Source: an optimization exercise on an open RTL-to-GDS flow (aim: small area). Production flows keep margins and buffers that such runs may drop. Where RTL was checked, it was by simulation tests only, not by an equivalence proof against the original. The series may have gaps, and a smaller design here may also do less where the tests do not look. Function not checked in runs 7 to 13: the RTL went through the layout flow alone. Power figures rest on the tool's default switching activity, not on a simulated workload.

==> design.v <==
`timescale 1ns / 1ps
module pipelined_complex_mult (
    input clk,                    
    input rst,                    
    input signed [7:0] a,         
    input signed [7:0] b,         
    input signed [7:0] c,         
    input signed [7:0] d,         
    output reg signed [16:0] real_out,  
    output reg signed [16:0] imag_out   
);
reg [7:0] a1, b1, c1, d1, a2, b2, c2, d2, c3, d3;
reg [7:0] a3, b3;
reg v1, v2;
always @(posedge clk, posedge rst)
begin
    if (rst) begin
        v1 <= 1'b0;
        v2 <= 1'b0;
        a3 <= 8'd0;
        b3 <= 8'd0;
    end else begin
        v1 <= 1'b1;
        v2 <= v1;
        a3 <= a2 & {8{v2}};
        b3 <= b2 & {8{v2}};
    end
end
always @(posedge clk)
begin
    a1 <= a; b1 <= b; c1 <= c; d1 <= d;
    a2 <= a1; b2 <= b1; c2 <= c1; d2 <= d1;
    c3 <= c2; d3 <= d2;
end
wire re_p1 = ~(a3[0] & c3[0]);
wire re_p2 = ~(a3[0] & c3[1]);
wire re_p3 = ~(a3[0] & c3[2]);
wire re_p4 = ~(a3[0] & c3[3]);
wire re_p5 = ~(a3[0] & c3[4]);
wire re_p6 = ~(a3[0] & c3[5]);
wire re_p7 = ~(a3[0] & c3[6]);
wire re_p8 = (a3[0] & c3[7]);
wire re_p9 = ~(a3[1] & c3[0]);
wire re_p10 = ~(a3[1] & c3[1]);
wire re_p11 = ~(a3[1] & c3[2]);
wire re_p12 = ~(a3[1] & c3[3]);
wire re_p13 = ~(a3[1] & c3[4]);
wire re_p14 = ~(a3[1] & c3[5]);
wire re_p15 = ~(a3[1] & c3[6]);
wire re_p16 = (a3[1] & c3[7]);
wire re_p17 = ~(a3[2] & c3[0]);
wire re_p18 = ~(a3[2] & c3[1]);
wire re_p19 = ~(a3[2] & c3[2]);
wire re_p20 = ~(a3[2] & c3[3]);
wire re_p21 = ~(a3[2] & c3[4]);
wire re_p22 = ~(a3[2] & c3[5]);
wire re_p23 = ~(a3[2] & c3[6]);
wire re_p24 = (a3[2] & c3[7]);
wire re_p25 = ~(a3[3] & c3[0]);
wire re_p26 = ~(a3[3] & c3[1]);
wire re_p27 = ~(a3[3] & c3[2]);
wire re_p28 = ~(a3[3] & c3[3]);
wire re_p29 = ~(a3[3] & c3[4]);
wire re_p30 = ~(a3[3] & c3[5]);
wire re_p31 = ~(a3[3] & c3[6]);
wire re_p32 = (a3[3] & c3[7]);
wire re_p33 = ~(a3[4] & c3[0]);
wire re_p34 = ~(a3[4] & c3[1]);
wire re_p35 = ~(a3[4] & c3[2]);
wire re_p36 = ~(a3[4] & c3[3]);
wire re_p37 = ~(a3[4] & c3[4]);
wire re_p38 = ~(a3[4] & c3[5]);
wire re_p39 = ~(a3[4] & c3[6]);
wire re_p40 = (a3[4] & c3[7]);
wire re_p41 = ~(a3[5] & c3[0]);
wire re_p42 = ~(a3[5] & c3[1]);
wire re_p43 = ~(a3[5] & c3[2]);
wire re_p44 = ~(a3[5] & c3[3]);
wire re_p45 = ~(a3[5] & c3[4]);
wire re_p46 = ~(a3[5] & c3[5]);
wire re_p47 = ~(a3[5] & c3[6]);
wire re_p48 = (a3[5] & c3[7]);
wire re_p49 = ~(a3[6] & c3[0]);
wire re_p50 = ~(a3[6] & c3[1]);
wire re_p51 = ~(a3[6] & c3[2]);
wire re_p52 = ~(a3[6] & c3[3]);
wire re_p53 = ~(a3[6] & c3[4]);
wire re_p54 = ~(a3[6] & c3[5]);
wire re_p55 = ~(a3[6] & c3[6]);
wire re_p56 = (a3[6] & c3[7]);
wire re_p57 = (a3[7] & c3[0]);
wire re_p58 = (a3[7] & c3[1]);
wire re_p59 = (a3[7] & c3[2]);
wire re_p60 = (a3[7] & c3[3]);
wire re_p61 = (a3[7] & c3[4]);
wire re_p62 = (a3[7] & c3[5]);
wire re_p63 = (a3[7] & c3[6]);
wire re_p64 = ~(a3[7] & c3[7]);
wire re_p65 = (b3[0] & d3[0]);
wire re_p66 = (b3[0] & d3[1]);
wire re_p67 = (b3[0] & d3[2]);
wire re_p68 = (b3[0] & d3[3]);
wire re_p69 = (b3[0] & d3[4]);
wire re_p70 = (b3[0] & d3[5]);
wire re_p71 = (b3[0] & d3[6]);
wire re_p72 = ~(b3[0] & d3[7]);
wire re_p73 = (b3[1] & d3[0]);
wire re_p74 = (b3[1] & d3[1]);
wire re_p75 = (b3[1] & d3[2]);
wire re_p76 = (b3[1] & d3[3]);
wire re_p77 = (b3[1] & d3[4]);
wire re_p78 = (b3[1] & d3[5]);
wire re_p79 = (b3[1] & d3[6]);
wire re_p80 = ~(b3[1] & d3[7]);
wire re_p81 = (b3[2] & d3[0]);
wire re_p82 = (b3[2] & d3[1]);
wire re_p83 = (b3[2] & d3[2]);
wire re_p84 = (b3[2] & d3[3]);
wire re_p85 = (b3[2] & d3[4]);
wire re_p86 = (b3[2] & d3[5]);
wire re_p87 = (b3[2] & d3[6]);
wire re_p88 = ~(b3[2] & d3[7]);
wire re_p89 = (b3[3] & d3[0]);
wire re_p90 = (b3[3] & d3[1]);
wire re_p91 = (b3[3] & d3[2]);
wire re_p92 = (b3[3] & d3[3]);
wire re_p93 = (b3[3] & d3[4]);
wire re_p94 = (b3[3] & d3[5]);
wire re_p95 = (b3[3] & d3[6]);
wire re_p96 = ~(b3[3] & d3[7]);
wire re_p97 = (b3[4] & d3[0]);
wire re_p98 = (b3[4] & d3[1]);
wire re_p99 = (b3[4] & d3[2]);
wire re_p100 = (b3[4] & d3[3]);
wire re_p101 = (b3[4] & d3[4]);
wire re_p102 = (b3[4] & d3[5]);
wire re_p103 = (b3[4] & d3[6]);
wire re_p104 = ~(b3[4] & d3[7]);
wire re_p105 = (b3[5] & d3[0]);
wire re_p106 = (b3[5] & d3[1]);
wire re_p107 = (b3[5] & d3[2]);
wire re_p108 = (b3[5] & d3[3]);
wire re_p109 = (b3[5] & d3[4]);
wire re_p110 = (b3[5] & d3[5]);
wire re_p111 = (b3[5] & d3[6]);
wire re_p112 = ~(b3[5] & d3[7]);
wire re_p113 = (b3[6] & d3[0]);
wire re_p114 = (b3[6] & d3[1]);
wire re_p115 = (b3[6] & d3[2]);
wire re_p116 = (b3[6] & d3[3]);
wire re_p117 = (b3[6] & d3[4]);
wire re_p118 = (b3[6] & d3[5]);
wire re_p119 = (b3[6] & d3[6]);
wire re_p120 = ~(b3[6] & d3[7]);
wire re_p121 = ~(b3[7] & d3[0]);
wire re_p122 = ~(b3[7] & d3[1]);
wire re_p123 = ~(b3[7] & d3[2]);
wire re_p124 = ~(b3[7] & d3[3]);
wire re_p125 = ~(b3[7] & d3[4]);
wire re_p126 = ~(b3[7] & d3[5]);
wire re_p127 = ~(b3[7] & d3[6]);
wire re_p128 = (b3[7] & d3[7]);
wire re_s129, re_c130;
cm_ha u_re_s129 (.x(re_p7), .y(re_p14), .s(re_s129), .c(re_c130));
wire re_s131, re_c132;
cm_ha u_re_s131 (.x(re_p8), .y(re_p15), .s(re_s131), .c(re_c132));
wire re_s133, re_c134;
cm_fa u_re_s133 (.x(re_p22), .y(re_p29), .z(re_p36), .s(re_s133), .c(re_c134));
wire re_s135, re_c136;
cm_xnor u_re_s135 (.x(re_p43), .y(re_p50), .s(re_s135));
cm_or u_re_c136 (.x(re_p43), .y(re_p50), .c(re_c136));
wire re_s137, re_c138;
cm_ha u_re_s137 (.x(re_p16), .y(re_p23), .s(re_s137), .c(re_c138));
wire re_s139, re_c140;
cm_fa u_re_s139 (.x(re_p30), .y(re_p37), .z(re_p44), .s(re_s139), .c(re_c140));
wire re_s141, re_c142;
cm_xnor u_re_s141 (.x(re_p51), .y(re_p58), .s(re_s141));
cm_or u_re_c142 (.x(re_p51), .y(re_p58), .c(re_c142));
wire re_s143, re_c144;
cm_fa u_re_s143 (.x(re_p24), .y(re_p31), .z(re_p38), .s(re_s143), .c(re_c144));
wire re_s145, re_c146;
cm_ha u_re_s145 (.x(re_p5), .y(re_p12), .s(re_s145), .c(re_c146));
wire re_s147, re_c148;
cm_ha u_re_s147 (.x(re_p6), .y(re_p13), .s(re_s147), .c(re_c148));
wire re_s149, re_c150;
cm_fa u_re_s149 (.x(re_p20), .y(re_p27), .z(re_p34), .s(re_s149), .c(re_c150));
wire re_s151, re_c152;
cm_xnor u_re_s151 (.x(re_p41), .y(re_p70), .s(re_s151));
cm_or u_re_c152 (.x(re_p41), .y(re_p70), .c(re_c152));
wire re_s153, re_c154;
cm_fa u_re_s153 (.x(re_p21), .y(re_p28), .z(re_p35), .s(re_s153), .c(re_c154));
wire re_s155, re_c156;
cm_fa u_re_s155 (.x(re_p42), .y(re_p49), .z(re_p71), .s(re_s155), .c(re_c156));
wire re_s157, re_c158;
cm_fa u_re_s157 (.x(re_p78), .y(re_p85), .z(re_p92), .s(re_s157), .c(re_c158));
wire re_s159, re_c160;
cm_xnor u_re_s159 (.x(re_p99), .y(re_p106), .s(re_s159));
cm_or u_re_c160 (.x(re_p99), .y(re_p106), .c(re_c160));
wire re_s161, re_c162;
cm_fa u_re_s161 (.x(re_p57), .y(re_p72), .z(re_p79), .s(re_s161), .c(re_c162));
wire re_s163, re_c164;
cm_fa u_re_s163 (.x(re_p86), .y(re_p93), .z(re_p100), .s(re_s163), .c(re_c164));
wire re_s165, re_c166;
cm_fa u_re_s165 (.x(re_p107), .y(re_p114), .z(re_p121), .s(re_s165), .c(re_c166));
wire re_s167, re_c168;
cm_fa u_re_s167 (.x(re_s135), .y(re_c130), .z(re_s131), .s(re_s167), .c(re_c168));
wire re_s169, re_c170;
cm_fa u_re_s169 (.x(re_p80), .y(re_p87), .z(re_p94), .s(re_s169), .c(re_c170));
wire re_s171, re_c172;
cm_fa u_re_s171 (.x(re_p101), .y(re_p108), .z(re_p115), .s(re_s171), .c(re_c172));
wire re_s173, re_c174;
cm_fa u_re_s173 (.x(re_p122), .y(re_s141), .z(re_c132), .s(re_s173), .c(re_c174));
wire re_s175, re_c176;
cm_fa u_re_s175 (.x(re_c136), .y(re_s137), .z(re_c134), .s(re_s175), .c(re_c176));
wire re_s177, re_c178;
cm_fa u_re_s177 (.x(re_p45), .y(re_p52), .z(re_p59), .s(re_s177), .c(re_c178));
wire re_s179, re_c180;
cm_fa u_re_s179 (.x(re_p88), .y(re_p95), .z(re_p102), .s(re_s179), .c(re_c180));
wire re_s181, re_c182;
cm_fa u_re_s181 (.x(re_p109), .y(re_p116), .z(re_p123), .s(re_s181), .c(re_c182));
wire re_s183, re_c184;
cm_fa u_re_s183 (.x(re_c138), .y(re_c142), .z(re_c140), .s(re_s183), .c(re_c184));
wire re_s185, re_c186;
cm_fa u_re_s185 (.x(re_p32), .y(re_p39), .z(re_p46), .s(re_s185), .c(re_c186));
wire re_s187, re_c188;
cm_fa u_re_s187 (.x(re_p53), .y(re_p60), .z(re_p96), .s(re_s187), .c(re_c188));
wire re_s189, re_c190;
cm_fa u_re_s189 (.x(re_p103), .y(re_p110), .z(re_p117), .s(re_s189), .c(re_c190));
wire re_s191, re_c192;
cm_fa u_re_s191 (.x(re_p40), .y(re_p47), .z(re_p54), .s(re_s191), .c(re_c192));
wire n193 = ~re_p3;
wire re_s194, re_c195;
cm_ha u_re_s194 (.x(re_p4), .y(re_p11), .s(re_s194), .c(re_c195));
wire re_s196, re_c197;
cm_fa u_re_s196 (.x(re_p18), .y(re_p25), .z(re_p68), .s(re_s196), .c(re_c197));
wire re_s198, re_c199;
cm_fa u_re_s198 (.x(re_p19), .y(re_p26), .z(re_p33), .s(re_s198), .c(re_c199));
wire re_s200, re_c201;
cm_fa u_re_s200 (.x(re_p69), .y(re_p76), .z(re_p83), .s(re_s200), .c(re_c201));
wire re_s202, re_c203;
cm_xnor u_re_s202 (.x(re_p90), .y(re_p97), .s(re_s202));
cm_or u_re_c203 (.x(re_p90), .y(re_p97), .c(re_c203));
wire re_s204, re_c205;
cm_fa u_re_s204 (.x(re_p77), .y(re_p84), .z(re_p91), .s(re_s204), .c(re_c205));
wire re_s206, re_c207;
cm_fa u_re_s206 (.x(re_p98), .y(re_p105), .z(re_s151), .s(re_s206), .c(re_c207));
wire re_s208, re_c209;
cm_fa u_re_s208 (.x(re_c146), .y(re_s147), .z(re_s149), .s(re_s208), .c(re_c209));
wire re_s210, re_c211;
cm_fa u_re_s210 (.x(re_p113), .y(re_s159), .z(re_c148), .s(re_s210), .c(re_c211));
wire re_s212, re_c213;
cm_fa u_re_s212 (.x(re_c152), .y(re_s129), .z(re_c150), .s(re_s212), .c(re_c213));
wire re_s214, re_c215;
cm_fa u_re_s214 (.x(re_s153), .y(re_s155), .z(re_s157), .s(re_s214), .c(re_c215));
wire re_s216, re_c217;
cm_fa u_re_s216 (.x(re_c160), .y(re_c154), .z(re_c156), .s(re_s216), .c(re_c217));
wire re_s218, re_c219;
cm_fa u_re_s218 (.x(re_c158), .y(re_s161), .z(re_s163), .s(re_s218), .c(re_c219));
wire re_s220, re_c221;
cm_fa u_re_s220 (.x(re_s165), .y(re_s133), .z(re_s167), .s(re_s220), .c(re_c221));
wire re_s222, re_c223;
cm_fa u_re_s222 (.x(re_c162), .y(re_c164), .z(re_c166), .s(re_s222), .c(re_c223));
wire re_s224, re_c225;
cm_fa u_re_s224 (.x(re_s169), .y(re_s171), .z(re_s139), .s(re_s224), .c(re_c225));
wire re_s226, re_c227;
cm_fa u_re_s226 (.x(re_c168), .y(re_s173), .z(re_s175), .s(re_s226), .c(re_c227));
wire re_s228, re_c229;
cm_fa u_re_s228 (.x(re_c170), .y(re_c172), .z(re_s177), .s(re_s228), .c(re_c229));
wire re_s230, re_c231;
cm_fa u_re_s230 (.x(re_s179), .y(re_s181), .z(re_s143), .s(re_s230), .c(re_c231));
wire re_s232, re_c233;
cm_fa u_re_s232 (.x(re_c174), .y(re_c176), .z(re_s183), .s(re_s232), .c(re_c233));
wire re_s234, re_c235;
cm_fa u_re_s234 (.x(re_p124), .y(re_c178), .z(re_c180), .s(re_s234), .c(re_c235));
wire re_s236, re_c237;
cm_fa u_re_s236 (.x(re_c182), .y(re_c144), .z(re_s185), .s(re_s236), .c(re_c237));
wire re_s238, re_c239;
cm_fa u_re_s238 (.x(re_s187), .y(re_s189), .z(re_c184), .s(re_s238), .c(re_c239));
wire re_s240, re_c241;
cm_fa u_re_s240 (.x(re_p61), .y(re_p104), .z(re_p111), .s(re_s240), .c(re_c241));
wire re_s242, re_c243;
cm_fa u_re_s242 (.x(re_p118), .y(re_p125), .z(re_c186), .s(re_s242), .c(re_c243));
wire re_s244, re_c245;
cm_fa u_re_s244 (.x(re_c188), .y(re_c190), .z(re_s191), .s(re_s244), .c(re_c245));
wire re_s246, re_c247;
cm_fa u_re_s246 (.x(re_p48), .y(re_p55), .z(re_p62), .s(re_s246), .c(re_c247));
wire re_s248, re_c249;
cm_fa u_re_s248 (.x(re_p112), .y(re_p119), .z(re_p126), .s(re_s248), .c(re_c249));
wire n250 = ~re_p2;
wire re_s251, re_c252;
cm_fa u_re_s251 (.x(re_p10), .y(re_p17), .z(re_p67), .s(re_s251), .c(re_c252));
wire re_s253, re_c254;
cm_xnor u_re_s253 (.x(re_p74), .y(re_p81), .s(re_s253));
cm_or u_re_c254 (.x(re_p74), .y(re_p81), .c(re_c254));
wire re_s255, re_c256;
cm_fa u_re_s255 (.x(re_p3), .y(re_p75), .z(re_p82), .s(re_s255), .c(re_c256));
wire re_s257, re_c258;
cm_fa u_re_s257 (.x(re_p89), .y(re_s194), .z(re_s196), .s(re_s257), .c(re_c258));
wire re_s259, re_c260;
cm_fa u_re_s259 (.x(re_s202), .y(re_c195), .z(re_s145), .s(re_s259), .c(re_c260));
wire re_s261, re_c262;
cm_fa u_re_s261 (.x(re_c197), .y(re_s198), .z(re_s200), .s(re_s261), .c(re_c262));
wire re_s263, re_c264;
cm_fa u_re_s263 (.x(re_c203), .y(re_c199), .z(re_c201), .s(re_s263), .c(re_c264));
wire re_s265, re_c266;
cm_fa u_re_s265 (.x(re_s204), .y(re_s206), .z(re_s208), .s(re_s265), .c(re_c266));
wire re_s267, re_c268;
cm_fa u_re_s267 (.x(re_c205), .y(re_c207), .z(re_s210), .s(re_s267), .c(re_c268));
wire re_s269, re_c270;
cm_fa u_re_s269 (.x(re_c209), .y(re_s212), .z(re_s214), .s(re_s269), .c(re_c270));
wire re_s271, re_c272;
cm_fa u_re_s271 (.x(re_c211), .y(re_c213), .z(re_c215), .s(re_s271), .c(re_c272));
wire re_s273, re_c274;
cm_fa u_re_s273 (.x(re_s216), .y(re_s218), .z(re_s220), .s(re_s273), .c(re_c274));
wire re_s275, re_c276;
cm_fa u_re_s275 (.x(re_c217), .y(re_c219), .z(re_s222), .s(re_s275), .c(re_c276));
wire re_s277, re_c278;
cm_fa u_re_s277 (.x(re_s224), .y(re_c221), .z(re_s226), .s(re_s277), .c(re_c278));
wire re_s279, re_c280;
cm_fa u_re_s279 (.x(re_c223), .y(re_c225), .z(re_s228), .s(re_s279), .c(re_c280));
wire re_s281, re_c282;
cm_fa u_re_s281 (.x(re_s230), .y(re_c227), .z(re_s232), .s(re_s281), .c(re_c282));
wire re_s283, re_c284;
cm_fa u_re_s283 (.x(re_c229), .y(re_c231), .z(re_s234), .s(re_s283), .c(re_c284));
wire re_s285, re_c286;
cm_fa u_re_s285 (.x(re_s236), .y(re_c233), .z(re_s238), .s(re_s285), .c(re_c286));
wire re_s287, re_c288;
cm_fa u_re_s287 (.x(re_s240), .y(re_c235), .z(re_c237), .s(re_s287), .c(re_c288));
wire re_s289, re_c290;
cm_fa u_re_s289 (.x(re_s242), .y(re_s244), .z(re_c239), .s(re_s289), .c(re_c290));
wire re_s291, re_c292;
cm_fa u_re_s291 (.x(re_c241), .y(re_c192), .z(re_s246), .s(re_s291), .c(re_c292));
wire re_s293, re_c294;
cm_fa u_re_s293 (.x(re_s248), .y(re_c243), .z(re_c245), .s(re_s293), .c(re_c294));
wire re_s295, re_c296;
cm_fa u_re_s295 (.x(re_p56), .y(re_p63), .z(re_p120), .s(re_s295), .c(re_c296));
wire re_s297, re_c298;
cm_fa u_re_s297 (.x(re_p127), .y(re_c247), .z(re_c249), .s(re_s297), .c(re_c298));
wire re_s299, re_c300;
cm_xnor u_re_s299 (.x(re_p9), .y(re_p66), .s(re_s299));
cm_or u_re_c300 (.x(re_p9), .y(re_p66), .c(re_c300));
wire re_s301, re_c302;
cm_fa u_re_s301 (.x(re_p2), .y(n193), .z(re_s253), .s(re_s301), .c(re_c302));
wire re_s303, re_c304;
cm_fa u_re_s303 (.x(re_c254), .y(re_c252), .z(re_s255), .s(re_s303), .c(re_c304));
wire re_s305, re_c306;
cm_fa u_re_s305 (.x(re_c256), .y(re_s259), .z(re_c258), .s(re_s305), .c(re_c306));
wire re_s307, re_c308;
cm_fa u_re_s307 (.x(re_c260), .y(re_c262), .z(re_s263), .s(re_s307), .c(re_c308));
wire re_s309, re_c310;
cm_fa u_re_s309 (.x(re_c264), .y(re_s267), .z(re_c266), .s(re_s309), .c(re_c310));
wire re_s311, re_c312;
cm_fa u_re_s311 (.x(re_c268), .y(re_c270), .z(re_s271), .s(re_s311), .c(re_c312));
wire re_s313, re_c314;
cm_fa u_re_s313 (.x(re_c272), .y(re_s275), .z(re_c274), .s(re_s313), .c(re_c314));
wire re_s315, re_c316;
cm_fa u_re_s315 (.x(re_c276), .y(re_s279), .z(re_c278), .s(re_s315), .c(re_c316));
wire re_s317, re_c318;
cm_fa u_re_s317 (.x(re_c280), .y(re_s283), .z(re_c282), .s(re_s317), .c(re_c318));
wire re_s319, re_c320;
cm_fa u_re_s319 (.x(re_c284), .y(re_s287), .z(re_c286), .s(re_s319), .c(re_c320));
wire re_s321, re_c322;
cm_fa u_re_s321 (.x(re_s291), .y(re_c288), .z(re_s293), .s(re_s321), .c(re_c322));
wire re_s323, re_c324;
cm_fa u_re_s323 (.x(re_s295), .y(re_c292), .z(re_s297), .s(re_s323), .c(re_c324));
wire re_s325, re_c326;
cm_fa u_re_s325 (.x(re_p64), .y(re_p128), .z(re_c296), .s(re_s325), .c(re_c326));
wire n327 = ~re_p1;
wire re_s328, re_c329;
cm_fa u_re_s328 (.x(re_p73), .y(n250), .z(re_s299), .s(re_s328), .c(re_c329));
wire re_s330, re_c331;
cm_fa u_re_s330 (.x(re_c300), .y(re_s251), .z(re_s301), .s(re_s330), .c(re_c331));
wire re_s332, re_c333;
cm_fa u_re_s332 (.x(re_c302), .y(re_s303), .z(re_s257), .s(re_s332), .c(re_c333));
wire re_s334, re_c335;
cm_fa u_re_s334 (.x(re_c304), .y(re_s261), .z(re_s305), .s(re_s334), .c(re_c335));
wire re_s336, re_c337;
cm_fa u_re_s336 (.x(re_c306), .y(re_s307), .z(re_s265), .s(re_s336), .c(re_c337));
wire re_s338, re_c339;
cm_fa u_re_s338 (.x(re_c308), .y(re_s269), .z(re_s309), .s(re_s338), .c(re_c339));
wire re_s340, re_c341;
cm_fa u_re_s340 (.x(re_c310), .y(re_s273), .z(re_s311), .s(re_s340), .c(re_c341));
wire re_s342, re_c343;
cm_fa u_re_s342 (.x(re_c312), .y(re_s277), .z(re_s313), .s(re_s342), .c(re_c343));
wire re_s344, re_c345;
cm_fa u_re_s344 (.x(re_s281), .y(re_c314), .z(re_s315), .s(re_s344), .c(re_c345));
wire re_s346, re_c347;
cm_fa u_re_s346 (.x(re_s285), .y(re_c316), .z(re_s317), .s(re_s346), .c(re_c347));
wire re_s348, re_c349;
cm_fa u_re_s348 (.x(re_s289), .y(re_c318), .z(re_s319), .s(re_s348), .c(re_c349));
wire re_s350, re_c351;
cm_fa u_re_s350 (.x(re_c290), .y(re_s321), .z(re_c320), .s(re_s350), .c(re_c351));
wire re_s352, re_c353;
cm_fa u_re_s352 (.x(re_c294), .y(re_s323), .z(re_c322), .s(re_s352), .c(re_c353));
wire re_s354, re_c355;
cm_fa u_re_s354 (.x(re_c298), .y(re_s325), .z(re_c324), .s(re_s354), .c(re_c355));
wire re_s356, re_c357;
cm_xnor u_re_s356 (.x(n327), .y(re_p65), .s(re_s356));
cm_or u_re_c357 (.x(n327), .y(re_p65), .c(re_c357));
wire n358 = ~re_s356;
wire re_s359, re_c360;
cm_fa u_re_s359 (.x(re_p1), .y(re_s328), .z(re_c357), .s(re_s359), .c(re_c360));
wire n361 = ~re_s359;
wire re_s362, re_c363;
cm_fa u_re_s362 (.x(re_c329), .y(re_s330), .z(re_c360), .s(re_s362), .c(re_c363));
wire n364 = ~re_s362;
wire re_s365, re_c366;
cm_fa u_re_s365 (.x(re_c331), .y(re_s332), .z(re_c363), .s(re_s365), .c(re_c366));
wire n367 = ~re_s365;
wire re_hp368, re_hg369;
cm_ha u_re_hp368 (.x(re_c333), .y(re_s334), .s(re_hp368), .c(re_hg369));
wire re_hp370, re_hg371;
cm_ha u_re_hp370 (.x(re_c335), .y(re_s336), .s(re_hp370), .c(re_hg371));
wire re_hp372, re_hg373;
cm_ha u_re_hp372 (.x(re_c337), .y(re_s338), .s(re_hp372), .c(re_hg373));
wire re_hp374, re_hg375;
cm_ha u_re_hp374 (.x(re_c339), .y(re_s340), .s(re_hp374), .c(re_hg375));
wire re_hp376, re_hg377;
cm_ha u_re_hp376 (.x(re_c341), .y(re_s342), .s(re_hp376), .c(re_hg377));
wire re_hp378, re_hg379;
cm_ha u_re_hp378 (.x(re_c343), .y(re_s344), .s(re_hp378), .c(re_hg379));
wire re_hp380, re_hg381;
cm_ha u_re_hp380 (.x(re_c345), .y(re_s346), .s(re_hp380), .c(re_hg381));
wire re_hp382, re_hg383;
cm_ha u_re_hp382 (.x(re_c347), .y(re_s348), .s(re_hp382), .c(re_hg383));
wire re_hp384, re_hg385;
cm_ha u_re_hp384 (.x(re_c349), .y(re_s350), .s(re_hp384), .c(re_hg385));
wire re_hp386, re_hg387;
cm_ha u_re_hp386 (.x(re_c351), .y(re_s352), .s(re_hp386), .c(re_hg387));
wire re_hp388, re_hg389;
cm_ha u_re_hp388 (.x(re_c353), .y(re_s354), .s(re_hp388), .c(re_hg389));
wire re_hp390, re_hg391;
cm_ha u_re_hp390 (.x(re_c355), .y(re_c326), .s(re_hp390), .c(re_hg391));
wire re_g392;
cm_ao u_re_g392 (.a(re_hp368), .b(re_c366), .c(re_hg369), .y(re_g392));
wire re_g393;
cm_ao u_re_g393 (.a(re_hp372), .b(re_hg371), .c(re_hg373), .y(re_g393));
wire re_pp394;
cm_and u_re_pp394 (.a(re_hp372), .b(re_hp370), .y(re_pp394));
wire re_g395;
cm_ao u_re_g395 (.a(re_hp376), .b(re_hg375), .c(re_hg377), .y(re_g395));
wire re_pp396;
cm_and u_re_pp396 (.a(re_hp376), .b(re_hp374), .y(re_pp396));
wire re_g397;
cm_ao u_re_g397 (.a(re_hp380), .b(re_hg379), .c(re_hg381), .y(re_g397));
wire re_pp398;
cm_and u_re_pp398 (.a(re_hp380), .b(re_hp378), .y(re_pp398));
wire re_g399;
cm_ao u_re_g399 (.a(re_hp384), .b(re_hg383), .c(re_hg385), .y(re_g399));
wire re_pp400;
cm_and u_re_pp400 (.a(re_hp384), .b(re_hp382), .y(re_pp400));
wire re_g401;
cm_ao u_re_g401 (.a(re_hp388), .b(re_hg387), .c(re_hg389), .y(re_g401));
wire re_pp402;
cm_and u_re_pp402 (.a(re_hp388), .b(re_hp386), .y(re_pp402));
wire re_g403;
cm_ao u_re_g403 (.a(re_hp370), .b(re_g392), .c(re_hg371), .y(re_g403));
wire re_g404;
cm_ao u_re_g404 (.a(re_pp394), .b(re_g392), .c(re_g393), .y(re_g404));
wire re_g405;
cm_ao u_re_g405 (.a(re_hp378), .b(re_g395), .c(re_hg379), .y(re_g405));
wire re_pp406;
cm_and u_re_pp406 (.a(re_hp378), .b(re_pp396), .y(re_pp406));
wire re_g407;
cm_ao u_re_g407 (.a(re_pp398), .b(re_g395), .c(re_g397), .y(re_g407));
wire re_pp408;
cm_and u_re_pp408 (.a(re_pp398), .b(re_pp396), .y(re_pp408));
wire re_g409;
cm_ao u_re_g409 (.a(re_hp386), .b(re_g399), .c(re_hg387), .y(re_g409));
wire re_pp410;
cm_and u_re_pp410 (.a(re_hp386), .b(re_pp400), .y(re_pp410));
wire re_g411;
cm_ao u_re_g411 (.a(re_pp402), .b(re_g399), .c(re_g401), .y(re_g411));
wire re_pp412;
cm_and u_re_pp412 (.a(re_pp402), .b(re_pp400), .y(re_pp412));
wire re_g413;
cm_ao u_re_g413 (.a(re_hp374), .b(re_g404), .c(re_hg375), .y(re_g413));
wire re_g414;
cm_ao u_re_g414 (.a(re_pp396), .b(re_g404), .c(re_g395), .y(re_g414));
wire re_g415;
cm_ao u_re_g415 (.a(re_pp406), .b(re_g404), .c(re_g405), .y(re_g415));
wire re_g416;
cm_ao u_re_g416 (.a(re_pp408), .b(re_g404), .c(re_g407), .y(re_g416));
wire re_g417;
cm_ao u_re_g417 (.a(re_hp390), .b(re_g411), .c(re_hg391), .y(re_g417));
wire re_pp418;
cm_and u_re_pp418 (.a(re_hp390), .b(re_pp412), .y(re_pp418));
wire re_g419;
cm_ao u_re_g419 (.a(re_hp382), .b(re_g416), .c(re_hg383), .y(re_g419));
wire re_g420;
cm_ao u_re_g420 (.a(re_pp400), .b(re_g416), .c(re_g399), .y(re_g420));
wire re_g421;
cm_ao u_re_g421 (.a(re_pp410), .b(re_g416), .c(re_g409), .y(re_g421));
wire re_g422;
cm_ao u_re_g422 (.a(re_pp412), .b(re_g416), .c(re_g411), .y(re_g422));
wire re_g423;
cm_ao u_re_g423 (.a(re_pp418), .b(re_g416), .c(re_g417), .y(re_g423));
wire re_x424;
cm_xnor u_re_x424 (.x(re_hp368), .y(re_c366), .s(re_x424));
wire re_x425;
cm_xnor u_re_x425 (.x(re_hp370), .y(re_g392), .s(re_x425));
wire re_x426;
cm_xnor u_re_x426 (.x(re_hp372), .y(re_g403), .s(re_x426));
wire re_x427;
cm_xnor u_re_x427 (.x(re_hp374), .y(re_g404), .s(re_x427));
wire re_x428;
cm_xnor u_re_x428 (.x(re_hp376), .y(re_g413), .s(re_x428));
wire re_x429;
cm_xnor u_re_x429 (.x(re_hp378), .y(re_g414), .s(re_x429));
wire re_x430;
cm_xnor u_re_x430 (.x(re_hp380), .y(re_g415), .s(re_x430));
wire re_x431;
cm_xnor u_re_x431 (.x(re_hp382), .y(re_g416), .s(re_x431));
wire re_x432;
cm_xnor u_re_x432 (.x(re_hp384), .y(re_g419), .s(re_x432));
wire re_x433;
cm_xnor u_re_x433 (.x(re_hp386), .y(re_g420), .s(re_x433));
wire re_x434;
cm_xnor u_re_x434 (.x(re_hp388), .y(re_g421), .s(re_x434));
wire re_x435;
cm_xnor u_re_x435 (.x(re_hp390), .y(re_g422), .s(re_x435));
wire [16:0] re_sum = {re_g423, re_x435, re_x434, re_x433, re_x432, re_x431, re_x430, re_x429, re_x428, re_x427, re_x426, re_x425, re_x424, n367, n364, n361, n358};
wire im_p436 = ~(a3[0] & d3[0]);
wire im_p437 = ~(a3[0] & d3[1]);
wire im_p438 = ~(a3[0] & d3[2]);
wire im_p439 = ~(a3[0] & d3[3]);
wire im_p440 = ~(a3[0] & d3[4]);
wire im_p441 = ~(a3[0] & d3[5]);
wire im_p442 = ~(a3[0] & d3[6]);
wire im_p443 = (a3[0] & d3[7]);
wire im_p444 = ~(a3[1] & d3[0]);
wire im_p445 = ~(a3[1] & d3[1]);
wire im_p446 = ~(a3[1] & d3[2]);
wire im_p447 = ~(a3[1] & d3[3]);
wire im_p448 = ~(a3[1] & d3[4]);
wire im_p449 = ~(a3[1] & d3[5]);
wire im_p450 = ~(a3[1] & d3[6]);
wire im_p451 = (a3[1] & d3[7]);
wire im_p452 = ~(a3[2] & d3[0]);
wire im_p453 = ~(a3[2] & d3[1]);
wire im_p454 = ~(a3[2] & d3[2]);
wire im_p455 = ~(a3[2] & d3[3]);
wire im_p456 = ~(a3[2] & d3[4]);
wire im_p457 = ~(a3[2] & d3[5]);
wire im_p458 = ~(a3[2] & d3[6]);
wire im_p459 = (a3[2] & d3[7]);
wire im_p460 = ~(a3[3] & d3[0]);
wire im_p461 = ~(a3[3] & d3[1]);
wire im_p462 = ~(a3[3] & d3[2]);
wire im_p463 = ~(a3[3] & d3[3]);
wire im_p464 = ~(a3[3] & d3[4]);
wire im_p465 = ~(a3[3] & d3[5]);
wire im_p466 = ~(a3[3] & d3[6]);
wire im_p467 = (a3[3] & d3[7]);
wire im_p468 = ~(a3[4] & d3[0]);
wire im_p469 = ~(a3[4] & d3[1]);
wire im_p470 = ~(a3[4] & d3[2]);
wire im_p471 = ~(a3[4] & d3[3]);
wire im_p472 = ~(a3[4] & d3[4]);
wire im_p473 = ~(a3[4] & d3[5]);
wire im_p474 = ~(a3[4] & d3[6]);
wire im_p475 = (a3[4] & d3[7]);
wire im_p476 = ~(a3[5] & d3[0]);
wire im_p477 = ~(a3[5] & d3[1]);
wire im_p478 = ~(a3[5] & d3[2]);
wire im_p479 = ~(a3[5] & d3[3]);
wire im_p480 = ~(a3[5] & d3[4]);
wire im_p481 = ~(a3[5] & d3[5]);
wire im_p482 = ~(a3[5] & d3[6]);
wire im_p483 = (a3[5] & d3[7]);
wire im_p484 = ~(a3[6] & d3[0]);
wire im_p485 = ~(a3[6] & d3[1]);
wire im_p486 = ~(a3[6] & d3[2]);
wire im_p487 = ~(a3[6] & d3[3]);
wire im_p488 = ~(a3[6] & d3[4]);
wire im_p489 = ~(a3[6] & d3[5]);
wire im_p490 = ~(a3[6] & d3[6]);
wire im_p491 = (a3[6] & d3[7]);
wire im_p492 = (a3[7] & d3[0]);
wire im_p493 = (a3[7] & d3[1]);
wire im_p494 = (a3[7] & d3[2]);
wire im_p495 = (a3[7] & d3[3]);
wire im_p496 = (a3[7] & d3[4]);
wire im_p497 = (a3[7] & d3[5]);
wire im_p498 = (a3[7] & d3[6]);
wire im_p499 = ~(a3[7] & d3[7]);
wire im_p500 = ~(b3[0] & c3[0]);
wire im_p501 = ~(b3[0] & c3[1]);
wire im_p502 = ~(b3[0] & c3[2]);
wire im_p503 = ~(b3[0] & c3[3]);
wire im_p504 = ~(b3[0] & c3[4]);
wire im_p505 = ~(b3[0] & c3[5]);
wire im_p506 = ~(b3[0] & c3[6]);
wire im_p507 = (b3[0] & c3[7]);
wire im_p508 = ~(b3[1] & c3[0]);
wire im_p509 = ~(b3[1] & c3[1]);
wire im_p510 = ~(b3[1] & c3[2]);
wire im_p511 = ~(b3[1] & c3[3]);
wire im_p512 = ~(b3[1] & c3[4]);
wire im_p513 = ~(b3[1] & c3[5]);
wire im_p514 = ~(b3[1] & c3[6]);
wire im_p515 = (b3[1] & c3[7]);
wire im_p516 = ~(b3[2] & c3[0]);
wire im_p517 = ~(b3[2] & c3[1]);
wire im_p518 = ~(b3[2] & c3[2]);
wire im_p519 = ~(b3[2] & c3[3]);
wire im_p520 = ~(b3[2] & c3[4]);
wire im_p521 = ~(b3[2] & c3[5]);
wire im_p522 = ~(b3[2] & c3[6]);
wire im_p523 = (b3[2] & c3[7]);
wire im_p524 = ~(b3[3] & c3[0]);
wire im_p525 = ~(b3[3] & c3[1]);
wire im_p526 = ~(b3[3] & c3[2]);
wire im_p527 = ~(b3[3] & c3[3]);
wire im_p528 = ~(b3[3] & c3[4]);
wire im_p529 = ~(b3[3] & c3[5]);
wire im_p530 = ~(b3[3] & c3[6]);
wire im_p531 = (b3[3] & c3[7]);
wire im_p532 = ~(b3[4] & c3[0]);
wire im_p533 = ~(b3[4] & c3[1]);
wire im_p534 = ~(b3[4] & c3[2]);
wire im_p535 = ~(b3[4] & c3[3]);
wire im_p536 = ~(b3[4] & c3[4]);
wire im_p537 = ~(b3[4] & c3[5]);
wire im_p538 = ~(b3[4] & c3[6]);
wire im_p539 = (b3[4] & c3[7]);
wire im_p540 = ~(b3[5] & c3[0]);
wire im_p541 = ~(b3[5] & c3[1]);
wire im_p542 = ~(b3[5] & c3[2]);
wire im_p543 = ~(b3[5] & c3[3]);
wire im_p544 = ~(b3[5] & c3[4]);
wire im_p545 = ~(b3[5] & c3[5]);
wire im_p546 = ~(b3[5] & c3[6]);
wire im_p547 = (b3[5] & c3[7]);
wire im_p548 = ~(b3[6] & c3[0]);
wire im_p549 = ~(b3[6] & c3[1]);
wire im_p550 = ~(b3[6] & c3[2]);
wire im_p551 = ~(b3[6] & c3[3]);
wire im_p552 = ~(b3[6] & c3[4]);
wire im_p553 = ~(b3[6] & c3[5]);
wire im_p554 = ~(b3[6] & c3[6]);
wire im_p555 = (b3[6] & c3[7]);
wire im_p556 = (b3[7] & c3[0]);
wire im_p557 = (b3[7] & c3[1]);
wire im_p558 = (b3[7] & c3[2]);
wire im_p559 = (b3[7] & c3[3]);
wire im_p560 = (b3[7] & c3[4]);
wire im_p561 = (b3[7] & c3[5]);
wire im_p562 = (b3[7] & c3[6]);
wire im_p563 = ~(b3[7] & c3[7]);
wire im_s564, im_c565;
cm_xnor u_im_s564 (.x(im_p442), .y(im_p449), .s(im_s564));
cm_or u_im_c565 (.x(im_p442), .y(im_p449), .c(im_c565));
wire im_s566, im_c567;
cm_fa u_im_s566 (.x(im_p443), .y(im_p450), .z(im_p457), .s(im_s566), .c(im_c567));
wire im_s568, im_c569;
cm_fa u_im_s568 (.x(im_p464), .y(im_p471), .z(im_p478), .s(im_s568), .c(im_c569));
wire im_s570, im_c571;
cm_fa u_im_s570 (.x(im_p451), .y(im_p458), .z(im_p465), .s(im_s570), .c(im_c571));
wire im_s572, im_c573;
cm_xnor u_im_s572 (.x(im_p472), .y(im_p479), .s(im_s572));
cm_or u_im_c573 (.x(im_p472), .y(im_p479), .c(im_c573));
wire im_s574, im_c575;
cm_ha u_im_s574 (.x(im_p459), .y(im_p466), .s(im_s574), .c(im_c575));
wire im_s576, im_c577;
cm_xnor u_im_s576 (.x(im_p440), .y(im_p447), .s(im_s576));
cm_or u_im_c577 (.x(im_p440), .y(im_p447), .c(im_c577));
wire im_s578, im_c579;
cm_fa u_im_s578 (.x(im_p441), .y(im_p448), .z(im_p455), .s(im_s578), .c(im_c579));
wire im_s580, im_c581;
cm_fa u_im_s580 (.x(im_p462), .y(im_p469), .z(im_p476), .s(im_s580), .c(im_c581));
wire im_s582, im_c583;
cm_fa u_im_s582 (.x(im_p456), .y(im_p463), .z(im_p470), .s(im_s582), .c(im_c583));
wire im_s584, im_c585;
cm_fa u_im_s584 (.x(im_p477), .y(im_p484), .z(im_p506), .s(im_s584), .c(im_c585));
wire im_s586, im_c587;
cm_fa u_im_s586 (.x(im_p513), .y(im_p520), .z(im_p527), .s(im_s586), .c(im_c587));
wire im_s588, im_c589;
cm_fa u_im_s588 (.x(im_p485), .y(im_p492), .z(im_p507), .s(im_s588), .c(im_c589));
wire im_s590, im_c591;
cm_fa u_im_s590 (.x(im_p514), .y(im_p521), .z(im_p528), .s(im_s590), .c(im_c591));
wire im_s592, im_c593;
cm_fa u_im_s592 (.x(im_p535), .y(im_p542), .z(im_p549), .s(im_s592), .c(im_c593));
wire im_s594, im_c595;
cm_xnor u_im_s594 (.x(im_p556), .y(im_c565), .s(im_s594));
cm_or u_im_c595 (.x(im_p556), .y(im_c565), .c(im_c595));
wire im_s596, im_c597;
cm_fa u_im_s596 (.x(im_p486), .y(im_p493), .z(im_p515), .s(im_s596), .c(im_c597));
wire im_s598, im_c599;
cm_fa u_im_s598 (.x(im_p522), .y(im_p529), .z(im_p536), .s(im_s598), .c(im_c599));
wire im_s600, im_c601;
cm_fa u_im_s600 (.x(im_p543), .y(im_p550), .z(im_p557), .s(im_s600), .c(im_c601));
wire im_s602, im_c603;
cm_fa u_im_s602 (.x(im_s572), .y(im_c567), .z(im_c569), .s(im_s602), .c(im_c603));
wire im_s604, im_c605;
cm_fa u_im_s604 (.x(im_p473), .y(im_p480), .z(im_p487), .s(im_s604), .c(im_c605));
wire im_s606, im_c607;
cm_fa u_im_s606 (.x(im_p494), .y(im_p523), .z(im_p530), .s(im_s606), .c(im_c607));
wire im_s608, im_c609;
cm_fa u_im_s608 (.x(im_p537), .y(im_p544), .z(im_p551), .s(im_s608), .c(im_c609));
wire im_s610, im_c611;
cm_fa u_im_s610 (.x(im_p558), .y(im_c573), .z(im_s574), .s(im_s610), .c(im_c611));
wire im_s612, im_c613;
cm_fa u_im_s612 (.x(im_p467), .y(im_p474), .z(im_p481), .s(im_s612), .c(im_c613));
wire im_s614, im_c615;
cm_fa u_im_s614 (.x(im_p488), .y(im_p495), .z(im_p531), .s(im_s614), .c(im_c615));
wire im_s616, im_c617;
cm_fa u_im_s616 (.x(im_p538), .y(im_p545), .z(im_p552), .s(im_s616), .c(im_c617));
wire im_s618, im_c619;
cm_fa u_im_s618 (.x(im_p475), .y(im_p482), .z(im_p489), .s(im_s618), .c(im_c619));
wire im_s620, im_c621;
cm_fa u_im_s620 (.x(im_p439), .y(im_p446), .z(im_p453), .s(im_s620), .c(im_c621));
wire im_s622, im_c623;
cm_fa u_im_s622 (.x(im_p454), .y(im_p461), .z(im_p468), .s(im_s622), .c(im_c623));
wire im_s624, im_c625;
cm_fa u_im_s624 (.x(im_p504), .y(im_p511), .z(im_p518), .s(im_s624), .c(im_c625));
wire im_s626, im_c627;
cm_fa u_im_s626 (.x(im_p505), .y(im_p512), .z(im_p519), .s(im_s626), .c(im_c627));
wire im_s628, im_c629;
cm_fa u_im_s628 (.x(im_p526), .y(im_p533), .z(im_p540), .s(im_s628), .c(im_c629));
wire im_s630, im_c631;
cm_xnor u_im_s630 (.x(im_c577), .y(im_s578), .s(im_s630));
cm_or u_im_c631 (.x(im_c577), .y(im_s578), .c(im_c631));
wire im_s632, im_c633;
cm_fa u_im_s632 (.x(im_p534), .y(im_p541), .z(im_p548), .s(im_s632), .c(im_c633));
wire im_s634, im_c635;
cm_fa u_im_s634 (.x(im_s564), .y(im_c579), .z(im_c581), .s(im_s634), .c(im_c635));
wire im_s636, im_c637;
cm_fa u_im_s636 (.x(im_s582), .y(im_s584), .z(im_s586), .s(im_s636), .c(im_c637));
wire im_s638, im_c639;
cm_fa u_im_s638 (.x(im_c583), .y(im_c585), .z(im_c587), .s(im_s638), .c(im_c639));
wire im_s640, im_c641;
cm_fa u_im_s640 (.x(im_s594), .y(im_s588), .z(im_s590), .s(im_s640), .c(im_c641));
wire im_s642, im_c643;
cm_fa u_im_s642 (.x(im_s592), .y(im_s566), .z(im_s568), .s(im_s642), .c(im_c643));
wire im_s644, im_c645;
cm_fa u_im_s644 (.x(im_c589), .y(im_c591), .z(im_c593), .s(im_s644), .c(im_c645));
wire im_s646, im_c647;
cm_fa u_im_s646 (.x(im_c595), .y(im_s596), .z(im_s598), .s(im_s646), .c(im_c647));
wire im_s648, im_c649;
cm_fa u_im_s648 (.x(im_s600), .y(im_s570), .z(im_s602), .s(im_s648), .c(im_c649));
wire im_s650, im_c651;
cm_fa u_im_s650 (.x(im_c597), .y(im_c599), .z(im_c601), .s(im_s650), .c(im_c651));
wire im_s652, im_c653;
cm_fa u_im_s652 (.x(im_c571), .y(im_s604), .z(im_s606), .s(im_s652), .c(im_c653));
wire im_s654, im_c655;
cm_fa u_im_s654 (.x(im_s608), .y(im_s610), .z(im_c603), .s(im_s654), .c(im_c655));
wire im_s656, im_c657;
cm_fa u_im_s656 (.x(im_p559), .y(im_c575), .z(im_c605), .s(im_s656), .c(im_c657));
wire im_s658, im_c659;
cm_fa u_im_s658 (.x(im_c607), .y(im_c609), .z(im_s612), .s(im_s658), .c(im_c659));
wire im_s660, im_c661;
cm_fa u_im_s660 (.x(im_s614), .y(im_s616), .z(im_c611), .s(im_s660), .c(im_c661));
wire im_s662, im_c663;
cm_fa u_im_s662 (.x(im_p496), .y(im_p539), .z(im_p546), .s(im_s662), .c(im_c663));
wire im_s664, im_c665;
cm_fa u_im_s664 (.x(im_p553), .y(im_p560), .z(im_c613), .s(im_s664), .c(im_c665));
wire im_s666, im_c667;
cm_fa u_im_s666 (.x(im_c615), .y(im_c617), .z(im_s618), .s(im_s666), .c(im_c667));
wire im_s668, im_c669;
cm_fa u_im_s668 (.x(im_p483), .y(im_p490), .z(im_p497), .s(im_s668), .c(im_c669));
wire im_s670, im_c671;
cm_fa u_im_s670 (.x(im_p547), .y(im_p554), .z(im_p561), .s(im_s670), .c(im_c671));
wire im_s672, im_c673;
cm_fa u_im_s672 (.x(im_p438), .y(im_p445), .z(im_p452), .s(im_s672), .c(im_c673));
wire im_s674, im_c675;
cm_fa u_im_s674 (.x(im_p460), .y(im_p503), .z(im_p510), .s(im_s674), .c(im_c675));
wire im_s676, im_c677;
cm_xnor u_im_s676 (.x(im_p517), .y(im_p524), .s(im_s676));
cm_or u_im_c677 (.x(im_p517), .y(im_p524), .c(im_c677));
wire im_s678, im_c679;
cm_fa u_im_s678 (.x(im_p525), .y(im_p532), .z(im_s576), .s(im_s678), .c(im_c679));
wire im_s680, im_c681;
cm_fa u_im_s680 (.x(im_c621), .y(im_s622), .z(im_s624), .s(im_s680), .c(im_c681));
wire im_s682, im_c683;
cm_fa u_im_s682 (.x(im_c623), .y(im_c625), .z(im_s626), .s(im_s682), .c(im_c683));
wire im_s684, im_c685;
cm_fa u_im_s684 (.x(im_s628), .y(im_s580), .z(im_s630), .s(im_s684), .c(im_c685));
wire im_s686, im_c687;
cm_fa u_im_s686 (.x(im_c627), .y(im_c629), .z(im_s632), .s(im_s686), .c(im_c687));
wire im_s688, im_c689;
cm_fa u_im_s688 (.x(im_c631), .y(im_s634), .z(im_s636), .s(im_s688), .c(im_c689));
wire im_s690, im_c691;
cm_fa u_im_s690 (.x(im_c633), .y(im_c635), .z(im_c637), .s(im_s690), .c(im_c691));
wire im_s692, im_c693;
cm_fa u_im_s692 (.x(im_s638), .y(im_s640), .z(im_s642), .s(im_s692), .c(im_c693));
wire im_s694, im_c695;
cm_fa u_im_s694 (.x(im_c639), .y(im_c641), .z(im_c643), .s(im_s694), .c(im_c695));
wire im_s696, im_c697;
cm_fa u_im_s696 (.x(im_s644), .y(im_s646), .z(im_s648), .s(im_s696), .c(im_c697));
wire im_s698, im_c699;
cm_fa u_im_s698 (.x(im_c645), .y(im_c647), .z(im_s650), .s(im_s698), .c(im_c699));
wire im_s700, im_c701;
cm_fa u_im_s700 (.x(im_s652), .y(im_c649), .z(im_s654), .s(im_s700), .c(im_c701));
wire im_s702, im_c703;
cm_fa u_im_s702 (.x(im_c651), .y(im_c653), .z(im_s656), .s(im_s702), .c(im_c703));
wire im_s704, im_c705;
cm_fa u_im_s704 (.x(im_s658), .y(im_c655), .z(im_s660), .s(im_s704), .c(im_c705));
wire im_s706, im_c707;
cm_fa u_im_s706 (.x(im_s662), .y(im_c657), .z(im_c659), .s(im_s706), .c(im_c707));
wire im_s708, im_c709;
cm_fa u_im_s708 (.x(im_s664), .y(im_s666), .z(im_c661), .s(im_s708), .c(im_c709));
wire im_s710, im_c711;
cm_fa u_im_s710 (.x(im_c663), .y(im_c619), .z(im_s668), .s(im_s710), .c(im_c711));
wire im_s712, im_c713;
cm_fa u_im_s712 (.x(im_s670), .y(im_c665), .z(im_c667), .s(im_s712), .c(im_c713));
wire im_s714, im_c715;
cm_fa u_im_s714 (.x(im_p491), .y(im_p498), .z(im_p555), .s(im_s714), .c(im_c715));
wire im_s716, im_c717;
cm_fa u_im_s716 (.x(im_p562), .y(im_c669), .z(im_c671), .s(im_s716), .c(im_c717));
wire im_s718, im_c719;
cm_xnor u_im_s718 (.x(im_p437), .y(im_p444), .s(im_s718));
cm_or u_im_c719 (.x(im_p437), .y(im_p444), .c(im_c719));
wire im_s720, im_c721;
cm_fa u_im_s720 (.x(im_p502), .y(im_p509), .z(im_p516), .s(im_s720), .c(im_c721));
wire im_s722, im_c723;
cm_fa u_im_s722 (.x(im_s676), .y(im_c673), .z(im_s674), .s(im_s722), .c(im_c723));
wire im_s724, im_c725;
cm_fa u_im_s724 (.x(im_c677), .y(im_c675), .z(im_s678), .s(im_s724), .c(im_c725));
wire im_s726, im_c727;
cm_fa u_im_s726 (.x(im_c679), .y(im_c681), .z(im_s682), .s(im_s726), .c(im_c727));
wire im_s728, im_c729;
cm_fa u_im_s728 (.x(im_c683), .y(im_s686), .z(im_c685), .s(im_s728), .c(im_c729));
wire im_s730, im_c731;
cm_fa u_im_s730 (.x(im_c687), .y(im_c689), .z(im_s690), .s(im_s730), .c(im_c731));
wire im_s732, im_c733;
cm_fa u_im_s732 (.x(im_c691), .y(im_c693), .z(im_s694), .s(im_s732), .c(im_c733));
wire im_s734, im_c735;
cm_fa u_im_s734 (.x(im_c695), .y(im_s698), .z(im_c697), .s(im_s734), .c(im_c735));
wire im_s736, im_c737;
cm_fa u_im_s736 (.x(im_c699), .y(im_s702), .z(im_c701), .s(im_s736), .c(im_c737));
wire im_s738, im_c739;
cm_fa u_im_s738 (.x(im_c703), .y(im_s706), .z(im_c705), .s(im_s738), .c(im_c739));
wire im_s740, im_c741;
cm_fa u_im_s740 (.x(im_s710), .y(im_c707), .z(im_s712), .s(im_s740), .c(im_c741));
wire im_s742, im_c743;
cm_fa u_im_s742 (.x(im_s714), .y(im_c711), .z(im_s716), .s(im_s742), .c(im_c743));
wire im_s744, im_c745;
cm_fa u_im_s744 (.x(im_p499), .y(im_p563), .z(im_c715), .s(im_s744), .c(im_c745));
wire im_s746, im_c747;
cm_xnor u_im_s746 (.x(im_p501), .y(im_p508), .s(im_s746));
cm_or u_im_c747 (.x(im_p501), .y(im_p508), .c(im_c747));
wire im_s748, im_c749;
cm_fa u_im_s748 (.x(im_c719), .y(im_s720), .z(im_s672), .s(im_s748), .c(im_c749));
wire im_s750, im_c751;
cm_fa u_im_s750 (.x(im_c721), .y(im_s620), .z(im_s722), .s(im_s750), .c(im_c751));
wire im_s752, im_c753;
cm_fa u_im_s752 (.x(im_c723), .y(im_s680), .z(im_s724), .s(im_s752), .c(im_c753));
wire im_s754, im_c755;
cm_fa u_im_s754 (.x(im_c725), .y(im_s684), .z(im_s726), .s(im_s754), .c(im_c755));
wire im_s756, im_c757;
cm_fa u_im_s756 (.x(im_c727), .y(im_s688), .z(im_s728), .s(im_s756), .c(im_c757));
wire im_s758, im_c759;
cm_fa u_im_s758 (.x(im_c729), .y(im_s692), .z(im_s730), .s(im_s758), .c(im_c759));
wire im_s760, im_c761;
cm_fa u_im_s760 (.x(im_c731), .y(im_s732), .z(im_s696), .s(im_s760), .c(im_c761));
wire im_s762, im_c763;
cm_fa u_im_s762 (.x(im_c733), .y(im_s700), .z(im_s734), .s(im_s762), .c(im_c763));
wire im_s764, im_c765;
cm_fa u_im_s764 (.x(im_s704), .y(im_c735), .z(im_s736), .s(im_s764), .c(im_c765));
wire im_s766, im_c767;
cm_fa u_im_s766 (.x(im_s708), .y(im_c737), .z(im_s738), .s(im_s766), .c(im_c767));
wire im_s768, im_c769;
cm_fa u_im_s768 (.x(im_c709), .y(im_s740), .z(im_c739), .s(im_s768), .c(im_c769));
wire im_s770, im_c771;
cm_fa u_im_s770 (.x(im_c713), .y(im_s742), .z(im_c741), .s(im_s770), .c(im_c771));
wire im_s772, im_c773;
cm_fa u_im_s772 (.x(im_c717), .y(im_s744), .z(im_c743), .s(im_s772), .c(im_c773));
wire im_s774, im_c775;
cm_xnor u_im_s774 (.x(im_p436), .y(im_p500), .s(im_s774));
cm_or u_im_c775 (.x(im_p436), .y(im_p500), .c(im_c775));
wire n776 = ~im_s774;
wire im_s777, im_c778;
cm_fa u_im_s777 (.x(im_s746), .y(im_s718), .z(im_c775), .s(im_s777), .c(im_c778));
wire n779 = ~im_s777;
wire im_s780, im_c781;
cm_fa u_im_s780 (.x(im_c747), .y(im_s748), .z(im_c778), .s(im_s780), .c(im_c781));
wire n782 = ~im_s780;
wire im_s783, im_c784;
cm_fa u_im_s783 (.x(im_c749), .y(im_s750), .z(im_c781), .s(im_s783), .c(im_c784));
wire n785 = ~im_s783;
wire im_hp786, im_hg787;
cm_ha u_im_hp786 (.x(im_c751), .y(im_s752), .s(im_hp786), .c(im_hg787));
wire im_hp788, im_hg789;
cm_ha u_im_hp788 (.x(im_c753), .y(im_s754), .s(im_hp788), .c(im_hg789));
wire im_hp790, im_hg791;
cm_ha u_im_hp790 (.x(im_c755), .y(im_s756), .s(im_hp790), .c(im_hg791));
wire im_hp792, im_hg793;
cm_ha u_im_hp792 (.x(im_c757), .y(im_s758), .s(im_hp792), .c(im_hg793));
wire im_hp794, im_hg795;
cm_ha u_im_hp794 (.x(im_c759), .y(im_s760), .s(im_hp794), .c(im_hg795));
wire im_hp796, im_hg797;
cm_ha u_im_hp796 (.x(im_c761), .y(im_s762), .s(im_hp796), .c(im_hg797));
wire im_hp798, im_hg799;
cm_ha u_im_hp798 (.x(im_c763), .y(im_s764), .s(im_hp798), .c(im_hg799));
wire im_hp800, im_hg801;
cm_ha u_im_hp800 (.x(im_c765), .y(im_s766), .s(im_hp800), .c(im_hg801));
wire im_hp802, im_hg803;
cm_ha u_im_hp802 (.x(im_c767), .y(im_s768), .s(im_hp802), .c(im_hg803));
wire im_hp804, im_hg805;
cm_ha u_im_hp804 (.x(im_c769), .y(im_s770), .s(im_hp804), .c(im_hg805));
wire im_hp806, im_hg807;
cm_ha u_im_hp806 (.x(im_c771), .y(im_s772), .s(im_hp806), .c(im_hg807));
wire im_hp808, im_hg809;
cm_ha u_im_hp808 (.x(im_c773), .y(im_c745), .s(im_hp808), .c(im_hg809));
wire im_g810;
cm_ao u_im_g810 (.a(im_hp786), .b(im_c784), .c(im_hg787), .y(im_g810));
wire im_g811;
cm_ao u_im_g811 (.a(im_hp790), .b(im_hg789), .c(im_hg791), .y(im_g811));
wire im_pp812;
cm_and u_im_pp812 (.a(im_hp790), .b(im_hp788), .y(im_pp812));
wire im_g813;
cm_ao u_im_g813 (.a(im_hp794), .b(im_hg793), .c(im_hg795), .y(im_g813));
wire im_pp814;
cm_and u_im_pp814 (.a(im_hp794), .b(im_hp792), .y(im_pp814));
wire im_g815;
cm_ao u_im_g815 (.a(im_hp798), .b(im_hg797), .c(im_hg799), .y(im_g815));
wire im_pp816;
cm_and u_im_pp816 (.a(im_hp798), .b(im_hp796), .y(im_pp816));
wire im_g817;
cm_ao u_im_g817 (.a(im_hp802), .b(im_hg801), .c(im_hg803), .y(im_g817));
wire im_pp818;
cm_and u_im_pp818 (.a(im_hp802), .b(im_hp800), .y(im_pp818));
wire im_g819;
cm_ao u_im_g819 (.a(im_hp806), .b(im_hg805), .c(im_hg807), .y(im_g819));
wire im_pp820;
cm_and u_im_pp820 (.a(im_hp806), .b(im_hp804), .y(im_pp820));
wire im_g821;
cm_ao u_im_g821 (.a(im_hp788), .b(im_g810), .c(im_hg789), .y(im_g821));
wire im_g822;
cm_ao u_im_g822 (.a(im_pp812), .b(im_g810), .c(im_g811), .y(im_g822));
wire im_g823;
cm_ao u_im_g823 (.a(im_hp796), .b(im_g813), .c(im_hg797), .y(im_g823));
wire im_pp824;
cm_and u_im_pp824 (.a(im_hp796), .b(im_pp814), .y(im_pp824));
wire im_g825;
cm_ao u_im_g825 (.a(im_pp816), .b(im_g813), .c(im_g815), .y(im_g825));
wire im_pp826;
cm_and u_im_pp826 (.a(im_pp816), .b(im_pp814), .y(im_pp826));
wire im_g827;
cm_ao u_im_g827 (.a(im_hp804), .b(im_g817), .c(im_hg805), .y(im_g827));
wire im_pp828;
cm_and u_im_pp828 (.a(im_hp804), .b(im_pp818), .y(im_pp828));
wire im_g829;
cm_ao u_im_g829 (.a(im_pp820), .b(im_g817), .c(im_g819), .y(im_g829));
wire im_pp830;
cm_and u_im_pp830 (.a(im_pp820), .b(im_pp818), .y(im_pp830));
wire im_g831;
cm_ao u_im_g831 (.a(im_hp792), .b(im_g822), .c(im_hg793), .y(im_g831));
wire im_g832;
cm_ao u_im_g832 (.a(im_pp814), .b(im_g822), .c(im_g813), .y(im_g832));
wire im_g833;
cm_ao u_im_g833 (.a(im_pp824), .b(im_g822), .c(im_g823), .y(im_g833));
wire im_g834;
cm_ao u_im_g834 (.a(im_pp826), .b(im_g822), .c(im_g825), .y(im_g834));
wire im_g835;
cm_ao u_im_g835 (.a(im_hp808), .b(im_g829), .c(im_hg809), .y(im_g835));
wire im_pp836;
cm_and u_im_pp836 (.a(im_hp808), .b(im_pp830), .y(im_pp836));
wire im_g837;
cm_ao u_im_g837 (.a(im_hp800), .b(im_g834), .c(im_hg801), .y(im_g837));
wire im_g838;
cm_ao u_im_g838 (.a(im_pp818), .b(im_g834), .c(im_g817), .y(im_g838));
wire im_g839;
cm_ao u_im_g839 (.a(im_pp828), .b(im_g834), .c(im_g827), .y(im_g839));
wire im_g840;
cm_ao u_im_g840 (.a(im_pp830), .b(im_g834), .c(im_g829), .y(im_g840));
wire im_g841;
cm_ao u_im_g841 (.a(im_pp836), .b(im_g834), .c(im_g835), .y(im_g841));
wire im_x842;
cm_xnor u_im_x842 (.x(im_hp786), .y(im_c784), .s(im_x842));
wire im_x843;
cm_xnor u_im_x843 (.x(im_hp788), .y(im_g810), .s(im_x843));
wire im_x844;
cm_xnor u_im_x844 (.x(im_hp790), .y(im_g821), .s(im_x844));
wire im_x845;
cm_xnor u_im_x845 (.x(im_hp792), .y(im_g822), .s(im_x845));
wire im_x846;
cm_xnor u_im_x846 (.x(im_hp794), .y(im_g831), .s(im_x846));
wire im_x847;
cm_xnor u_im_x847 (.x(im_hp796), .y(im_g832), .s(im_x847));
wire im_x848;
cm_xnor u_im_x848 (.x(im_hp798), .y(im_g833), .s(im_x848));
wire im_x849;
cm_xnor u_im_x849 (.x(im_hp800), .y(im_g834), .s(im_x849));
wire im_x850;
cm_xnor u_im_x850 (.x(im_hp802), .y(im_g837), .s(im_x850));
wire im_x851;
cm_xnor u_im_x851 (.x(im_hp804), .y(im_g838), .s(im_x851));
wire im_x852;
cm_xnor u_im_x852 (.x(im_hp806), .y(im_g839), .s(im_x852));
wire im_x853;
cm_xnor u_im_x853 (.x(im_hp808), .y(im_g840), .s(im_x853));
wire [16:0] im_sum = {im_g841, im_x853, im_x852, im_x851, im_x850, im_x849, im_x848, im_x847, im_x846, im_x845, im_x844, im_x843, im_x842, n785, n782, n779, n776};
always @(posedge clk, posedge rst)
begin
    if (rst) begin
        real_out <= 17'd0;
        imag_out <= 17'd0;
    end else begin
        real_out <= re_sum;
        imag_out <= im_sum;
    end
end
endmodule
module cm_fa (input x, input y, input z, output s, output c);
assign s = x ^ y ^ z;
assign c = (x & y) | (x & z) | (y & z);
endmodule
module cm_ha (input x, input y, output s, output c);
assign s = x ^ y;
assign c = x & y;
endmodule
module cm_xor (input x, input y, output s);
assign s = x ^ y;
endmodule
module cm_xnor (input x, input y, output s);
assign s = ~(x ^ y);
endmodule
module cm_or (input x, input y, output c);
assign c = x | y;
endmodule
module cm_ao (input a, input b, input c, output y);
assign y = c | (a & b);
endmodule
module cm_and (input a, input b, output y);
assign y = a & b;
endmodule
==> run.sh <==
#!/bin/bash
# synth_recipe.tcl (not shown) runs the flow's synth.tcl, then flattens the netlist and writes it again
# the make line also repeats each setting of config.mk as NAME=value (left out here)
make -C /OpenROAD-flow-scripts/flow DESIGN_CONFIG=/design/flow/config.mk WORK_HOME=/design/flow/orfs CLKGATE_MAP_FILE= SYNTH_SCRIPT=/design/flow/synth_recipe.tcl finish
==> config.mk <==
export PLATFORM = sky130hd
export DESIGN_NAME = pipelined_complex_mult
export DESIGN_NICKNAME = pipelined_complex_mult
export VERILOG_FILES = /design/flow/design.v
export SDC_FILE = /design/flow/constraint.sdc
export NUM_CORES = 4
export LEC_CHECK = 0
export CAP_MARGIN = 20
export CORE_MARGIN = 2
export CORE_UTILIZATION = 40
export CTS_BUF_LIST = sky130_fd_sc_hd__clkbuf_8
export GPL_TIMING_DRIVEN = 0
export SLEW_MARGIN = 20
export SYNTH_HIERARCHICAL = 1
==> constraint.sdc <==
create_clock -name core_clock -period 5.0 [get_ports {clk}]
set_input_delay 1.0000 -clock core_clock [delete_from_list [all_inputs] [get_ports {clk}]]
set_output_delay 1.0000 -clock core_clock [all_outputs]
set_load 0.01 [all_outputs]
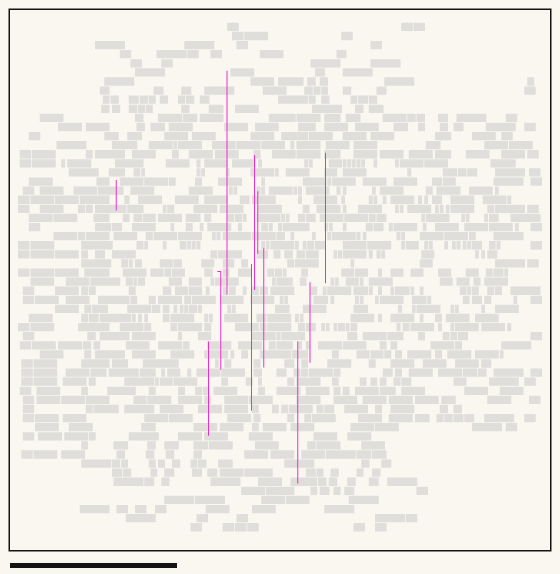
run_1/met4.png
The bar under the picture is 50 um long. Cells faint in the background.
wire length on this layer: 376 um
main direction: vertical

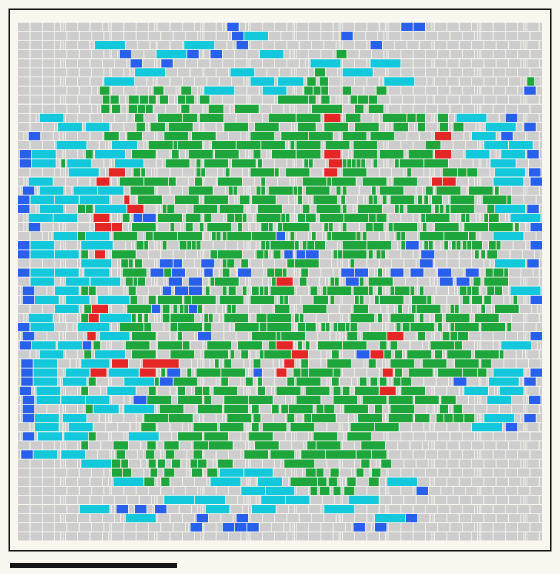
run_1/cell_classes.png
The bar under the picture is 50 um long. Fill, decap, tap and diode cells in gray.
[blue] other buffers and delay cells | cells: 107
[cyan] flip-flops | cells: 132
[green] all other logic | cells: 639
[red] clock drivers and dummy loads | cells: 32

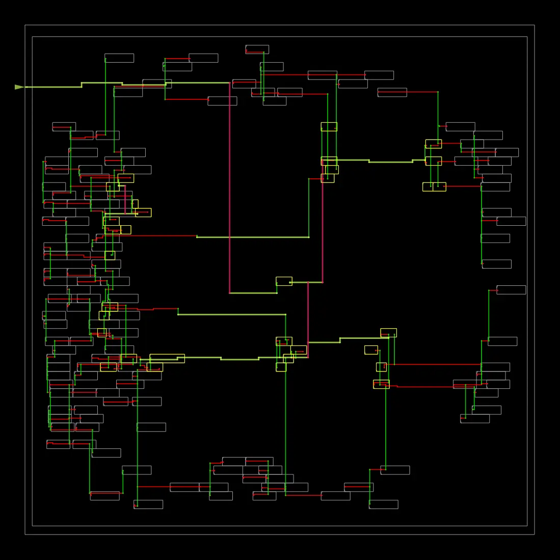
run_1/final_clocks.png
clk sinks: 132
CTS buffer count: 17
clkbuf count: 17

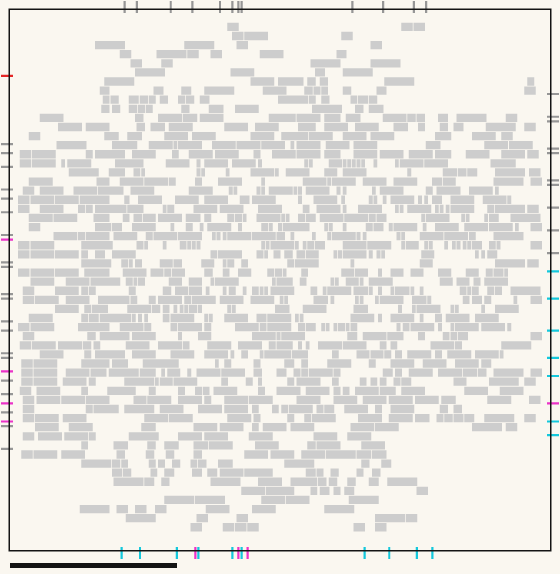
run_1/pins.png
The bar under the picture is 50 um long. Pins as bars across the die edge, other pins in gray.
[cyan] `real_out` | pins: 17 | direction: output | edge: 10 bottom, 7 right
[magenta] `d` | pins: 8 | direction: input | edge: 4 left, 3 bottom, 1 right
[red] `clk` | pins: 1 | direction: input | edge: left
all pins by edge: 25 left, 18 right, 13 bottom, 12 top

==> results.json, run 1 <==
{
  "status": "timing/DRC/antenna clean",
  "switchingPower_uw": 2507,
  "place_area_um2": 11000,
  "yosys.area_share.simple_pct": 15.54,
  "crit_end": "real_out[14]",
  "maxSlewViolCount": 0,
  "seq_cells": 132,
  "overflow": 0,
  "grt_pass1_vias": 6539,
  "path_max_fanout": 10,
  "grt_max_degree": 53,
  "die_h_um": 161.5,
  "viasPerCell": 4.762,
  "wl_met3_um": 916,
  "peakVddDrop_mv": 0.3564,
  "min_period_ns": 4.838,
  "nFillCells": 2236,
  "nonClkBufAreaFrac_pct": 9.334,
  "synthAdderAreaFrac_pct": 44.49,
  "postSynthAreaPerCell_um2": 12.32,
  "yosysMostFrequentCell": "fa_1",
  "synth-seq-cells": 132,
  "power_leader": "combinational cells",
  "critPathLaunchType": "flip-flop",
  "setup_viol": 0,
  "core-area_um2": 24320,
  "dr.pass1.iters": 5,
  "critPathBufInv": 1,
  "clk_pin_slew_worst_paths_ns": 0.10,
  "min_path_type": "flip-flop to flip-flop",
  "wl_per_cell_um": 17.06,
  "cp.depth": 14,
  "vias": 5876,
  "p_comb_uw": 4220,
  "area_delta_synth_final_pct": 16.65,
  "drtIter0Drc": 341,
  "cp_slowest_cell": "fa_1",
  "start_util_pct": 40.78,
  "synth_area_um2": 9917,
  "crit_chain": "buf_6 -> nand2_1 -> fa_1 -> fa_1 -> fa_1 -> fa_2 -> fa_1 -> fa_1 -> ha_4 -> and2_1 -> and2_1 -> a21o_2 -> a21o_1 -> xnor2_1",
  "dieWidth_um": 161.5,
  "placedCellCount": 1196,
  "multi_input_area_um2": 6718,
  "io_buffers": 67,
  "hold_viol_final": 0,
  "n_all_inverters": 9,
  "critPathTopFamily": "adder cells",
  "synth_xor_area_share_pct": 3.621,
  "synth.area.top_cells": "fa_1 41%, dfxtp_1 16%, dfrtp_1 13%, and2_1 8.3%, nand2_1 6.2%",
  "synth_top_family_by_area": "adder cells",
  "skew_ns": 0.02260,
  "final_area_um2": 11570,
  "fmax_mhz": 206.7,
  "final_cell_mix": "196 x fa_1, 164 x nand2_1, 131 x and2_1",
  "p_per_area_nw_per_um2": 564.0,
  "synth-edff-count": 0,
  "grtUsageMet1_pct": 23.73
}
run_1/port_nets.png
The bar under the picture is 50 um long.
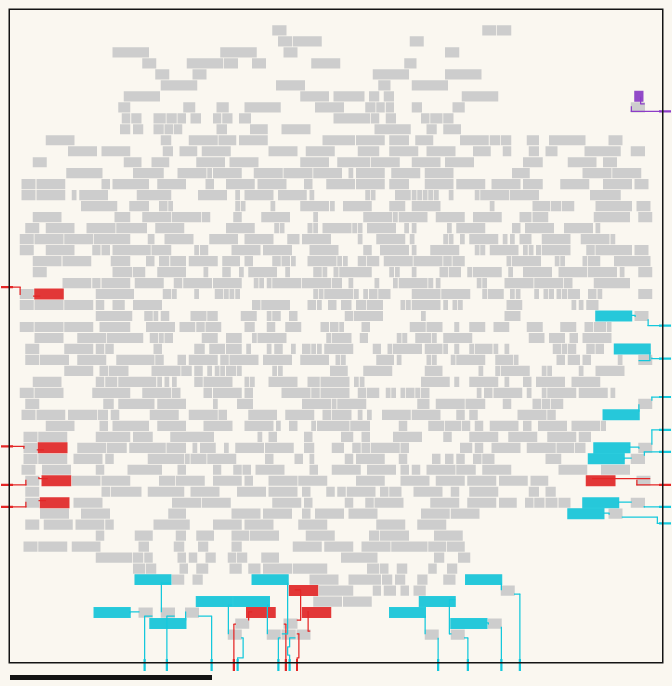

## Run 2: what changed since run 1
==> flow/run.sh (new file) <==
#!/bin/bash
# The standard layout (standard.sh) with one change: the buffers that
# buffer_ports puts on every input and output port are the smallest buffer,
# sky130_fd_sc_hd__buf_1, instead of the cell it picks by default.
# Each tool's full output is in the logs standard.sh writes under orfs/logs;
# this script's own output goes to run.log.
set -e
cd "$(dirname "$0")/.."
export BUFFER_PORTS_ARGS="-buffer_cell sky130_fd_sc_hd__buf_1"
bash standard.sh > run.log 2>&1
==> standard.sh (new file) <==
#!/bin/bash
# synth_recipe.tcl (not shown) runs the flow's synth.tcl, then flattens the netlist and writes it again
# the make line also repeats each setting of config.mk as NAME=value (left out here)
make -C /OpenROAD-flow-scripts/flow DESIGN_CONFIG=/design/flow/config.mk WORK_HOME=/design/flow/orfs CLKGATE_MAP_FILE= SYNTH_SCRIPT=/design/flow/synth_recipe.tcl "${@:-finish}"
removed: run.sh
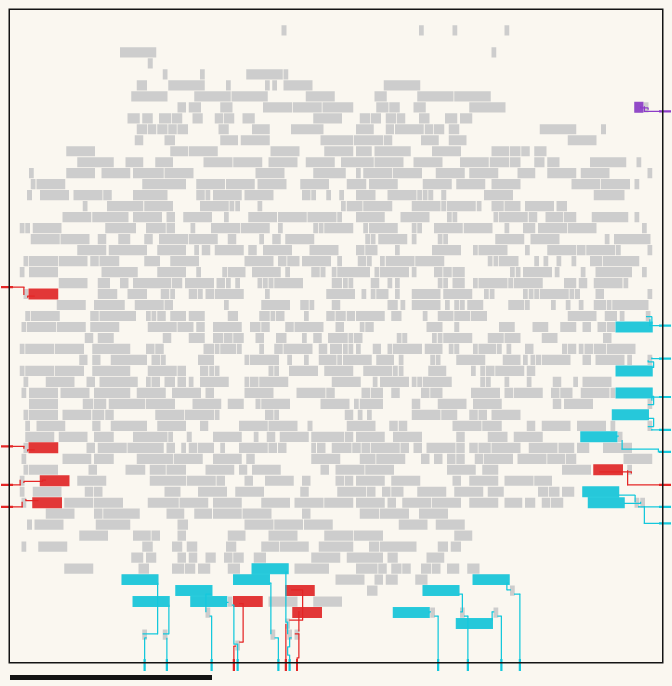
run_2/port_nets.png
The bar under the picture is 50 um long.
[purple] `rst` | direction: input | edge: right | end cells: 1 | buffers: 1 | wire: 7.70 um
[red] `d` | direction: input | edge: 4 left, 3 bottom, 1 right | end cells: 8 | buffers: 8 | wire: 99.5 um
[cyan] `real_out` | direction: output | edge: 10 bottom, 7 right | end cells: 17 | buffers: 17 | wire: 243 um

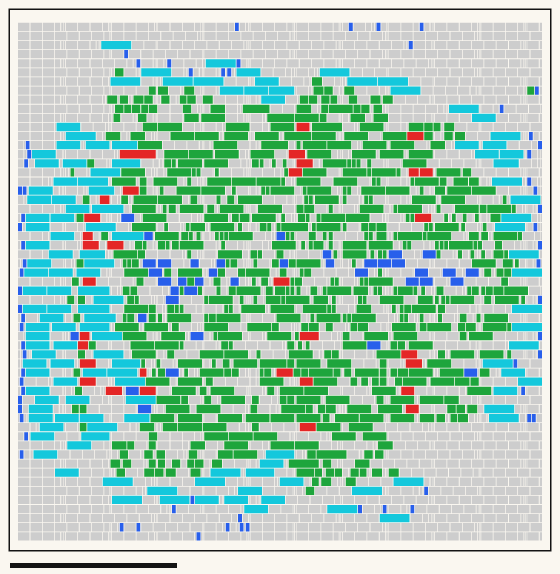
run_2/cell_classes.png
The bar under the picture is 50 um long. Fill, decap, tap and diode cells in gray.
[red] clock drivers and dummy loads | cells: 32
[blue] other buffers and delay cells | cells: 106
[cyan] flip-flops | cells: 132
[green] all other logic | cells: 639

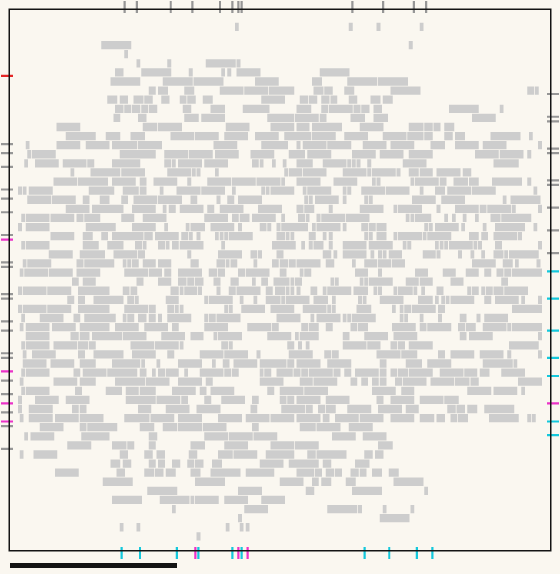
run_2/pins.png
The bar under the picture is 50 um long. Pins as bars across the die edge, other pins in gray.
[magenta] `d` | pins: 8 | direction: input | edge: 4 left, 3 bottom, 1 right
[red] `clk` | pins: 1 | direction: input | edge: left
[cyan] `real_out` | pins: 17 | direction: output | edge: 10 bottom, 7 right

==> run 2 against run 1 <==
Register-to-register slack hardly changed. Design area is 3.8% lower. Worst setup slack better by 0.0093 ns. Die area stayed put. Via count is 1.3% lower. Highest routed layer is now met5. Routed wire length is 1.6% lower. First-iteration DRC count is 3.2% higher. Clock skew is 0.0024 ns higher.
==> results.json, run 2 <==
{
  "status": "timing/DRC/antenna clean",
  "skew_ns": 0.02499,
  "cp.depth": 14,
  "clkbuf_count": 17,
  "synth_area_um2": 9917,
  "insertion_delay_ns": 0.48,
  "pg_clk_uw": 961,
  "multi_input_cells": 630,
  "wl_per_cell_um": 16.80,
  "crit_chain": "buf_6 -> nand2_1 -> fa_1 -> fa_1 -> fa_1 -> fa_1 -> fa_1 -> fa_1 -> ha_4 -> and2_1 -> and2_1 -> a21o_4 -> a21o_1 -> xnor2_1",
  "seq_share_pct": 26.37,
  "power_leader": "combinational cells",
  "hold_viol_final": 0,
  "core-area_um2": 24320,
  "yosysMostFrequentCell": "fa_1",
  "start_util_pct": 40.78,
  "placedCellCount": 1196,
  "viasPerCell": 4.705,
  "maxSlewViolCount": 0,
  "swShare_pct": 39.46,
  "hold_depth": 0,
  "share_comb_of_total_power_pct": 62.9,
  "synthCells": 805,
  "area_delta_synth_final_pct": 12.25,
  "ctsResizeCount": 13,
  "critPathTopFamily": "adder cells",
  "clk_pin_slew_worst_paths_ns": 0.11,
  "htree_num_levels": 4,
  "drtIter0Drc": 352,
  "synth_top_family_by_area": "adder cells",
  "cts.sinks": 132,
  "die_h_um": 161.5,
  "grt_max_degree": 53,
  "nFillCells": 2289,
  "final_cell_mix": "195 x fa_1, 164 x nand2_1, 131 x and2_1",
  "min-delay-start": "a1[7]",
  "synth_commonest_cells": "201 x fa_1, 164 x nand2_1, 131 x and2_1, 80 x dfxtp_1, 52 x dfrtp_1",
  "cts_buffer_depth": 2,
  "synthAdderAreaFrac_pct": 44.49,
  "synth-edff-count": 0,
  "final_area_um2": 11130,
  "postSynthAreaPerCell_um2": 12.32,
  "cts-hold-fix-buffers": 0,
  "p_comb_uw": 3960,
  "seq_cells": 132,
  "multi_input_area_share_pct": 60.26,
  "dieWidth_um": 161.5,
  "finalSetupTns_ns": 0,
  "switchingPower_uw": 2485,
  "synth.area.top_cells": "fa_1 41%, dfxtp_1 16%, dfrtp_1 13%, and2_1 8.3%, nand2_1 6.2%",
  "top_usage_layer": "met2",
  "numCtsBuffers": 17,
  "place_area_um2": 10580,
  "fmax_mhz": 207.1,
  "async_flop_share_pct": 39.39,
  "ys.flop_type": "dfxtp_1",
  "min_period_ns": 4.829,
  "overflow": 0,
  "ios": 68,
  "yosys.area_share.simple_pct": 15.54,
  "wl_met1_um": 8638,
  "critPathLaunchType": "flip-flop",
  "min_path_type": "flip-flop to flip-flop",
  "cts_tree": "done",
  "cp.required_ns": 5.36,
  "final_cells": 1233,
  "multi_input_area_um2": 6708,
  "dr.pass1.iters": 4,
  "setup_viol": 0,
  "synth-seq-cells": 132,
  "grt_pass1_vias": 6569,
  "crit_end": "real_out[15]",
  "cp_slowest_cell": "fa_1",
  "routed.top_layer": "met5",
  "path_common_cell": "fa_1",
  "worst_slew_pin_slew_ns": 0.6739,
  "nonClkBufAreaFrac_pct": 5.732,
  "n_all_inverters": 9,
  "io_buffers": 67,
  "maxCapViolations": 0,
  "synth_xor_area_share_pct": 3.621,
  "grt_usage_pct": 17.22,
  "p_int_uw": 3814,
  "p_per_area_nw_per_um2": 565.9,
  "leakage_uw": 0.004409,
  "vias": 5801,
  "crit_arrival_ns": 5.19,
  "slew_headroom_pct": 55.07,
  "grtUsageMet1_pct": 22.70,
  "rrSetupSlack_ns": 0.17,
  "path_max_fanout": 10,
  "total_power_uw": 6299,
  "synth_cell_types": 13,
  "cp_slowest_stage_delay_ns": 0.62,
  "wl_met3_um": 1218,
  "synth_top_area_share_pct": 40.58,
  "peakVddDrop_mv": 0.4133,
  "antenna_found_initial": 0,
  "r2r_cells": 14,
  "critPathBufInv": 1
}
run_2/met4.png
The bar under the picture is 50 um long. Cells faint in the background.
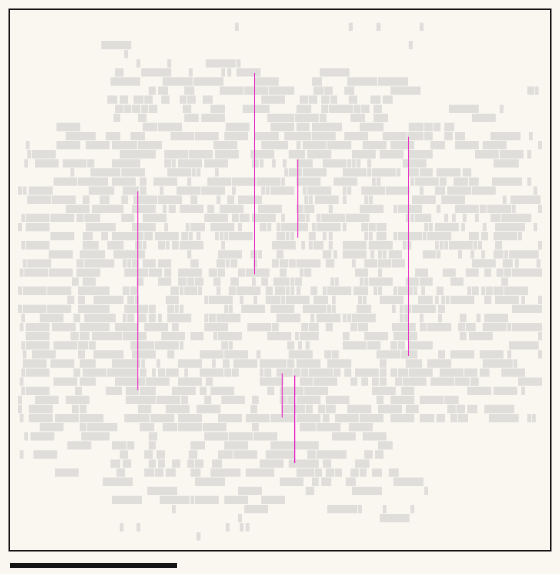

## Run 3: what changed since run 2
==> flow/run.sh (replaced) <==
#!/bin/bash
# The standard layout (standard.sh) with these changes:
#  - buffer_ports puts the smallest buffer, sky130_fd_sc_hd__buf_1, on every
#    input and output port instead of the cell it picks by default;
#  - clock tree synthesis arguments as set below (CTS_ARGS), if any.
# Each tool's full output is in the logs standard.sh writes under orfs/logs;
# this script's own output goes to run.log.
set -e
cd "$(dirname "$0")/.."
export BUFFER_PORTS_ARGS="-buffer_cell sky130_fd_sc_hd__buf_1"
export CTS_ARGS="-sink_clustering_enable -repair_clock_nets -dont_use_dummy_load -buf_list sky130_fd_sc_hd__clkbuf_8"
bash standard.sh > run.log 2>&1
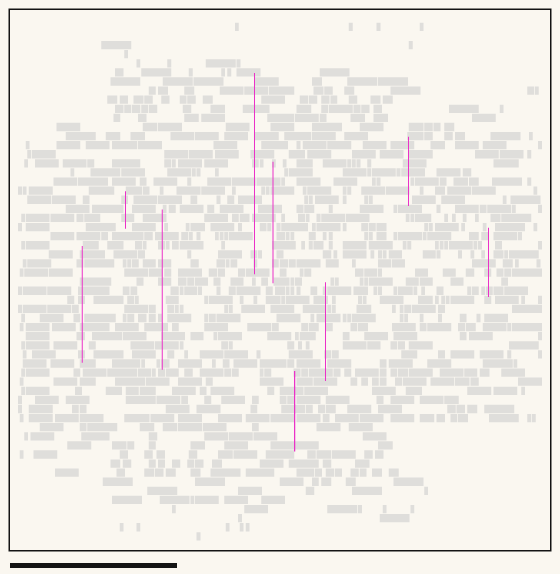
run_3/met4.png
The bar under the picture is 50 um long. Cells faint in the background.
nets with wire on the layer: 5
main direction: vertical
longest straight run: 59.8 um
share of all routed wire: 1.4%
wire length on this layer: 283 um

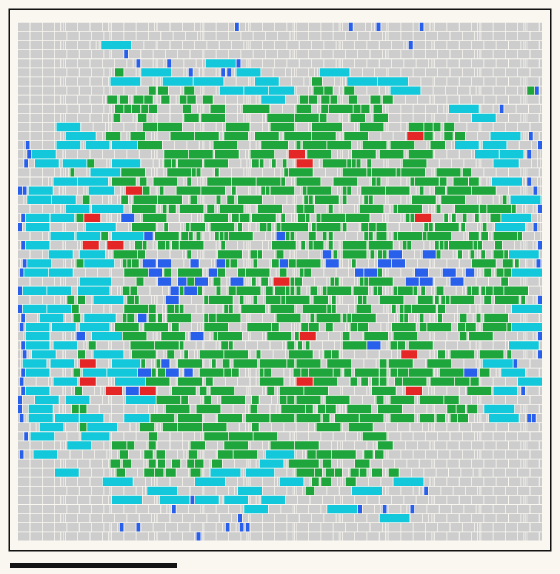
run_3/cell_classes.png
The bar under the picture is 50 um long. Fill, decap, tap and diode cells in gray.
Util after Layout: 45.08%
post-route cell area: 10960 um^2

==> run 3 against run 2 <==
Worst setup slack worse by 0.020 ns. Utilization down 0.69 points. Design area down 1.5%. Global-route usage down 0.13 points. Combinational power down 1%. Synthesized cell count unchanged. Critical path depth unchanged. Sequential share of layout area up 0.41 points. Flip-flop and latch count unchanged. Clock power down about 30%. Critical path type unchanged. Critical endpoint unchanged.
==> results.json, run 3 <==
{
  "wl_met1_um": 8809,
  "nFillCells": 2297,
  "cp.required_ns": 5.34,
  "grt_max_degree": 53,
  "wirelength_um": 20500,
  "cts_tree": "done",
  "critPathBufInv": 1,
  "routed.top_layer": "met4",
  "start_util_pct": 40.78,
  "r2r_cells": 14,
  "n_all_inverters": 9,
  "fmax_mhz": 206.2,
  "crit_chain": "buf_6 -> nand2_1 -> fa_1 -> fa_1 -> fa_1 -> fa_1 -> fa_1 -> fa_1 -> ha_1 -> and2_1 -> and2_1 -> a21o_4 -> a21o_1 -> xnor2_1",
  "crit_arrival_ns": 5.19,
  "swShare_pct": 38.77,
  "total_power_uw": 5964,
  "status": "timing/DRC/antenna clean",
  "antenna_cells": 0,
  "synthCells": 805,
  "skew_ns": 0.03405,
  "maxCapViolations": 0,
  "wl_met3_um": 1082,
  "synth-seq-cells": 132,
  "p_per_area_nw_per_um2": 544.0,
  "cp_slowest_stage_delay_ns": 0.54,
  "placedCellCount": 1196,
  "die_h_um": 161.5,
  "htree_num_levels": 4,
  "cts-hold-fix-buffers": 0,
  "min-delay-start": "b1[1]",
  "seq_share_pct": 26.77,
  "critPathLaunchType": "flip-flop",
  "synth_mux_area_share_pct": 0,
  "buffers": 108,
  "cts_buffer_depth": 2,
  "rrSetupSlack_ns": 0.15,
  "top_usage_layer": "met2",
  "min_period_ns": 4.849,
  "path_max_fanout": 10,
  "vias": 5805,
  "grtUsageMet1_pct": 22.63,
  "path_common_cell": "fa_1",
  "p_comb_uw": 3910,
  "peakVddDrop_mv": 0.4141,
  "crit_end": "real_out[15]",
  "synth_compound_area_share_pct": 3.331,
  "yosysMostFrequentCell": "fa_1",
  "place_area_um2": 10580,
  "final_cell_mix": "195 x fa_1, 164 x nand2_1, 131 x and2_1",
  "area_delta_synth_final_pct": 10.55,
  "leakage_uw": 0.004330,
  "synth_top_area_share_pct": 40.58,
  "synth-edff-count": 0,
  "multi_input_area_um2": 6695,
  "ctsResizeCount": 10,
  "seq_cells": 132,
  "drtIter0Drc": 372,
  "dieWidth_um": 161.5,
  "multi_input_area_share_pct": 61.07,
  "grt_pass1_vias": 6499,
  "clkbuf_count": 17,
  "clk_pin_slew_worst_paths_ns": 0.09,
  "synth_commonest_cells": "201 x fa_1, 164 x nand2_1, 131 x and2_1, 80 x dfxtp_1, 52 x dfrtp_1",
  "worst_slew_pin_slew_ns": 0.6805,
  "nonClkBufAreaFrac_pct": 5.992,
  "synth.area.top_cells": "fa_1 41%, dfxtp_1 16%, dfrtp_1 13%, and2_1 8.3%, nand2_1 6.2%",
  "hold_depth": 0,
  "share_comb_of_total_power_pct": 65.6,
  "yosys.area_share.simple_pct": 15.54,
  "biggestCellCategory": "multi-input gates",
  "synth.yosys.seq_area_share_pct": 29.27,
  "cp.depth": 14,
  "async_flop_share_pct": 39.39,
  "grt_usage_pct": 17.09,
  "wl_per_cell_um": 16.80,
  "core-area_um2": 24320,
  "final_cells": 1220,
  "crit_path_end_kind": "flip-flop",
  "synth_cell_types": 13,
  "dieArea_um2": 26070,
  "ys.flop_type": "dfxtp_1",
  "maxSlewViolCount": 0,
  "synth_area_um2": 9917,
  "postSynthAreaPerCell_um2": 12.32,
  "pg_clk_uw": 670,
  "overflow": 0,
  "cts.sinks": 132,
  "critPathTopFamily": "adder cells",
  "dr.pass1.iters": 5,
  "hold_viol_final": 0,
  "synth_xor_area_share_pct": 3.621,
  "synth_top_family_by_area": "adder cells",
  "p_int_uw": 3651,
  "setup_viol": 0,
  "insertion_delay_ns": 0.47,
  "wl_met2_um": 10330,
  "viasPerCell": 4.758,
  "gp_congestion": 0.8299,
  "slew_headroom_pct": 54.63,
  "power_leader": "combinational cells",
  "switchingPower_uw": 2313,
  "min_path_type": "flip-flop to flip-flop",
  "multi_input_cells": 630,
  "numCtsBuffers": 17
}
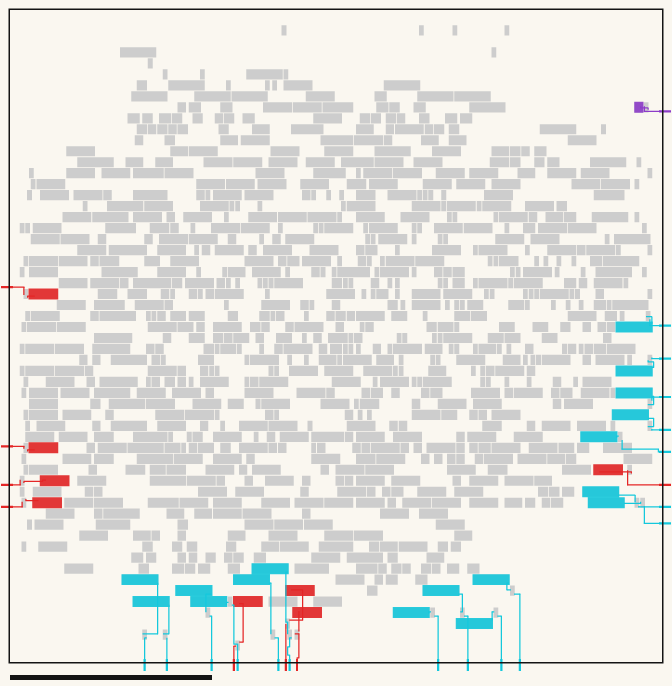
run_3/port_nets.png
The bar under the picture is 50 um long.
num ports: 68
IO Port Bufs: 67

run_3/final_clocks.png
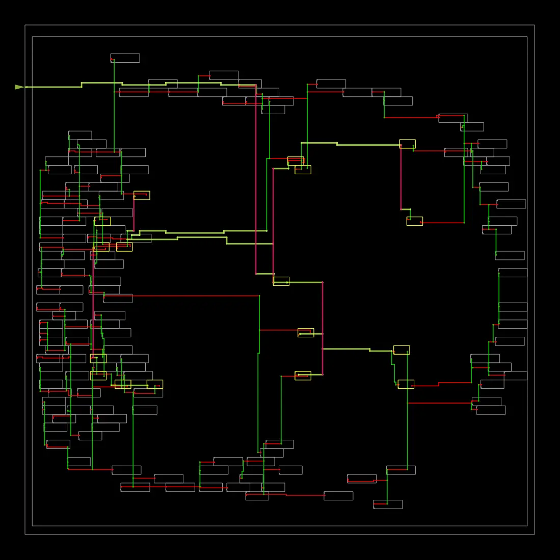

## Run 4: what changed since run 3
--- a/flow/run.sh
+++ b/flow/run.sh
@@ -9,4 +9,5 @@
 cd "$(dirname "$0")/.."
 export BUFFER_PORTS_ARGS="-buffer_cell sky130_fd_sc_hd__buf_1"
 export CTS_ARGS="-sink_clustering_enable -repair_clock_nets -dont_use_dummy_load -buf_list sky130_fd_sc_hd__clkbuf_8"
+export REMOVE_ABC_BUFFERS=1
 bash standard.sh > run.log 2>&1
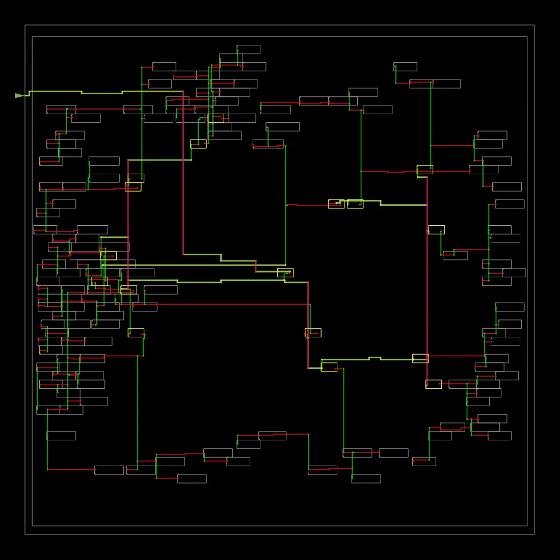
run_4/final_clocks.png
later-pin clock latency in the skew report: 0.47 ns
Clk. pwr: 674 uW
Seq cells: 132

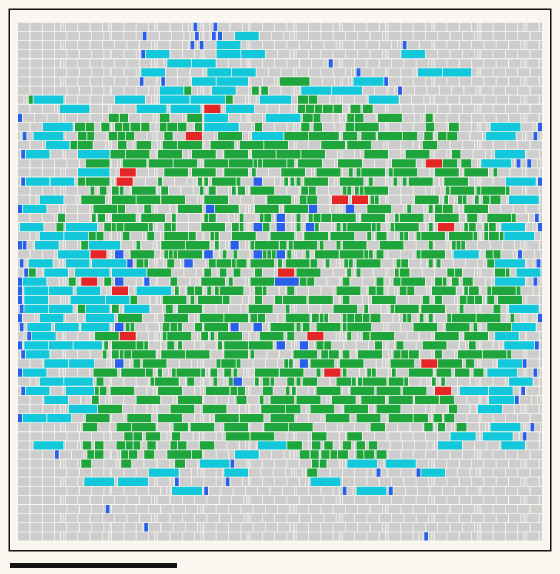
run_4/cell_classes.png
The bar under the picture is 50 um long. Fill, decap, tap and diode cells in gray.
[red] cells driving clock nets | cells: 17
[green] all other logic | cells: 639
[blue] other buffers and delay cells | cells: 93
[cyan] flip-flops | cells: 132

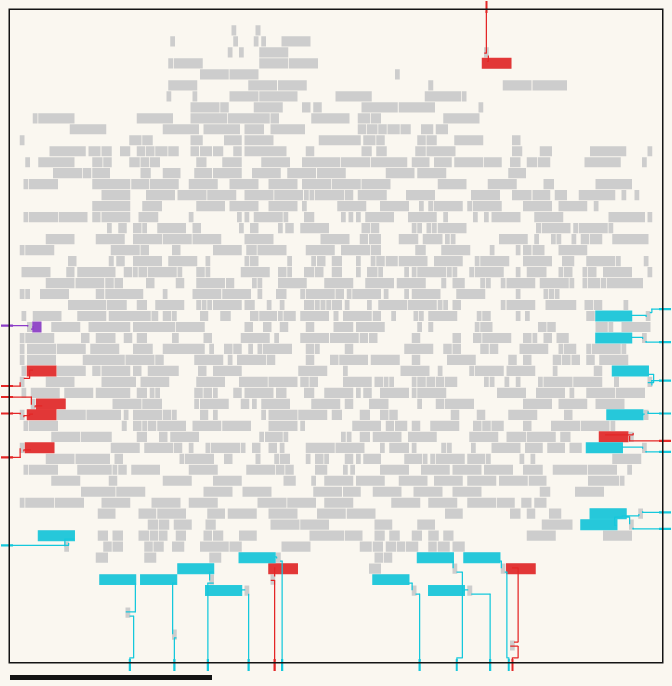
run_4/port_nets.png
The bar under the picture is 50 um long.

==> run 4 against run 3 <==
Register-to-register slack barely moved. Clock-buffer cell count did not move. Routed wire length fell by 1.6%. Non-clock buffer count fell by 15. Largest cell class unchanged. Via count barely moved. First-iteration DRC count fell by 7.3%. Clock skew rose by 0.0021 ns. Synthesized area did not move. Worst setup slack got worse by 0.0024 ns. Synthesized cell count did not move. Critical path type unchanged. Sequential share of layout area rose by 0.90 points.
==> results.json, run 4 <==
{
  "cp.depth": 13,
  "setup_viol": 0,
  "switchingPower_uw": 2322,
  "wl_met1_um": 8434,
  "gp_congestion": 0.7760,
  "clk_pin_slew_worst_paths_ns": 0.09,
  "synth_area_um2": 9917,
  "final_area_um2": 10790,
  "clkbuf_count": 17,
  "p_per_area_nw_per_um2": 549.5,
  "synthCells": 805,
  "worst_slew_pin_slew_ns": 0.6839,
  "dieWidth_um": 161.5,
  "cts_buffer_depth": 2,
  "antenna_cells": 0,
  "wl_met3_um": 975,
  "cts-hold-fix-buffers": 0,
  "area_delta_synth_final_pct": 8.806,
  "numCtsBuffers": 17,
  "cts_tree": "done",
  "path_max_fanout": 6,
  "buffers": 93,
  "nonClkBufAreaFrac_pct": 4.209,
  "yosysMostFrequentCell": "fa_1",
  "placedCellCount": 1162,
  "routed.top_layer": "met4",
  "wl_met2_um": 10450,
  "crit_path_end_kind": "flip-flop",
  "fmax_mhz": 206.1,
  "synth.yosys.seq_area_share_pct": 29.27,
  "ctsResizeCount": 26,
  "grt_pass1_vias": 6472,
  "synth_top_area_share_pct": 40.58,
  "synth-edff-count": 0,
  "status": "timing/DRC/antenna clean",
  "slew_headroom_pct": 54.41,
  "async_flop_share_pct": 39.39,
  "min_path_type": "flip-flop to flip-flop",
  "crit_chain": "and2_1 -> fa_1 -> fa_1 -> fa_1 -> fa_1 -> fa_1 -> fa_1 -> ha_4 -> and2_1 -> and2_1 -> a21o_2 -> a21o_1 -> xnor2_1",
  "critPathTopFamily": "adder cells",
  "grt_usage_pct": 16.81,
  "die_h_um": 161.5,
  "biggestCellCategory": "multi-input gates",
  "seq_share_pct": 27.68,
  "critPathBufInv": 0,
  "hold_viol_final": 0,
  "rrSetupSlack_ns": 0.15,
  "wl_per_cell_um": 16.75,
  "postSynthAreaPerCell_um2": 12.32,
  "htree_num_levels": 4,
  "viasPerCell": 4.816,
  "maxCapViolations": 0,
  "dr.pass1.iters": 7,
  "vias": 5803,
  "synth_xor_area_share_pct": 3.621,
  "synth.area.top_cells": "fa_1 41%, dfxtp_1 16%, dfrtp_1 13%, and2_1 8.3%, nand2_1 6.2%",
  "top_usage_layer": "met2",
  "fin_util_pct": 44.37,
  "multi_input_area_share_pct": 61.85,
  "core-area_um2": 24320,
  "grt_max_degree": 53,
  "final_cells": 1205,
  "critPathLaunchType": "flip-flop",
  "synth_commonest_cells": "201 x fa_1, 164 x nand2_1, 131 x and2_1, 80 x dfxtp_1, 52 x dfrtp_1",
  "dieArea_um2": 26070,
  "maxSlewViolCount": 0,
  "io_buffers": 67,
  "p_int_uw": 3607,
  "path_common_cell": "fa_1",
  "multi_input_area_um2": 6674,
  "p_comb_uw": 3840,
  "overflow": 0,
  "ios": 68,
  "peakVddDrop_mv": 0.3518,
  "nFillCells": 2255,
  "ys.flop_type": "dfxtp_1",
  "place_area_um2": 10240,
  "drtIter0Drc": 345,
  "total_power_uw": 5929,
  "swShare_pct": 39.17,
  "crit_end": "imag_out[15]",
  "min_period_ns": 4.851,
  "r2r_cells": 13,
  "final_cell_mix": "201 x fa_1, 164 x nand2_1, 131 x and2_1",
  "power_leader": "combinational cells",
  "grtUsageMet1_pct": 21.37,
  "synth-seq-cells": 132,
  "skew_ns": 0.03610,
  "hold_depth": 0,
  "start_util_pct": 40.78,
  "yosys.area_share.simple_pct": 15.54,
  "rows": 57,
  "synth_cell_types": 13,
  "synth_mux_area_share_pct": 0,
  "multi_input_cells": 630
}
run_4/pins.png
The bar under the picture is 50 um long. Pins as bars across the die edge, other pins in gray.
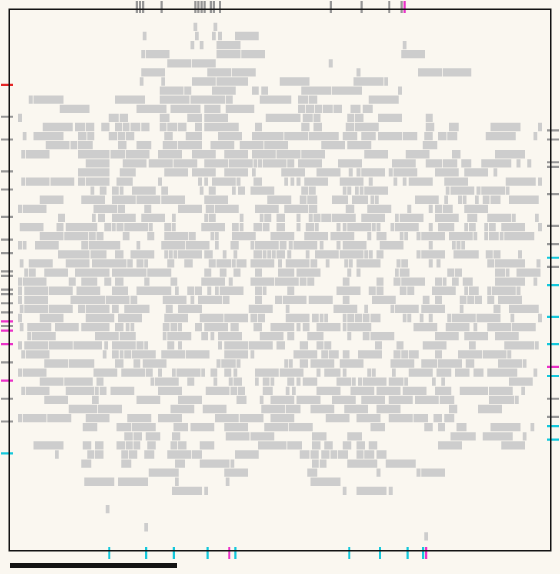

## Run 5: what changed since run 4
--- a/flow/run.sh
+++ b/flow/run.sh
@@ -9,5 +9,4 @@
 cd "$(dirname "$0")/.."
 export BUFFER_PORTS_ARGS="-buffer_cell sky130_fd_sc_hd__buf_1"
 export CTS_ARGS="-sink_clustering_enable -repair_clock_nets -dont_use_dummy_load -buf_list sky130_fd_sc_hd__clkbuf_8"
-export REMOVE_ABC_BUFFERS=1
 bash standard.sh > run.log 2>&1
==> flow/ff.json (new file) <==
{"SYNTH_HIERARCHICAL": 1, "GPL_TIMING_DRIVEN": 0, "CTS_BUF_LIST": ["sky130_fd_sc_hd__clkbuf_8"]}
--- a/config.mk
+++ b/config.mk
@@ -8,7 +8,4 @@
 export CAP_MARGIN = 20
 export CORE_MARGIN = 2
 export CORE_UTILIZATION = 40
-export CTS_BUF_LIST = sky130_fd_sc_hd__clkbuf_8
-export GPL_TIMING_DRIVEN = 0
 export SLEW_MARGIN = 20
-export SYNTH_HIERARCHICAL = 1
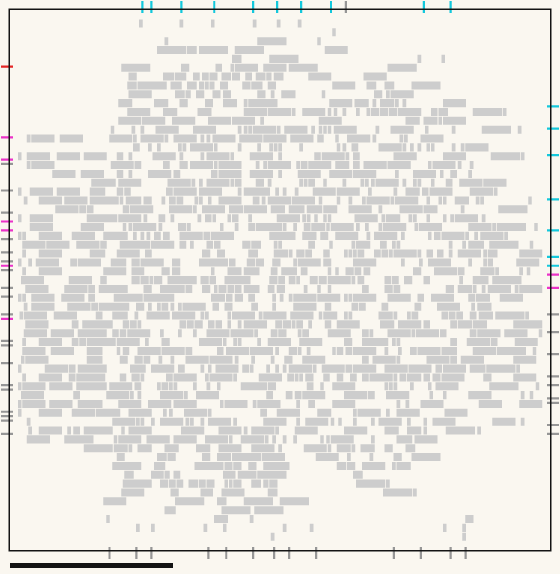
run_5/pins.png
The bar under the picture is 50 um long. Pins as bars across the die edge, other pins in gray.
[red] `clk` | pins: 1 | direction: input | edge: left
[cyan] `real_out` | pins: 17 | direction: output | edge: 10 top, 7 right
[magenta] `d` | pins: 8 | direction: input | edge: 6 left, 2 right
all pins by edge: 26 left, 18 right, 13 bottom, 11 top

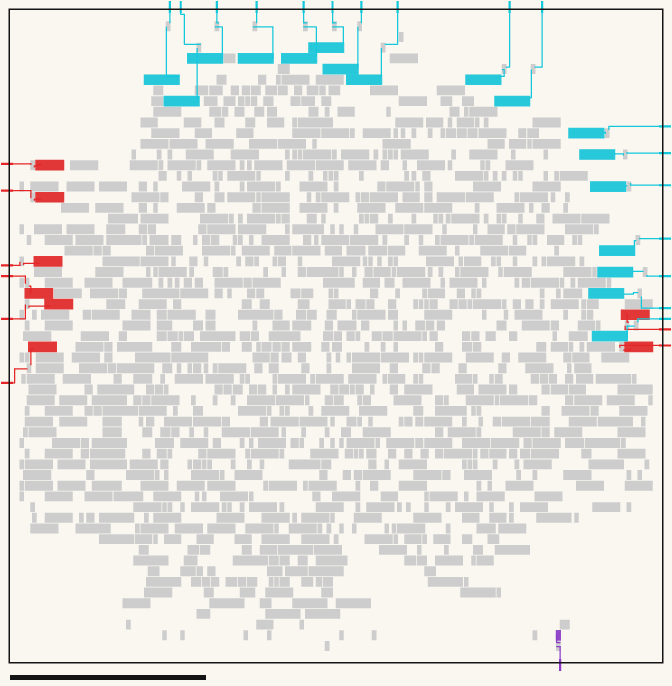
run_5/port_nets.png
The bar under the picture is 50 um long.
[purple] `rst` | direction: input | edge: bottom | end cells: 1 | buffers: 1 | wire: 7.50 um
[red] `d` | direction: input | edge: 6 left, 2 right | end cells: 8 | buffers: 8 | wire: 81.4 um
[cyan] `real_out` | direction: output | edge: 10 top, 7 right | end cells: 17 | buffers: 17 | wire: 245 um

==> run 5 against run 4 <==
Register-to-register slack lost 0.04 ns. Clock power hardly changed. Fmax shrank 0.78%. Largest power group unchanged. Hold slack got worse by 0.012 ns. Flip-flop and latch count is the same. Clock-buffer cell count unchanged. Non-clock buffer count up 44. Synthesized cell count increased by 20%. Global-route usage increased by 0.12 points. First-iteration DRC count down 26%.
==> results.json, run 5 <==
{
  "min_path_type": "flip-flop to flip-flop",
  "setup_viol": 0,
  "overflow": 0,
  "vias": 6544,
  "crit_path_end_kind": "flip-flop",
  "path_max_fanout": 6,
  "grt_max_degree": 53,
  "yosysMostFrequentCell": "fa_1",
  "p_comb_uw": 4440,
  "swShare_pct": 41.77,
  "multi_input_cells": 605,
  "postSynthAreaPerCell_um2": 10.83,
  "synth.area.top_cells": "fa_1 40%, dfxtp_1 15%, dfrtp_1 12%, and2_1 9.1%, inv_1 7.0%",
  "synthCells": 969,
  "ios": 68,
  "critPathTopFamily": "adder cells",
  "wl_per_cell_um": 14.98,
  "rrSetupSlack_ns": 0.11,
  "cts_buffer_depth": 2,
  "critPathLaunchType": "flip-flop",
  "biggestCellCategory": "multi-input gates",
  "status": "timing/DRC/antenna clean",
  "cts-hold-fix-buffers": 0,
  "dieArea_um2": 27550,
  "routed.top_layer": "met4",
  "grt_pass1_vias": 7366,
  "final_cells": 1423,
  "grt_usage_pct": 16.93,
  "grtUsageMet1_pct": 21.98,
  "synth_area_um2": 10500,
  "synth_mux_area_share_pct": 0,
  "placedCellCount": 1399,
  "r2r_cells": 16,
  "ctsResizeCount": 4,
  "slew_headroom_pct": 54.02,
  "multi_input_area_um2": 6819,
  "maxSlewViolCount": 0,
  "place_area_um2": 11580,
  "wl_met2_um": 10930,
  "fmax_mhz": 204.5,
  "peakVddDrop_mv": 0.4642,
  "clk_pin_slew_worst_paths_ns": 0.09,
  "insertion_delay_ns": 0.45,
  "path_common_cell": "fa_1",
  "dieWidth_um": 166.0,
  "area_delta_synth_final_pct": 14.05,
  "p_per_area_nw_per_um2": 541.6,
  "rows": 59,
  "p_int_uw": 3776,
  "maxCapViolations": 0,
  "final_cell_mix": "201 x fa_1, 195 x inv_1, 151 x and2_1",
  "synth.yosys.seq_area_share_pct": 27.66,
  "hold_viol_final": 0,
  "multi_input_area_share_pct": 56.96,
  "clkbuf_count": 17,
  "crit_chain": "buf_4 -> buf_4 -> and2_1 -> fa_1 -> ha_1 -> fa_1 -> fa_1 -> inv_1 -> fa_1 -> ha_1 -> o21a_1 -> o31ai_2 -> a21oi_2 -> buf_4 -> and3_1 -> or4_1",
  "synth_xor_area_share_pct": 1.252,
  "total_power_uw": 6483,
  "buffers": 137,
  "synth_cell_types": 34,
  "final_area_um2": 11970,
  "seq_cells": 132,
  "wl_met1_um": 9129,
  "core-area_um2": 25910,
  "antenna_cells": 0,
  "crit_end": "imag_out[13]",
  "synth-edff-count": 0,
  "power_leader": "combinational cells",
  "min_period_ns": 4.889,
  "numCtsBuffers": 17,
  "viasPerCell": 4.599,
  "fin_util_pct": 46.20,
  "switchingPower_uw": 2708,
  "nFillCells": 2512,
  "seq_share_pct": 24.36,
  "dr.pass1.iters": 4
}
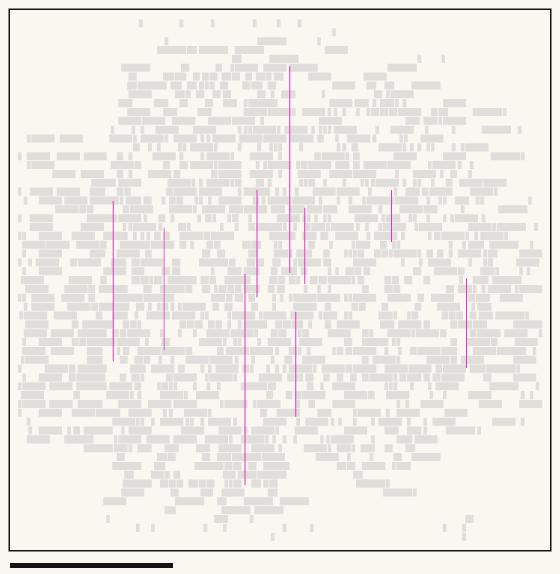
run_5/met4.png
The bar under the picture is 50 um long. Cells faint in the background.
share of all routed wire: 1.6%
longest straight run: 64.6 um
nets with wire on the layer: 7
wire length on this layer: 345 um

## Run 6: what changed since run 5
--- a/flow/run.sh
+++ b/flow/run.sh
@@ -8,5 +8,5 @@
 set -e
 cd "$(dirname "$0")/.."
 export BUFFER_PORTS_ARGS="-buffer_cell sky130_fd_sc_hd__buf_1"
-export CTS_ARGS="-sink_clustering_enable -repair_clock_nets -dont_use_dummy_load -buf_list sky130_fd_sc_hd__clkbuf_8"
+export CTS_ARGS="-sink_clustering_enable -repair_clock_nets -dont_use_dummy_load -buf_list sky130_fd_sc_hd__clkbuf_8 -sink_clustering_size 30 -sink_clustering_max_diameter 150"
 bash standard.sh > run.log 2>&1
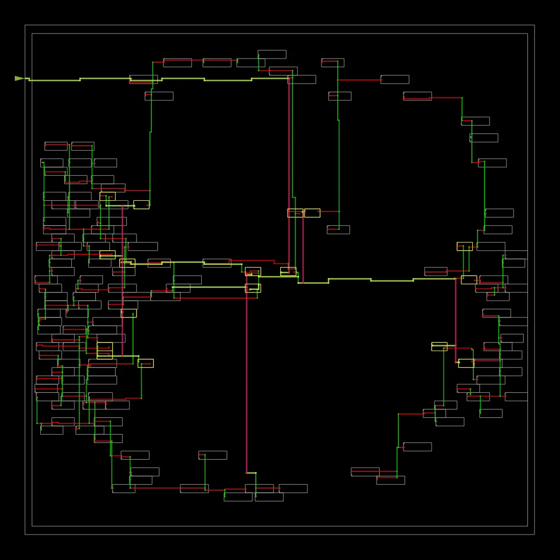
run_6/final_clocks.png
clk_skew: 0.03909 ns
later-pin clock latency in the skew report: 0.45 ns

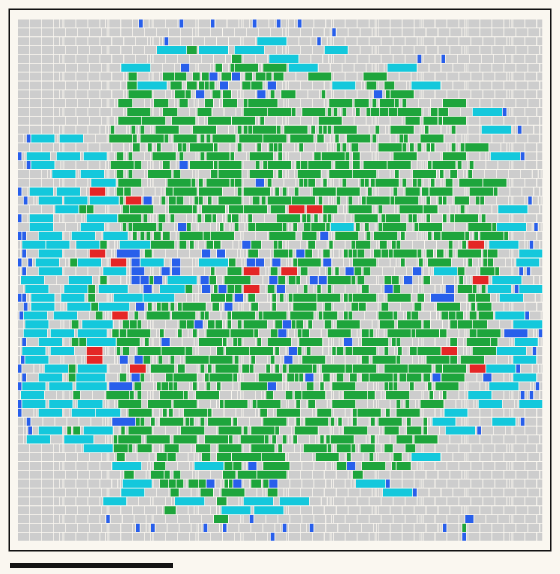
run_6/cell_classes.png
The bar under the picture is 50 um long. Fill, decap, tap and diode cells in gray.
post-route cell area: 11970 um^2
core area: 25910 um^2
Util after Layout: 46.20%
sequential share of cell area: 24.36%
# rows: 59

==> run 6 against run 5 <==
Flip-flop and latch count did not move. Die area did not move. Critical endpoint unchanged. Critical path type unchanged. Utilization unchanged.
==> results.json, run 6 <==
{
  "drc": 0,
  "path_max_fanout": 6,
  "multi_input_area_share_pct": 56.96,
  "multi_input_area_um2": 6819,
  "buffers": 137,
  "share_comb_of_total_power_pct": 68.4,
  "wl_per_cell_um": 14.98,
  "dieArea_um2": 27550,
  "crit_end": "imag_out[13]",
  "holdWs_ns": 0.3033,
  "p_comb_uw": 4440,
  "swShare_pct": 41.77,
  "final_cells": 1423,
  "area_delta_synth_final_pct": 14.05,
  "setup_ws_ns": 0.1106,
  "slew_headroom_pct": 54.02,
  "worst_slew_pin_slew_ns": 0.6897,
  "htree_num_levels": 4,
  "synth_xor_area_share_pct": 1.252,
  "p_per_area_nw_per_um2": 541.6,
  "synth_area_um2": 10500,
  "top_usage_layer": "met2",
  "clockRootBuffer": "clkbuf_8",
  "synth_mux_area_share_pct": 0,
  "dr.pass1.iters": 4,
  "pre_cts_slack_ns": -0.1137,
  "rrSetupSlack_ns": 0.11,
  "cp_slowest_stage_delay_ns": 0.54,
  "final_cell_mix": "201 x fa_1, 195 x inv_1, 151 x and2_1",
  "cp.depth": 16,
  "clkCellAreaFrac_pct": 1.954,
  "crit_type": "flip-flop to flip-flop",
  "min_period_ns": 4.889,
  "clk_pin_slew_worst_paths_ns": 0.09,
  "critPathLaunchType": "flip-flop",
  "path_common_cell": "fa_1",
  "overflow": 0,
  "multi_input_cells": 605,
  "use_met3_pct": 2.908,
  "postSynthAreaPerCell_um2": 10.83,
  "post_cts_buffers": 2,
  "biggestCellCategory": "multi-input gates",
  "pg_clk_uw": 674,
  "grt_pass1_wl_um": 36890,
  "min_path_type": "flip-flop to flip-flop",
  "layout_commonest_cell": "fa_1",
  "grtUsageMet1_pct": 21.98,
  "cts_buffer_depth": 2,
  "synthCells": 969,
  "setup_viol": 0,
  "numCtsBuffers": 17,
  "async_flop_share_pct": 39.39,
  "pwr-share-seq_pct": 21.2,
  "finalSetupTns_ns": 0,
  "rsz0062_at_grt": "yes",
  "grt_pass1_vias": 7366,
  "ios": 68,
  "power_leader": "combinational cells",
  "synth_top_family_by_area": "adder cells",
  "final_net_count": 1380,
  "wl_met2_um": 10930,
  "seq_cells": 132,
  "grtUsageMet2_pct": 29.64,
  "antenna_found_initial": 0,
  "grt_max_degree": 53,
  "crit_chain": "buf_4 -> buf_4 -> and2_1 -> fa_1 -> ha_1 -> fa_1 -> fa_1 -> inv_1 -> fa_1 -> ha_1 -> o21a_1 -> o31ai_2 -> a21oi_2 -> buf_4 -> and3_1 -> or4_1",
  "r2r_cells": 16,
  "cts-hold-fix-buffers": 0,
  "status": "timing/DRC/antenna clean",
  "synth_cell_types": 34,
  "place_area_um2": 11580,
  "grt_usage_pct": 16.93,
  "placedCellCount": 1399,
  "nFillCells": 2512,
  "viasPerCell": 4.599,
  "routed.top_layer": "met4",
  "hold_depth": 0,
  "critPathBufInv": 4,
  "total_power_uw": 6483,
  "crit_path_end_kind": "flip-flop",
  "synth.yosys.seq_area_share_pct": 27.66,
  "synthAdderAreaFrac_pct": 45.39,
  "switchingPower_uw": 2708,
  "synth-seq-cells": 132,
  "p_int_uw": 3776,
  "dieWidth_um": 166.0,
  "synth.area.top_cells": "fa_1 40%, dfxtp_1 15%, dfrtp_1 12%, and2_1 9.1%, inv_1 7.0%",
  "fmax_mhz": 204.5,
  "hold_viol_final": 0,
  "antenna_cells": 0,
  "vias": 6544,
  "synth-edff-count": 0,
  "drtAntennaViolNets": 0,
  "wl_met1_um": 9129,
  "peakVddDrop_mv": 0.4642,
  "maxCapViolations": 0,
  "ctsResizeCount": 4,
  "clkbuf_count": 17,
  "maxSlewViolCount": 0,
  "yosysMostFrequentCell": "fa_1",
  "critPathTopFamily": "adder cells"
}
==> run 7: a larger rewrite; changed files in full <==
removed: flow/run.sh
removed: flow/ff.json
removed: standard.sh
==> design.v <==
`timescale 1ns / 1ps
module pipelined_complex_mult (
    input clk,                    
    input rst,                    
    input signed [7:0] a,         
    input signed [7:0] b,         
    input signed [7:0] c,         
    input signed [7:0] d,         
    output reg signed [16:0] real_out,  
    output reg signed [16:0] imag_out   
);
reg signed [7:0] a_reg, b_reg, c_reg, d_reg;
reg signed [15:0] r1,r2,i1,i2; 
reg signed [16:0] re, im;  
always@(posedge clk, posedge rst)
begin
    if(rst) begin
        a_reg <= 0;
        b_reg <= 0;
        c_reg <= 0;
        d_reg <= 0;
    end
    else    begin
        a_reg <= a;
        b_reg <= b;
        c_reg <= c;
        d_reg <= d;
    end
end
always@(posedge clk, posedge rst)
begin
    if(rst) begin
        r1 <= 0;
        r2 <= 0;
        i1 <= 0;
        i2 <= 0;
    end
    else    begin
        r1 <= a_reg * c_reg;
        r2 <= b_reg * d_reg;
        i1 <= a_reg * d_reg;
        i2 <= b_reg * c_reg;
    end 
end
always@(posedge clk, posedge rst)
begin
    if(rst) begin
        re <= 0;
        im <= 0;
    end
    else    begin
        re <= r1 - r2;
        im <= i1 + i2;
    end 
end
always@(posedge clk, posedge rst)
begin
    if(rst) begin
        real_out <= 0;
        imag_out <= 0;
    end
    else    begin
        real_out <= re;
        imag_out <= im;
    end 
end
endmodule
==> run.sh <==
#!/bin/bash
# synth_recipe.tcl (not shown) runs the flow's synth.tcl, then flattens the netlist and writes it again
# the make line also repeats each setting of config.mk as NAME=value (left out here)
make -C /OpenROAD-flow-scripts/flow DESIGN_CONFIG=/design/flow/config.mk WORK_HOME=/design/flow/orfs CLKGATE_MAP_FILE= SYNTH_SCRIPT=/design/flow/synth_recipe.tcl finish
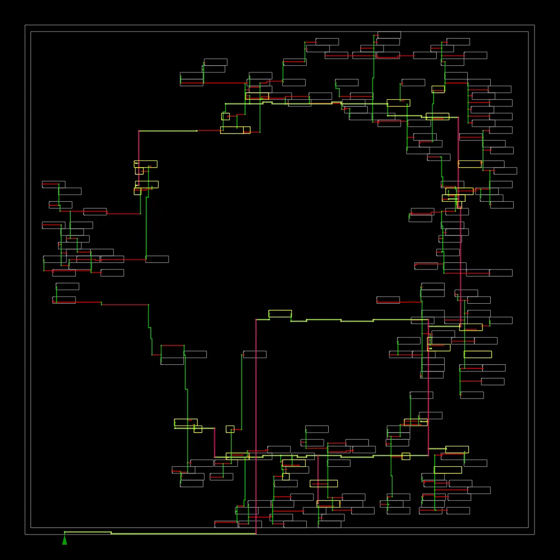
run_7/final_clocks.png
clk sinks: 164
Clk. pwr: 1440 uW

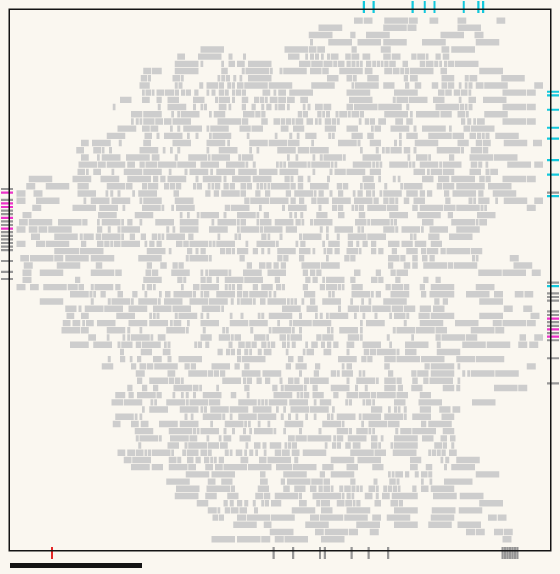
run_7/pins.png
The bar under the picture is 50 um long. Pins as bars across the die edge, other pins in gray.
[magenta] `d` | pins: 8 | direction: input | edge: 5 left, 3 right
[cyan] `real_out` | pins: 17 | direction: output | edge: 9 right, 8 top
[red] `clk` | pins: 1 | direction: input | edge: bottom
all pins by edge: 25 right, 20 left, 15 bottom, 8 top

==> run 7 against run 6 <==
Flip-flop and latch count up 32. Cell count up 54%. Via count up 63%. Total power increased by 60%. First-iteration DRC count up 150%. Sequential power up 55%. Combinational power grew 53%. Clock skew is 0.026 ns lower. Design area is 50% higher. Largest power group unchanged.
==> results.json, run 7 <==
{
  "final_cell_mix": "350 x inv_1, 222 x fa_1, 169 x and2_1",
  "synth-edff-count": 0,
  "place_area_um2": 17310,
  "cts-hold-fix-buffers": 0,
  "maxCapViolations": 0,
  "synth.yosys.seq_area_share_pct": 25.67,
  "peakVddDrop_mv": 0.2638,
  "crit_type": "flip-flop to flip-flop",
  "nFillCells": 3727,
  "holdWs_ns": 0.3461,
  "critPathBufInv": 4,
  "core-area_um2": 39550,
  "synth_xor_area_share_pct": 4.547,
  "wl_met2_um": 14370,
  "r2r_cells": 15,
  "grtUsageMet2_pct": 26.96,
  "clk_pin_slew_worst_paths_ns": 0.07,
  "placedCellCount": 2156,
  "multi_input_area_share_pct": 58.05,
  "synth-seq-cells": 164,
  "use_met3_pct": 3.603,
  "share_comb_of_total_power_pct": 65.7,
  "buffers": 83,
  "vias": 10640,
  "min_path_type": "flip-flop to flip-flop",
  "swShare_pct": 43.48,
  "seq_share_pct": 22.86,
  "rrSetupSlack_ns": 0.38,
  "yosysMostFrequentCell": "inv_1",
  "ios": 68,
  "pre_cts_slack_ns": 0.3215,
  "final_area_um2": 17960,
  "dieArea_um2": 41590,
  "routed.top_layer": "met4",
  "critPathTopFamily": "adder cells",
  "pwr-share-seq_pct": 20.4,
  "numCtsBuffers": 17,
  "grt_usage_pct": 17.44,
  "top_usage_layer": "met2",
  "synthCells": 1586,
  "critPathLaunchType": "flip-flop",
  "clkCellAreaFrac_pct": 3.538,
  "maxSlewViolCount": 0,
  "ctsResizeCount": 0,
  "skew_ns": 0.01302,
  "synth.area.top_cells": "fa_1 28%, dfrtp_1 26%, ha_1 12%, inv_1 8.2%, and2_1 6.6%",
  "cp.depth": 15,
  "cts_buffer_depth": 2,
  "grtUsageMet1_pct": 25.33,
  "dieWidth_um": 203.9,
  "status": "timing/DRC/antenna clean",
  "antenna_found_initial": 0,
  "power_leader": "combinational cells",
  "synth_cell_types": 57,
  "dr.pass1.iters": 5
}
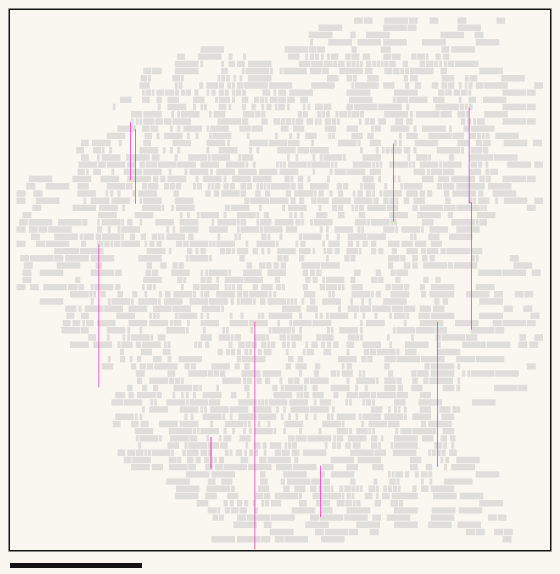
run_7/met4.png
The bar under the picture is 50 um long. Cells faint in the background.
nets with wire on the layer: 5
share of all routed wire: 1.2%
longest straight run: 85.7 um

run_7/port_nets.png
The bar under the picture is 50 um long.
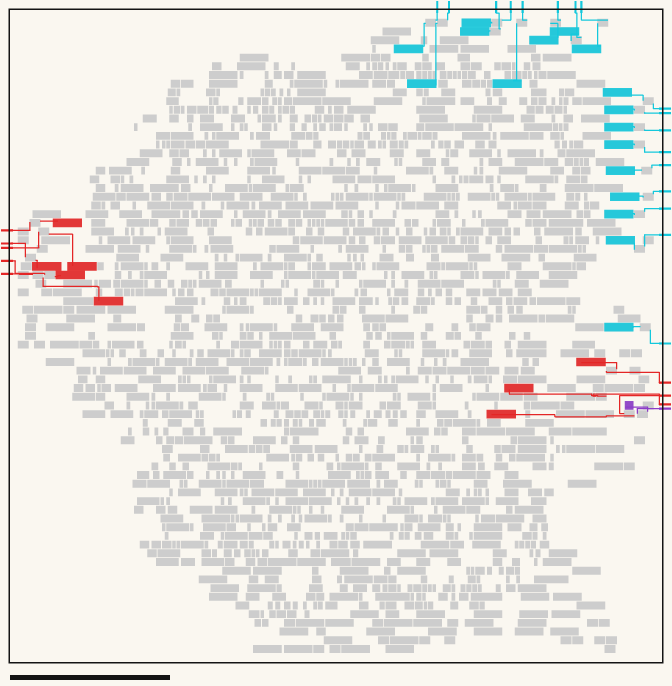

==> run 8: a larger rewrite; changed files in full <==
==> design.v <==
`timescale 1ns / 1ps
module pipelined_complex_mult (
    input clk,
    input rst,
    input signed [7:0] a,
    input signed [7:0] b,
    input signed [7:0] c,
    input signed [7:0] d,
    output reg signed [16:0] real_out,
    output reg signed [16:0] imag_out
);
reg [7:0] a1, b1, c1, d1, a2, b2, c2, d2, a3, b3, c3, d3;
reg v1, v2, v3;
always @(posedge clk, posedge rst)
begin
    if (rst) begin
        v1 <= 1'b0; v2 <= 1'b0; v3 <= 1'b0;
    end else begin
        v1 <= 1'b1; v2 <= v1; v3 <= v2;
    end
end
always @(posedge clk)
begin
    a1 <= a; b1 <= b; c1 <= c; d1 <= d;
    a2 <= a1; b2 <= b1; c2 <= c1; d2 <= d1;
    a3 <= a2; b3 <= b2; c3 <= c2; d3 <= d2;
end
wire [7:0] ga = a3 & {8{v3}};
wire [7:0] gb = b3 & {8{v3}};
wire re_p1 = ~(ga[0] & c3[0]);
wire re_p2 = ~(ga[0] & c3[1]);
wire re_p3 = ~(ga[0] & c3[2]);
wire re_p4 = ~(ga[0] & c3[3]);
wire re_p5 = ~(ga[0] & c3[4]);
wire re_p6 = ~(ga[0] & c3[5]);
wire re_p7 = ~(ga[0] & c3[6]);
wire re_p8 = (ga[0] & c3[7]);
wire re_p9 = ~(ga[1] & c3[0]);
wire re_p10 = ~(ga[1] & c3[1]);
wire re_p11 = ~(ga[1] & c3[2]);
wire re_p12 = ~(ga[1] & c3[3]);
wire re_p13 = ~(ga[1] & c3[4]);
wire re_p14 = ~(ga[1] & c3[5]);
wire re_p15 = ~(ga[1] & c3[6]);
wire re_p16 = (ga[1] & c3[7]);
wire re_p17 = ~(ga[2] & c3[0]);
wire re_p18 = ~(ga[2] & c3[1]);
wire re_p19 = ~(ga[2] & c3[2]);
wire re_p20 = ~(ga[2] & c3[3]);
wire re_p21 = ~(ga[2] & c3[4]);
wire re_p22 = ~(ga[2] & c3[5]);
wire re_p23 = ~(ga[2] & c3[6]);
wire re_p24 = (ga[2] & c3[7]);
wire re_p25 = ~(ga[3] & c3[0]);
wire re_p26 = ~(ga[3] & c3[1]);
wire re_p27 = ~(ga[3] & c3[2]);
wire re_p28 = ~(ga[3] & c3[3]);
wire re_p29 = ~(ga[3] & c3[4]);
wire re_p30 = ~(ga[3] & c3[5]);
wire re_p31 = ~(ga[3] & c3[6]);
wire re_p32 = (ga[3] & c3[7]);
wire re_p33 = ~(ga[4] & c3[0]);
wire re_p34 = ~(ga[4] & c3[1]);
wire re_p35 = ~(ga[4] & c3[2]);
wire re_p36 = ~(ga[4] & c3[3]);
wire re_p37 = ~(ga[4] & c3[4]);
wire re_p38 = ~(ga[4] & c3[5]);
wire re_p39 = ~(ga[4] & c3[6]);
wire re_p40 = (ga[4] & c3[7]);
wire re_p41 = ~(ga[5] & c3[0]);
wire re_p42 = ~(ga[5] & c3[1]);
wire re_p43 = ~(ga[5] & c3[2]);
wire re_p44 = ~(ga[5] & c3[3]);
wire re_p45 = ~(ga[5] & c3[4]);
wire re_p46 = ~(ga[5] & c3[5]);
wire re_p47 = ~(ga[5] & c3[6]);
wire re_p48 = (ga[5] & c3[7]);
wire re_p49 = ~(ga[6] & c3[0]);
wire re_p50 = ~(ga[6] & c3[1]);
wire re_p51 = ~(ga[6] & c3[2]);
wire re_p52 = ~(ga[6] & c3[3]);
wire re_p53 = ~(ga[6] & c3[4]);
wire re_p54 = ~(ga[6] & c3[5]);
wire re_p55 = ~(ga[6] & c3[6]);
wire re_p56 = (ga[6] & c3[7]);
wire re_p57 = (ga[7] & c3[0]);
wire re_p58 = (ga[7] & c3[1]);
wire re_p59 = (ga[7] & c3[2]);
wire re_p60 = (ga[7] & c3[3]);
wire re_p61 = (ga[7] & c3[4]);
wire re_p62 = (ga[7] & c3[5]);
wire re_p63 = (ga[7] & c3[6]);
wire re_p64 = ~(ga[7] & c3[7]);
wire re_p65 = (gb[0] & d3[0]);
wire re_p66 = (gb[0] & d3[1]);
wire re_p67 = (gb[0] & d3[2]);
wire re_p68 = (gb[0] & d3[3]);
wire re_p69 = (gb[0] & d3[4]);
wire re_p70 = (gb[0] & d3[5]);
wire re_p71 = (gb[0] & d3[6]);
wire re_p72 = ~(gb[0] & d3[7]);
wire re_p73 = (gb[1] & d3[0]);
wire re_p74 = (gb[1] & d3[1]);
wire re_p75 = (gb[1] & d3[2]);
wire re_p76 = (gb[1] & d3[3]);
wire re_p77 = (gb[1] & d3[4]);
wire re_p78 = (gb[1] & d3[5]);
wire re_p79 = (gb[1] & d3[6]);
wire re_p80 = ~(gb[1] & d3[7]);
wire re_p81 = (gb[2] & d3[0]);
wire re_p82 = (gb[2] & d3[1]);
wire re_p83 = (gb[2] & d3[2]);
wire re_p84 = (gb[2] & d3[3]);
wire re_p85 = (gb[2] & d3[4]);
wire re_p86 = (gb[2] & d3[5]);
wire re_p87 = (gb[2] & d3[6]);
wire re_p88 = ~(gb[2] & d3[7]);
wire re_p89 = (gb[3] & d3[0]);
wire re_p90 = (gb[3] & d3[1]);
wire re_p91 = (gb[3] & d3[2]);
wire re_p92 = (gb[3] & d3[3]);
wire re_p93 = (gb[3] & d3[4]);
wire re_p94 = (gb[3] & d3[5]);
wire re_p95 = (gb[3] & d3[6]);
wire re_p96 = ~(gb[3] & d3[7]);
wire re_p97 = (gb[4] & d3[0]);
wire re_p98 = (gb[4] & d3[1]);
wire re_p99 = (gb[4] & d3[2]);
wire re_p100 = (gb[4] & d3[3]);
wire re_p101 = (gb[4] & d3[4]);
wire re_p102 = (gb[4] & d3[5]);
wire re_p103 = (gb[4] & d3[6]);
wire re_p104 = ~(gb[4] & d3[7]);
wire re_p105 = (gb[5] & d3[0]);
wire re_p106 = (gb[5] & d3[1]);
wire re_p107 = (gb[5] & d3[2]);
wire re_p108 = (gb[5] & d3[3]);
wire re_p109 = (gb[5] & d3[4]);
wire re_p110 = (gb[5] & d3[5]);
wire re_p111 = (gb[5] & d3[6]);
wire re_p112 = ~(gb[5] & d3[7]);
wire re_p113 = (gb[6] & d3[0]);
wire re_p114 = (gb[6] & d3[1]);
wire re_p115 = (gb[6] & d3[2]);
wire re_p116 = (gb[6] & d3[3]);
wire re_p117 = (gb[6] & d3[4]);
wire re_p118 = (gb[6] & d3[5]);
wire re_p119 = (gb[6] & d3[6]);
wire re_p120 = ~(gb[6] & d3[7]);
wire re_p121 = ~(gb[7] & d3[0]);
wire re_p122 = ~(gb[7] & d3[1]);
wire re_p123 = ~(gb[7] & d3[2]);
wire re_p124 = ~(gb[7] & d3[3]);
wire re_p125 = ~(gb[7] & d3[4]);
wire re_p126 = ~(gb[7] & d3[5]);
wire re_p127 = ~(gb[7] & d3[6]);
wire re_p128 = (gb[7] & d3[7]);
wire re_s129, re_c130;
cm_fa u_re_s129 (.x(re_p1), .y(re_p65), .z(1'b0), .s(re_s129), .c(re_c130));
wire re_s131, re_c132;
cm_fa u_re_s131 (.x(re_p2), .y(re_p9), .z(re_p66), .s(re_s131), .c(re_c132));
wire re_s133, re_c134;
cm_fa u_re_s133 (.x(re_p73), .y(1'b0), .z(re_c130), .s(re_s133), .c(re_c134));
wire re_s135, re_c136;
cm_fa u_re_s135 (.x(re_p3), .y(re_p10), .z(re_p17), .s(re_s135), .c(re_c136));
wire re_s137, re_c138;
cm_fa u_re_s137 (.x(re_p67), .y(re_p74), .z(re_p81), .s(re_s137), .c(re_c138));
wire re_s139, re_c140;
cm_fa u_re_s139 (.x(1'b0), .y(re_c132), .z(re_s135), .s(re_s139), .c(re_c140));
wire re_s141, re_c142;
cm_fa u_re_s141 (.x(re_s137), .y(re_c134), .z(re_s139), .s(re_s141), .c(re_c142));
wire re_s143, re_c144;
cm_fa u_re_s143 (.x(re_p4), .y(re_p11), .z(re_p18), .s(re_s143), .c(re_c144));
wire re_s145, re_c146;
cm_fa u_re_s145 (.x(re_p25), .y(re_p68), .z(re_p75), .s(re_s145), .c(re_c146));
wire re_s147, re_c148;
cm_fa u_re_s147 (.x(re_p82), .y(re_p89), .z(1'b0), .s(re_s147), .c(re_c148));
wire re_s149, re_c150;
cm_fa u_re_s149 (.x(re_c136), .y(re_c138), .z(re_s143), .s(re_s149), .c(re_c150));
wire re_s151, re_c152;
cm_fa u_re_s151 (.x(re_s145), .y(re_s147), .z(re_c140), .s(re_s151), .c(re_c152));
wire re_s153, re_c154;
cm_fa u_re_s153 (.x(re_s149), .y(re_c142), .z(re_s151), .s(re_s153), .c(re_c154));
wire re_s155, re_c156;
cm_fa u_re_s155 (.x(re_p5), .y(re_p12), .z(re_p19), .s(re_s155), .c(re_c156));
wire re_s157, re_c158;
cm_fa u_re_s157 (.x(re_p26), .y(re_p33), .z(re_p69), .s(re_s157), .c(re_c158));
wire re_s159, re_c160;
cm_fa u_re_s159 (.x(re_p76), .y(re_p83), .z(re_p90), .s(re_s159), .c(re_c160));
wire re_s161, re_c162;
cm_fa u_re_s161 (.x(re_p97), .y(1'b0), .z(re_c144), .s(re_s161), .c(re_c162));
wire re_s163, re_c164;
cm_fa u_re_s163 (.x(re_c146), .y(re_c148), .z(re_s155), .s(re_s163), .c(re_c164));
wire re_s165, re_c166;
cm_fa u_re_s165 (.x(re_s157), .y(re_s159), .z(re_c150), .s(re_s165), .c(re_c166));
wire re_s167, re_c168;
cm_fa u_re_s167 (.x(re_s161), .y(re_s163), .z(re_c152), .s(re_s167), .c(re_c168));
wire re_s169, re_c170;
cm_fa u_re_s169 (.x(re_s165), .y(re_c154), .z(re_s167), .s(re_s169), .c(re_c170));
wire re_s171, re_c172;
cm_fa u_re_s171 (.x(re_p6), .y(re_p13), .z(re_p20), .s(re_s171), .c(re_c172));
wire re_s173, re_c174;
cm_fa u_re_s173 (.x(re_p27), .y(re_p34), .z(re_p41), .s(re_s173), .c(re_c174));
wire re_s175, re_c176;
cm_fa u_re_s175 (.x(re_p70), .y(re_p77), .z(re_p84), .s(re_s175), .c(re_c176));
wire re_s177, re_c178;
cm_fa u_re_s177 (.x(re_p91), .y(re_p98), .z(re_p105), .s(re_s177), .c(re_c178));
wire re_s179, re_c180;
cm_fa u_re_s179 (.x(1'b0), .y(re_c156), .z(re_c158), .s(re_s179), .c(re_c180));
wire re_s181, re_c182;
cm_fa u_re_s181 (.x(re_c160), .y(re_s171), .z(re_s173), .s(re_s181), .c(re_c182));
wire re_s183, re_c184;
cm_fa u_re_s183 (.x(re_s175), .y(re_s177), .z(re_c162), .s(re_s183), .c(re_c184));
wire re_s185, re_c186;
cm_fa u_re_s185 (.x(re_c164), .y(re_s179), .z(re_s181), .s(re_s185), .c(re_c186));
wire re_s187, re_c188;
cm_fa u_re_s187 (.x(re_c166), .y(re_s183), .z(re_s185), .s(re_s187), .c(re_c188));
wire re_s189, re_c190;
cm_fa u_re_s189 (.x(re_c168), .y(re_s187), .z(re_c170), .s(re_s189), .c(re_c190));
wire re_s191, re_c192;
cm_fa u_re_s191 (.x(re_p7), .y(re_p14), .z(re_p21), .s(re_s191), .c(re_c192));
wire re_s193, re_c194;
cm_fa u_re_s193 (.x(re_p28), .y(re_p35), .z(re_p42), .s(re_s193), .c(re_c194));
wire re_s195, re_c196;
cm_fa u_re_s195 (.x(re_p49), .y(re_p71), .z(re_p78), .s(re_s195), .c(re_c196));
wire re_s197, re_c198;
cm_fa u_re_s197 (.x(re_p85), .y(re_p92), .z(re_p99), .s(re_s197), .c(re_c198));
wire re_s199, re_c200;
cm_fa u_re_s199 (.x(re_p106), .y(re_p113), .z(1'b0), .s(re_s199), .c(re_c200));
wire re_s201, re_c202;
cm_fa u_re_s201 (.x(re_c172), .y(re_c174), .z(re_c176), .s(re_s201), .c(re_c202));
wire re_s203, re_c204;
cm_fa u_re_s203 (.x(re_c178), .y(re_s191), .z(re_s193), .s(re_s203), .c(re_c204));
wire re_s205, re_c206;
cm_fa u_re_s205 (.x(re_s195), .y(re_s197), .z(re_s199), .s(re_s205), .c(re_c206));
wire re_s207, re_c208;
cm_fa u_re_s207 (.x(re_c180), .y(re_c182), .z(re_s201), .s(re_s207), .c(re_c208));
wire re_s209, re_c210;
cm_fa u_re_s209 (.x(re_s203), .y(re_s205), .z(re_c184), .s(re_s209), .c(re_c210));
wire re_s211, re_c212;
cm_fa u_re_s211 (.x(re_c186), .y(re_s207), .z(re_s209), .s(re_s211), .c(re_c212));
wire re_s213, re_c214;
cm_fa u_re_s213 (.x(re_c188), .y(re_s211), .z(re_c190), .s(re_s213), .c(re_c214));
wire re_s215, re_c216;
cm_fa u_re_s215 (.x(re_p8), .y(re_p15), .z(re_p22), .s(re_s215), .c(re_c216));
wire re_s217, re_c218;
cm_fa u_re_s217 (.x(re_p29), .y(re_p36), .z(re_p43), .s(re_s217), .c(re_c218));
wire re_s219, re_c220;
cm_fa u_re_s219 (.x(re_p50), .y(re_p57), .z(re_p72), .s(re_s219), .c(re_c220));
wire re_s221, re_c222;
cm_fa u_re_s221 (.x(re_p79), .y(re_p86), .z(re_p93), .s(re_s221), .c(re_c222));
wire re_s223, re_c224;
cm_fa u_re_s223 (.x(re_p100), .y(re_p107), .z(re_p114), .s(re_s223), .c(re_c224));
wire re_s225, re_c226;
cm_fa u_re_s225 (.x(re_p121), .y(1'b0), .z(re_c192), .s(re_s225), .c(re_c226));
wire re_s227, re_c228;
cm_fa u_re_s227 (.x(re_c194), .y(re_c196), .z(re_c198), .s(re_s227), .c(re_c228));
wire re_s229, re_c230;
cm_fa u_re_s229 (.x(re_c200), .y(re_s215), .z(re_s217), .s(re_s229), .c(re_c230));
wire re_s231, re_c232;
cm_fa u_re_s231 (.x(re_s219), .y(re_s221), .z(re_s223), .s(re_s231), .c(re_c232));
wire re_s233, re_c234;
cm_fa u_re_s233 (.x(re_c202), .y(re_c204), .z(re_c206), .s(re_s233), .c(re_c234));
wire re_s235, re_c236;
cm_fa u_re_s235 (.x(re_s225), .y(re_s227), .z(re_s229), .s(re_s235), .c(re_c236));
wire re_s237, re_c238;
cm_fa u_re_s237 (.x(re_s231), .y(re_c208), .z(re_s233), .s(re_s237), .c(re_c238));
wire re_s239, re_c240;
cm_fa u_re_s239 (.x(re_s235), .y(re_c210), .z(re_s237), .s(re_s239), .c(re_c240));
wire re_s241, re_c242;
cm_fa u_re_s241 (.x(re_c212), .y(re_s239), .z(re_c214), .s(re_s241), .c(re_c242));
wire re_s243, re_c244;
cm_fa u_re_s243 (.x(re_p16), .y(re_p23), .z(re_p30), .s(re_s243), .c(re_c244));
wire re_s245, re_c246;
cm_fa u_re_s245 (.x(re_p37), .y(re_p44), .z(re_p51), .s(re_s245), .c(re_c246));
wire re_s247, re_c248;
cm_fa u_re_s247 (.x(re_p58), .y(re_p80), .z(re_p87), .s(re_s247), .c(re_c248));
wire re_s249, re_c250;
cm_fa u_re_s249 (.x(re_p94), .y(re_p101), .z(re_p108), .s(re_s249), .c(re_c250));
wire re_s251, re_c252;
cm_fa u_re_s251 (.x(re_p115), .y(re_p122), .z(1'b0), .s(re_s251), .c(re_c252));
wire re_s253, re_c254;
cm_fa u_re_s253 (.x(re_c216), .y(re_c218), .z(re_c220), .s(re_s253), .c(re_c254));
wire re_s255, re_c256;
cm_fa u_re_s255 (.x(re_c222), .y(re_c224), .z(re_s243), .s(re_s255), .c(re_c256));
wire re_s257, re_c258;
cm_fa u_re_s257 (.x(re_s245), .y(re_s247), .z(re_s249), .s(re_s257), .c(re_c258));
wire re_s259, re_c260;
cm_fa u_re_s259 (.x(re_s251), .y(re_c226), .z(re_c228), .s(re_s259), .c(re_c260));
wire re_s261, re_c262;
cm_fa u_re_s261 (.x(re_c230), .y(re_c232), .z(re_s253), .s(re_s261), .c(re_c262));
wire re_s263, re_c264;
cm_fa u_re_s263 (.x(re_s255), .y(re_s257), .z(re_c234), .s(re_s263), .c(re_c264));
wire re_s265, re_c266;
cm_fa u_re_s265 (.x(re_s259), .y(re_c236), .z(re_s261), .s(re_s265), .c(re_c266));
wire re_s267, re_c268;
cm_fa u_re_s267 (.x(re_c238), .y(re_s263), .z(re_s265), .s(re_s267), .c(re_c268));
wire re_s269, re_c270;
cm_fa u_re_s269 (.x(re_c240), .y(re_s267), .z(re_c242), .s(re_s269), .c(re_c270));
wire re_s271, re_c272;
cm_fa u_re_s271 (.x(re_p24), .y(re_p31), .z(re_p38), .s(re_s271), .c(re_c272));
wire re_s273, re_c274;
cm_fa u_re_s273 (.x(re_p45), .y(re_p52), .z(re_p59), .s(re_s273), .c(re_c274));
wire re_s275, re_c276;
cm_fa u_re_s275 (.x(re_p88), .y(re_p95), .z(re_p102), .s(re_s275), .c(re_c276));
wire re_s277, re_c278;
cm_fa u_re_s277 (.x(re_p109), .y(re_p116), .z(re_p123), .s(re_s277), .c(re_c278));
wire re_s279, re_c280;
cm_fa u_re_s279 (.x(re_c244), .y(re_c246), .z(re_c248), .s(re_s279), .c(re_c280));
wire re_s281, re_c282;
cm_fa u_re_s281 (.x(re_c250), .y(re_c252), .z(re_s271), .s(re_s281), .c(re_c282));
wire re_s283, re_c284;
cm_fa u_re_s283 (.x(re_s273), .y(re_s275), .z(re_s277), .s(re_s283), .c(re_c284));
wire re_s285, re_c286;
cm_fa u_re_s285 (.x(re_c254), .y(re_c256), .z(re_c258), .s(re_s285), .c(re_c286));
wire re_s287, re_c288;
cm_fa u_re_s287 (.x(re_s279), .y(re_s281), .z(re_s283), .s(re_s287), .c(re_c288));
wire re_s289, re_c290;
cm_fa u_re_s289 (.x(re_c260), .y(re_c262), .z(re_s285), .s(re_s289), .c(re_c290));
wire re_s291, re_c292;
cm_fa u_re_s291 (.x(re_s287), .y(re_c264), .z(re_c266), .s(re_s291), .c(re_c292));
wire re_s293, re_c294;
cm_fa u_re_s293 (.x(re_s289), .y(re_c268), .z(re_s291), .s(re_s293), .c(re_c294));
wire re_s295, re_c296;
cm_fa u_re_s295 (.x(re_p32), .y(re_p39), .z(re_p46), .s(re_s295), .c(re_c296));
wire re_s297, re_c298;
cm_fa u_re_s297 (.x(re_p53), .y(re_p60), .z(re_p96), .s(re_s297), .c(re_c298));
wire re_s299, re_c300;
cm_fa u_re_s299 (.x(re_p103), .y(re_p110), .z(re_p117), .s(re_s299), .c(re_c300));
wire re_s301, re_c302;
cm_fa u_re_s301 (.x(re_p124), .y(re_c272), .z(re_c274), .s(re_s301), .c(re_c302));
wire re_s303, re_c304;
cm_fa u_re_s303 (.x(re_c276), .y(re_c278), .z(re_s295), .s(re_s303), .c(re_c304));
wire re_s305, re_c306;
cm_fa u_re_s305 (.x(re_s297), .y(re_s299), .z(re_c280), .s(re_s305), .c(re_c306));
wire re_s307, re_c308;
cm_fa u_re_s307 (.x(re_c282), .y(re_c284), .z(re_s301), .s(re_s307), .c(re_c308));
wire re_s309, re_c310;
cm_fa u_re_s309 (.x(re_s303), .y(re_c286), .z(re_s305), .s(re_s309), .c(re_c310));
wire re_s311, re_c312;
cm_fa u_re_s311 (.x(re_c288), .y(re_s307), .z(re_c290), .s(re_s311), .c(re_c312));
wire re_s313, re_c314;
cm_fa u_re_s313 (.x(re_s309), .y(re_c292), .z(re_s311), .s(re_s313), .c(re_c314));
wire re_s315, re_c316;
cm_fa u_re_s315 (.x(re_p40), .y(re_p47), .z(re_p54), .s(re_s315), .c(re_c316));
wire re_s317, re_c318;
cm_fa u_re_s317 (.x(re_p61), .y(re_p104), .z(re_p111), .s(re_s317), .c(re_c318));
wire re_s319, re_c320;
cm_fa u_re_s319 (.x(re_p118), .y(re_p125), .z(re_c296), .s(re_s319), .c(re_c320));
wire re_s321, re_c322;
cm_fa u_re_s321 (.x(re_c298), .y(re_c300), .z(re_s315), .s(re_s321), .c(re_c322));
wire re_s323, re_c324;
cm_fa u_re_s323 (.x(re_s317), .y(re_c302), .z(re_c304), .s(re_s323), .c(re_c324));
wire re_s325, re_c326;
cm_fa u_re_s325 (.x(re_s319), .y(re_s321), .z(re_c306), .s(re_s325), .c(re_c326));
wire re_s327, re_c328;
cm_fa u_re_s327 (.x(re_c308), .y(re_s323), .z(re_s325), .s(re_s327), .c(re_c328));
wire re_s329, re_c330;
cm_fa u_re_s329 (.x(re_c310), .y(re_s327), .z(re_c312), .s(re_s329), .c(re_c330));
wire re_s331, re_c332;
cm_fa u_re_s331 (.x(re_p48), .y(re_p55), .z(re_p62), .s(re_s331), .c(re_c332));
wire re_s333, re_c334;
cm_fa u_re_s333 (.x(re_p112), .y(re_p119), .z(re_p126), .s(re_s333), .c(re_c334));
wire re_s335, re_c336;
cm_fa u_re_s335 (.x(re_c316), .y(re_c318), .z(re_s331), .s(re_s335), .c(re_c336));
wire re_s337, re_c338;
cm_fa u_re_s337 (.x(re_s333), .y(re_c320), .z(re_c322), .s(re_s337), .c(re_c338));
wire re_s339, re_c340;
cm_fa u_re_s339 (.x(re_s335), .y(re_c324), .z(re_s337), .s(re_s339), .c(re_c340));
wire re_s341, re_c342;
cm_fa u_re_s341 (.x(re_c326), .y(re_s339), .z(re_c328), .s(re_s341), .c(re_c342));
wire re_s343, re_c344;
cm_fa u_re_s343 (.x(re_p56), .y(re_p63), .z(re_p120), .s(re_s343), .c(re_c344));
wire re_s345, re_c346;
cm_fa u_re_s345 (.x(re_p127), .y(re_c332), .z(re_c334), .s(re_s345), .c(re_c346));
wire re_s347, re_c348;
cm_fa u_re_s347 (.x(re_s343), .y(re_c336), .z(re_s345), .s(re_s347), .c(re_c348));
wire re_s349, re_c350;
cm_fa u_re_s349 (.x(re_c338), .y(re_s347), .z(re_c340), .s(re_s349), .c(re_c350));
wire re_s351, re_c352;
cm_fa u_re_s351 (.x(re_p64), .y(re_p128), .z(re_c344), .s(re_s351), .c(re_c352));
wire re_s353, re_c354;
cm_fa u_re_s353 (.x(re_c346), .y(re_s351), .z(re_c348), .s(re_s353), .c(re_c354));
wire [16:0] re_ra = {1'b0, re_c352, re_c350, re_c342, re_c330, re_c314, re_c294, re_c270, re_s269, re_s241, re_s213, re_s189, re_s169, re_s153, re_s141, re_s131, re_s129};
wire [16:0] re_rb = {1'b1, re_c354, re_s353, re_s349, re_s341, re_s329, re_s313, re_s293, 1'b1, 1'b1, 1'b1, 1'b1, 1'b1, 1'b1, 1'b1, re_s133, 1'b1};
wire [16:0] re_sum;
assign re_sum = ~(re_ra + re_rb + 17'd1);
wire im_p355 = ~(ga[0] & d3[0]);
wire im_p356 = ~(ga[0] & d3[1]);
wire im_p357 = ~(ga[0] & d3[2]);
wire im_p358 = ~(ga[0] & d3[3]);
wire im_p359 = ~(ga[0] & d3[4]);
wire im_p360 = ~(ga[0] & d3[5]);
wire im_p361 = ~(ga[0] & d3[6]);
wire im_p362 = (ga[0] & d3[7]);
wire im_p363 = ~(ga[1] & d3[0]);
wire im_p364 = ~(ga[1] & d3[1]);
wire im_p365 = ~(ga[1] & d3[2]);
wire im_p366 = ~(ga[1] & d3[3]);
wire im_p367 = ~(ga[1] & d3[4]);
wire im_p368 = ~(ga[1] & d3[5]);
wire im_p369 = ~(ga[1] & d3[6]);
wire im_p370 = (ga[1] & d3[7]);
wire im_p371 = ~(ga[2] & d3[0]);
wire im_p372 = ~(ga[2] & d3[1]);
wire im_p373 = ~(ga[2] & d3[2]);
wire im_p374 = ~(ga[2] & d3[3]);
wire im_p375 = ~(ga[2] & d3[4]);
wire im_p376 = ~(ga[2] & d3[5]);
wire im_p377 = ~(ga[2] & d3[6]);
wire im_p378 = (ga[2] & d3[7]);
wire im_p379 = ~(ga[3] & d3[0]);
wire im_p380 = ~(ga[3] & d3[1]);
wire im_p381 = ~(ga[3] & d3[2]);
wire im_p382 = ~(ga[3] & d3[3]);
wire im_p383 = ~(ga[3] & d3[4]);
wire im_p384 = ~(ga[3] & d3[5]);
wire im_p385 = ~(ga[3] & d3[6]);
wire im_p386 = (ga[3] & d3[7]);
wire im_p387 = ~(ga[4] & d3[0]);
wire im_p388 = ~(ga[4] & d3[1]);
wire im_p389 = ~(ga[4] & d3[2]);
wire im_p390 = ~(ga[4] & d3[3]);
wire im_p391 = ~(ga[4] & d3[4]);
wire im_p392 = ~(ga[4] & d3[5]);
wire im_p393 = ~(ga[4] & d3[6]);
wire im_p394 = (ga[4] & d3[7]);
wire im_p395 = ~(ga[5] & d3[0]);
wire im_p396 = ~(ga[5] & d3[1]);
wire im_p397 = ~(ga[5] & d3[2]);
wire im_p398 = ~(ga[5] & d3[3]);
wire im_p399 = ~(ga[5] & d3[4]);
wire im_p400 = ~(ga[5] & d3[5]);
wire im_p401 = ~(ga[5] & d3[6]);
wire im_p402 = (ga[5] & d3[7]);
wire im_p403 = ~(ga[6] & d3[0]);
wire im_p404 = ~(ga[6] & d3[1]);
wire im_p405 = ~(ga[6] & d3[2]);
wire im_p406 = ~(ga[6] & d3[3]);
wire im_p407 = ~(ga[6] & d3[4]);
wire im_p408 = ~(ga[6] & d3[5]);
wire im_p409 = ~(ga[6] & d3[6]);
wire im_p410 = (ga[6] & d3[7]);
wire im_p411 = (ga[7] & d3[0]);
wire im_p412 = (ga[7] & d3[1]);
wire im_p413 = (ga[7] & d3[2]);
wire im_p414 = (ga[7] & d3[3]);
wire im_p415 = (ga[7] & d3[4]);
wire im_p416 = (ga[7] & d3[5]);
wire im_p417 = (ga[7] & d3[6]);
wire im_p418 = ~(ga[7] & d3[7]);
wire im_p419 = ~(gb[0] & c3[0]);
wire im_p420 = ~(gb[0] & c3[1]);
wire im_p421 = ~(gb[0] & c3[2]);
wire im_p422 = ~(gb[0] & c3[3]);
wire im_p423 = ~(gb[0] & c3[4]);
wire im_p424 = ~(gb[0] & c3[5]);
wire im_p425 = ~(gb[0] & c3[6]);
wire im_p426 = (gb[0] & c3[7]);
wire im_p427 = ~(gb[1] & c3[0]);
wire im_p428 = ~(gb[1] & c3[1]);
wire im_p429 = ~(gb[1] & c3[2]);
wire im_p430 = ~(gb[1] & c3[3]);
wire im_p431 = ~(gb[1] & c3[4]);
wire im_p432 = ~(gb[1] & c3[5]);
wire im_p433 = ~(gb[1] & c3[6]);
wire im_p434 = (gb[1] & c3[7]);
wire im_p435 = ~(gb[2] & c3[0]);
wire im_p436 = ~(gb[2] & c3[1]);
wire im_p437 = ~(gb[2] & c3[2]);
wire im_p438 = ~(gb[2] & c3[3]);
wire im_p439 = ~(gb[2] & c3[4]);
wire im_p440 = ~(gb[2] & c3[5]);
wire im_p441 = ~(gb[2] & c3[6]);
wire im_p442 = (gb[2] & c3[7]);
wire im_p443 = ~(gb[3] & c3[0]);
wire im_p444 = ~(gb[3] & c3[1]);
wire im_p445 = ~(gb[3] & c3[2]);
wire im_p446 = ~(gb[3] & c3[3]);
wire im_p447 = ~(gb[3] & c3[4]);
wire im_p448 = ~(gb[3] & c3[5]);
wire im_p449 = ~(gb[3] & c3[6]);
wire im_p450 = (gb[3] & c3[7]);
wire im_p451 = ~(gb[4] & c3[0]);
wire im_p452 = ~(gb[4] & c3[1]);
wire im_p453 = ~(gb[4] & c3[2]);
wire im_p454 = ~(gb[4] & c3[3]);
wire im_p455 = ~(gb[4] & c3[4]);
wire im_p456 = ~(gb[4] & c3[5]);
wire im_p457 = ~(gb[4] & c3[6]);
wire im_p458 = (gb[4] & c3[7]);
wire im_p459 = ~(gb[5] & c3[0]);
wire im_p460 = ~(gb[5] & c3[1]);
wire im_p461 = ~(gb[5] & c3[2]);
wire im_p462 = ~(gb[5] & c3[3]);
wire im_p463 = ~(gb[5] & c3[4]);
wire im_p464 = ~(gb[5] & c3[5]);
wire im_p465 = ~(gb[5] & c3[6]);
wire im_p466 = (gb[5] & c3[7]);
wire im_p467 = ~(gb[6] & c3[0]);
wire im_p468 = ~(gb[6] & c3[1]);
wire im_p469 = ~(gb[6] & c3[2]);
wire im_p470 = ~(gb[6] & c3[3]);
wire im_p471 = ~(gb[6] & c3[4]);
wire im_p472 = ~(gb[6] & c3[5]);
wire im_p473 = ~(gb[6] & c3[6]);
wire im_p474 = (gb[6] & c3[7]);
wire im_p475 = (gb[7] & c3[0]);
wire im_p476 = (gb[7] & c3[1]);
wire im_p477 = (gb[7] & c3[2]);
wire im_p478 = (gb[7] & c3[3]);
wire im_p479 = (gb[7] & c3[4]);
wire im_p480 = (gb[7] & c3[5]);
wire im_p481 = (gb[7] & c3[6]);
wire im_p482 = ~(gb[7] & c3[7]);
wire im_s483, im_c484;
cm_fa u_im_s483 (.x(im_p356), .y(im_p363), .z(im_p420), .s(im_s483), .c(im_c484));
wire im_s485, im_c486;
cm_fa u_im_s485 (.x(im_p357), .y(im_p364), .z(im_p371), .s(im_s485), .c(im_c486));
wire im_s487, im_c488;
cm_fa u_im_s487 (.x(im_p421), .y(im_p428), .z(im_p435), .s(im_s487), .c(im_c488));
wire im_s489, im_c490;
cm_fa u_im_s489 (.x(im_c484), .y(im_s485), .z(im_s487), .s(im_s489), .c(im_c490));
wire im_s491, im_c492;
cm_fa u_im_s491 (.x(im_p358), .y(im_p365), .z(im_p372), .s(im_s491), .c(im_c492));
wire im_s493, im_c494;
cm_fa u_im_s493 (.x(im_p379), .y(im_p422), .z(im_p429), .s(im_s493), .c(im_c494));
wire im_s495, im_c496;
cm_fa u_im_s495 (.x(im_p436), .y(im_p443), .z(im_c486), .s(im_s495), .c(im_c496));
wire im_s497, im_c498;
cm_fa u_im_s497 (.x(im_c488), .y(im_s491), .z(im_s493), .s(im_s497), .c(im_c498));
wire im_s499, im_c500;
cm_fa u_im_s499 (.x(im_c490), .y(im_s495), .z(im_s497), .s(im_s499), .c(im_c500));
wire im_s501, im_c502;
cm_fa u_im_s501 (.x(im_p359), .y(im_p366), .z(im_p373), .s(im_s501), .c(im_c502));
wire im_s503, im_c504;
cm_fa u_im_s503 (.x(im_p380), .y(im_p387), .z(im_p423), .s(im_s503), .c(im_c504));
wire im_s505, im_c506;
cm_fa u_im_s505 (.x(im_p430), .y(im_p437), .z(im_p444), .s(im_s505), .c(im_c506));
wire im_s507, im_c508;
cm_fa u_im_s507 (.x(im_p451), .y(im_c492), .z(im_c494), .s(im_s507), .c(im_c508));
wire im_s509, im_c510;
cm_fa u_im_s509 (.x(im_s501), .y(im_s503), .z(im_s505), .s(im_s509), .c(im_c510));
wire im_s511, im_c512;
cm_fa u_im_s511 (.x(im_c496), .y(im_c498), .z(im_s507), .s(im_s511), .c(im_c512));
wire im_s513, im_c514;
cm_fa u_im_s513 (.x(im_s509), .y(im_c500), .z(im_s511), .s(im_s513), .c(im_c514));
wire im_s515, im_c516;
cm_fa u_im_s515 (.x(im_p360), .y(im_p367), .z(im_p374), .s(im_s515), .c(im_c516));
wire im_s517, im_c518;
cm_fa u_im_s517 (.x(im_p381), .y(im_p388), .z(im_p395), .s(im_s517), .c(im_c518));
wire im_s519, im_c520;
cm_fa u_im_s519 (.x(im_p424), .y(im_p431), .z(im_p438), .s(im_s519), .c(im_c520));
wire im_s521, im_c522;
cm_fa u_im_s521 (.x(im_p445), .y(im_p452), .z(im_p459), .s(im_s521), .c(im_c522));
wire im_s523, im_c524;
cm_fa u_im_s523 (.x(im_c502), .y(im_c504), .z(im_c506), .s(im_s523), .c(im_c524));
wire im_s525, im_c526;
cm_fa u_im_s525 (.x(im_s515), .y(im_s517), .z(im_s519), .s(im_s525), .c(im_c526));
wire im_s527, im_c528;
cm_fa u_im_s527 (.x(im_s521), .y(im_c508), .z(im_c510), .s(im_s527), .c(im_c528));
wire im_s529, im_c530;
cm_fa u_im_s529 (.x(im_s523), .y(im_s525), .z(im_c512), .s(im_s529), .c(im_c530));
wire im_s531, im_c532;
cm_fa u_im_s531 (.x(im_s527), .y(im_c514), .z(im_s529), .s(im_s531), .c(im_c532));
wire im_s533, im_c534;
cm_fa u_im_s533 (.x(im_p361), .y(im_p368), .z(im_p375), .s(im_s533), .c(im_c534));
wire im_s535, im_c536;
cm_fa u_im_s535 (.x(im_p382), .y(im_p389), .z(im_p396), .s(im_s535), .c(im_c536));
wire im_s537, im_c538;
cm_fa u_im_s537 (.x(im_p403), .y(im_p425), .z(im_p432), .s(im_s537), .c(im_c538));
wire im_s539, im_c540;
cm_fa u_im_s539 (.x(im_p439), .y(im_p446), .z(im_p453), .s(im_s539), .c(im_c540));
wire im_s541, im_c542;
cm_fa u_im_s541 (.x(im_p460), .y(im_p467), .z(im_c516), .s(im_s541), .c(im_c542));
wire im_s543, im_c544;
cm_fa u_im_s543 (.x(im_c518), .y(im_c520), .z(im_c522), .s(im_s543), .c(im_c544));
wire im_s545, im_c546;
cm_fa u_im_s545 (.x(im_s533), .y(im_s535), .z(im_s537), .s(im_s545), .c(im_c546));
wire im_s547, im_c548;
cm_fa u_im_s547 (.x(im_s539), .y(im_c524), .z(im_c526), .s(im_s547), .c(im_c548));
wire im_s549, im_c550;
cm_fa u_im_s549 (.x(im_s541), .y(im_s543), .z(im_s545), .s(im_s549), .c(im_c550));
wire im_s551, im_c552;
cm_fa u_im_s551 (.x(im_c528), .y(im_s547), .z(im_s549), .s(im_s551), .c(im_c552));
wire im_s553, im_c554;
cm_fa u_im_s553 (.x(im_c530), .y(im_s551), .z(im_c532), .s(im_s553), .c(im_c554));
wire im_s555, im_c556;
cm_fa u_im_s555 (.x(im_p362), .y(im_p369), .z(im_p376), .s(im_s555), .c(im_c556));
wire im_s557, im_c558;
cm_fa u_im_s557 (.x(im_p383), .y(im_p390), .z(im_p397), .s(im_s557), .c(im_c558));
wire im_s559, im_c560;
cm_fa u_im_s559 (.x(im_p404), .y(im_p411), .z(im_p426), .s(im_s559), .c(im_c560));
wire im_s561, im_c562;
cm_fa u_im_s561 (.x(im_p433), .y(im_p440), .z(im_p447), .s(im_s561), .c(im_c562));
wire im_s563, im_c564;
cm_fa u_im_s563 (.x(im_p454), .y(im_p461), .z(im_p468), .s(im_s563), .c(im_c564));
wire im_s565, im_c566;
cm_fa u_im_s565 (.x(im_p475), .y(im_c534), .z(im_c536), .s(im_s565), .c(im_c566));
wire im_s567, im_c568;
cm_fa u_im_s567 (.x(im_c538), .y(im_c540), .z(im_s555), .s(im_s567), .c(im_c568));
wire im_s569, im_c570;
cm_fa u_im_s569 (.x(im_s557), .y(im_s559), .z(im_s561), .s(im_s569), .c(im_c570));
wire im_s571, im_c572;
cm_fa u_im_s571 (.x(im_s563), .y(im_c542), .z(im_c544), .s(im_s571), .c(im_c572));
wire im_s573, im_c574;
cm_fa u_im_s573 (.x(im_c546), .y(im_s565), .z(im_s567), .s(im_s573), .c(im_c574));
wire im_s575, im_c576;
cm_fa u_im_s575 (.x(im_s569), .y(im_c548), .z(im_s571), .s(im_s575), .c(im_c576));
wire im_s577, im_c578;
cm_fa u_im_s577 (.x(im_c550), .y(im_s573), .z(im_s575), .s(im_s577), .c(im_c578));
wire im_s579, im_c580;
cm_fa u_im_s579 (.x(im_c552), .y(im_s577), .z(im_c554), .s(im_s579), .c(im_c580));
wire im_s581, im_c582;
cm_fa u_im_s581 (.x(im_p370), .y(im_p377), .z(im_p384), .s(im_s581), .c(im_c582));
wire im_s583, im_c584;
cm_fa u_im_s583 (.x(im_p391), .y(im_p398), .z(im_p405), .s(im_s583), .c(im_c584));
wire im_s585, im_c586;
cm_fa u_im_s585 (.x(im_p412), .y(im_p434), .z(im_p441), .s(im_s585), .c(im_c586));
wire im_s587, im_c588;
cm_fa u_im_s587 (.x(im_p448), .y(im_p455), .z(im_p462), .s(im_s587), .c(im_c588));
wire im_s589, im_c590;
cm_fa u_im_s589 (.x(im_p469), .y(im_p476), .z(im_c556), .s(im_s589), .c(im_c590));
wire im_s591, im_c592;
cm_fa u_im_s591 (.x(im_c558), .y(im_c560), .z(im_c562), .s(im_s591), .c(im_c592));
wire im_s593, im_c594;
cm_fa u_im_s593 (.x(im_c564), .y(im_s581), .z(im_s583), .s(im_s593), .c(im_c594));
wire im_s595, im_c596;
cm_fa u_im_s595 (.x(im_s585), .y(im_s587), .z(im_c566), .s(im_s595), .c(im_c596));
wire im_s597, im_c598;
cm_fa u_im_s597 (.x(im_c568), .y(im_c570), .z(im_s589), .s(im_s597), .c(im_c598));
wire im_s599, im_c600;
cm_fa u_im_s599 (.x(im_s591), .y(im_s593), .z(im_c572), .s(im_s599), .c(im_c600));
wire im_s601, im_c602;
cm_fa u_im_s601 (.x(im_s595), .y(im_c574), .z(im_s597), .s(im_s601), .c(im_c602));
wire im_s603, im_c604;
cm_fa u_im_s603 (.x(im_s599), .y(im_c576), .z(im_s601), .s(im_s603), .c(im_c604));
wire im_s605, im_c606;
cm_fa u_im_s605 (.x(im_c578), .y(im_s603), .z(im_c580), .s(im_s605), .c(im_c606));
wire im_s607, im_c608;
cm_fa u_im_s607 (.x(im_p378), .y(im_p385), .z(im_p392), .s(im_s607), .c(im_c608));
wire im_s609, im_c610;
cm_fa u_im_s609 (.x(im_p399), .y(im_p406), .z(im_p413), .s(im_s609), .c(im_c610));
wire im_s611, im_c612;
cm_fa u_im_s611 (.x(im_p442), .y(im_p449), .z(im_p456), .s(im_s611), .c(im_c612));
wire im_s613, im_c614;
cm_fa u_im_s613 (.x(im_p463), .y(im_p470), .z(im_p477), .s(im_s613), .c(im_c614));
wire im_s615, im_c616;
cm_fa u_im_s615 (.x(1'b0), .y(im_c582), .z(im_c584), .s(im_s615), .c(im_c616));
wire im_s617, im_c618;
cm_fa u_im_s617 (.x(im_c586), .y(im_c588), .z(im_s607), .s(im_s617), .c(im_c618));
wire im_s619, im_c620;
cm_fa u_im_s619 (.x(im_s609), .y(im_s611), .z(im_s613), .s(im_s619), .c(im_c620));
wire im_s621, im_c622;
cm_fa u_im_s621 (.x(im_c590), .y(im_c592), .z(im_c594), .s(im_s621), .c(im_c622));
wire im_s623, im_c624;
cm_fa u_im_s623 (.x(im_s615), .y(im_s617), .z(im_s619), .s(im_s623), .c(im_c624));
wire im_s625, im_c626;
cm_fa u_im_s625 (.x(im_c596), .y(im_c598), .z(im_s621), .s(im_s625), .c(im_c626));
wire im_s627, im_c628;
cm_fa u_im_s627 (.x(im_s623), .y(im_c600), .z(im_c602), .s(im_s627), .c(im_c628));
wire im_s629, im_c630;
cm_fa u_im_s629 (.x(im_s625), .y(im_c604), .z(im_s627), .s(im_s629), .c(im_c630));
wire im_s631, im_c632;
cm_fa u_im_s631 (.x(im_p386), .y(im_p393), .z(im_p400), .s(im_s631), .c(im_c632));
wire im_s633, im_c634;
cm_fa u_im_s633 (.x(im_p407), .y(im_p414), .z(im_p450), .s(im_s633), .c(im_c634));
wire im_s635, im_c636;
cm_fa u_im_s635 (.x(im_p457), .y(im_p464), .z(im_p471), .s(im_s635), .c(im_c636));
wire im_s637, im_c638;
cm_fa u_im_s637 (.x(im_p478), .y(im_c608), .z(im_c610), .s(im_s637), .c(im_c638));
wire im_s639, im_c640;
cm_fa u_im_s639 (.x(im_c612), .y(im_c614), .z(im_s631), .s(im_s639), .c(im_c640));
wire im_s641, im_c642;
cm_fa u_im_s641 (.x(im_s633), .y(im_s635), .z(im_c616), .s(im_s641), .c(im_c642));
wire im_s643, im_c644;
cm_fa u_im_s643 (.x(im_c618), .y(im_c620), .z(im_s637), .s(im_s643), .c(im_c644));
wire im_s645, im_c646;
cm_fa u_im_s645 (.x(im_s639), .y(im_c622), .z(im_s641), .s(im_s645), .c(im_c646));
wire im_s647, im_c648;
cm_fa u_im_s647 (.x(im_c624), .y(im_s643), .z(im_c626), .s(im_s647), .c(im_c648));
wire im_s649, im_c650;
cm_fa u_im_s649 (.x(im_s645), .y(im_c628), .z(im_s647), .s(im_s649), .c(im_c650));
wire im_s651, im_c652;
cm_fa u_im_s651 (.x(im_p394), .y(im_p401), .z(im_p408), .s(im_s651), .c(im_c652));
wire im_s653, im_c654;
cm_fa u_im_s653 (.x(im_p415), .y(im_p458), .z(im_p465), .s(im_s653), .c(im_c654));
wire im_s655, im_c656;
cm_fa u_im_s655 (.x(im_p472), .y(im_p479), .z(im_c632), .s(im_s655), .c(im_c656));
wire im_s657, im_c658;
cm_fa u_im_s657 (.x(im_c634), .y(im_c636), .z(im_s651), .s(im_s657), .c(im_c658));
wire im_s659, im_c660;
cm_fa u_im_s659 (.x(im_s653), .y(im_c638), .z(im_c640), .s(im_s659), .c(im_c660));
wire im_s661, im_c662;
cm_fa u_im_s661 (.x(im_s655), .y(im_s657), .z(im_c642), .s(im_s661), .c(im_c662));
wire im_s663, im_c664;
cm_fa u_im_s663 (.x(im_c644), .y(im_s659), .z(im_s661), .s(im_s663), .c(im_c664));
wire im_s665, im_c666;
cm_fa u_im_s665 (.x(im_c646), .y(im_s663), .z(im_c648), .s(im_s665), .c(im_c666));
wire im_s667, im_c668;
cm_fa u_im_s667 (.x(im_p402), .y(im_p409), .z(im_p416), .s(im_s667), .c(im_c668));
wire im_s669, im_c670;
cm_fa u_im_s669 (.x(im_p466), .y(im_p473), .z(im_p480), .s(im_s669), .c(im_c670));
wire im_s671, im_c672;
cm_fa u_im_s671 (.x(im_c652), .y(im_c654), .z(im_s667), .s(im_s671), .c(im_c672));
wire im_s673, im_c674;
cm_fa u_im_s673 (.x(im_s669), .y(im_c656), .z(im_c658), .s(im_s673), .c(im_c674));
wire im_s675, im_c676;
cm_fa u_im_s675 (.x(im_s671), .y(im_c660), .z(im_s673), .s(im_s675), .c(im_c676));
wire im_s677, im_c678;
cm_fa u_im_s677 (.x(im_c662), .y(im_s675), .z(im_c664), .s(im_s677), .c(im_c678));
wire im_s679, im_c680;
cm_fa u_im_s679 (.x(im_p410), .y(im_p417), .z(im_p474), .s(im_s679), .c(im_c680));
wire im_s681, im_c682;
cm_fa u_im_s681 (.x(im_p481), .y(im_c668), .z(im_c670), .s(im_s681), .c(im_c682));
wire im_s683, im_c684;
cm_fa u_im_s683 (.x(im_s679), .y(im_c672), .z(im_s681), .s(im_s683), .c(im_c684));
wire im_s685, im_c686;
cm_fa u_im_s685 (.x(im_c674), .y(im_s683), .z(im_c676), .s(im_s685), .c(im_c686));
wire im_s687, im_c688;
cm_fa u_im_s687 (.x(im_p418), .y(im_p482), .z(im_c680), .s(im_s687), .c(im_c688));
wire im_s689, im_c690;
cm_fa u_im_s689 (.x(im_c682), .y(im_s687), .z(im_c684), .s(im_s689), .c(im_c690));
wire [16:0] im_ra = {1'b0, im_c688, im_c686, im_c678, im_c666, im_c650, im_c630, im_c606, im_s605, im_s579, im_s553, im_s531, im_s513, im_s499, im_s489, im_p427, im_p355};
wire [16:0] im_rb = {1'b1, im_c690, im_s689, im_s685, im_s677, im_s665, im_s649, im_s629, 1'b1, 1'b1, 1'b1, 1'b1, 1'b1, 1'b1, 1'b1, im_s483, im_p419};
wire [16:0] im_sum;
assign im_sum = ~(im_ra + im_rb + 17'd1);
always @(posedge clk, posedge rst)
begin
    if (rst) begin
        real_out <= 17'd0;
        imag_out <= 17'd0;
    end else begin
        real_out <= re_sum;
        imag_out <= im_sum;
    end
end
endmodule
module cm_fa (input x, input y, input z, output s, output c);
assign s = x ^ y ^ z;
assign c = (x & y) | (x & z) | (y & z);
endmodule
==> config.mk <==
export PLATFORM = sky130hd
export DESIGN_NAME = pipelined_complex_mult
export DESIGN_NICKNAME = pipelined_complex_mult
export VERILOG_FILES = /design/flow/design.v
export SDC_FILE = /design/flow/constraint.sdc
export NUM_CORES = 4
export LEC_CHECK = 0
export CAP_MARGIN = 20
export CORE_MARGIN = 2
export CORE_UTILIZATION = 40
export SLEW_MARGIN = 20
export SYNTH_HIERARCHICAL = 1
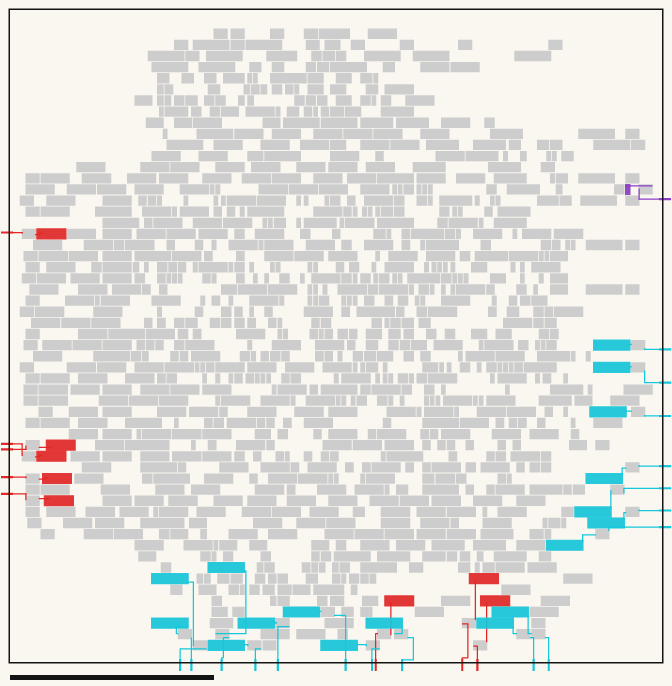
run_8/port_nets.png
The bar under the picture is 50 um long.
[cyan] `real_out` | direction: output | edge: 10 bottom, 7 right | end cells: 17 | buffers: 17 | wire: 205 um
[purple] `rst` | direction: input | edge: right | end cells: 1 | buffers: 1 | wire: 13.8 um
[red] `d` | direction: input | edge: 5 left, 3 bottom | end cells: 8 | buffers: 8 | wire: 83.7 um

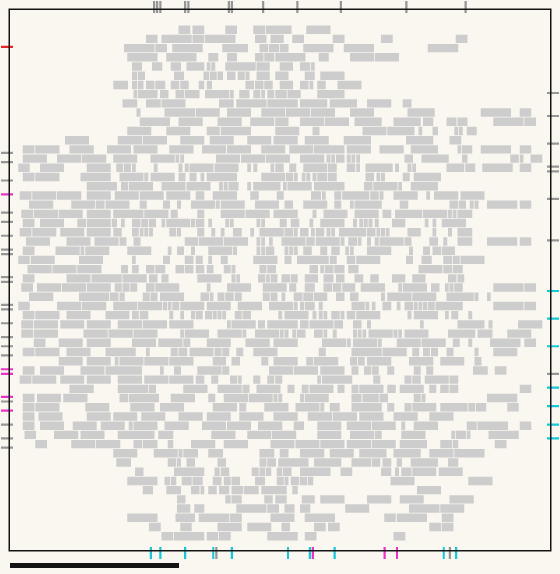
run_8/pins.png
The bar under the picture is 50 um long. Pins as bars across the die edge, other pins in gray.
[cyan] `real_out` | pins: 17 | direction: output | edge: 10 bottom, 7 right
[red] `clk` | pins: 1 | direction: input | edge: left
[magenta] `d` | pins: 8 | direction: input | edge: 5 left, 3 bottom
all pins by edge: 26 left, 15 right, 15 bottom, 12 top

==> run 8 against run 7 <==
Now fails the layout checks on negative setup slack. Total power shrank 6.1%. First-iteration DRC count shrank 28%. Synthesized cell count shrank 49%. Sequential share of layout area shrank 0.32 points. Synthesized area shrank 40%. Routed wire length shrank 27%. Clock skew grew 0.0023 ns. Critical path type unchanged. Critical endpoint is now real_out[12]. Highest routed layer is now met5.
==> results.json, run 8 <==
{
  "status": "complete, but fails checks",
  "so.violations": "negative setup slack",
  "cts_buffer_depth": 2,
  "dr.pass1.iters": 5,
  "yosys.area.top_type": "fa_1",
  "worst_slew_pin_slew_ns": 0.5346,
  "routed.top_layer": "met5",
  "nFillCells": 2063,
  "cp_slowest_stage_delay_ns": 0.56,
  "layout_commonest_cell": "fa_1",
  "holdWs_ns": 0.3193,
  "synthCells": 807,
  "cp_slowest_cell": "fa_1",
  "overflow": 0,
  "maxSlewViolCount": 0,
  "synthAdderAreaFrac_pct": 47.58,
  "grtUsageMet1_pct": 26.97,
  "leakage_uw": 0.005210,
  "share_comb_of_total_power_pct": 72.5,
  "clkCellAreaFrac_pct": 4.673,
  "multi_input_area_share_pct": 55.03,
  "seq_share_pct": 22.54,
  "peakVddDrop_mv": 0.6108,
  "critPathLaunchType": "flip-flop",
  "r2r_cells": 16,
  "finalSetupTns_ns": -3.869,
  "hold_viol_final": 0,
  "setup_viol": 15,
  "critPathBufInv": 1,
  "synth-seq-cells": 133,
  "final_area_um2": 12640,
  "cts.sinks": 133,
  "dieWidth_um": 159.5,
  "placedCellCount": 1274,
  "pre_cts_slack_ns": -0.5367,
  "antenna_found_initial": 0,
  "p_per_area_nw_per_um2": 770.4,
  "grt_pass1_wl_um": 39260,
  "maxCapViolations": 0,
  "vias": 6732,
  "synth_compound_area_share_pct": 2.251,
  "synth.yosys.seq_area_share_pct": 29.44,
  "grt_pass1_vias": 7377,
  "cp.depth": 16,
  "yosysMostFrequentCell": "fa_1",
  "wl_per_cell_um": 18.05,
  "buffers": 197,
  "synth.area.top_cells": "fa_1 45%, dfxtp_1 20%, dfrtp_1 9.6%, nand2_1 6.4%, and3_1 6.1%",
  "synth_area_um2": 9672,
  "synth_xor_area_share_pct": 2.445,
  "min_path_type": "flip-flop to flip-flop",
  "swShare_pct": 39.99,
  "use_met3_pct": 3.204,
  "die_h_um": 159.5,
  "crit_path_end_kind": "flip-flop",
  "setup_ws_ns": -0.4559,
  "critPathTopFamily": "adder cells",
  "hold_end": "b2[5]",
  "numCtsBuffers": 17,
  "cts_tree": "done",
  "finalCritPeriodShare_pct": 109.1,
  "cts-hold-fix-buffers": 0,
  "place_area_um2": 11710,
  "hpwlAfterDp_um": 18180,
  "wl_met2_um": 11820,
  "start_util_pct": 40.96,
  "power_leader": "combinational cells",
  "wirelength_um": 23800,
  "rrSetupSlack_ns": -0.46,
  "top_usage_layer": "met2",
  "gp_congestion": 0.9122,
  "final_cell_mix": "189 x fa_1, 155 x nand2_1, 106 x buf_4",
  "p_int_uw": 5843,
  "grtUsageMet2_pct": 32.98,
  "multi_input_cells": 627,
  "final_net_count": 1257,
  "path_common_cell": "fa_2",
  "ctsResizeCount": 60,
  "core-area_um2": 23610,
  "synth_cell_types": 36,
  "grt_usage_pct": 20.13,
  "clk_pin_slew_worst_paths_ns": 0.07,
  "dieArea_um2": 25440,
  "pwr-share-seq_pct": 14.3,
  "crit_type": "flip-flop to flip-flop",
  "synth-edff-count": 0,
  "ios": 68
}
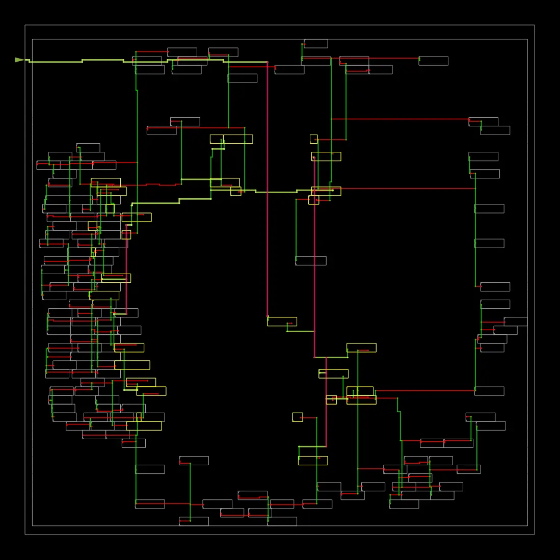
run_8/final_clocks.png
later-pin clock latency in the skew report: 0.43 ns
Clk. pwr: 1290 uW
clk_skew: 0.01531 ns
clkbuf count: 20
Seq cells: 133

run_8/cell_classes.png
The bar under the picture is 50 um long. Fill, decap, tap and diode cells in gray.
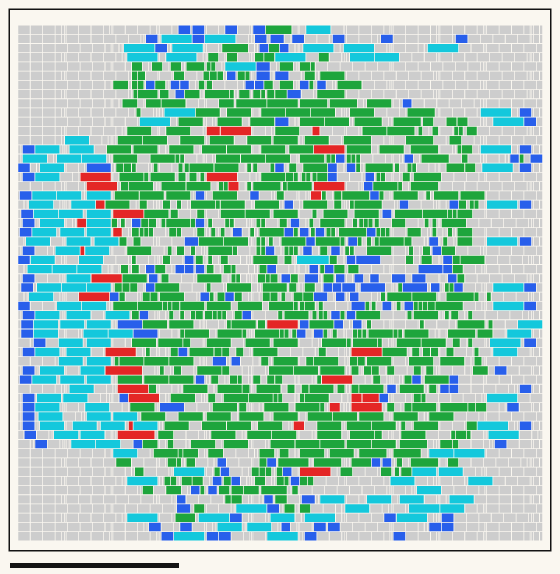

--- run 9: outline of the changes from run 8 ---
design.v: 742 -> 753 lines; modules unchanged: 1
  pipelined_complex_mult: edited, 737 -> 740 lines
  cm_ha: new, 4 lines
  cm_han: new, 4 lines
==> module cm_han as of run 9 <==
module cm_han (input x, input y, output s, output c);
assign s = ~(x ^ y);
assign c = x | y;
endmodule
==> module cm_ha as of run 9 <==
module cm_ha (input x, input y, output s, output c);
assign s = x ^ y;
assign c = x & y;
endmodule
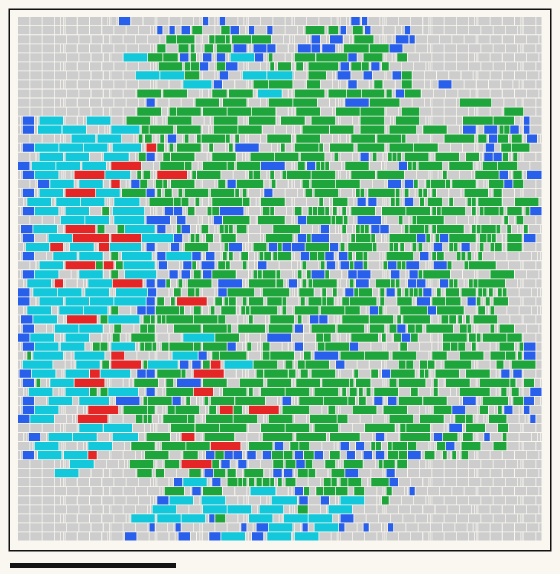
run_9/cell_classes.png
The bar under the picture is 50 um long. Fill, decap, tap and diode cells in gray.
post-route cell area: 13910 um^2
Util after Layout: 55.87%

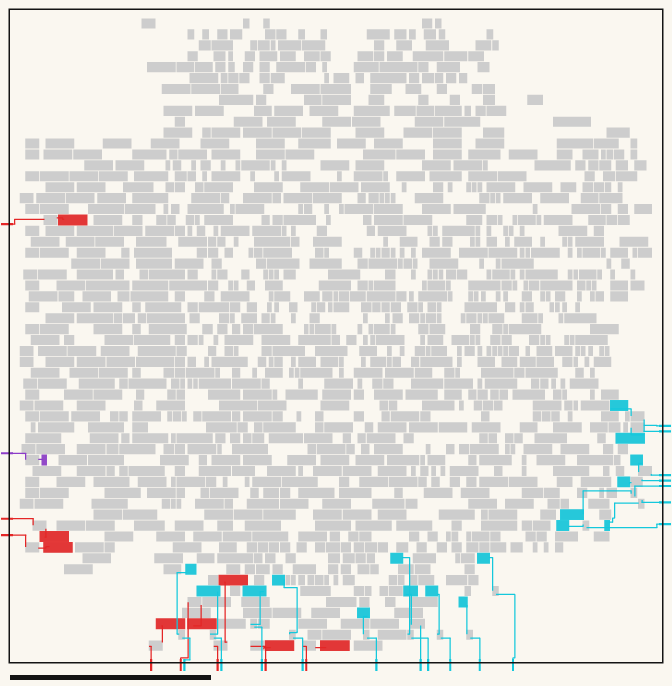
run_9/port_nets.png
The bar under the picture is 50 um long.
[red] `d` | direction: input | edge: 5 bottom, 3 left | end cells: 8 | buffers: 8 | wire: 97.3 um
[cyan] `real_out` | direction: output | edge: 10 bottom, 7 right | end cells: 17 | buffers: 17 | wire: 323 um
[purple] `rst` | direction: input | edge: left | end cells: 1 | buffers: 1 | wire: 6.10 um

==> run 9 against run 8 <==
Still fails the layout checks on negative setup slack. Cell count grew 13%. Flip-flop and latch count shrank 2. Critical endpoint is now real_out[16]. First-iteration DRC count decreased by 39%. Critical path type is now flip-flop to output pin. Hold slack better by 0.0028 ns. Die area increased by 3.8%. Fmax down 13%. Synthesized cell count rose by 12%. Clock power shrank 4%. Total power increased by 20%. Highest routed layer is now met4.
==> results.json, run 9 <==
{
  "status": "complete, but fails checks",
  "so.violations": "negative setup slack",
  "synth.area.top_cells": "fa_1 39%, dfxtp_1 22%, ha_1 7.0%, and2_1 6.9%, nand2_1 6.4%",
  "yosys.area.top_type": "fa_1",
  "setup_viol": 25,
  "clk_pin_slew_worst_paths_ns": 0.06,
  "cp.depth": 16,
  "nonClkBufAreaFrac_pct": 15.93,
  "clkPwrFrac_pct": 10.6,
  "power_leader": "combinational cells",
  "share_comb_of_total_power_pct": 79.5,
  "dieArea_um2": 26400,
  "cp_slowest_cell": "fa_2",
  "r2r_cells": 1,
  "grt_max_degree": 20,
  "ctsResizeCount": 221,
  "buffers": 257,
  "hold_viol_final": 0,
  "synth_area_um2": 10050,
  "antenna_found_initial": 0,
  "crit_type": "flip-flop to output pin",
  "numCtsBuffers": 17,
  "routed.top_layer": "met4",
  "overflow": 0,
  "core-area_um2": 24890,
  "cp_slowest_stage_delay_ns": 0.55,
  "dieWidth_um": 162.5,
  "synth-seq-cells": 131,
  "pg_clk_uw": 1240,
  "critPathLaunchType": "flip-flop",
  "hpwlAfterDp_um": 17940,
  "multi_input_area_share_pct": 54.89,
  "critPathTopFamily": "adder cells",
  "drtIter0Drc": 275,
  "wl_met1_um": 9559,
  "synthAdderAreaFrac_pct": 46.23,
  "yosys_warnings": 7,
  "synth_cell_types": 47,
  "drtAntennaViolNets": 0,
  "wirelength_um": 22800,
  "hold_end": "d3[2]",
  "vias": 7001,
  "p_int_uw": 6903,
  "n_all_inverters": 74,
  "setup_ws_ns": -1.298,
  "maxSlewViolCount": 0,
  "taps": 330,
  "final_cell_mix": "154 x fa_1, 153 x nand2_1, 152 x buf_4",
  "layout_commonest_cell": "fa_1",
  "dr.pass1.iters": 4,
  "top_usage_layer": "met2",
  "finalSetupTns_ns": -21.26,
  "leakage_uw": 0.005912,
  "grtUsageMet2_pct": 33.64,
  "antenna_cells": 0,
  "cp.required_ns": 4.00,
  "p_per_area_nw_per_um2": 838.5,
  "maxCapViolations": 0,
  "holdWs_ns": 0.3220,
  "regArea_um2": 2759,
  "final_net_count": 1434,
  "synth.yosys.seq_area_share_pct": 27.05,
  "critPathBufInv": 3,
  "pwr-share-seq_pct": 9.8,
  "min_path_type": "flip-flop to flip-flop",
  "yosysMostFrequentCell": "fa_1",
  "use_met3_pct": 2.190,
  "gp_congestion": 0.8545,
  "cts_tree": "done",
  "seq_share_pct": 19.84,
  "pre_cts_slack_ns": -1.317,
  "nFillCells": 2128,
  "seq_cells": 131,
  "peakVddDrop_mv": 0.7270,
  "multi_input_cells": 666,
  "slew_headroom_pct": 52.85,
  "place_area_um2": 12510,
  "synthCells": 906,
  "synth_compound_area_share_pct": 5.118,
  "wl_met2_um": 12090,
  "die_h_um": 162.5,
  "insertion_delay_ns": 0.41,
  "fmax_mhz": 158.8,
  "rrSetupSlack_ns": 4.19,
  "grt_usage_pct": 18.47,
  "worst_slew_pin_slew_ns": 0.7064,
  "placedCellCount": 1425,
  "clkCellAreaFrac_pct": 4.373,
  "async_flop_share_pct": 14.50,
  "synth_xor_area_share_pct": 2.179,
  "cts_buffer_depth": 2,
  "crit_end": "real_out[16]",
  "final_cells": 1490,
  "start_util_pct": 40.36,
  "crit_arrival_ns": 5.30,
  "ios": 68,
  "htree_num_levels": 4,
  "finalCritPeriodShare_pct": 126.0,
  "cts-hold-fix-buffers": 0,
  "crit_path_end_kind": "output pin",
  "grt_pass1_wl_um": 37870,
  "wl_per_cell_um": 15.30,
  "viasPerCell": 4.699,
  "reg2reg_from": "v3",
  "grt_pass1_vias": 7828,
  "synth-edff-count": 0,
  "io_buffers": 67,
  "swShare_pct": 40.79,
  "grtUsageMet1_pct": 22.79
}
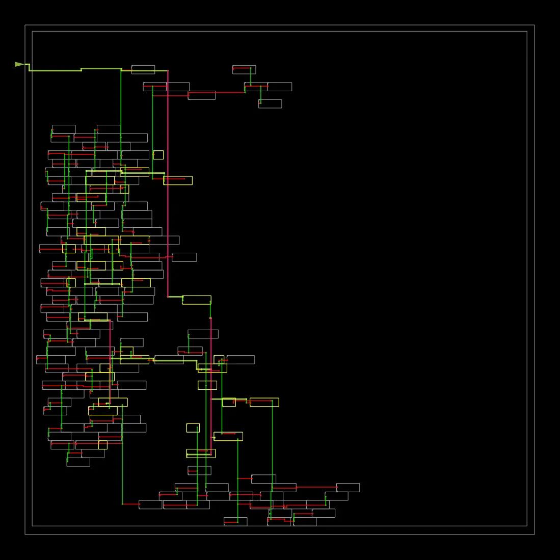
run_9/final_clocks.png
clk sinks: 131
clkbuf count: 18
clk_skew: 0.006411 ns

run_9/met4.png
The bar under the picture is 50 um long. Cells faint in the background.
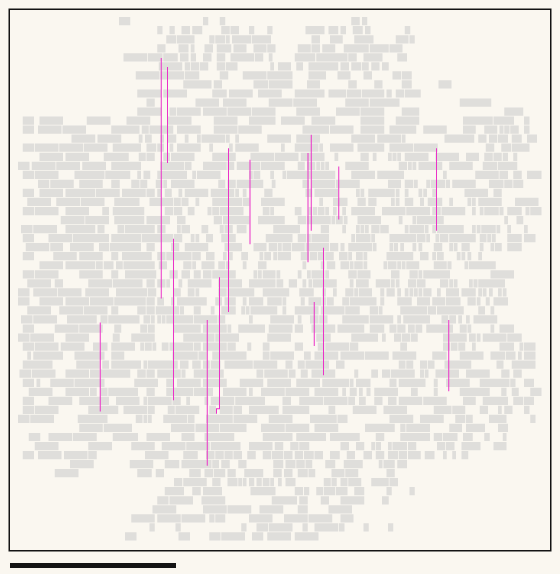

## Run 10: large edit since run 9, in outline
design.v: 753 -> 758 lines; modules unchanged: 3
  pipelined_complex_mult: edited, 740 -> 745 lines
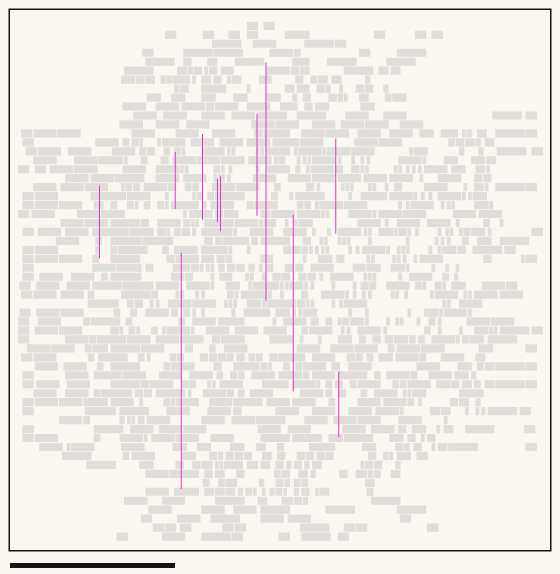
run_10/met4.png
The bar under the picture is 50 um long. Cells faint in the background.
share of all routed wire: 1.6%
wire length on this layer: 370 um

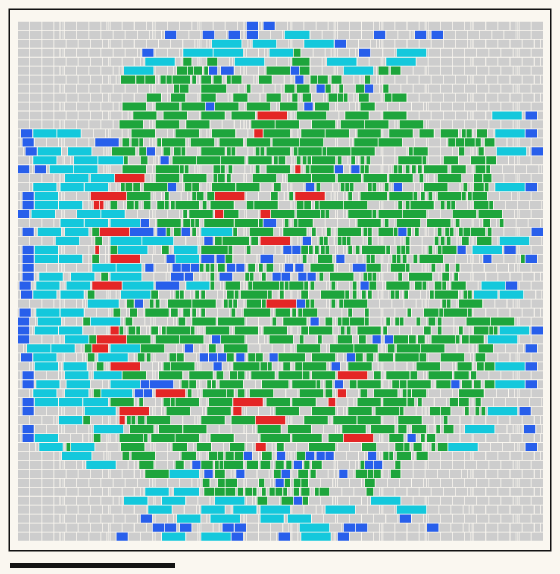
run_10/cell_classes.png
The bar under the picture is 50 um long. Fill, decap, tap and diode cells in gray.
[blue] other buffers and delay cells | cells: 156
[red] clock drivers and dummy loads | cells: 32
[green] all other logic | cells: 740
[cyan] flip-flops | cells: 132

==> run 10 against run 9 <==
Now clean on timing, DRC and antenna. Flip-flop and latch count increased by 1. Sequential share of layout area increased by 3.3 points. Fmax increased by 29%. Routed wire length decreased by 0.71%. Global-route usage decreased by 0.12 points. Sequential power increased by 21%.
==> results.json, run 10 <==
{
  "synth-seq-cells": 132,
  "synth_compound_area_share_pct": 5.026,
  "critPathBufInv": 3,
  "critPathTopFamily": "adder cells",
  "nFillCells": 2276,
  "taps": 330,
  "yosys_warnings": 7,
  "final_area_um2": 12650,
  "dr.pass1.iters": 5,
  "synth_cell_types": 47,
  "vias": 6692,
  "dieWidth_um": 163.9,
  "hold_viol_final": 0,
  "min_path_type": "flip-flop to flip-flop",
  "crit_type": "flip-flop to flip-flop",
  "share_comb_of_total_power_pct": 69.4,
  "leakage_uw": 0.005298,
  "n_all_inverters": 74,
  "rrSetupSlack_ns": 0.12,
  "place_area_um2": 11900,
  "seq_share_pct": 23.11,
  "pwr-share-seq_pct": 16.3,
  "yosysMostFrequentCell": "fa_1",
  "fin_util_pct": 50.23,
  "dieArea_um2": 26880,
  "drtAntennaViolNets": 0,
  "clkPwrFrac_pct": 14.3,
  "p_per_area_nw_per_um2": 669.3,
  "cp_slowest_stage_delay_ns": 0.57,
  "status": "timing/DRC/antenna clean",
  "layout_commonest_cell": "fa_1",
  "start_util_pct": 40.63,
  "holdWs_ns": 0.3198,
  "grt_pass1_vias": 7130,
  "die_h_um": 163.9,
  "synth_xor_area_share_pct": 2.140,
  "grtUsageMet1_pct": 24.40,
  "p_int_uw": 5038,
  "regArea_um2": 2923,
  "grt_max_degree": 35,
  "finalCritPeriodShare_pct": 97.61,
  "grt_usage_pct": 18.35,
  "slew_headroom_pct": 48.68,
  "synth_area_um2": 10230,
  "pre_cts_slack_ns": -0.1570,
  "drtIter0Drc": 322,
  "buffers": 156,
  "antenna_cells": 0,
  "maxSlewViolCount": 0,
  "synth.yosys.seq_area_share_pct": 28.37,
  "critPathLaunchType": "flip-flop",
  "reg2reg_from": "c3[1]",
  "numCtsBuffers": 17,
  "setup_viol": 0,
  "overflow": 0,
  "grt_pass1_wl_um": 37250,
  "final_cell_mix": "184 x fa_1, 169 x nand2_1, 111 x and2_1",
  "ios": 68,
  "clkCellAreaFrac_pct": 4.372,
  "hold_end": "d2[0]",
  "crit_path_end_kind": "flip-flop",
  "async_flop_share_pct": 39.39,
  "use_met3_pct": 3.131,
  "synth-edff-count": 0,
  "synthAdderAreaFrac_pct": 45.39,
  "skew_ns": 0.01481,
  "synth.area.top_cells": "fa_1 39%, dfxtp_1 16%, dfrtp_1 13%, ha_1 6.8%, and2_1 6.8%",
  "cts-hold-fix-buffers": 0,
  "cp.required_ns": 5.31,
  "crit_arrival_ns": 5.19,
  "core-area_um2": 25180,
  "swShare_pct": 40.49,
  "wl_met2_um": 11370,
  "cts_buffer_depth": 2,
  "wl_per_cell_um": 16.29
}
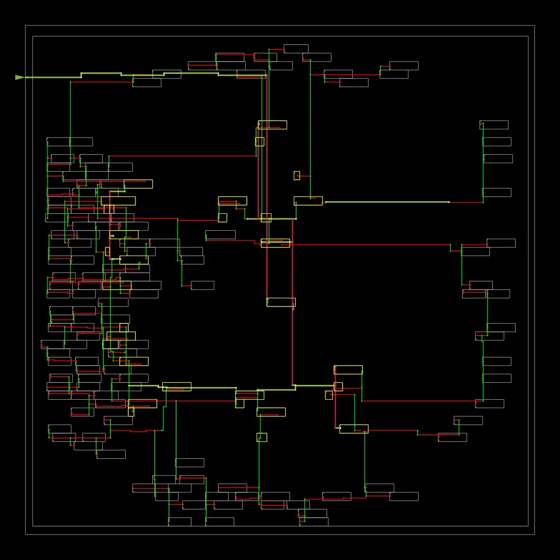
run_10/final_clocks.png
later-pin clock latency in the skew report: 0.42 ns
Clk. pwr: 1210 uW
clkbuf count: 20
clk sinks: 132
Seq cells: 132

run_10/port_nets.png
The bar under the picture is 50 um long.
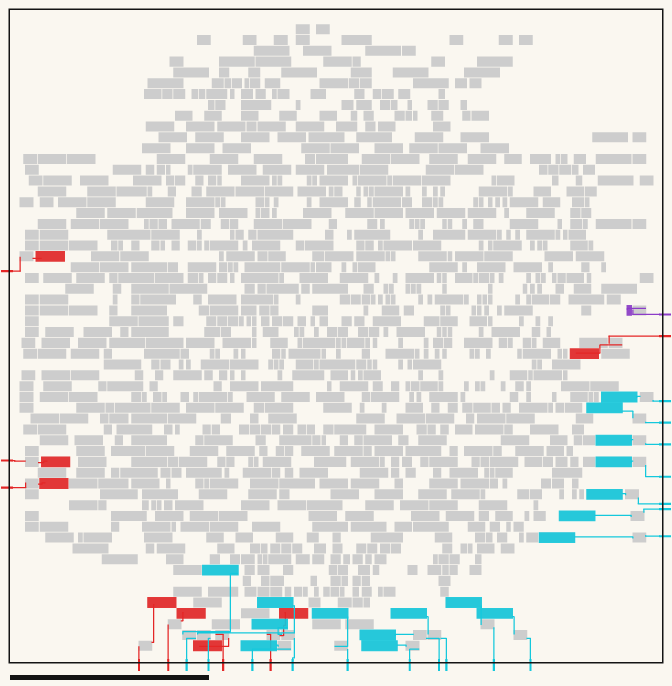

==> run 11: too many edits to list; what changed since run 10 <==
design.v: 758 -> 964 lines; modules unchanged: 2
  pipelined_complex_mult: edited, 745 -> 940 lines
  cm_xor: new, 3 lines
  cm_xnor: new, 3 lines
  cm_or: new, 3 lines
  cm_ao: new, 3 lines
  cm_and: new, 3 lines
  removed: cm_han
==> module cm_xnor as of run 11 <==
module cm_xnor (input x, input y, output s);
assign s = ~(x ^ y);
endmodule
==> module cm_xor as of run 11 <==
module cm_xor (input x, input y, output s);
assign s = x ^ y;
endmodule
==> module cm_ao as of run 11 <==
module cm_ao (input a, input b, input c, output y);
assign y = c | (a & b);
endmodule
==> module cm_and as of run 11 <==
module cm_and (input a, input b, output y);
assign y = a & b;
endmodule
==> module cm_or as of run 11 <==
module cm_or (input x, input y, output c);
assign c = x | y;
endmodule
--- a/config.mk
+++ b/config.mk
@@ -9,4 +9,6 @@
 export CORE_MARGIN = 2
 export CORE_UTILIZATION = 40
+export CTS_BUF_LIST = sky130_fd_sc_hd__clkbuf_8
+export GPL_TIMING_DRIVEN = 0
 export SLEW_MARGIN = 20
 export SYNTH_HIERARCHICAL = 1
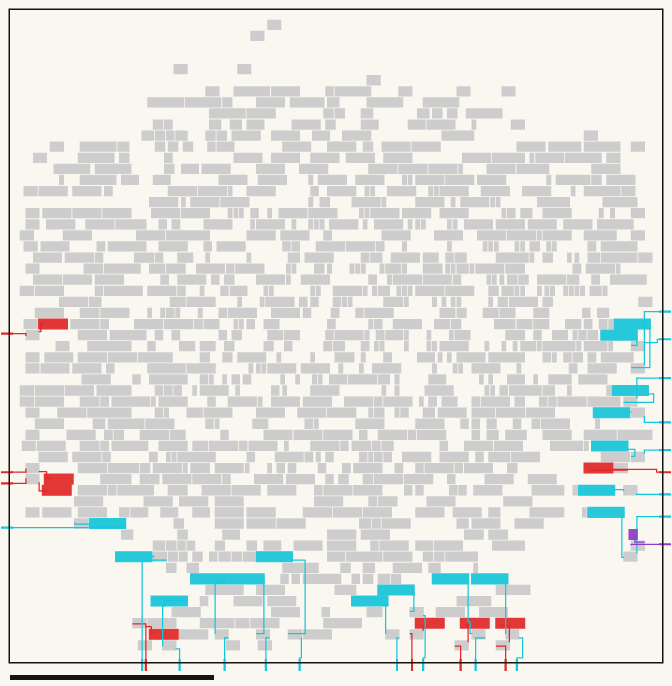
run_11/port_nets.png
The bar under the picture is 50 um long.
[red] `d` | direction: input | edge: 4 bottom, 3 left, 1 right | end cells: 8 | buffers: 8 | wire: 92.2 um
[cyan] `real_out` | direction: output | edge: 9 bottom, 7 right, 1 left | end cells: 17 | buffers: 17 | wire: 343 um
[purple] `rst` | direction: input | edge: right | end cells: 1 | buffers: 1 | wire: 11.3 um

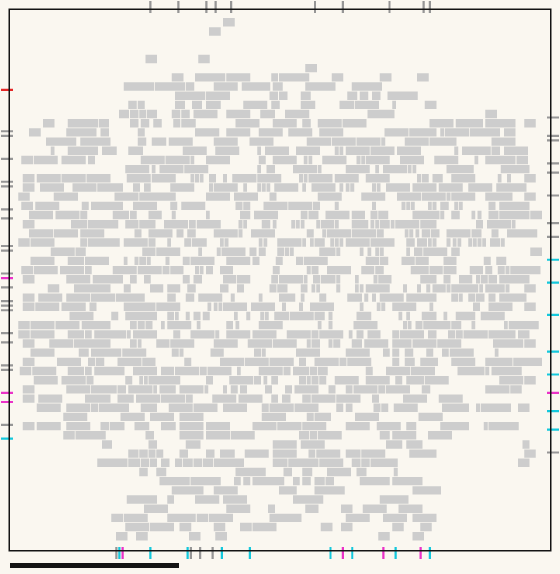
run_11/pins.png
The bar under the picture is 50 um long. Pins as bars across the die edge, other pins in gray.
die height: 160.0 um
die width: 160.0 um

==> run 11 against run 10 <==
Via count decreased by 12%. Routed wire length decreased by 6.6%. Flip-flop and latch count unchanged. Clock power decreased by 16%.
==> results.json, run 11 <==
{
  "antenna_cells": 0,
  "clkCellAreaFrac_pct": 3.772,
  "cts.sinks": 132,
  "place_area_um2": 10840,
  "start_util_pct": 40.40,
  "layout_commonest_cell": "fa_1",
  "fin_util_pct": 48.30,
  "synth.yosys.seq_area_share_pct": 29.80,
  "cts-hold-fix-buffers": 0,
  "ctsResizeCount": 45,
  "p_int_uw": 3874,
  "pg_clk_uw": 1020,
  "regArea_um2": 2955,
  "cp_slowest_stage_delay_ns": 0.50,
  "grt_pass1_wl_um": 34640,
  "wl_met2_um": 10950,
  "slew_headroom_pct": 55.01,
  "ios": 68,
  "core-area_um2": 24110,
  "share_comb_of_total_power_pct": 60.9,
  "cp.depth": 14,
  "nFillCells": 2234,
  "critPathLaunchType": "flip-flop",
  "pre_cts_slack_ns": -0.4728,
  "cts_buffer_depth": 2,
  "setup_ws_ns": 0.05438,
  "peakVddDrop_mv": 0.3599,
  "synth_area_um2": 9739,
  "synth_xor_area_share_pct": 2.968,
  "seq_share_pct": 25.38,
  "leakage_uw": 0.004572,
  "crit_type": "flip-flop to flip-flop",
  "async_flop_share_pct": 39.39,
  "min_path_type": "flip-flop to flip-flop",
  "pwr-share-seq_pct": 22.5,
  "seq_cells": 132,
  "vias": 5856,
  "critPathBufInv": 1,
  "synth-seq-cells": 132,
  "swShare_pct": 36.68,
  "yosysMostFrequentCell": "fa_1",
  "clockRootBuffer": "clkbuf_8",
  "dr.pass1.iters": 5,
  "synth_compound_area_share_pct": 2.004,
  "crit_path_end_kind": "flip-flop",
  "synth.area.top_cells": "fa_1 43%, dfxtp_1 16%, dfrtp_1 13%, and2_1 7.8%, nand2_1 6.3%",
  "cp.required_ns": 5.34,
  "numCtsBuffers": 17,
  "use_met3_pct": 3.558,
  "maxSlewViolCount": 0,
  "drtIter0Drc": 404,
  "yosys_warnings": 7,
  "critPathTopFamily": "adder cells",
  "drtAntennaViolNets": 0,
  "rrSetupSlack_ns": 0.05,
  "status": "timing/DRC/antenna clean",
  "synth_cell_types": 13,
  "final_area_um2": 11640,
  "dieArea_um2": 25610,
  "final_cell_mix": "193 x fa_1, 164 x nand2_1, 119 x and2_1",
  "grtUsageMet1_pct": 23.27,
  "synthAdderAreaFrac_pct": 45.91,
  "grt_usage_pct": 17.81,
  "taps": 324,
  "hold_viol_final": 0,
  "reg2reg_from": "b3[0]",
  "finalCritPeriodShare_pct": 98.91,
  "hold_end": "c3[4]",
  "synth-edff-count": 0,
  "wl_per_cell_um": 17.25,
  "crit_end": "real_out[16]",
  "worstSetupStartpoint": "b3[0]",
  "htree_num_levels": 4,
  "overflow": 0,
  "n_all_inverters": 17,
  "crit_arrival_ns": 5.29,
  "synthCells": 777,
  "holdWs_ns": 0.2934,
  "buffers": 127,
  "setup_viol": 0,
  "p_per_area_nw_per_um2": 525.4
}
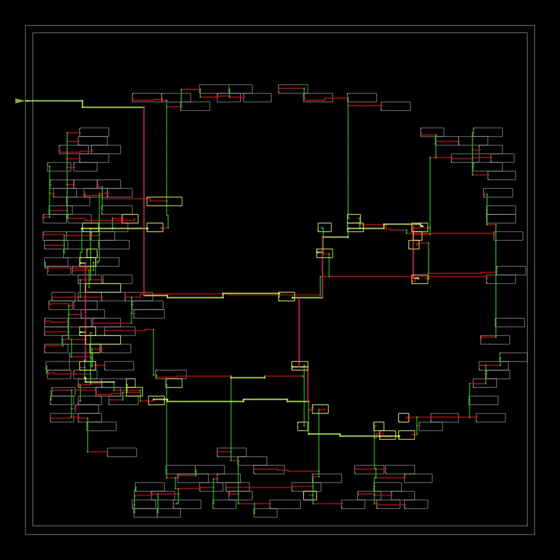
run_11/final_clocks.png
later-pin clock latency in the skew report: 0.47 ns
clk_skew: 0.03168 ns
clkbuf count: 18

run_11/met4.png
The bar under the picture is 50 um long. Cells faint in the background.
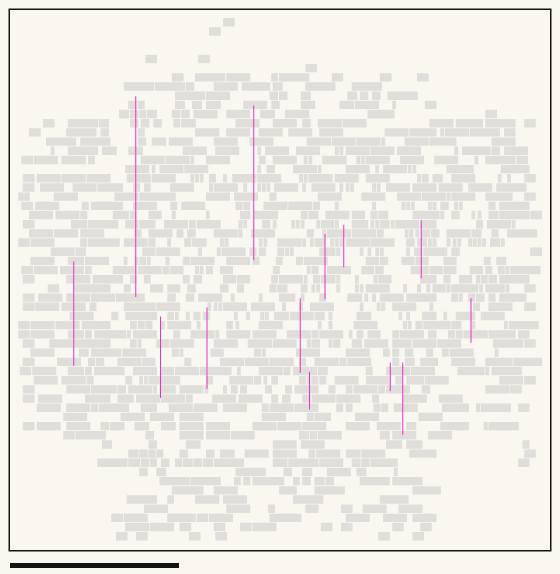

--- run 12: outline of the changes from run 11 ---
design.v: 964 -> 1255 lines; modules unchanged: 7
  pipelined_complex_mult: edited, 940 -> 1222 lines
  cm_ao22: new, 3 lines
  cm_bpp0: new, 3 lines
  cm_bpp0n: new, 3 lines
==> module cm_bpp0n as of run 12 <==
module cm_bpp0n (input x, input one, input n, output y);
assign y = ~((x & one) ^ n);
endmodule
==> module cm_ao22 as of run 12 <==
module cm_ao22 (input a, input b, input c, input d, output y);
assign y = (a & b) | (c & d);
endmodule
==> module cm_bpp0 as of run 12 <==
module cm_bpp0 (input x, input one, input n, output y);
assign y = (x & one) ^ n;
endmodule
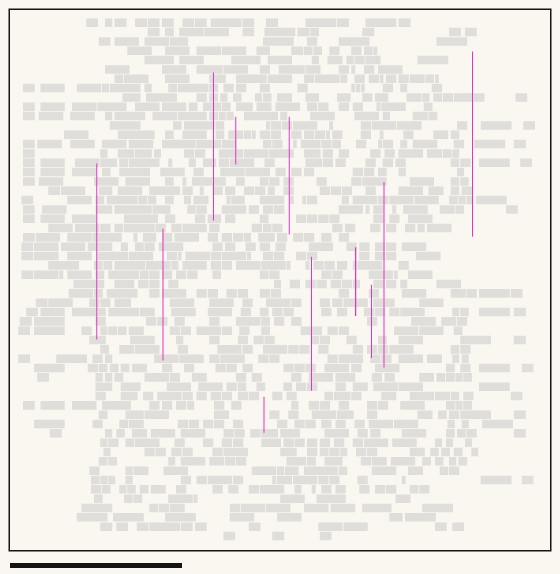
run_12/met4.png
The bar under the picture is 50 um long. Cells faint in the background.
share of all routed wire: 1.7%
nets with wire on the layer: 8
longest straight run: 53.7 um

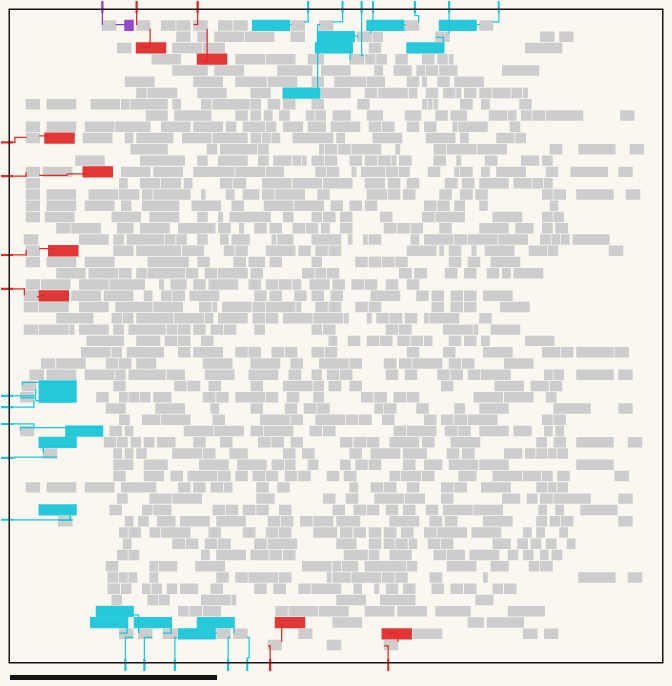
run_12/port_nets.png
The bar under the picture is 50 um long.

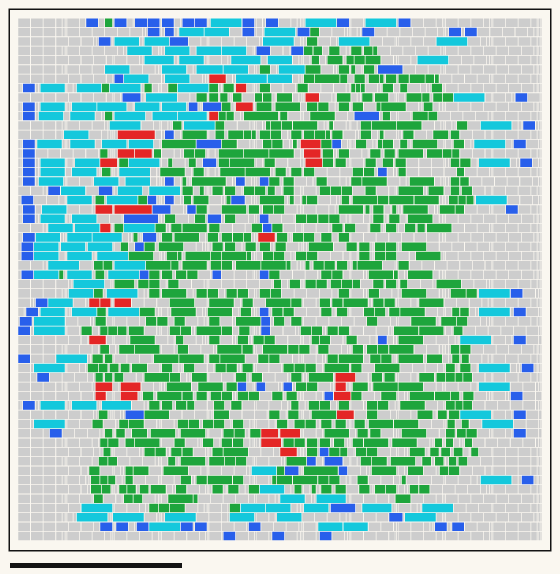
run_12/cell_classes.png
The bar under the picture is 50 um long. Fill, decap, tap and diode cells in gray.
post-route cell area: 11640 um^2
sequential share of cell area: 25.22%
Util after Layout: 50.03%
core area: 23260 um^2

==> run 12 against run 11 <==
Sequential power is 7% higher. Sequential share of layout area is 0.16 points lower. Still clean on timing, DRC and antenna. Cell count is 2.1% higher. Highest routed layer unchanged. Register-to-register slack better by 0.20 ns. Via count is 7.0% higher.
==> results.json, run 12 <==
{
  "status": "timing/DRC/antenna clean",
  "synth-edff-count": 0,
  "p_int_uw": 4770,
  "numCtsBuffers": 17,
  "swShare_pct": 40.93,
  "pg_clk_uw": 987,
  "synthCells": 785,
  "synth_compound_area_share_pct": 17.57,
  "dr.pass1.iters": 5,
  "drtAntennaViolNets": 0,
  "rrSetupSlack_ns": 0.26,
  "postSynthAreaPerCell_um2": 11.99,
  "wl_met2_um": 10960,
  "grtUsageMet1_pct": 23.63,
  "die_h_um": 157.4,
  "cp_slowest_stage_delay_ns": 0.93,
  "synth.yosys.seq_area_share_pct": 30.84,
  "setup_ws_ns": 0.2571,
  "min_period_ns": 4.743,
  "pre_cts_slack_ns": -0.7234,
  "crit_type": "flip-flop to flip-flop",
  "synth.area.top_cells": "fa_1 21%, dfxtp_1 17%, dfrtp_1 14%, xnor2_1 13%, a22o_1 12%",
  "grtUsageMet2_pct": 30.53,
  "async_flop_share_pct": 39.39,
  "synth-seq-cells": 132,
  "fmax_mhz": 210.8,
  "nFillCells": 2166,
  "grt_max_degree": 53,
  "setup_viol": 0,
  "synth_cell_types": 18,
  "yosys_warnings": 7,
  "start_util_pct": 40.46,
  "cts.sinks": 132,
  "cts_buffer_depth": 2,
  "reg2reg_from": "b3[7]",
  "wl_per_cell_um": 17.63,
  "critPathTopFamily": "adder cells",
  "viasPerCell": 5.006,
  "ios": 68,
  "buffers": 115,
  "critPathBufInv": 0,
  "yosysMostFrequentCell": "xnor2_1",
  "hold_viol_final": 0,
  "leakage_uw": 0.004881,
  "cts-hold-fix-buffers": 0,
  "synth_area_um2": 9413,
  "crit_path_end_kind": "flip-flop",
  "clockRootBuffer": "clkbuf_8",
  "crit_end": "real_out[16]",
  "holdWs_ns": 0.3229,
  "p_per_area_nw_per_um2": 693.9,
  "seq_cells": 132,
  "n_all_inverters": 11,
  "regArea_um2": 2935,
  "min_path_type": "flip-flop to flip-flop",
  "final_cell_mix": "144 x xnor2_1, 128 x a22o_1, 98 x fa_1",
  "slew_headroom_pct": 41.17,
  "total_power_uw": 8076,
  "place_area_um2": 10670,
  "finalCritPeriodShare_pct": 94.86,
  "worstSetupStartpoint": "b3[7]",
  "grt_usage_pct": 18.00,
  "rows": 56,
  "dieArea_um2": 24770,
  "clkCellAreaFrac_pct": 3.838,
  "synth_xor_area_share_pct": 18.80,
  "cp.depth": 12,
  "insertion_delay_ns": 0.46,
  "htree_num_levels": 4,
  "skew_ns": 0.01895,
  "vias": 6267,
  "hold_end": "d3[3]",
  "grt_pass1_wl_um": 34180,
  "pwr-share-seq_pct": 18.1,
  "crit_arrival_ns": 5.09,
  "biggestCellCategory": "multi-input gates",
  "overflow": 0,
  "critPathLaunchType": "flip-flop",
  "final_layout_size_suffix_gt1_share_pct": 12.54,
  "peakVddDrop_mv": 0.5586,
  "taps": 319,
  "path_max_fanout": 24,
  "dieWidth_um": 157.4,
  "clkbuf_count": 17,
  "antenna_cells": 0,
  "drc": 0,
  "use_met3_pct": 2.808,
  "drtIter0Drc": 267,
  "layout_commonest_cell": "xnor2_1",
  "synthAdderAreaFrac_pct": 25.89,
  "maxSlewViolCount": 0,
  "ctsResizeCount": 17
}
run_12/final_clocks.png
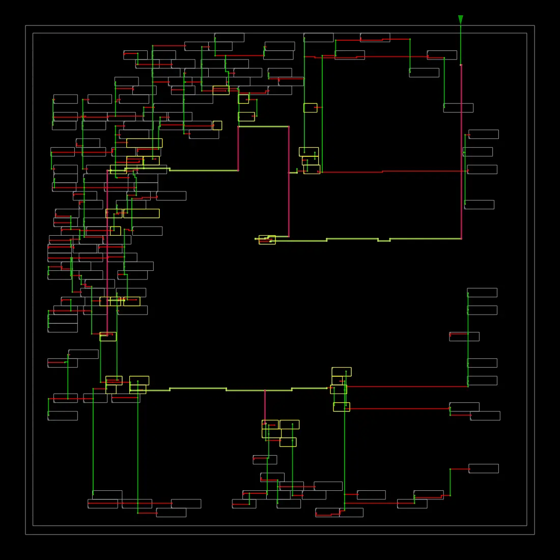

--- run 13: outline of the changes from run 12 ---
design.v: 1255 -> 1181 lines; modules unchanged: 10
  pipelined_complex_mult: edited, 1222 -> 1148 lines
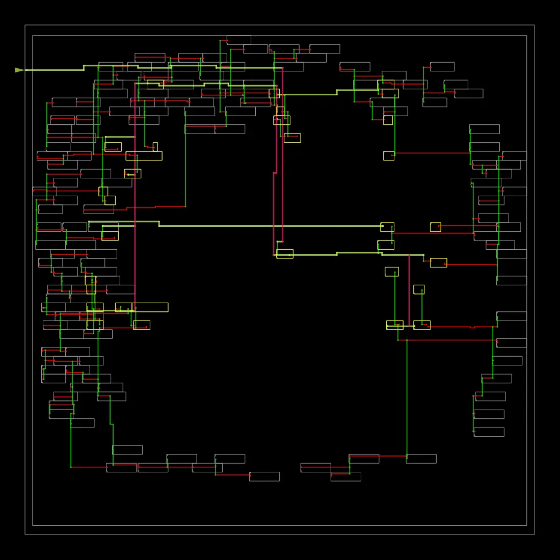
run_13/final_clocks.png
Clk. pwr: 953 uW
clkbuf count: 17
clk_skew: 0.02252 ns

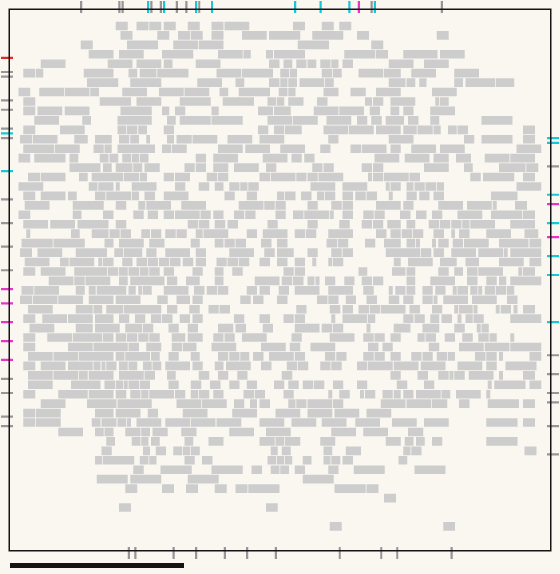
run_13/pins.png
The bar under the picture is 50 um long. Pins as bars across the die edge, other pins in gray.
[red] `clk` | pins: 1 | direction: input | edge: left
[cyan] `real_out` | pins: 17 | direction: output | edge: 8 top, 7 right, 2 left
[magenta] `d` | pins: 8 | direction: input | edge: 5 left, 2 right, 1 top
all pins by edge: 22 left, 19 top, 16 right, 11 bottom

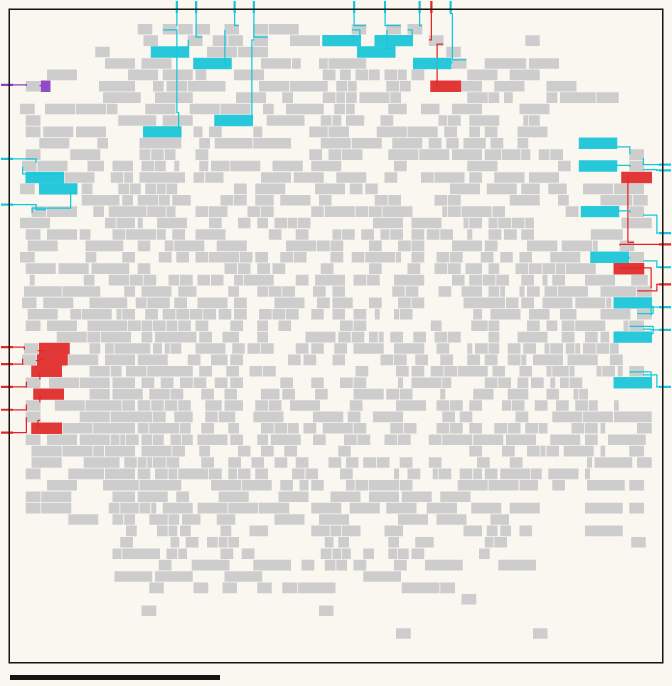
run_13/port_nets.png
The bar under the picture is 50 um long.

==> run 13 against run 12 <==
Global-route usage rose by 0.17 points. Critical path depth rose by 3. Sequential power barely moved. Highest routed layer unchanged. Cell count fell by 4.6%. Flip-flop and latch count did not move. Utilization rose by 0.88 points.
==> results.json, run 13 <==
{
  "synth-seq-cells": 132,
  "leakage_uw": 0.004738,
  "dieWidth_um": 155.6,
  "min_path_type": "flip-flop to flip-flop",
  "crit_type": "flip-flop to flip-flop",
  "regArea_um2": 2937,
  "viasPerCell": 5.297,
  "buffers": 126,
  "yosys_warnings": 7,
  "wl_per_cell_um": 17.95,
  "p_per_area_nw_per_um2": 648.1,
  "taps": 285,
  "final_area_um2": 11490,
  "grt_usage_pct": 18.18,
  "cts.sinks": 132,
  "p_int_uw": 4486,
  "synth.area.top_cells": "fa_1 23%, dfxtp_1 17%, dfrtp_1 14%, xnor2_1 13%, a22o_1 12%",
  "synth.yosys.seq_area_share_pct": 31.59,
  "swShare_pct": 39.77,
  "final_layout_size_suffix_gt1_share_pct": 14.07,
  "grt_pass1_wl_um": 34000,
  "crit_end": "real_out[14]",
  "finalCritPeriodShare_pct": 96.15,
  "nFillCells": 2046,
  "crit_arrival_ns": 5.17,
  "fin_util_pct": 50.91,
  "holdWs_ns": 0.3238,
  "cp_slowest_stage_delay_ns": 0.58,
  "dieArea_um2": 24200,
  "async_flop_share_pct": 39.39,
  "insertion_delay_ns": 0.47,
  "critPathLaunchType": "flip-flop",
  "fmax_mhz": 208.0,
  "rows": 55,
  "core-area_um2": 22570,
  "pre_cts_slack_ns": -0.8279,
  "layout_commonest_cell": "xnor2_1",
  "place_area_um2": 10400,
  "critPathBufInv": 1,
  "start_util_pct": 40.70,
  "status": "timing/DRC/antenna clean",
  "maxSlewViolCount": 0,
  "slew_headroom_pct": 42.94,
  "cts-hold-fix-buffers": 0,
  "synth_compound_area_share_pct": 16.21,
  "total_power_uw": 7447,
  "seq_cells": 132,
  "postSynthAreaPerCell_um2": 12.20,
  "antenna_cells": 0,
  "clockRootBuffer": "clkbuf_8",
  "pwr-share-seq_pct": 19.6,
  "worstSetupStartpoint": "c3[3]"
}

==> layout pictures side by side <==
M4 wires.
The bar under the picture is 50 um long. Cells faint in the background.
shot_01.png
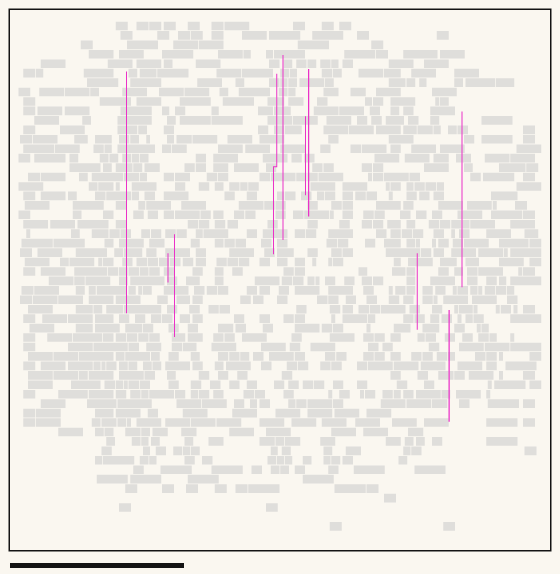
shot_02.png
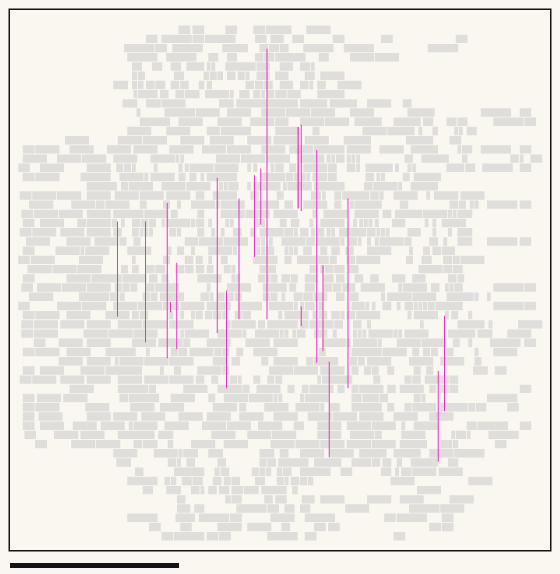
shot_01.png is run 13.
shot_02.png is run 8.


==> notes/layouts.md <==
Pictures saved along the way, in no particular order.

I/O pins on the die edge.
The bar under the picture is 50 um long. Pins as bars across the die edge, other pins in gray.
picture 1
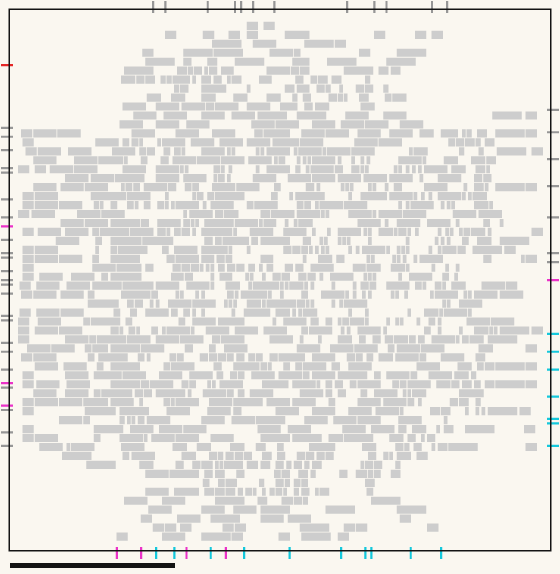
picture 2
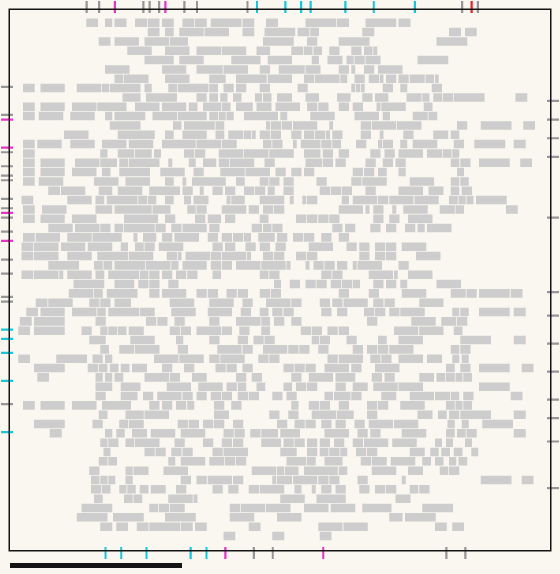
run 10: picture 1
run 12: picture 2

==> static timing again, ports no longer ideal <==
The results above use ideal ports. As a check the final layouts listed here were re-extracted and re-timed, cells and wires unchanged. Step 1: set_driving_cell puts a clkbuf_16 on clk and a buf_2 on each other input, an assumption about the parent block. Step 2 also shifts input and output timing later by t, the mid clock arrival at the registers, as if the neighbouring blocks saw the same clock. Slacks: no drivers / after step 1 / after step 2; pairs: no drivers / after step 1.
run | t (ns) | setup slack, ns | worst slew at a driven data input, ns | pins driven straight from the clock port
run 1 | 0.495 | 0.162 / 0.162 / 0.162 | 0.03 | 1
run 2 | 0.512 | 0.171 / 0.171 / 0.171 | 0.03 | 1
run 3 | 0.491 | 0.151 / 0.151 / 0.151 | 0.03 | 1
run 4 | 0.493 | 0.149 / 0.149 / 0.149 | 0.03 | 1
run 5 | 0.476 | 0.111 / 0.111 / 0.111 | 0.03 | 1
run 6 | 0.476 | 0.111 / 0.111 / 0.111 | 0.03 | 1
run 7 | 0.499 | 0.382 / 0.382 / 0.382 | 0.04 | 1
run 8 | 0.474 | -0.456 / -0.456 / -0.456 | 0.03 | 1
run 9 | 0.451 | -1.298 / -1.341 / -0.890 | 0.03 | 1
run 10 | 0.465 | 0.120 / 0.120 / 0.120 | 0.03 | 1
run 11 | 0.499 | 0.054 / 0.054 / 0.054 | 0.04 | 1
run 12 | 0.491 | 0.257 / 0.257 / 0.257 | 0.03 | 1
run 13 | 0.498 | 0.193 / 0.193 / 0.193 | 0.03 | 1
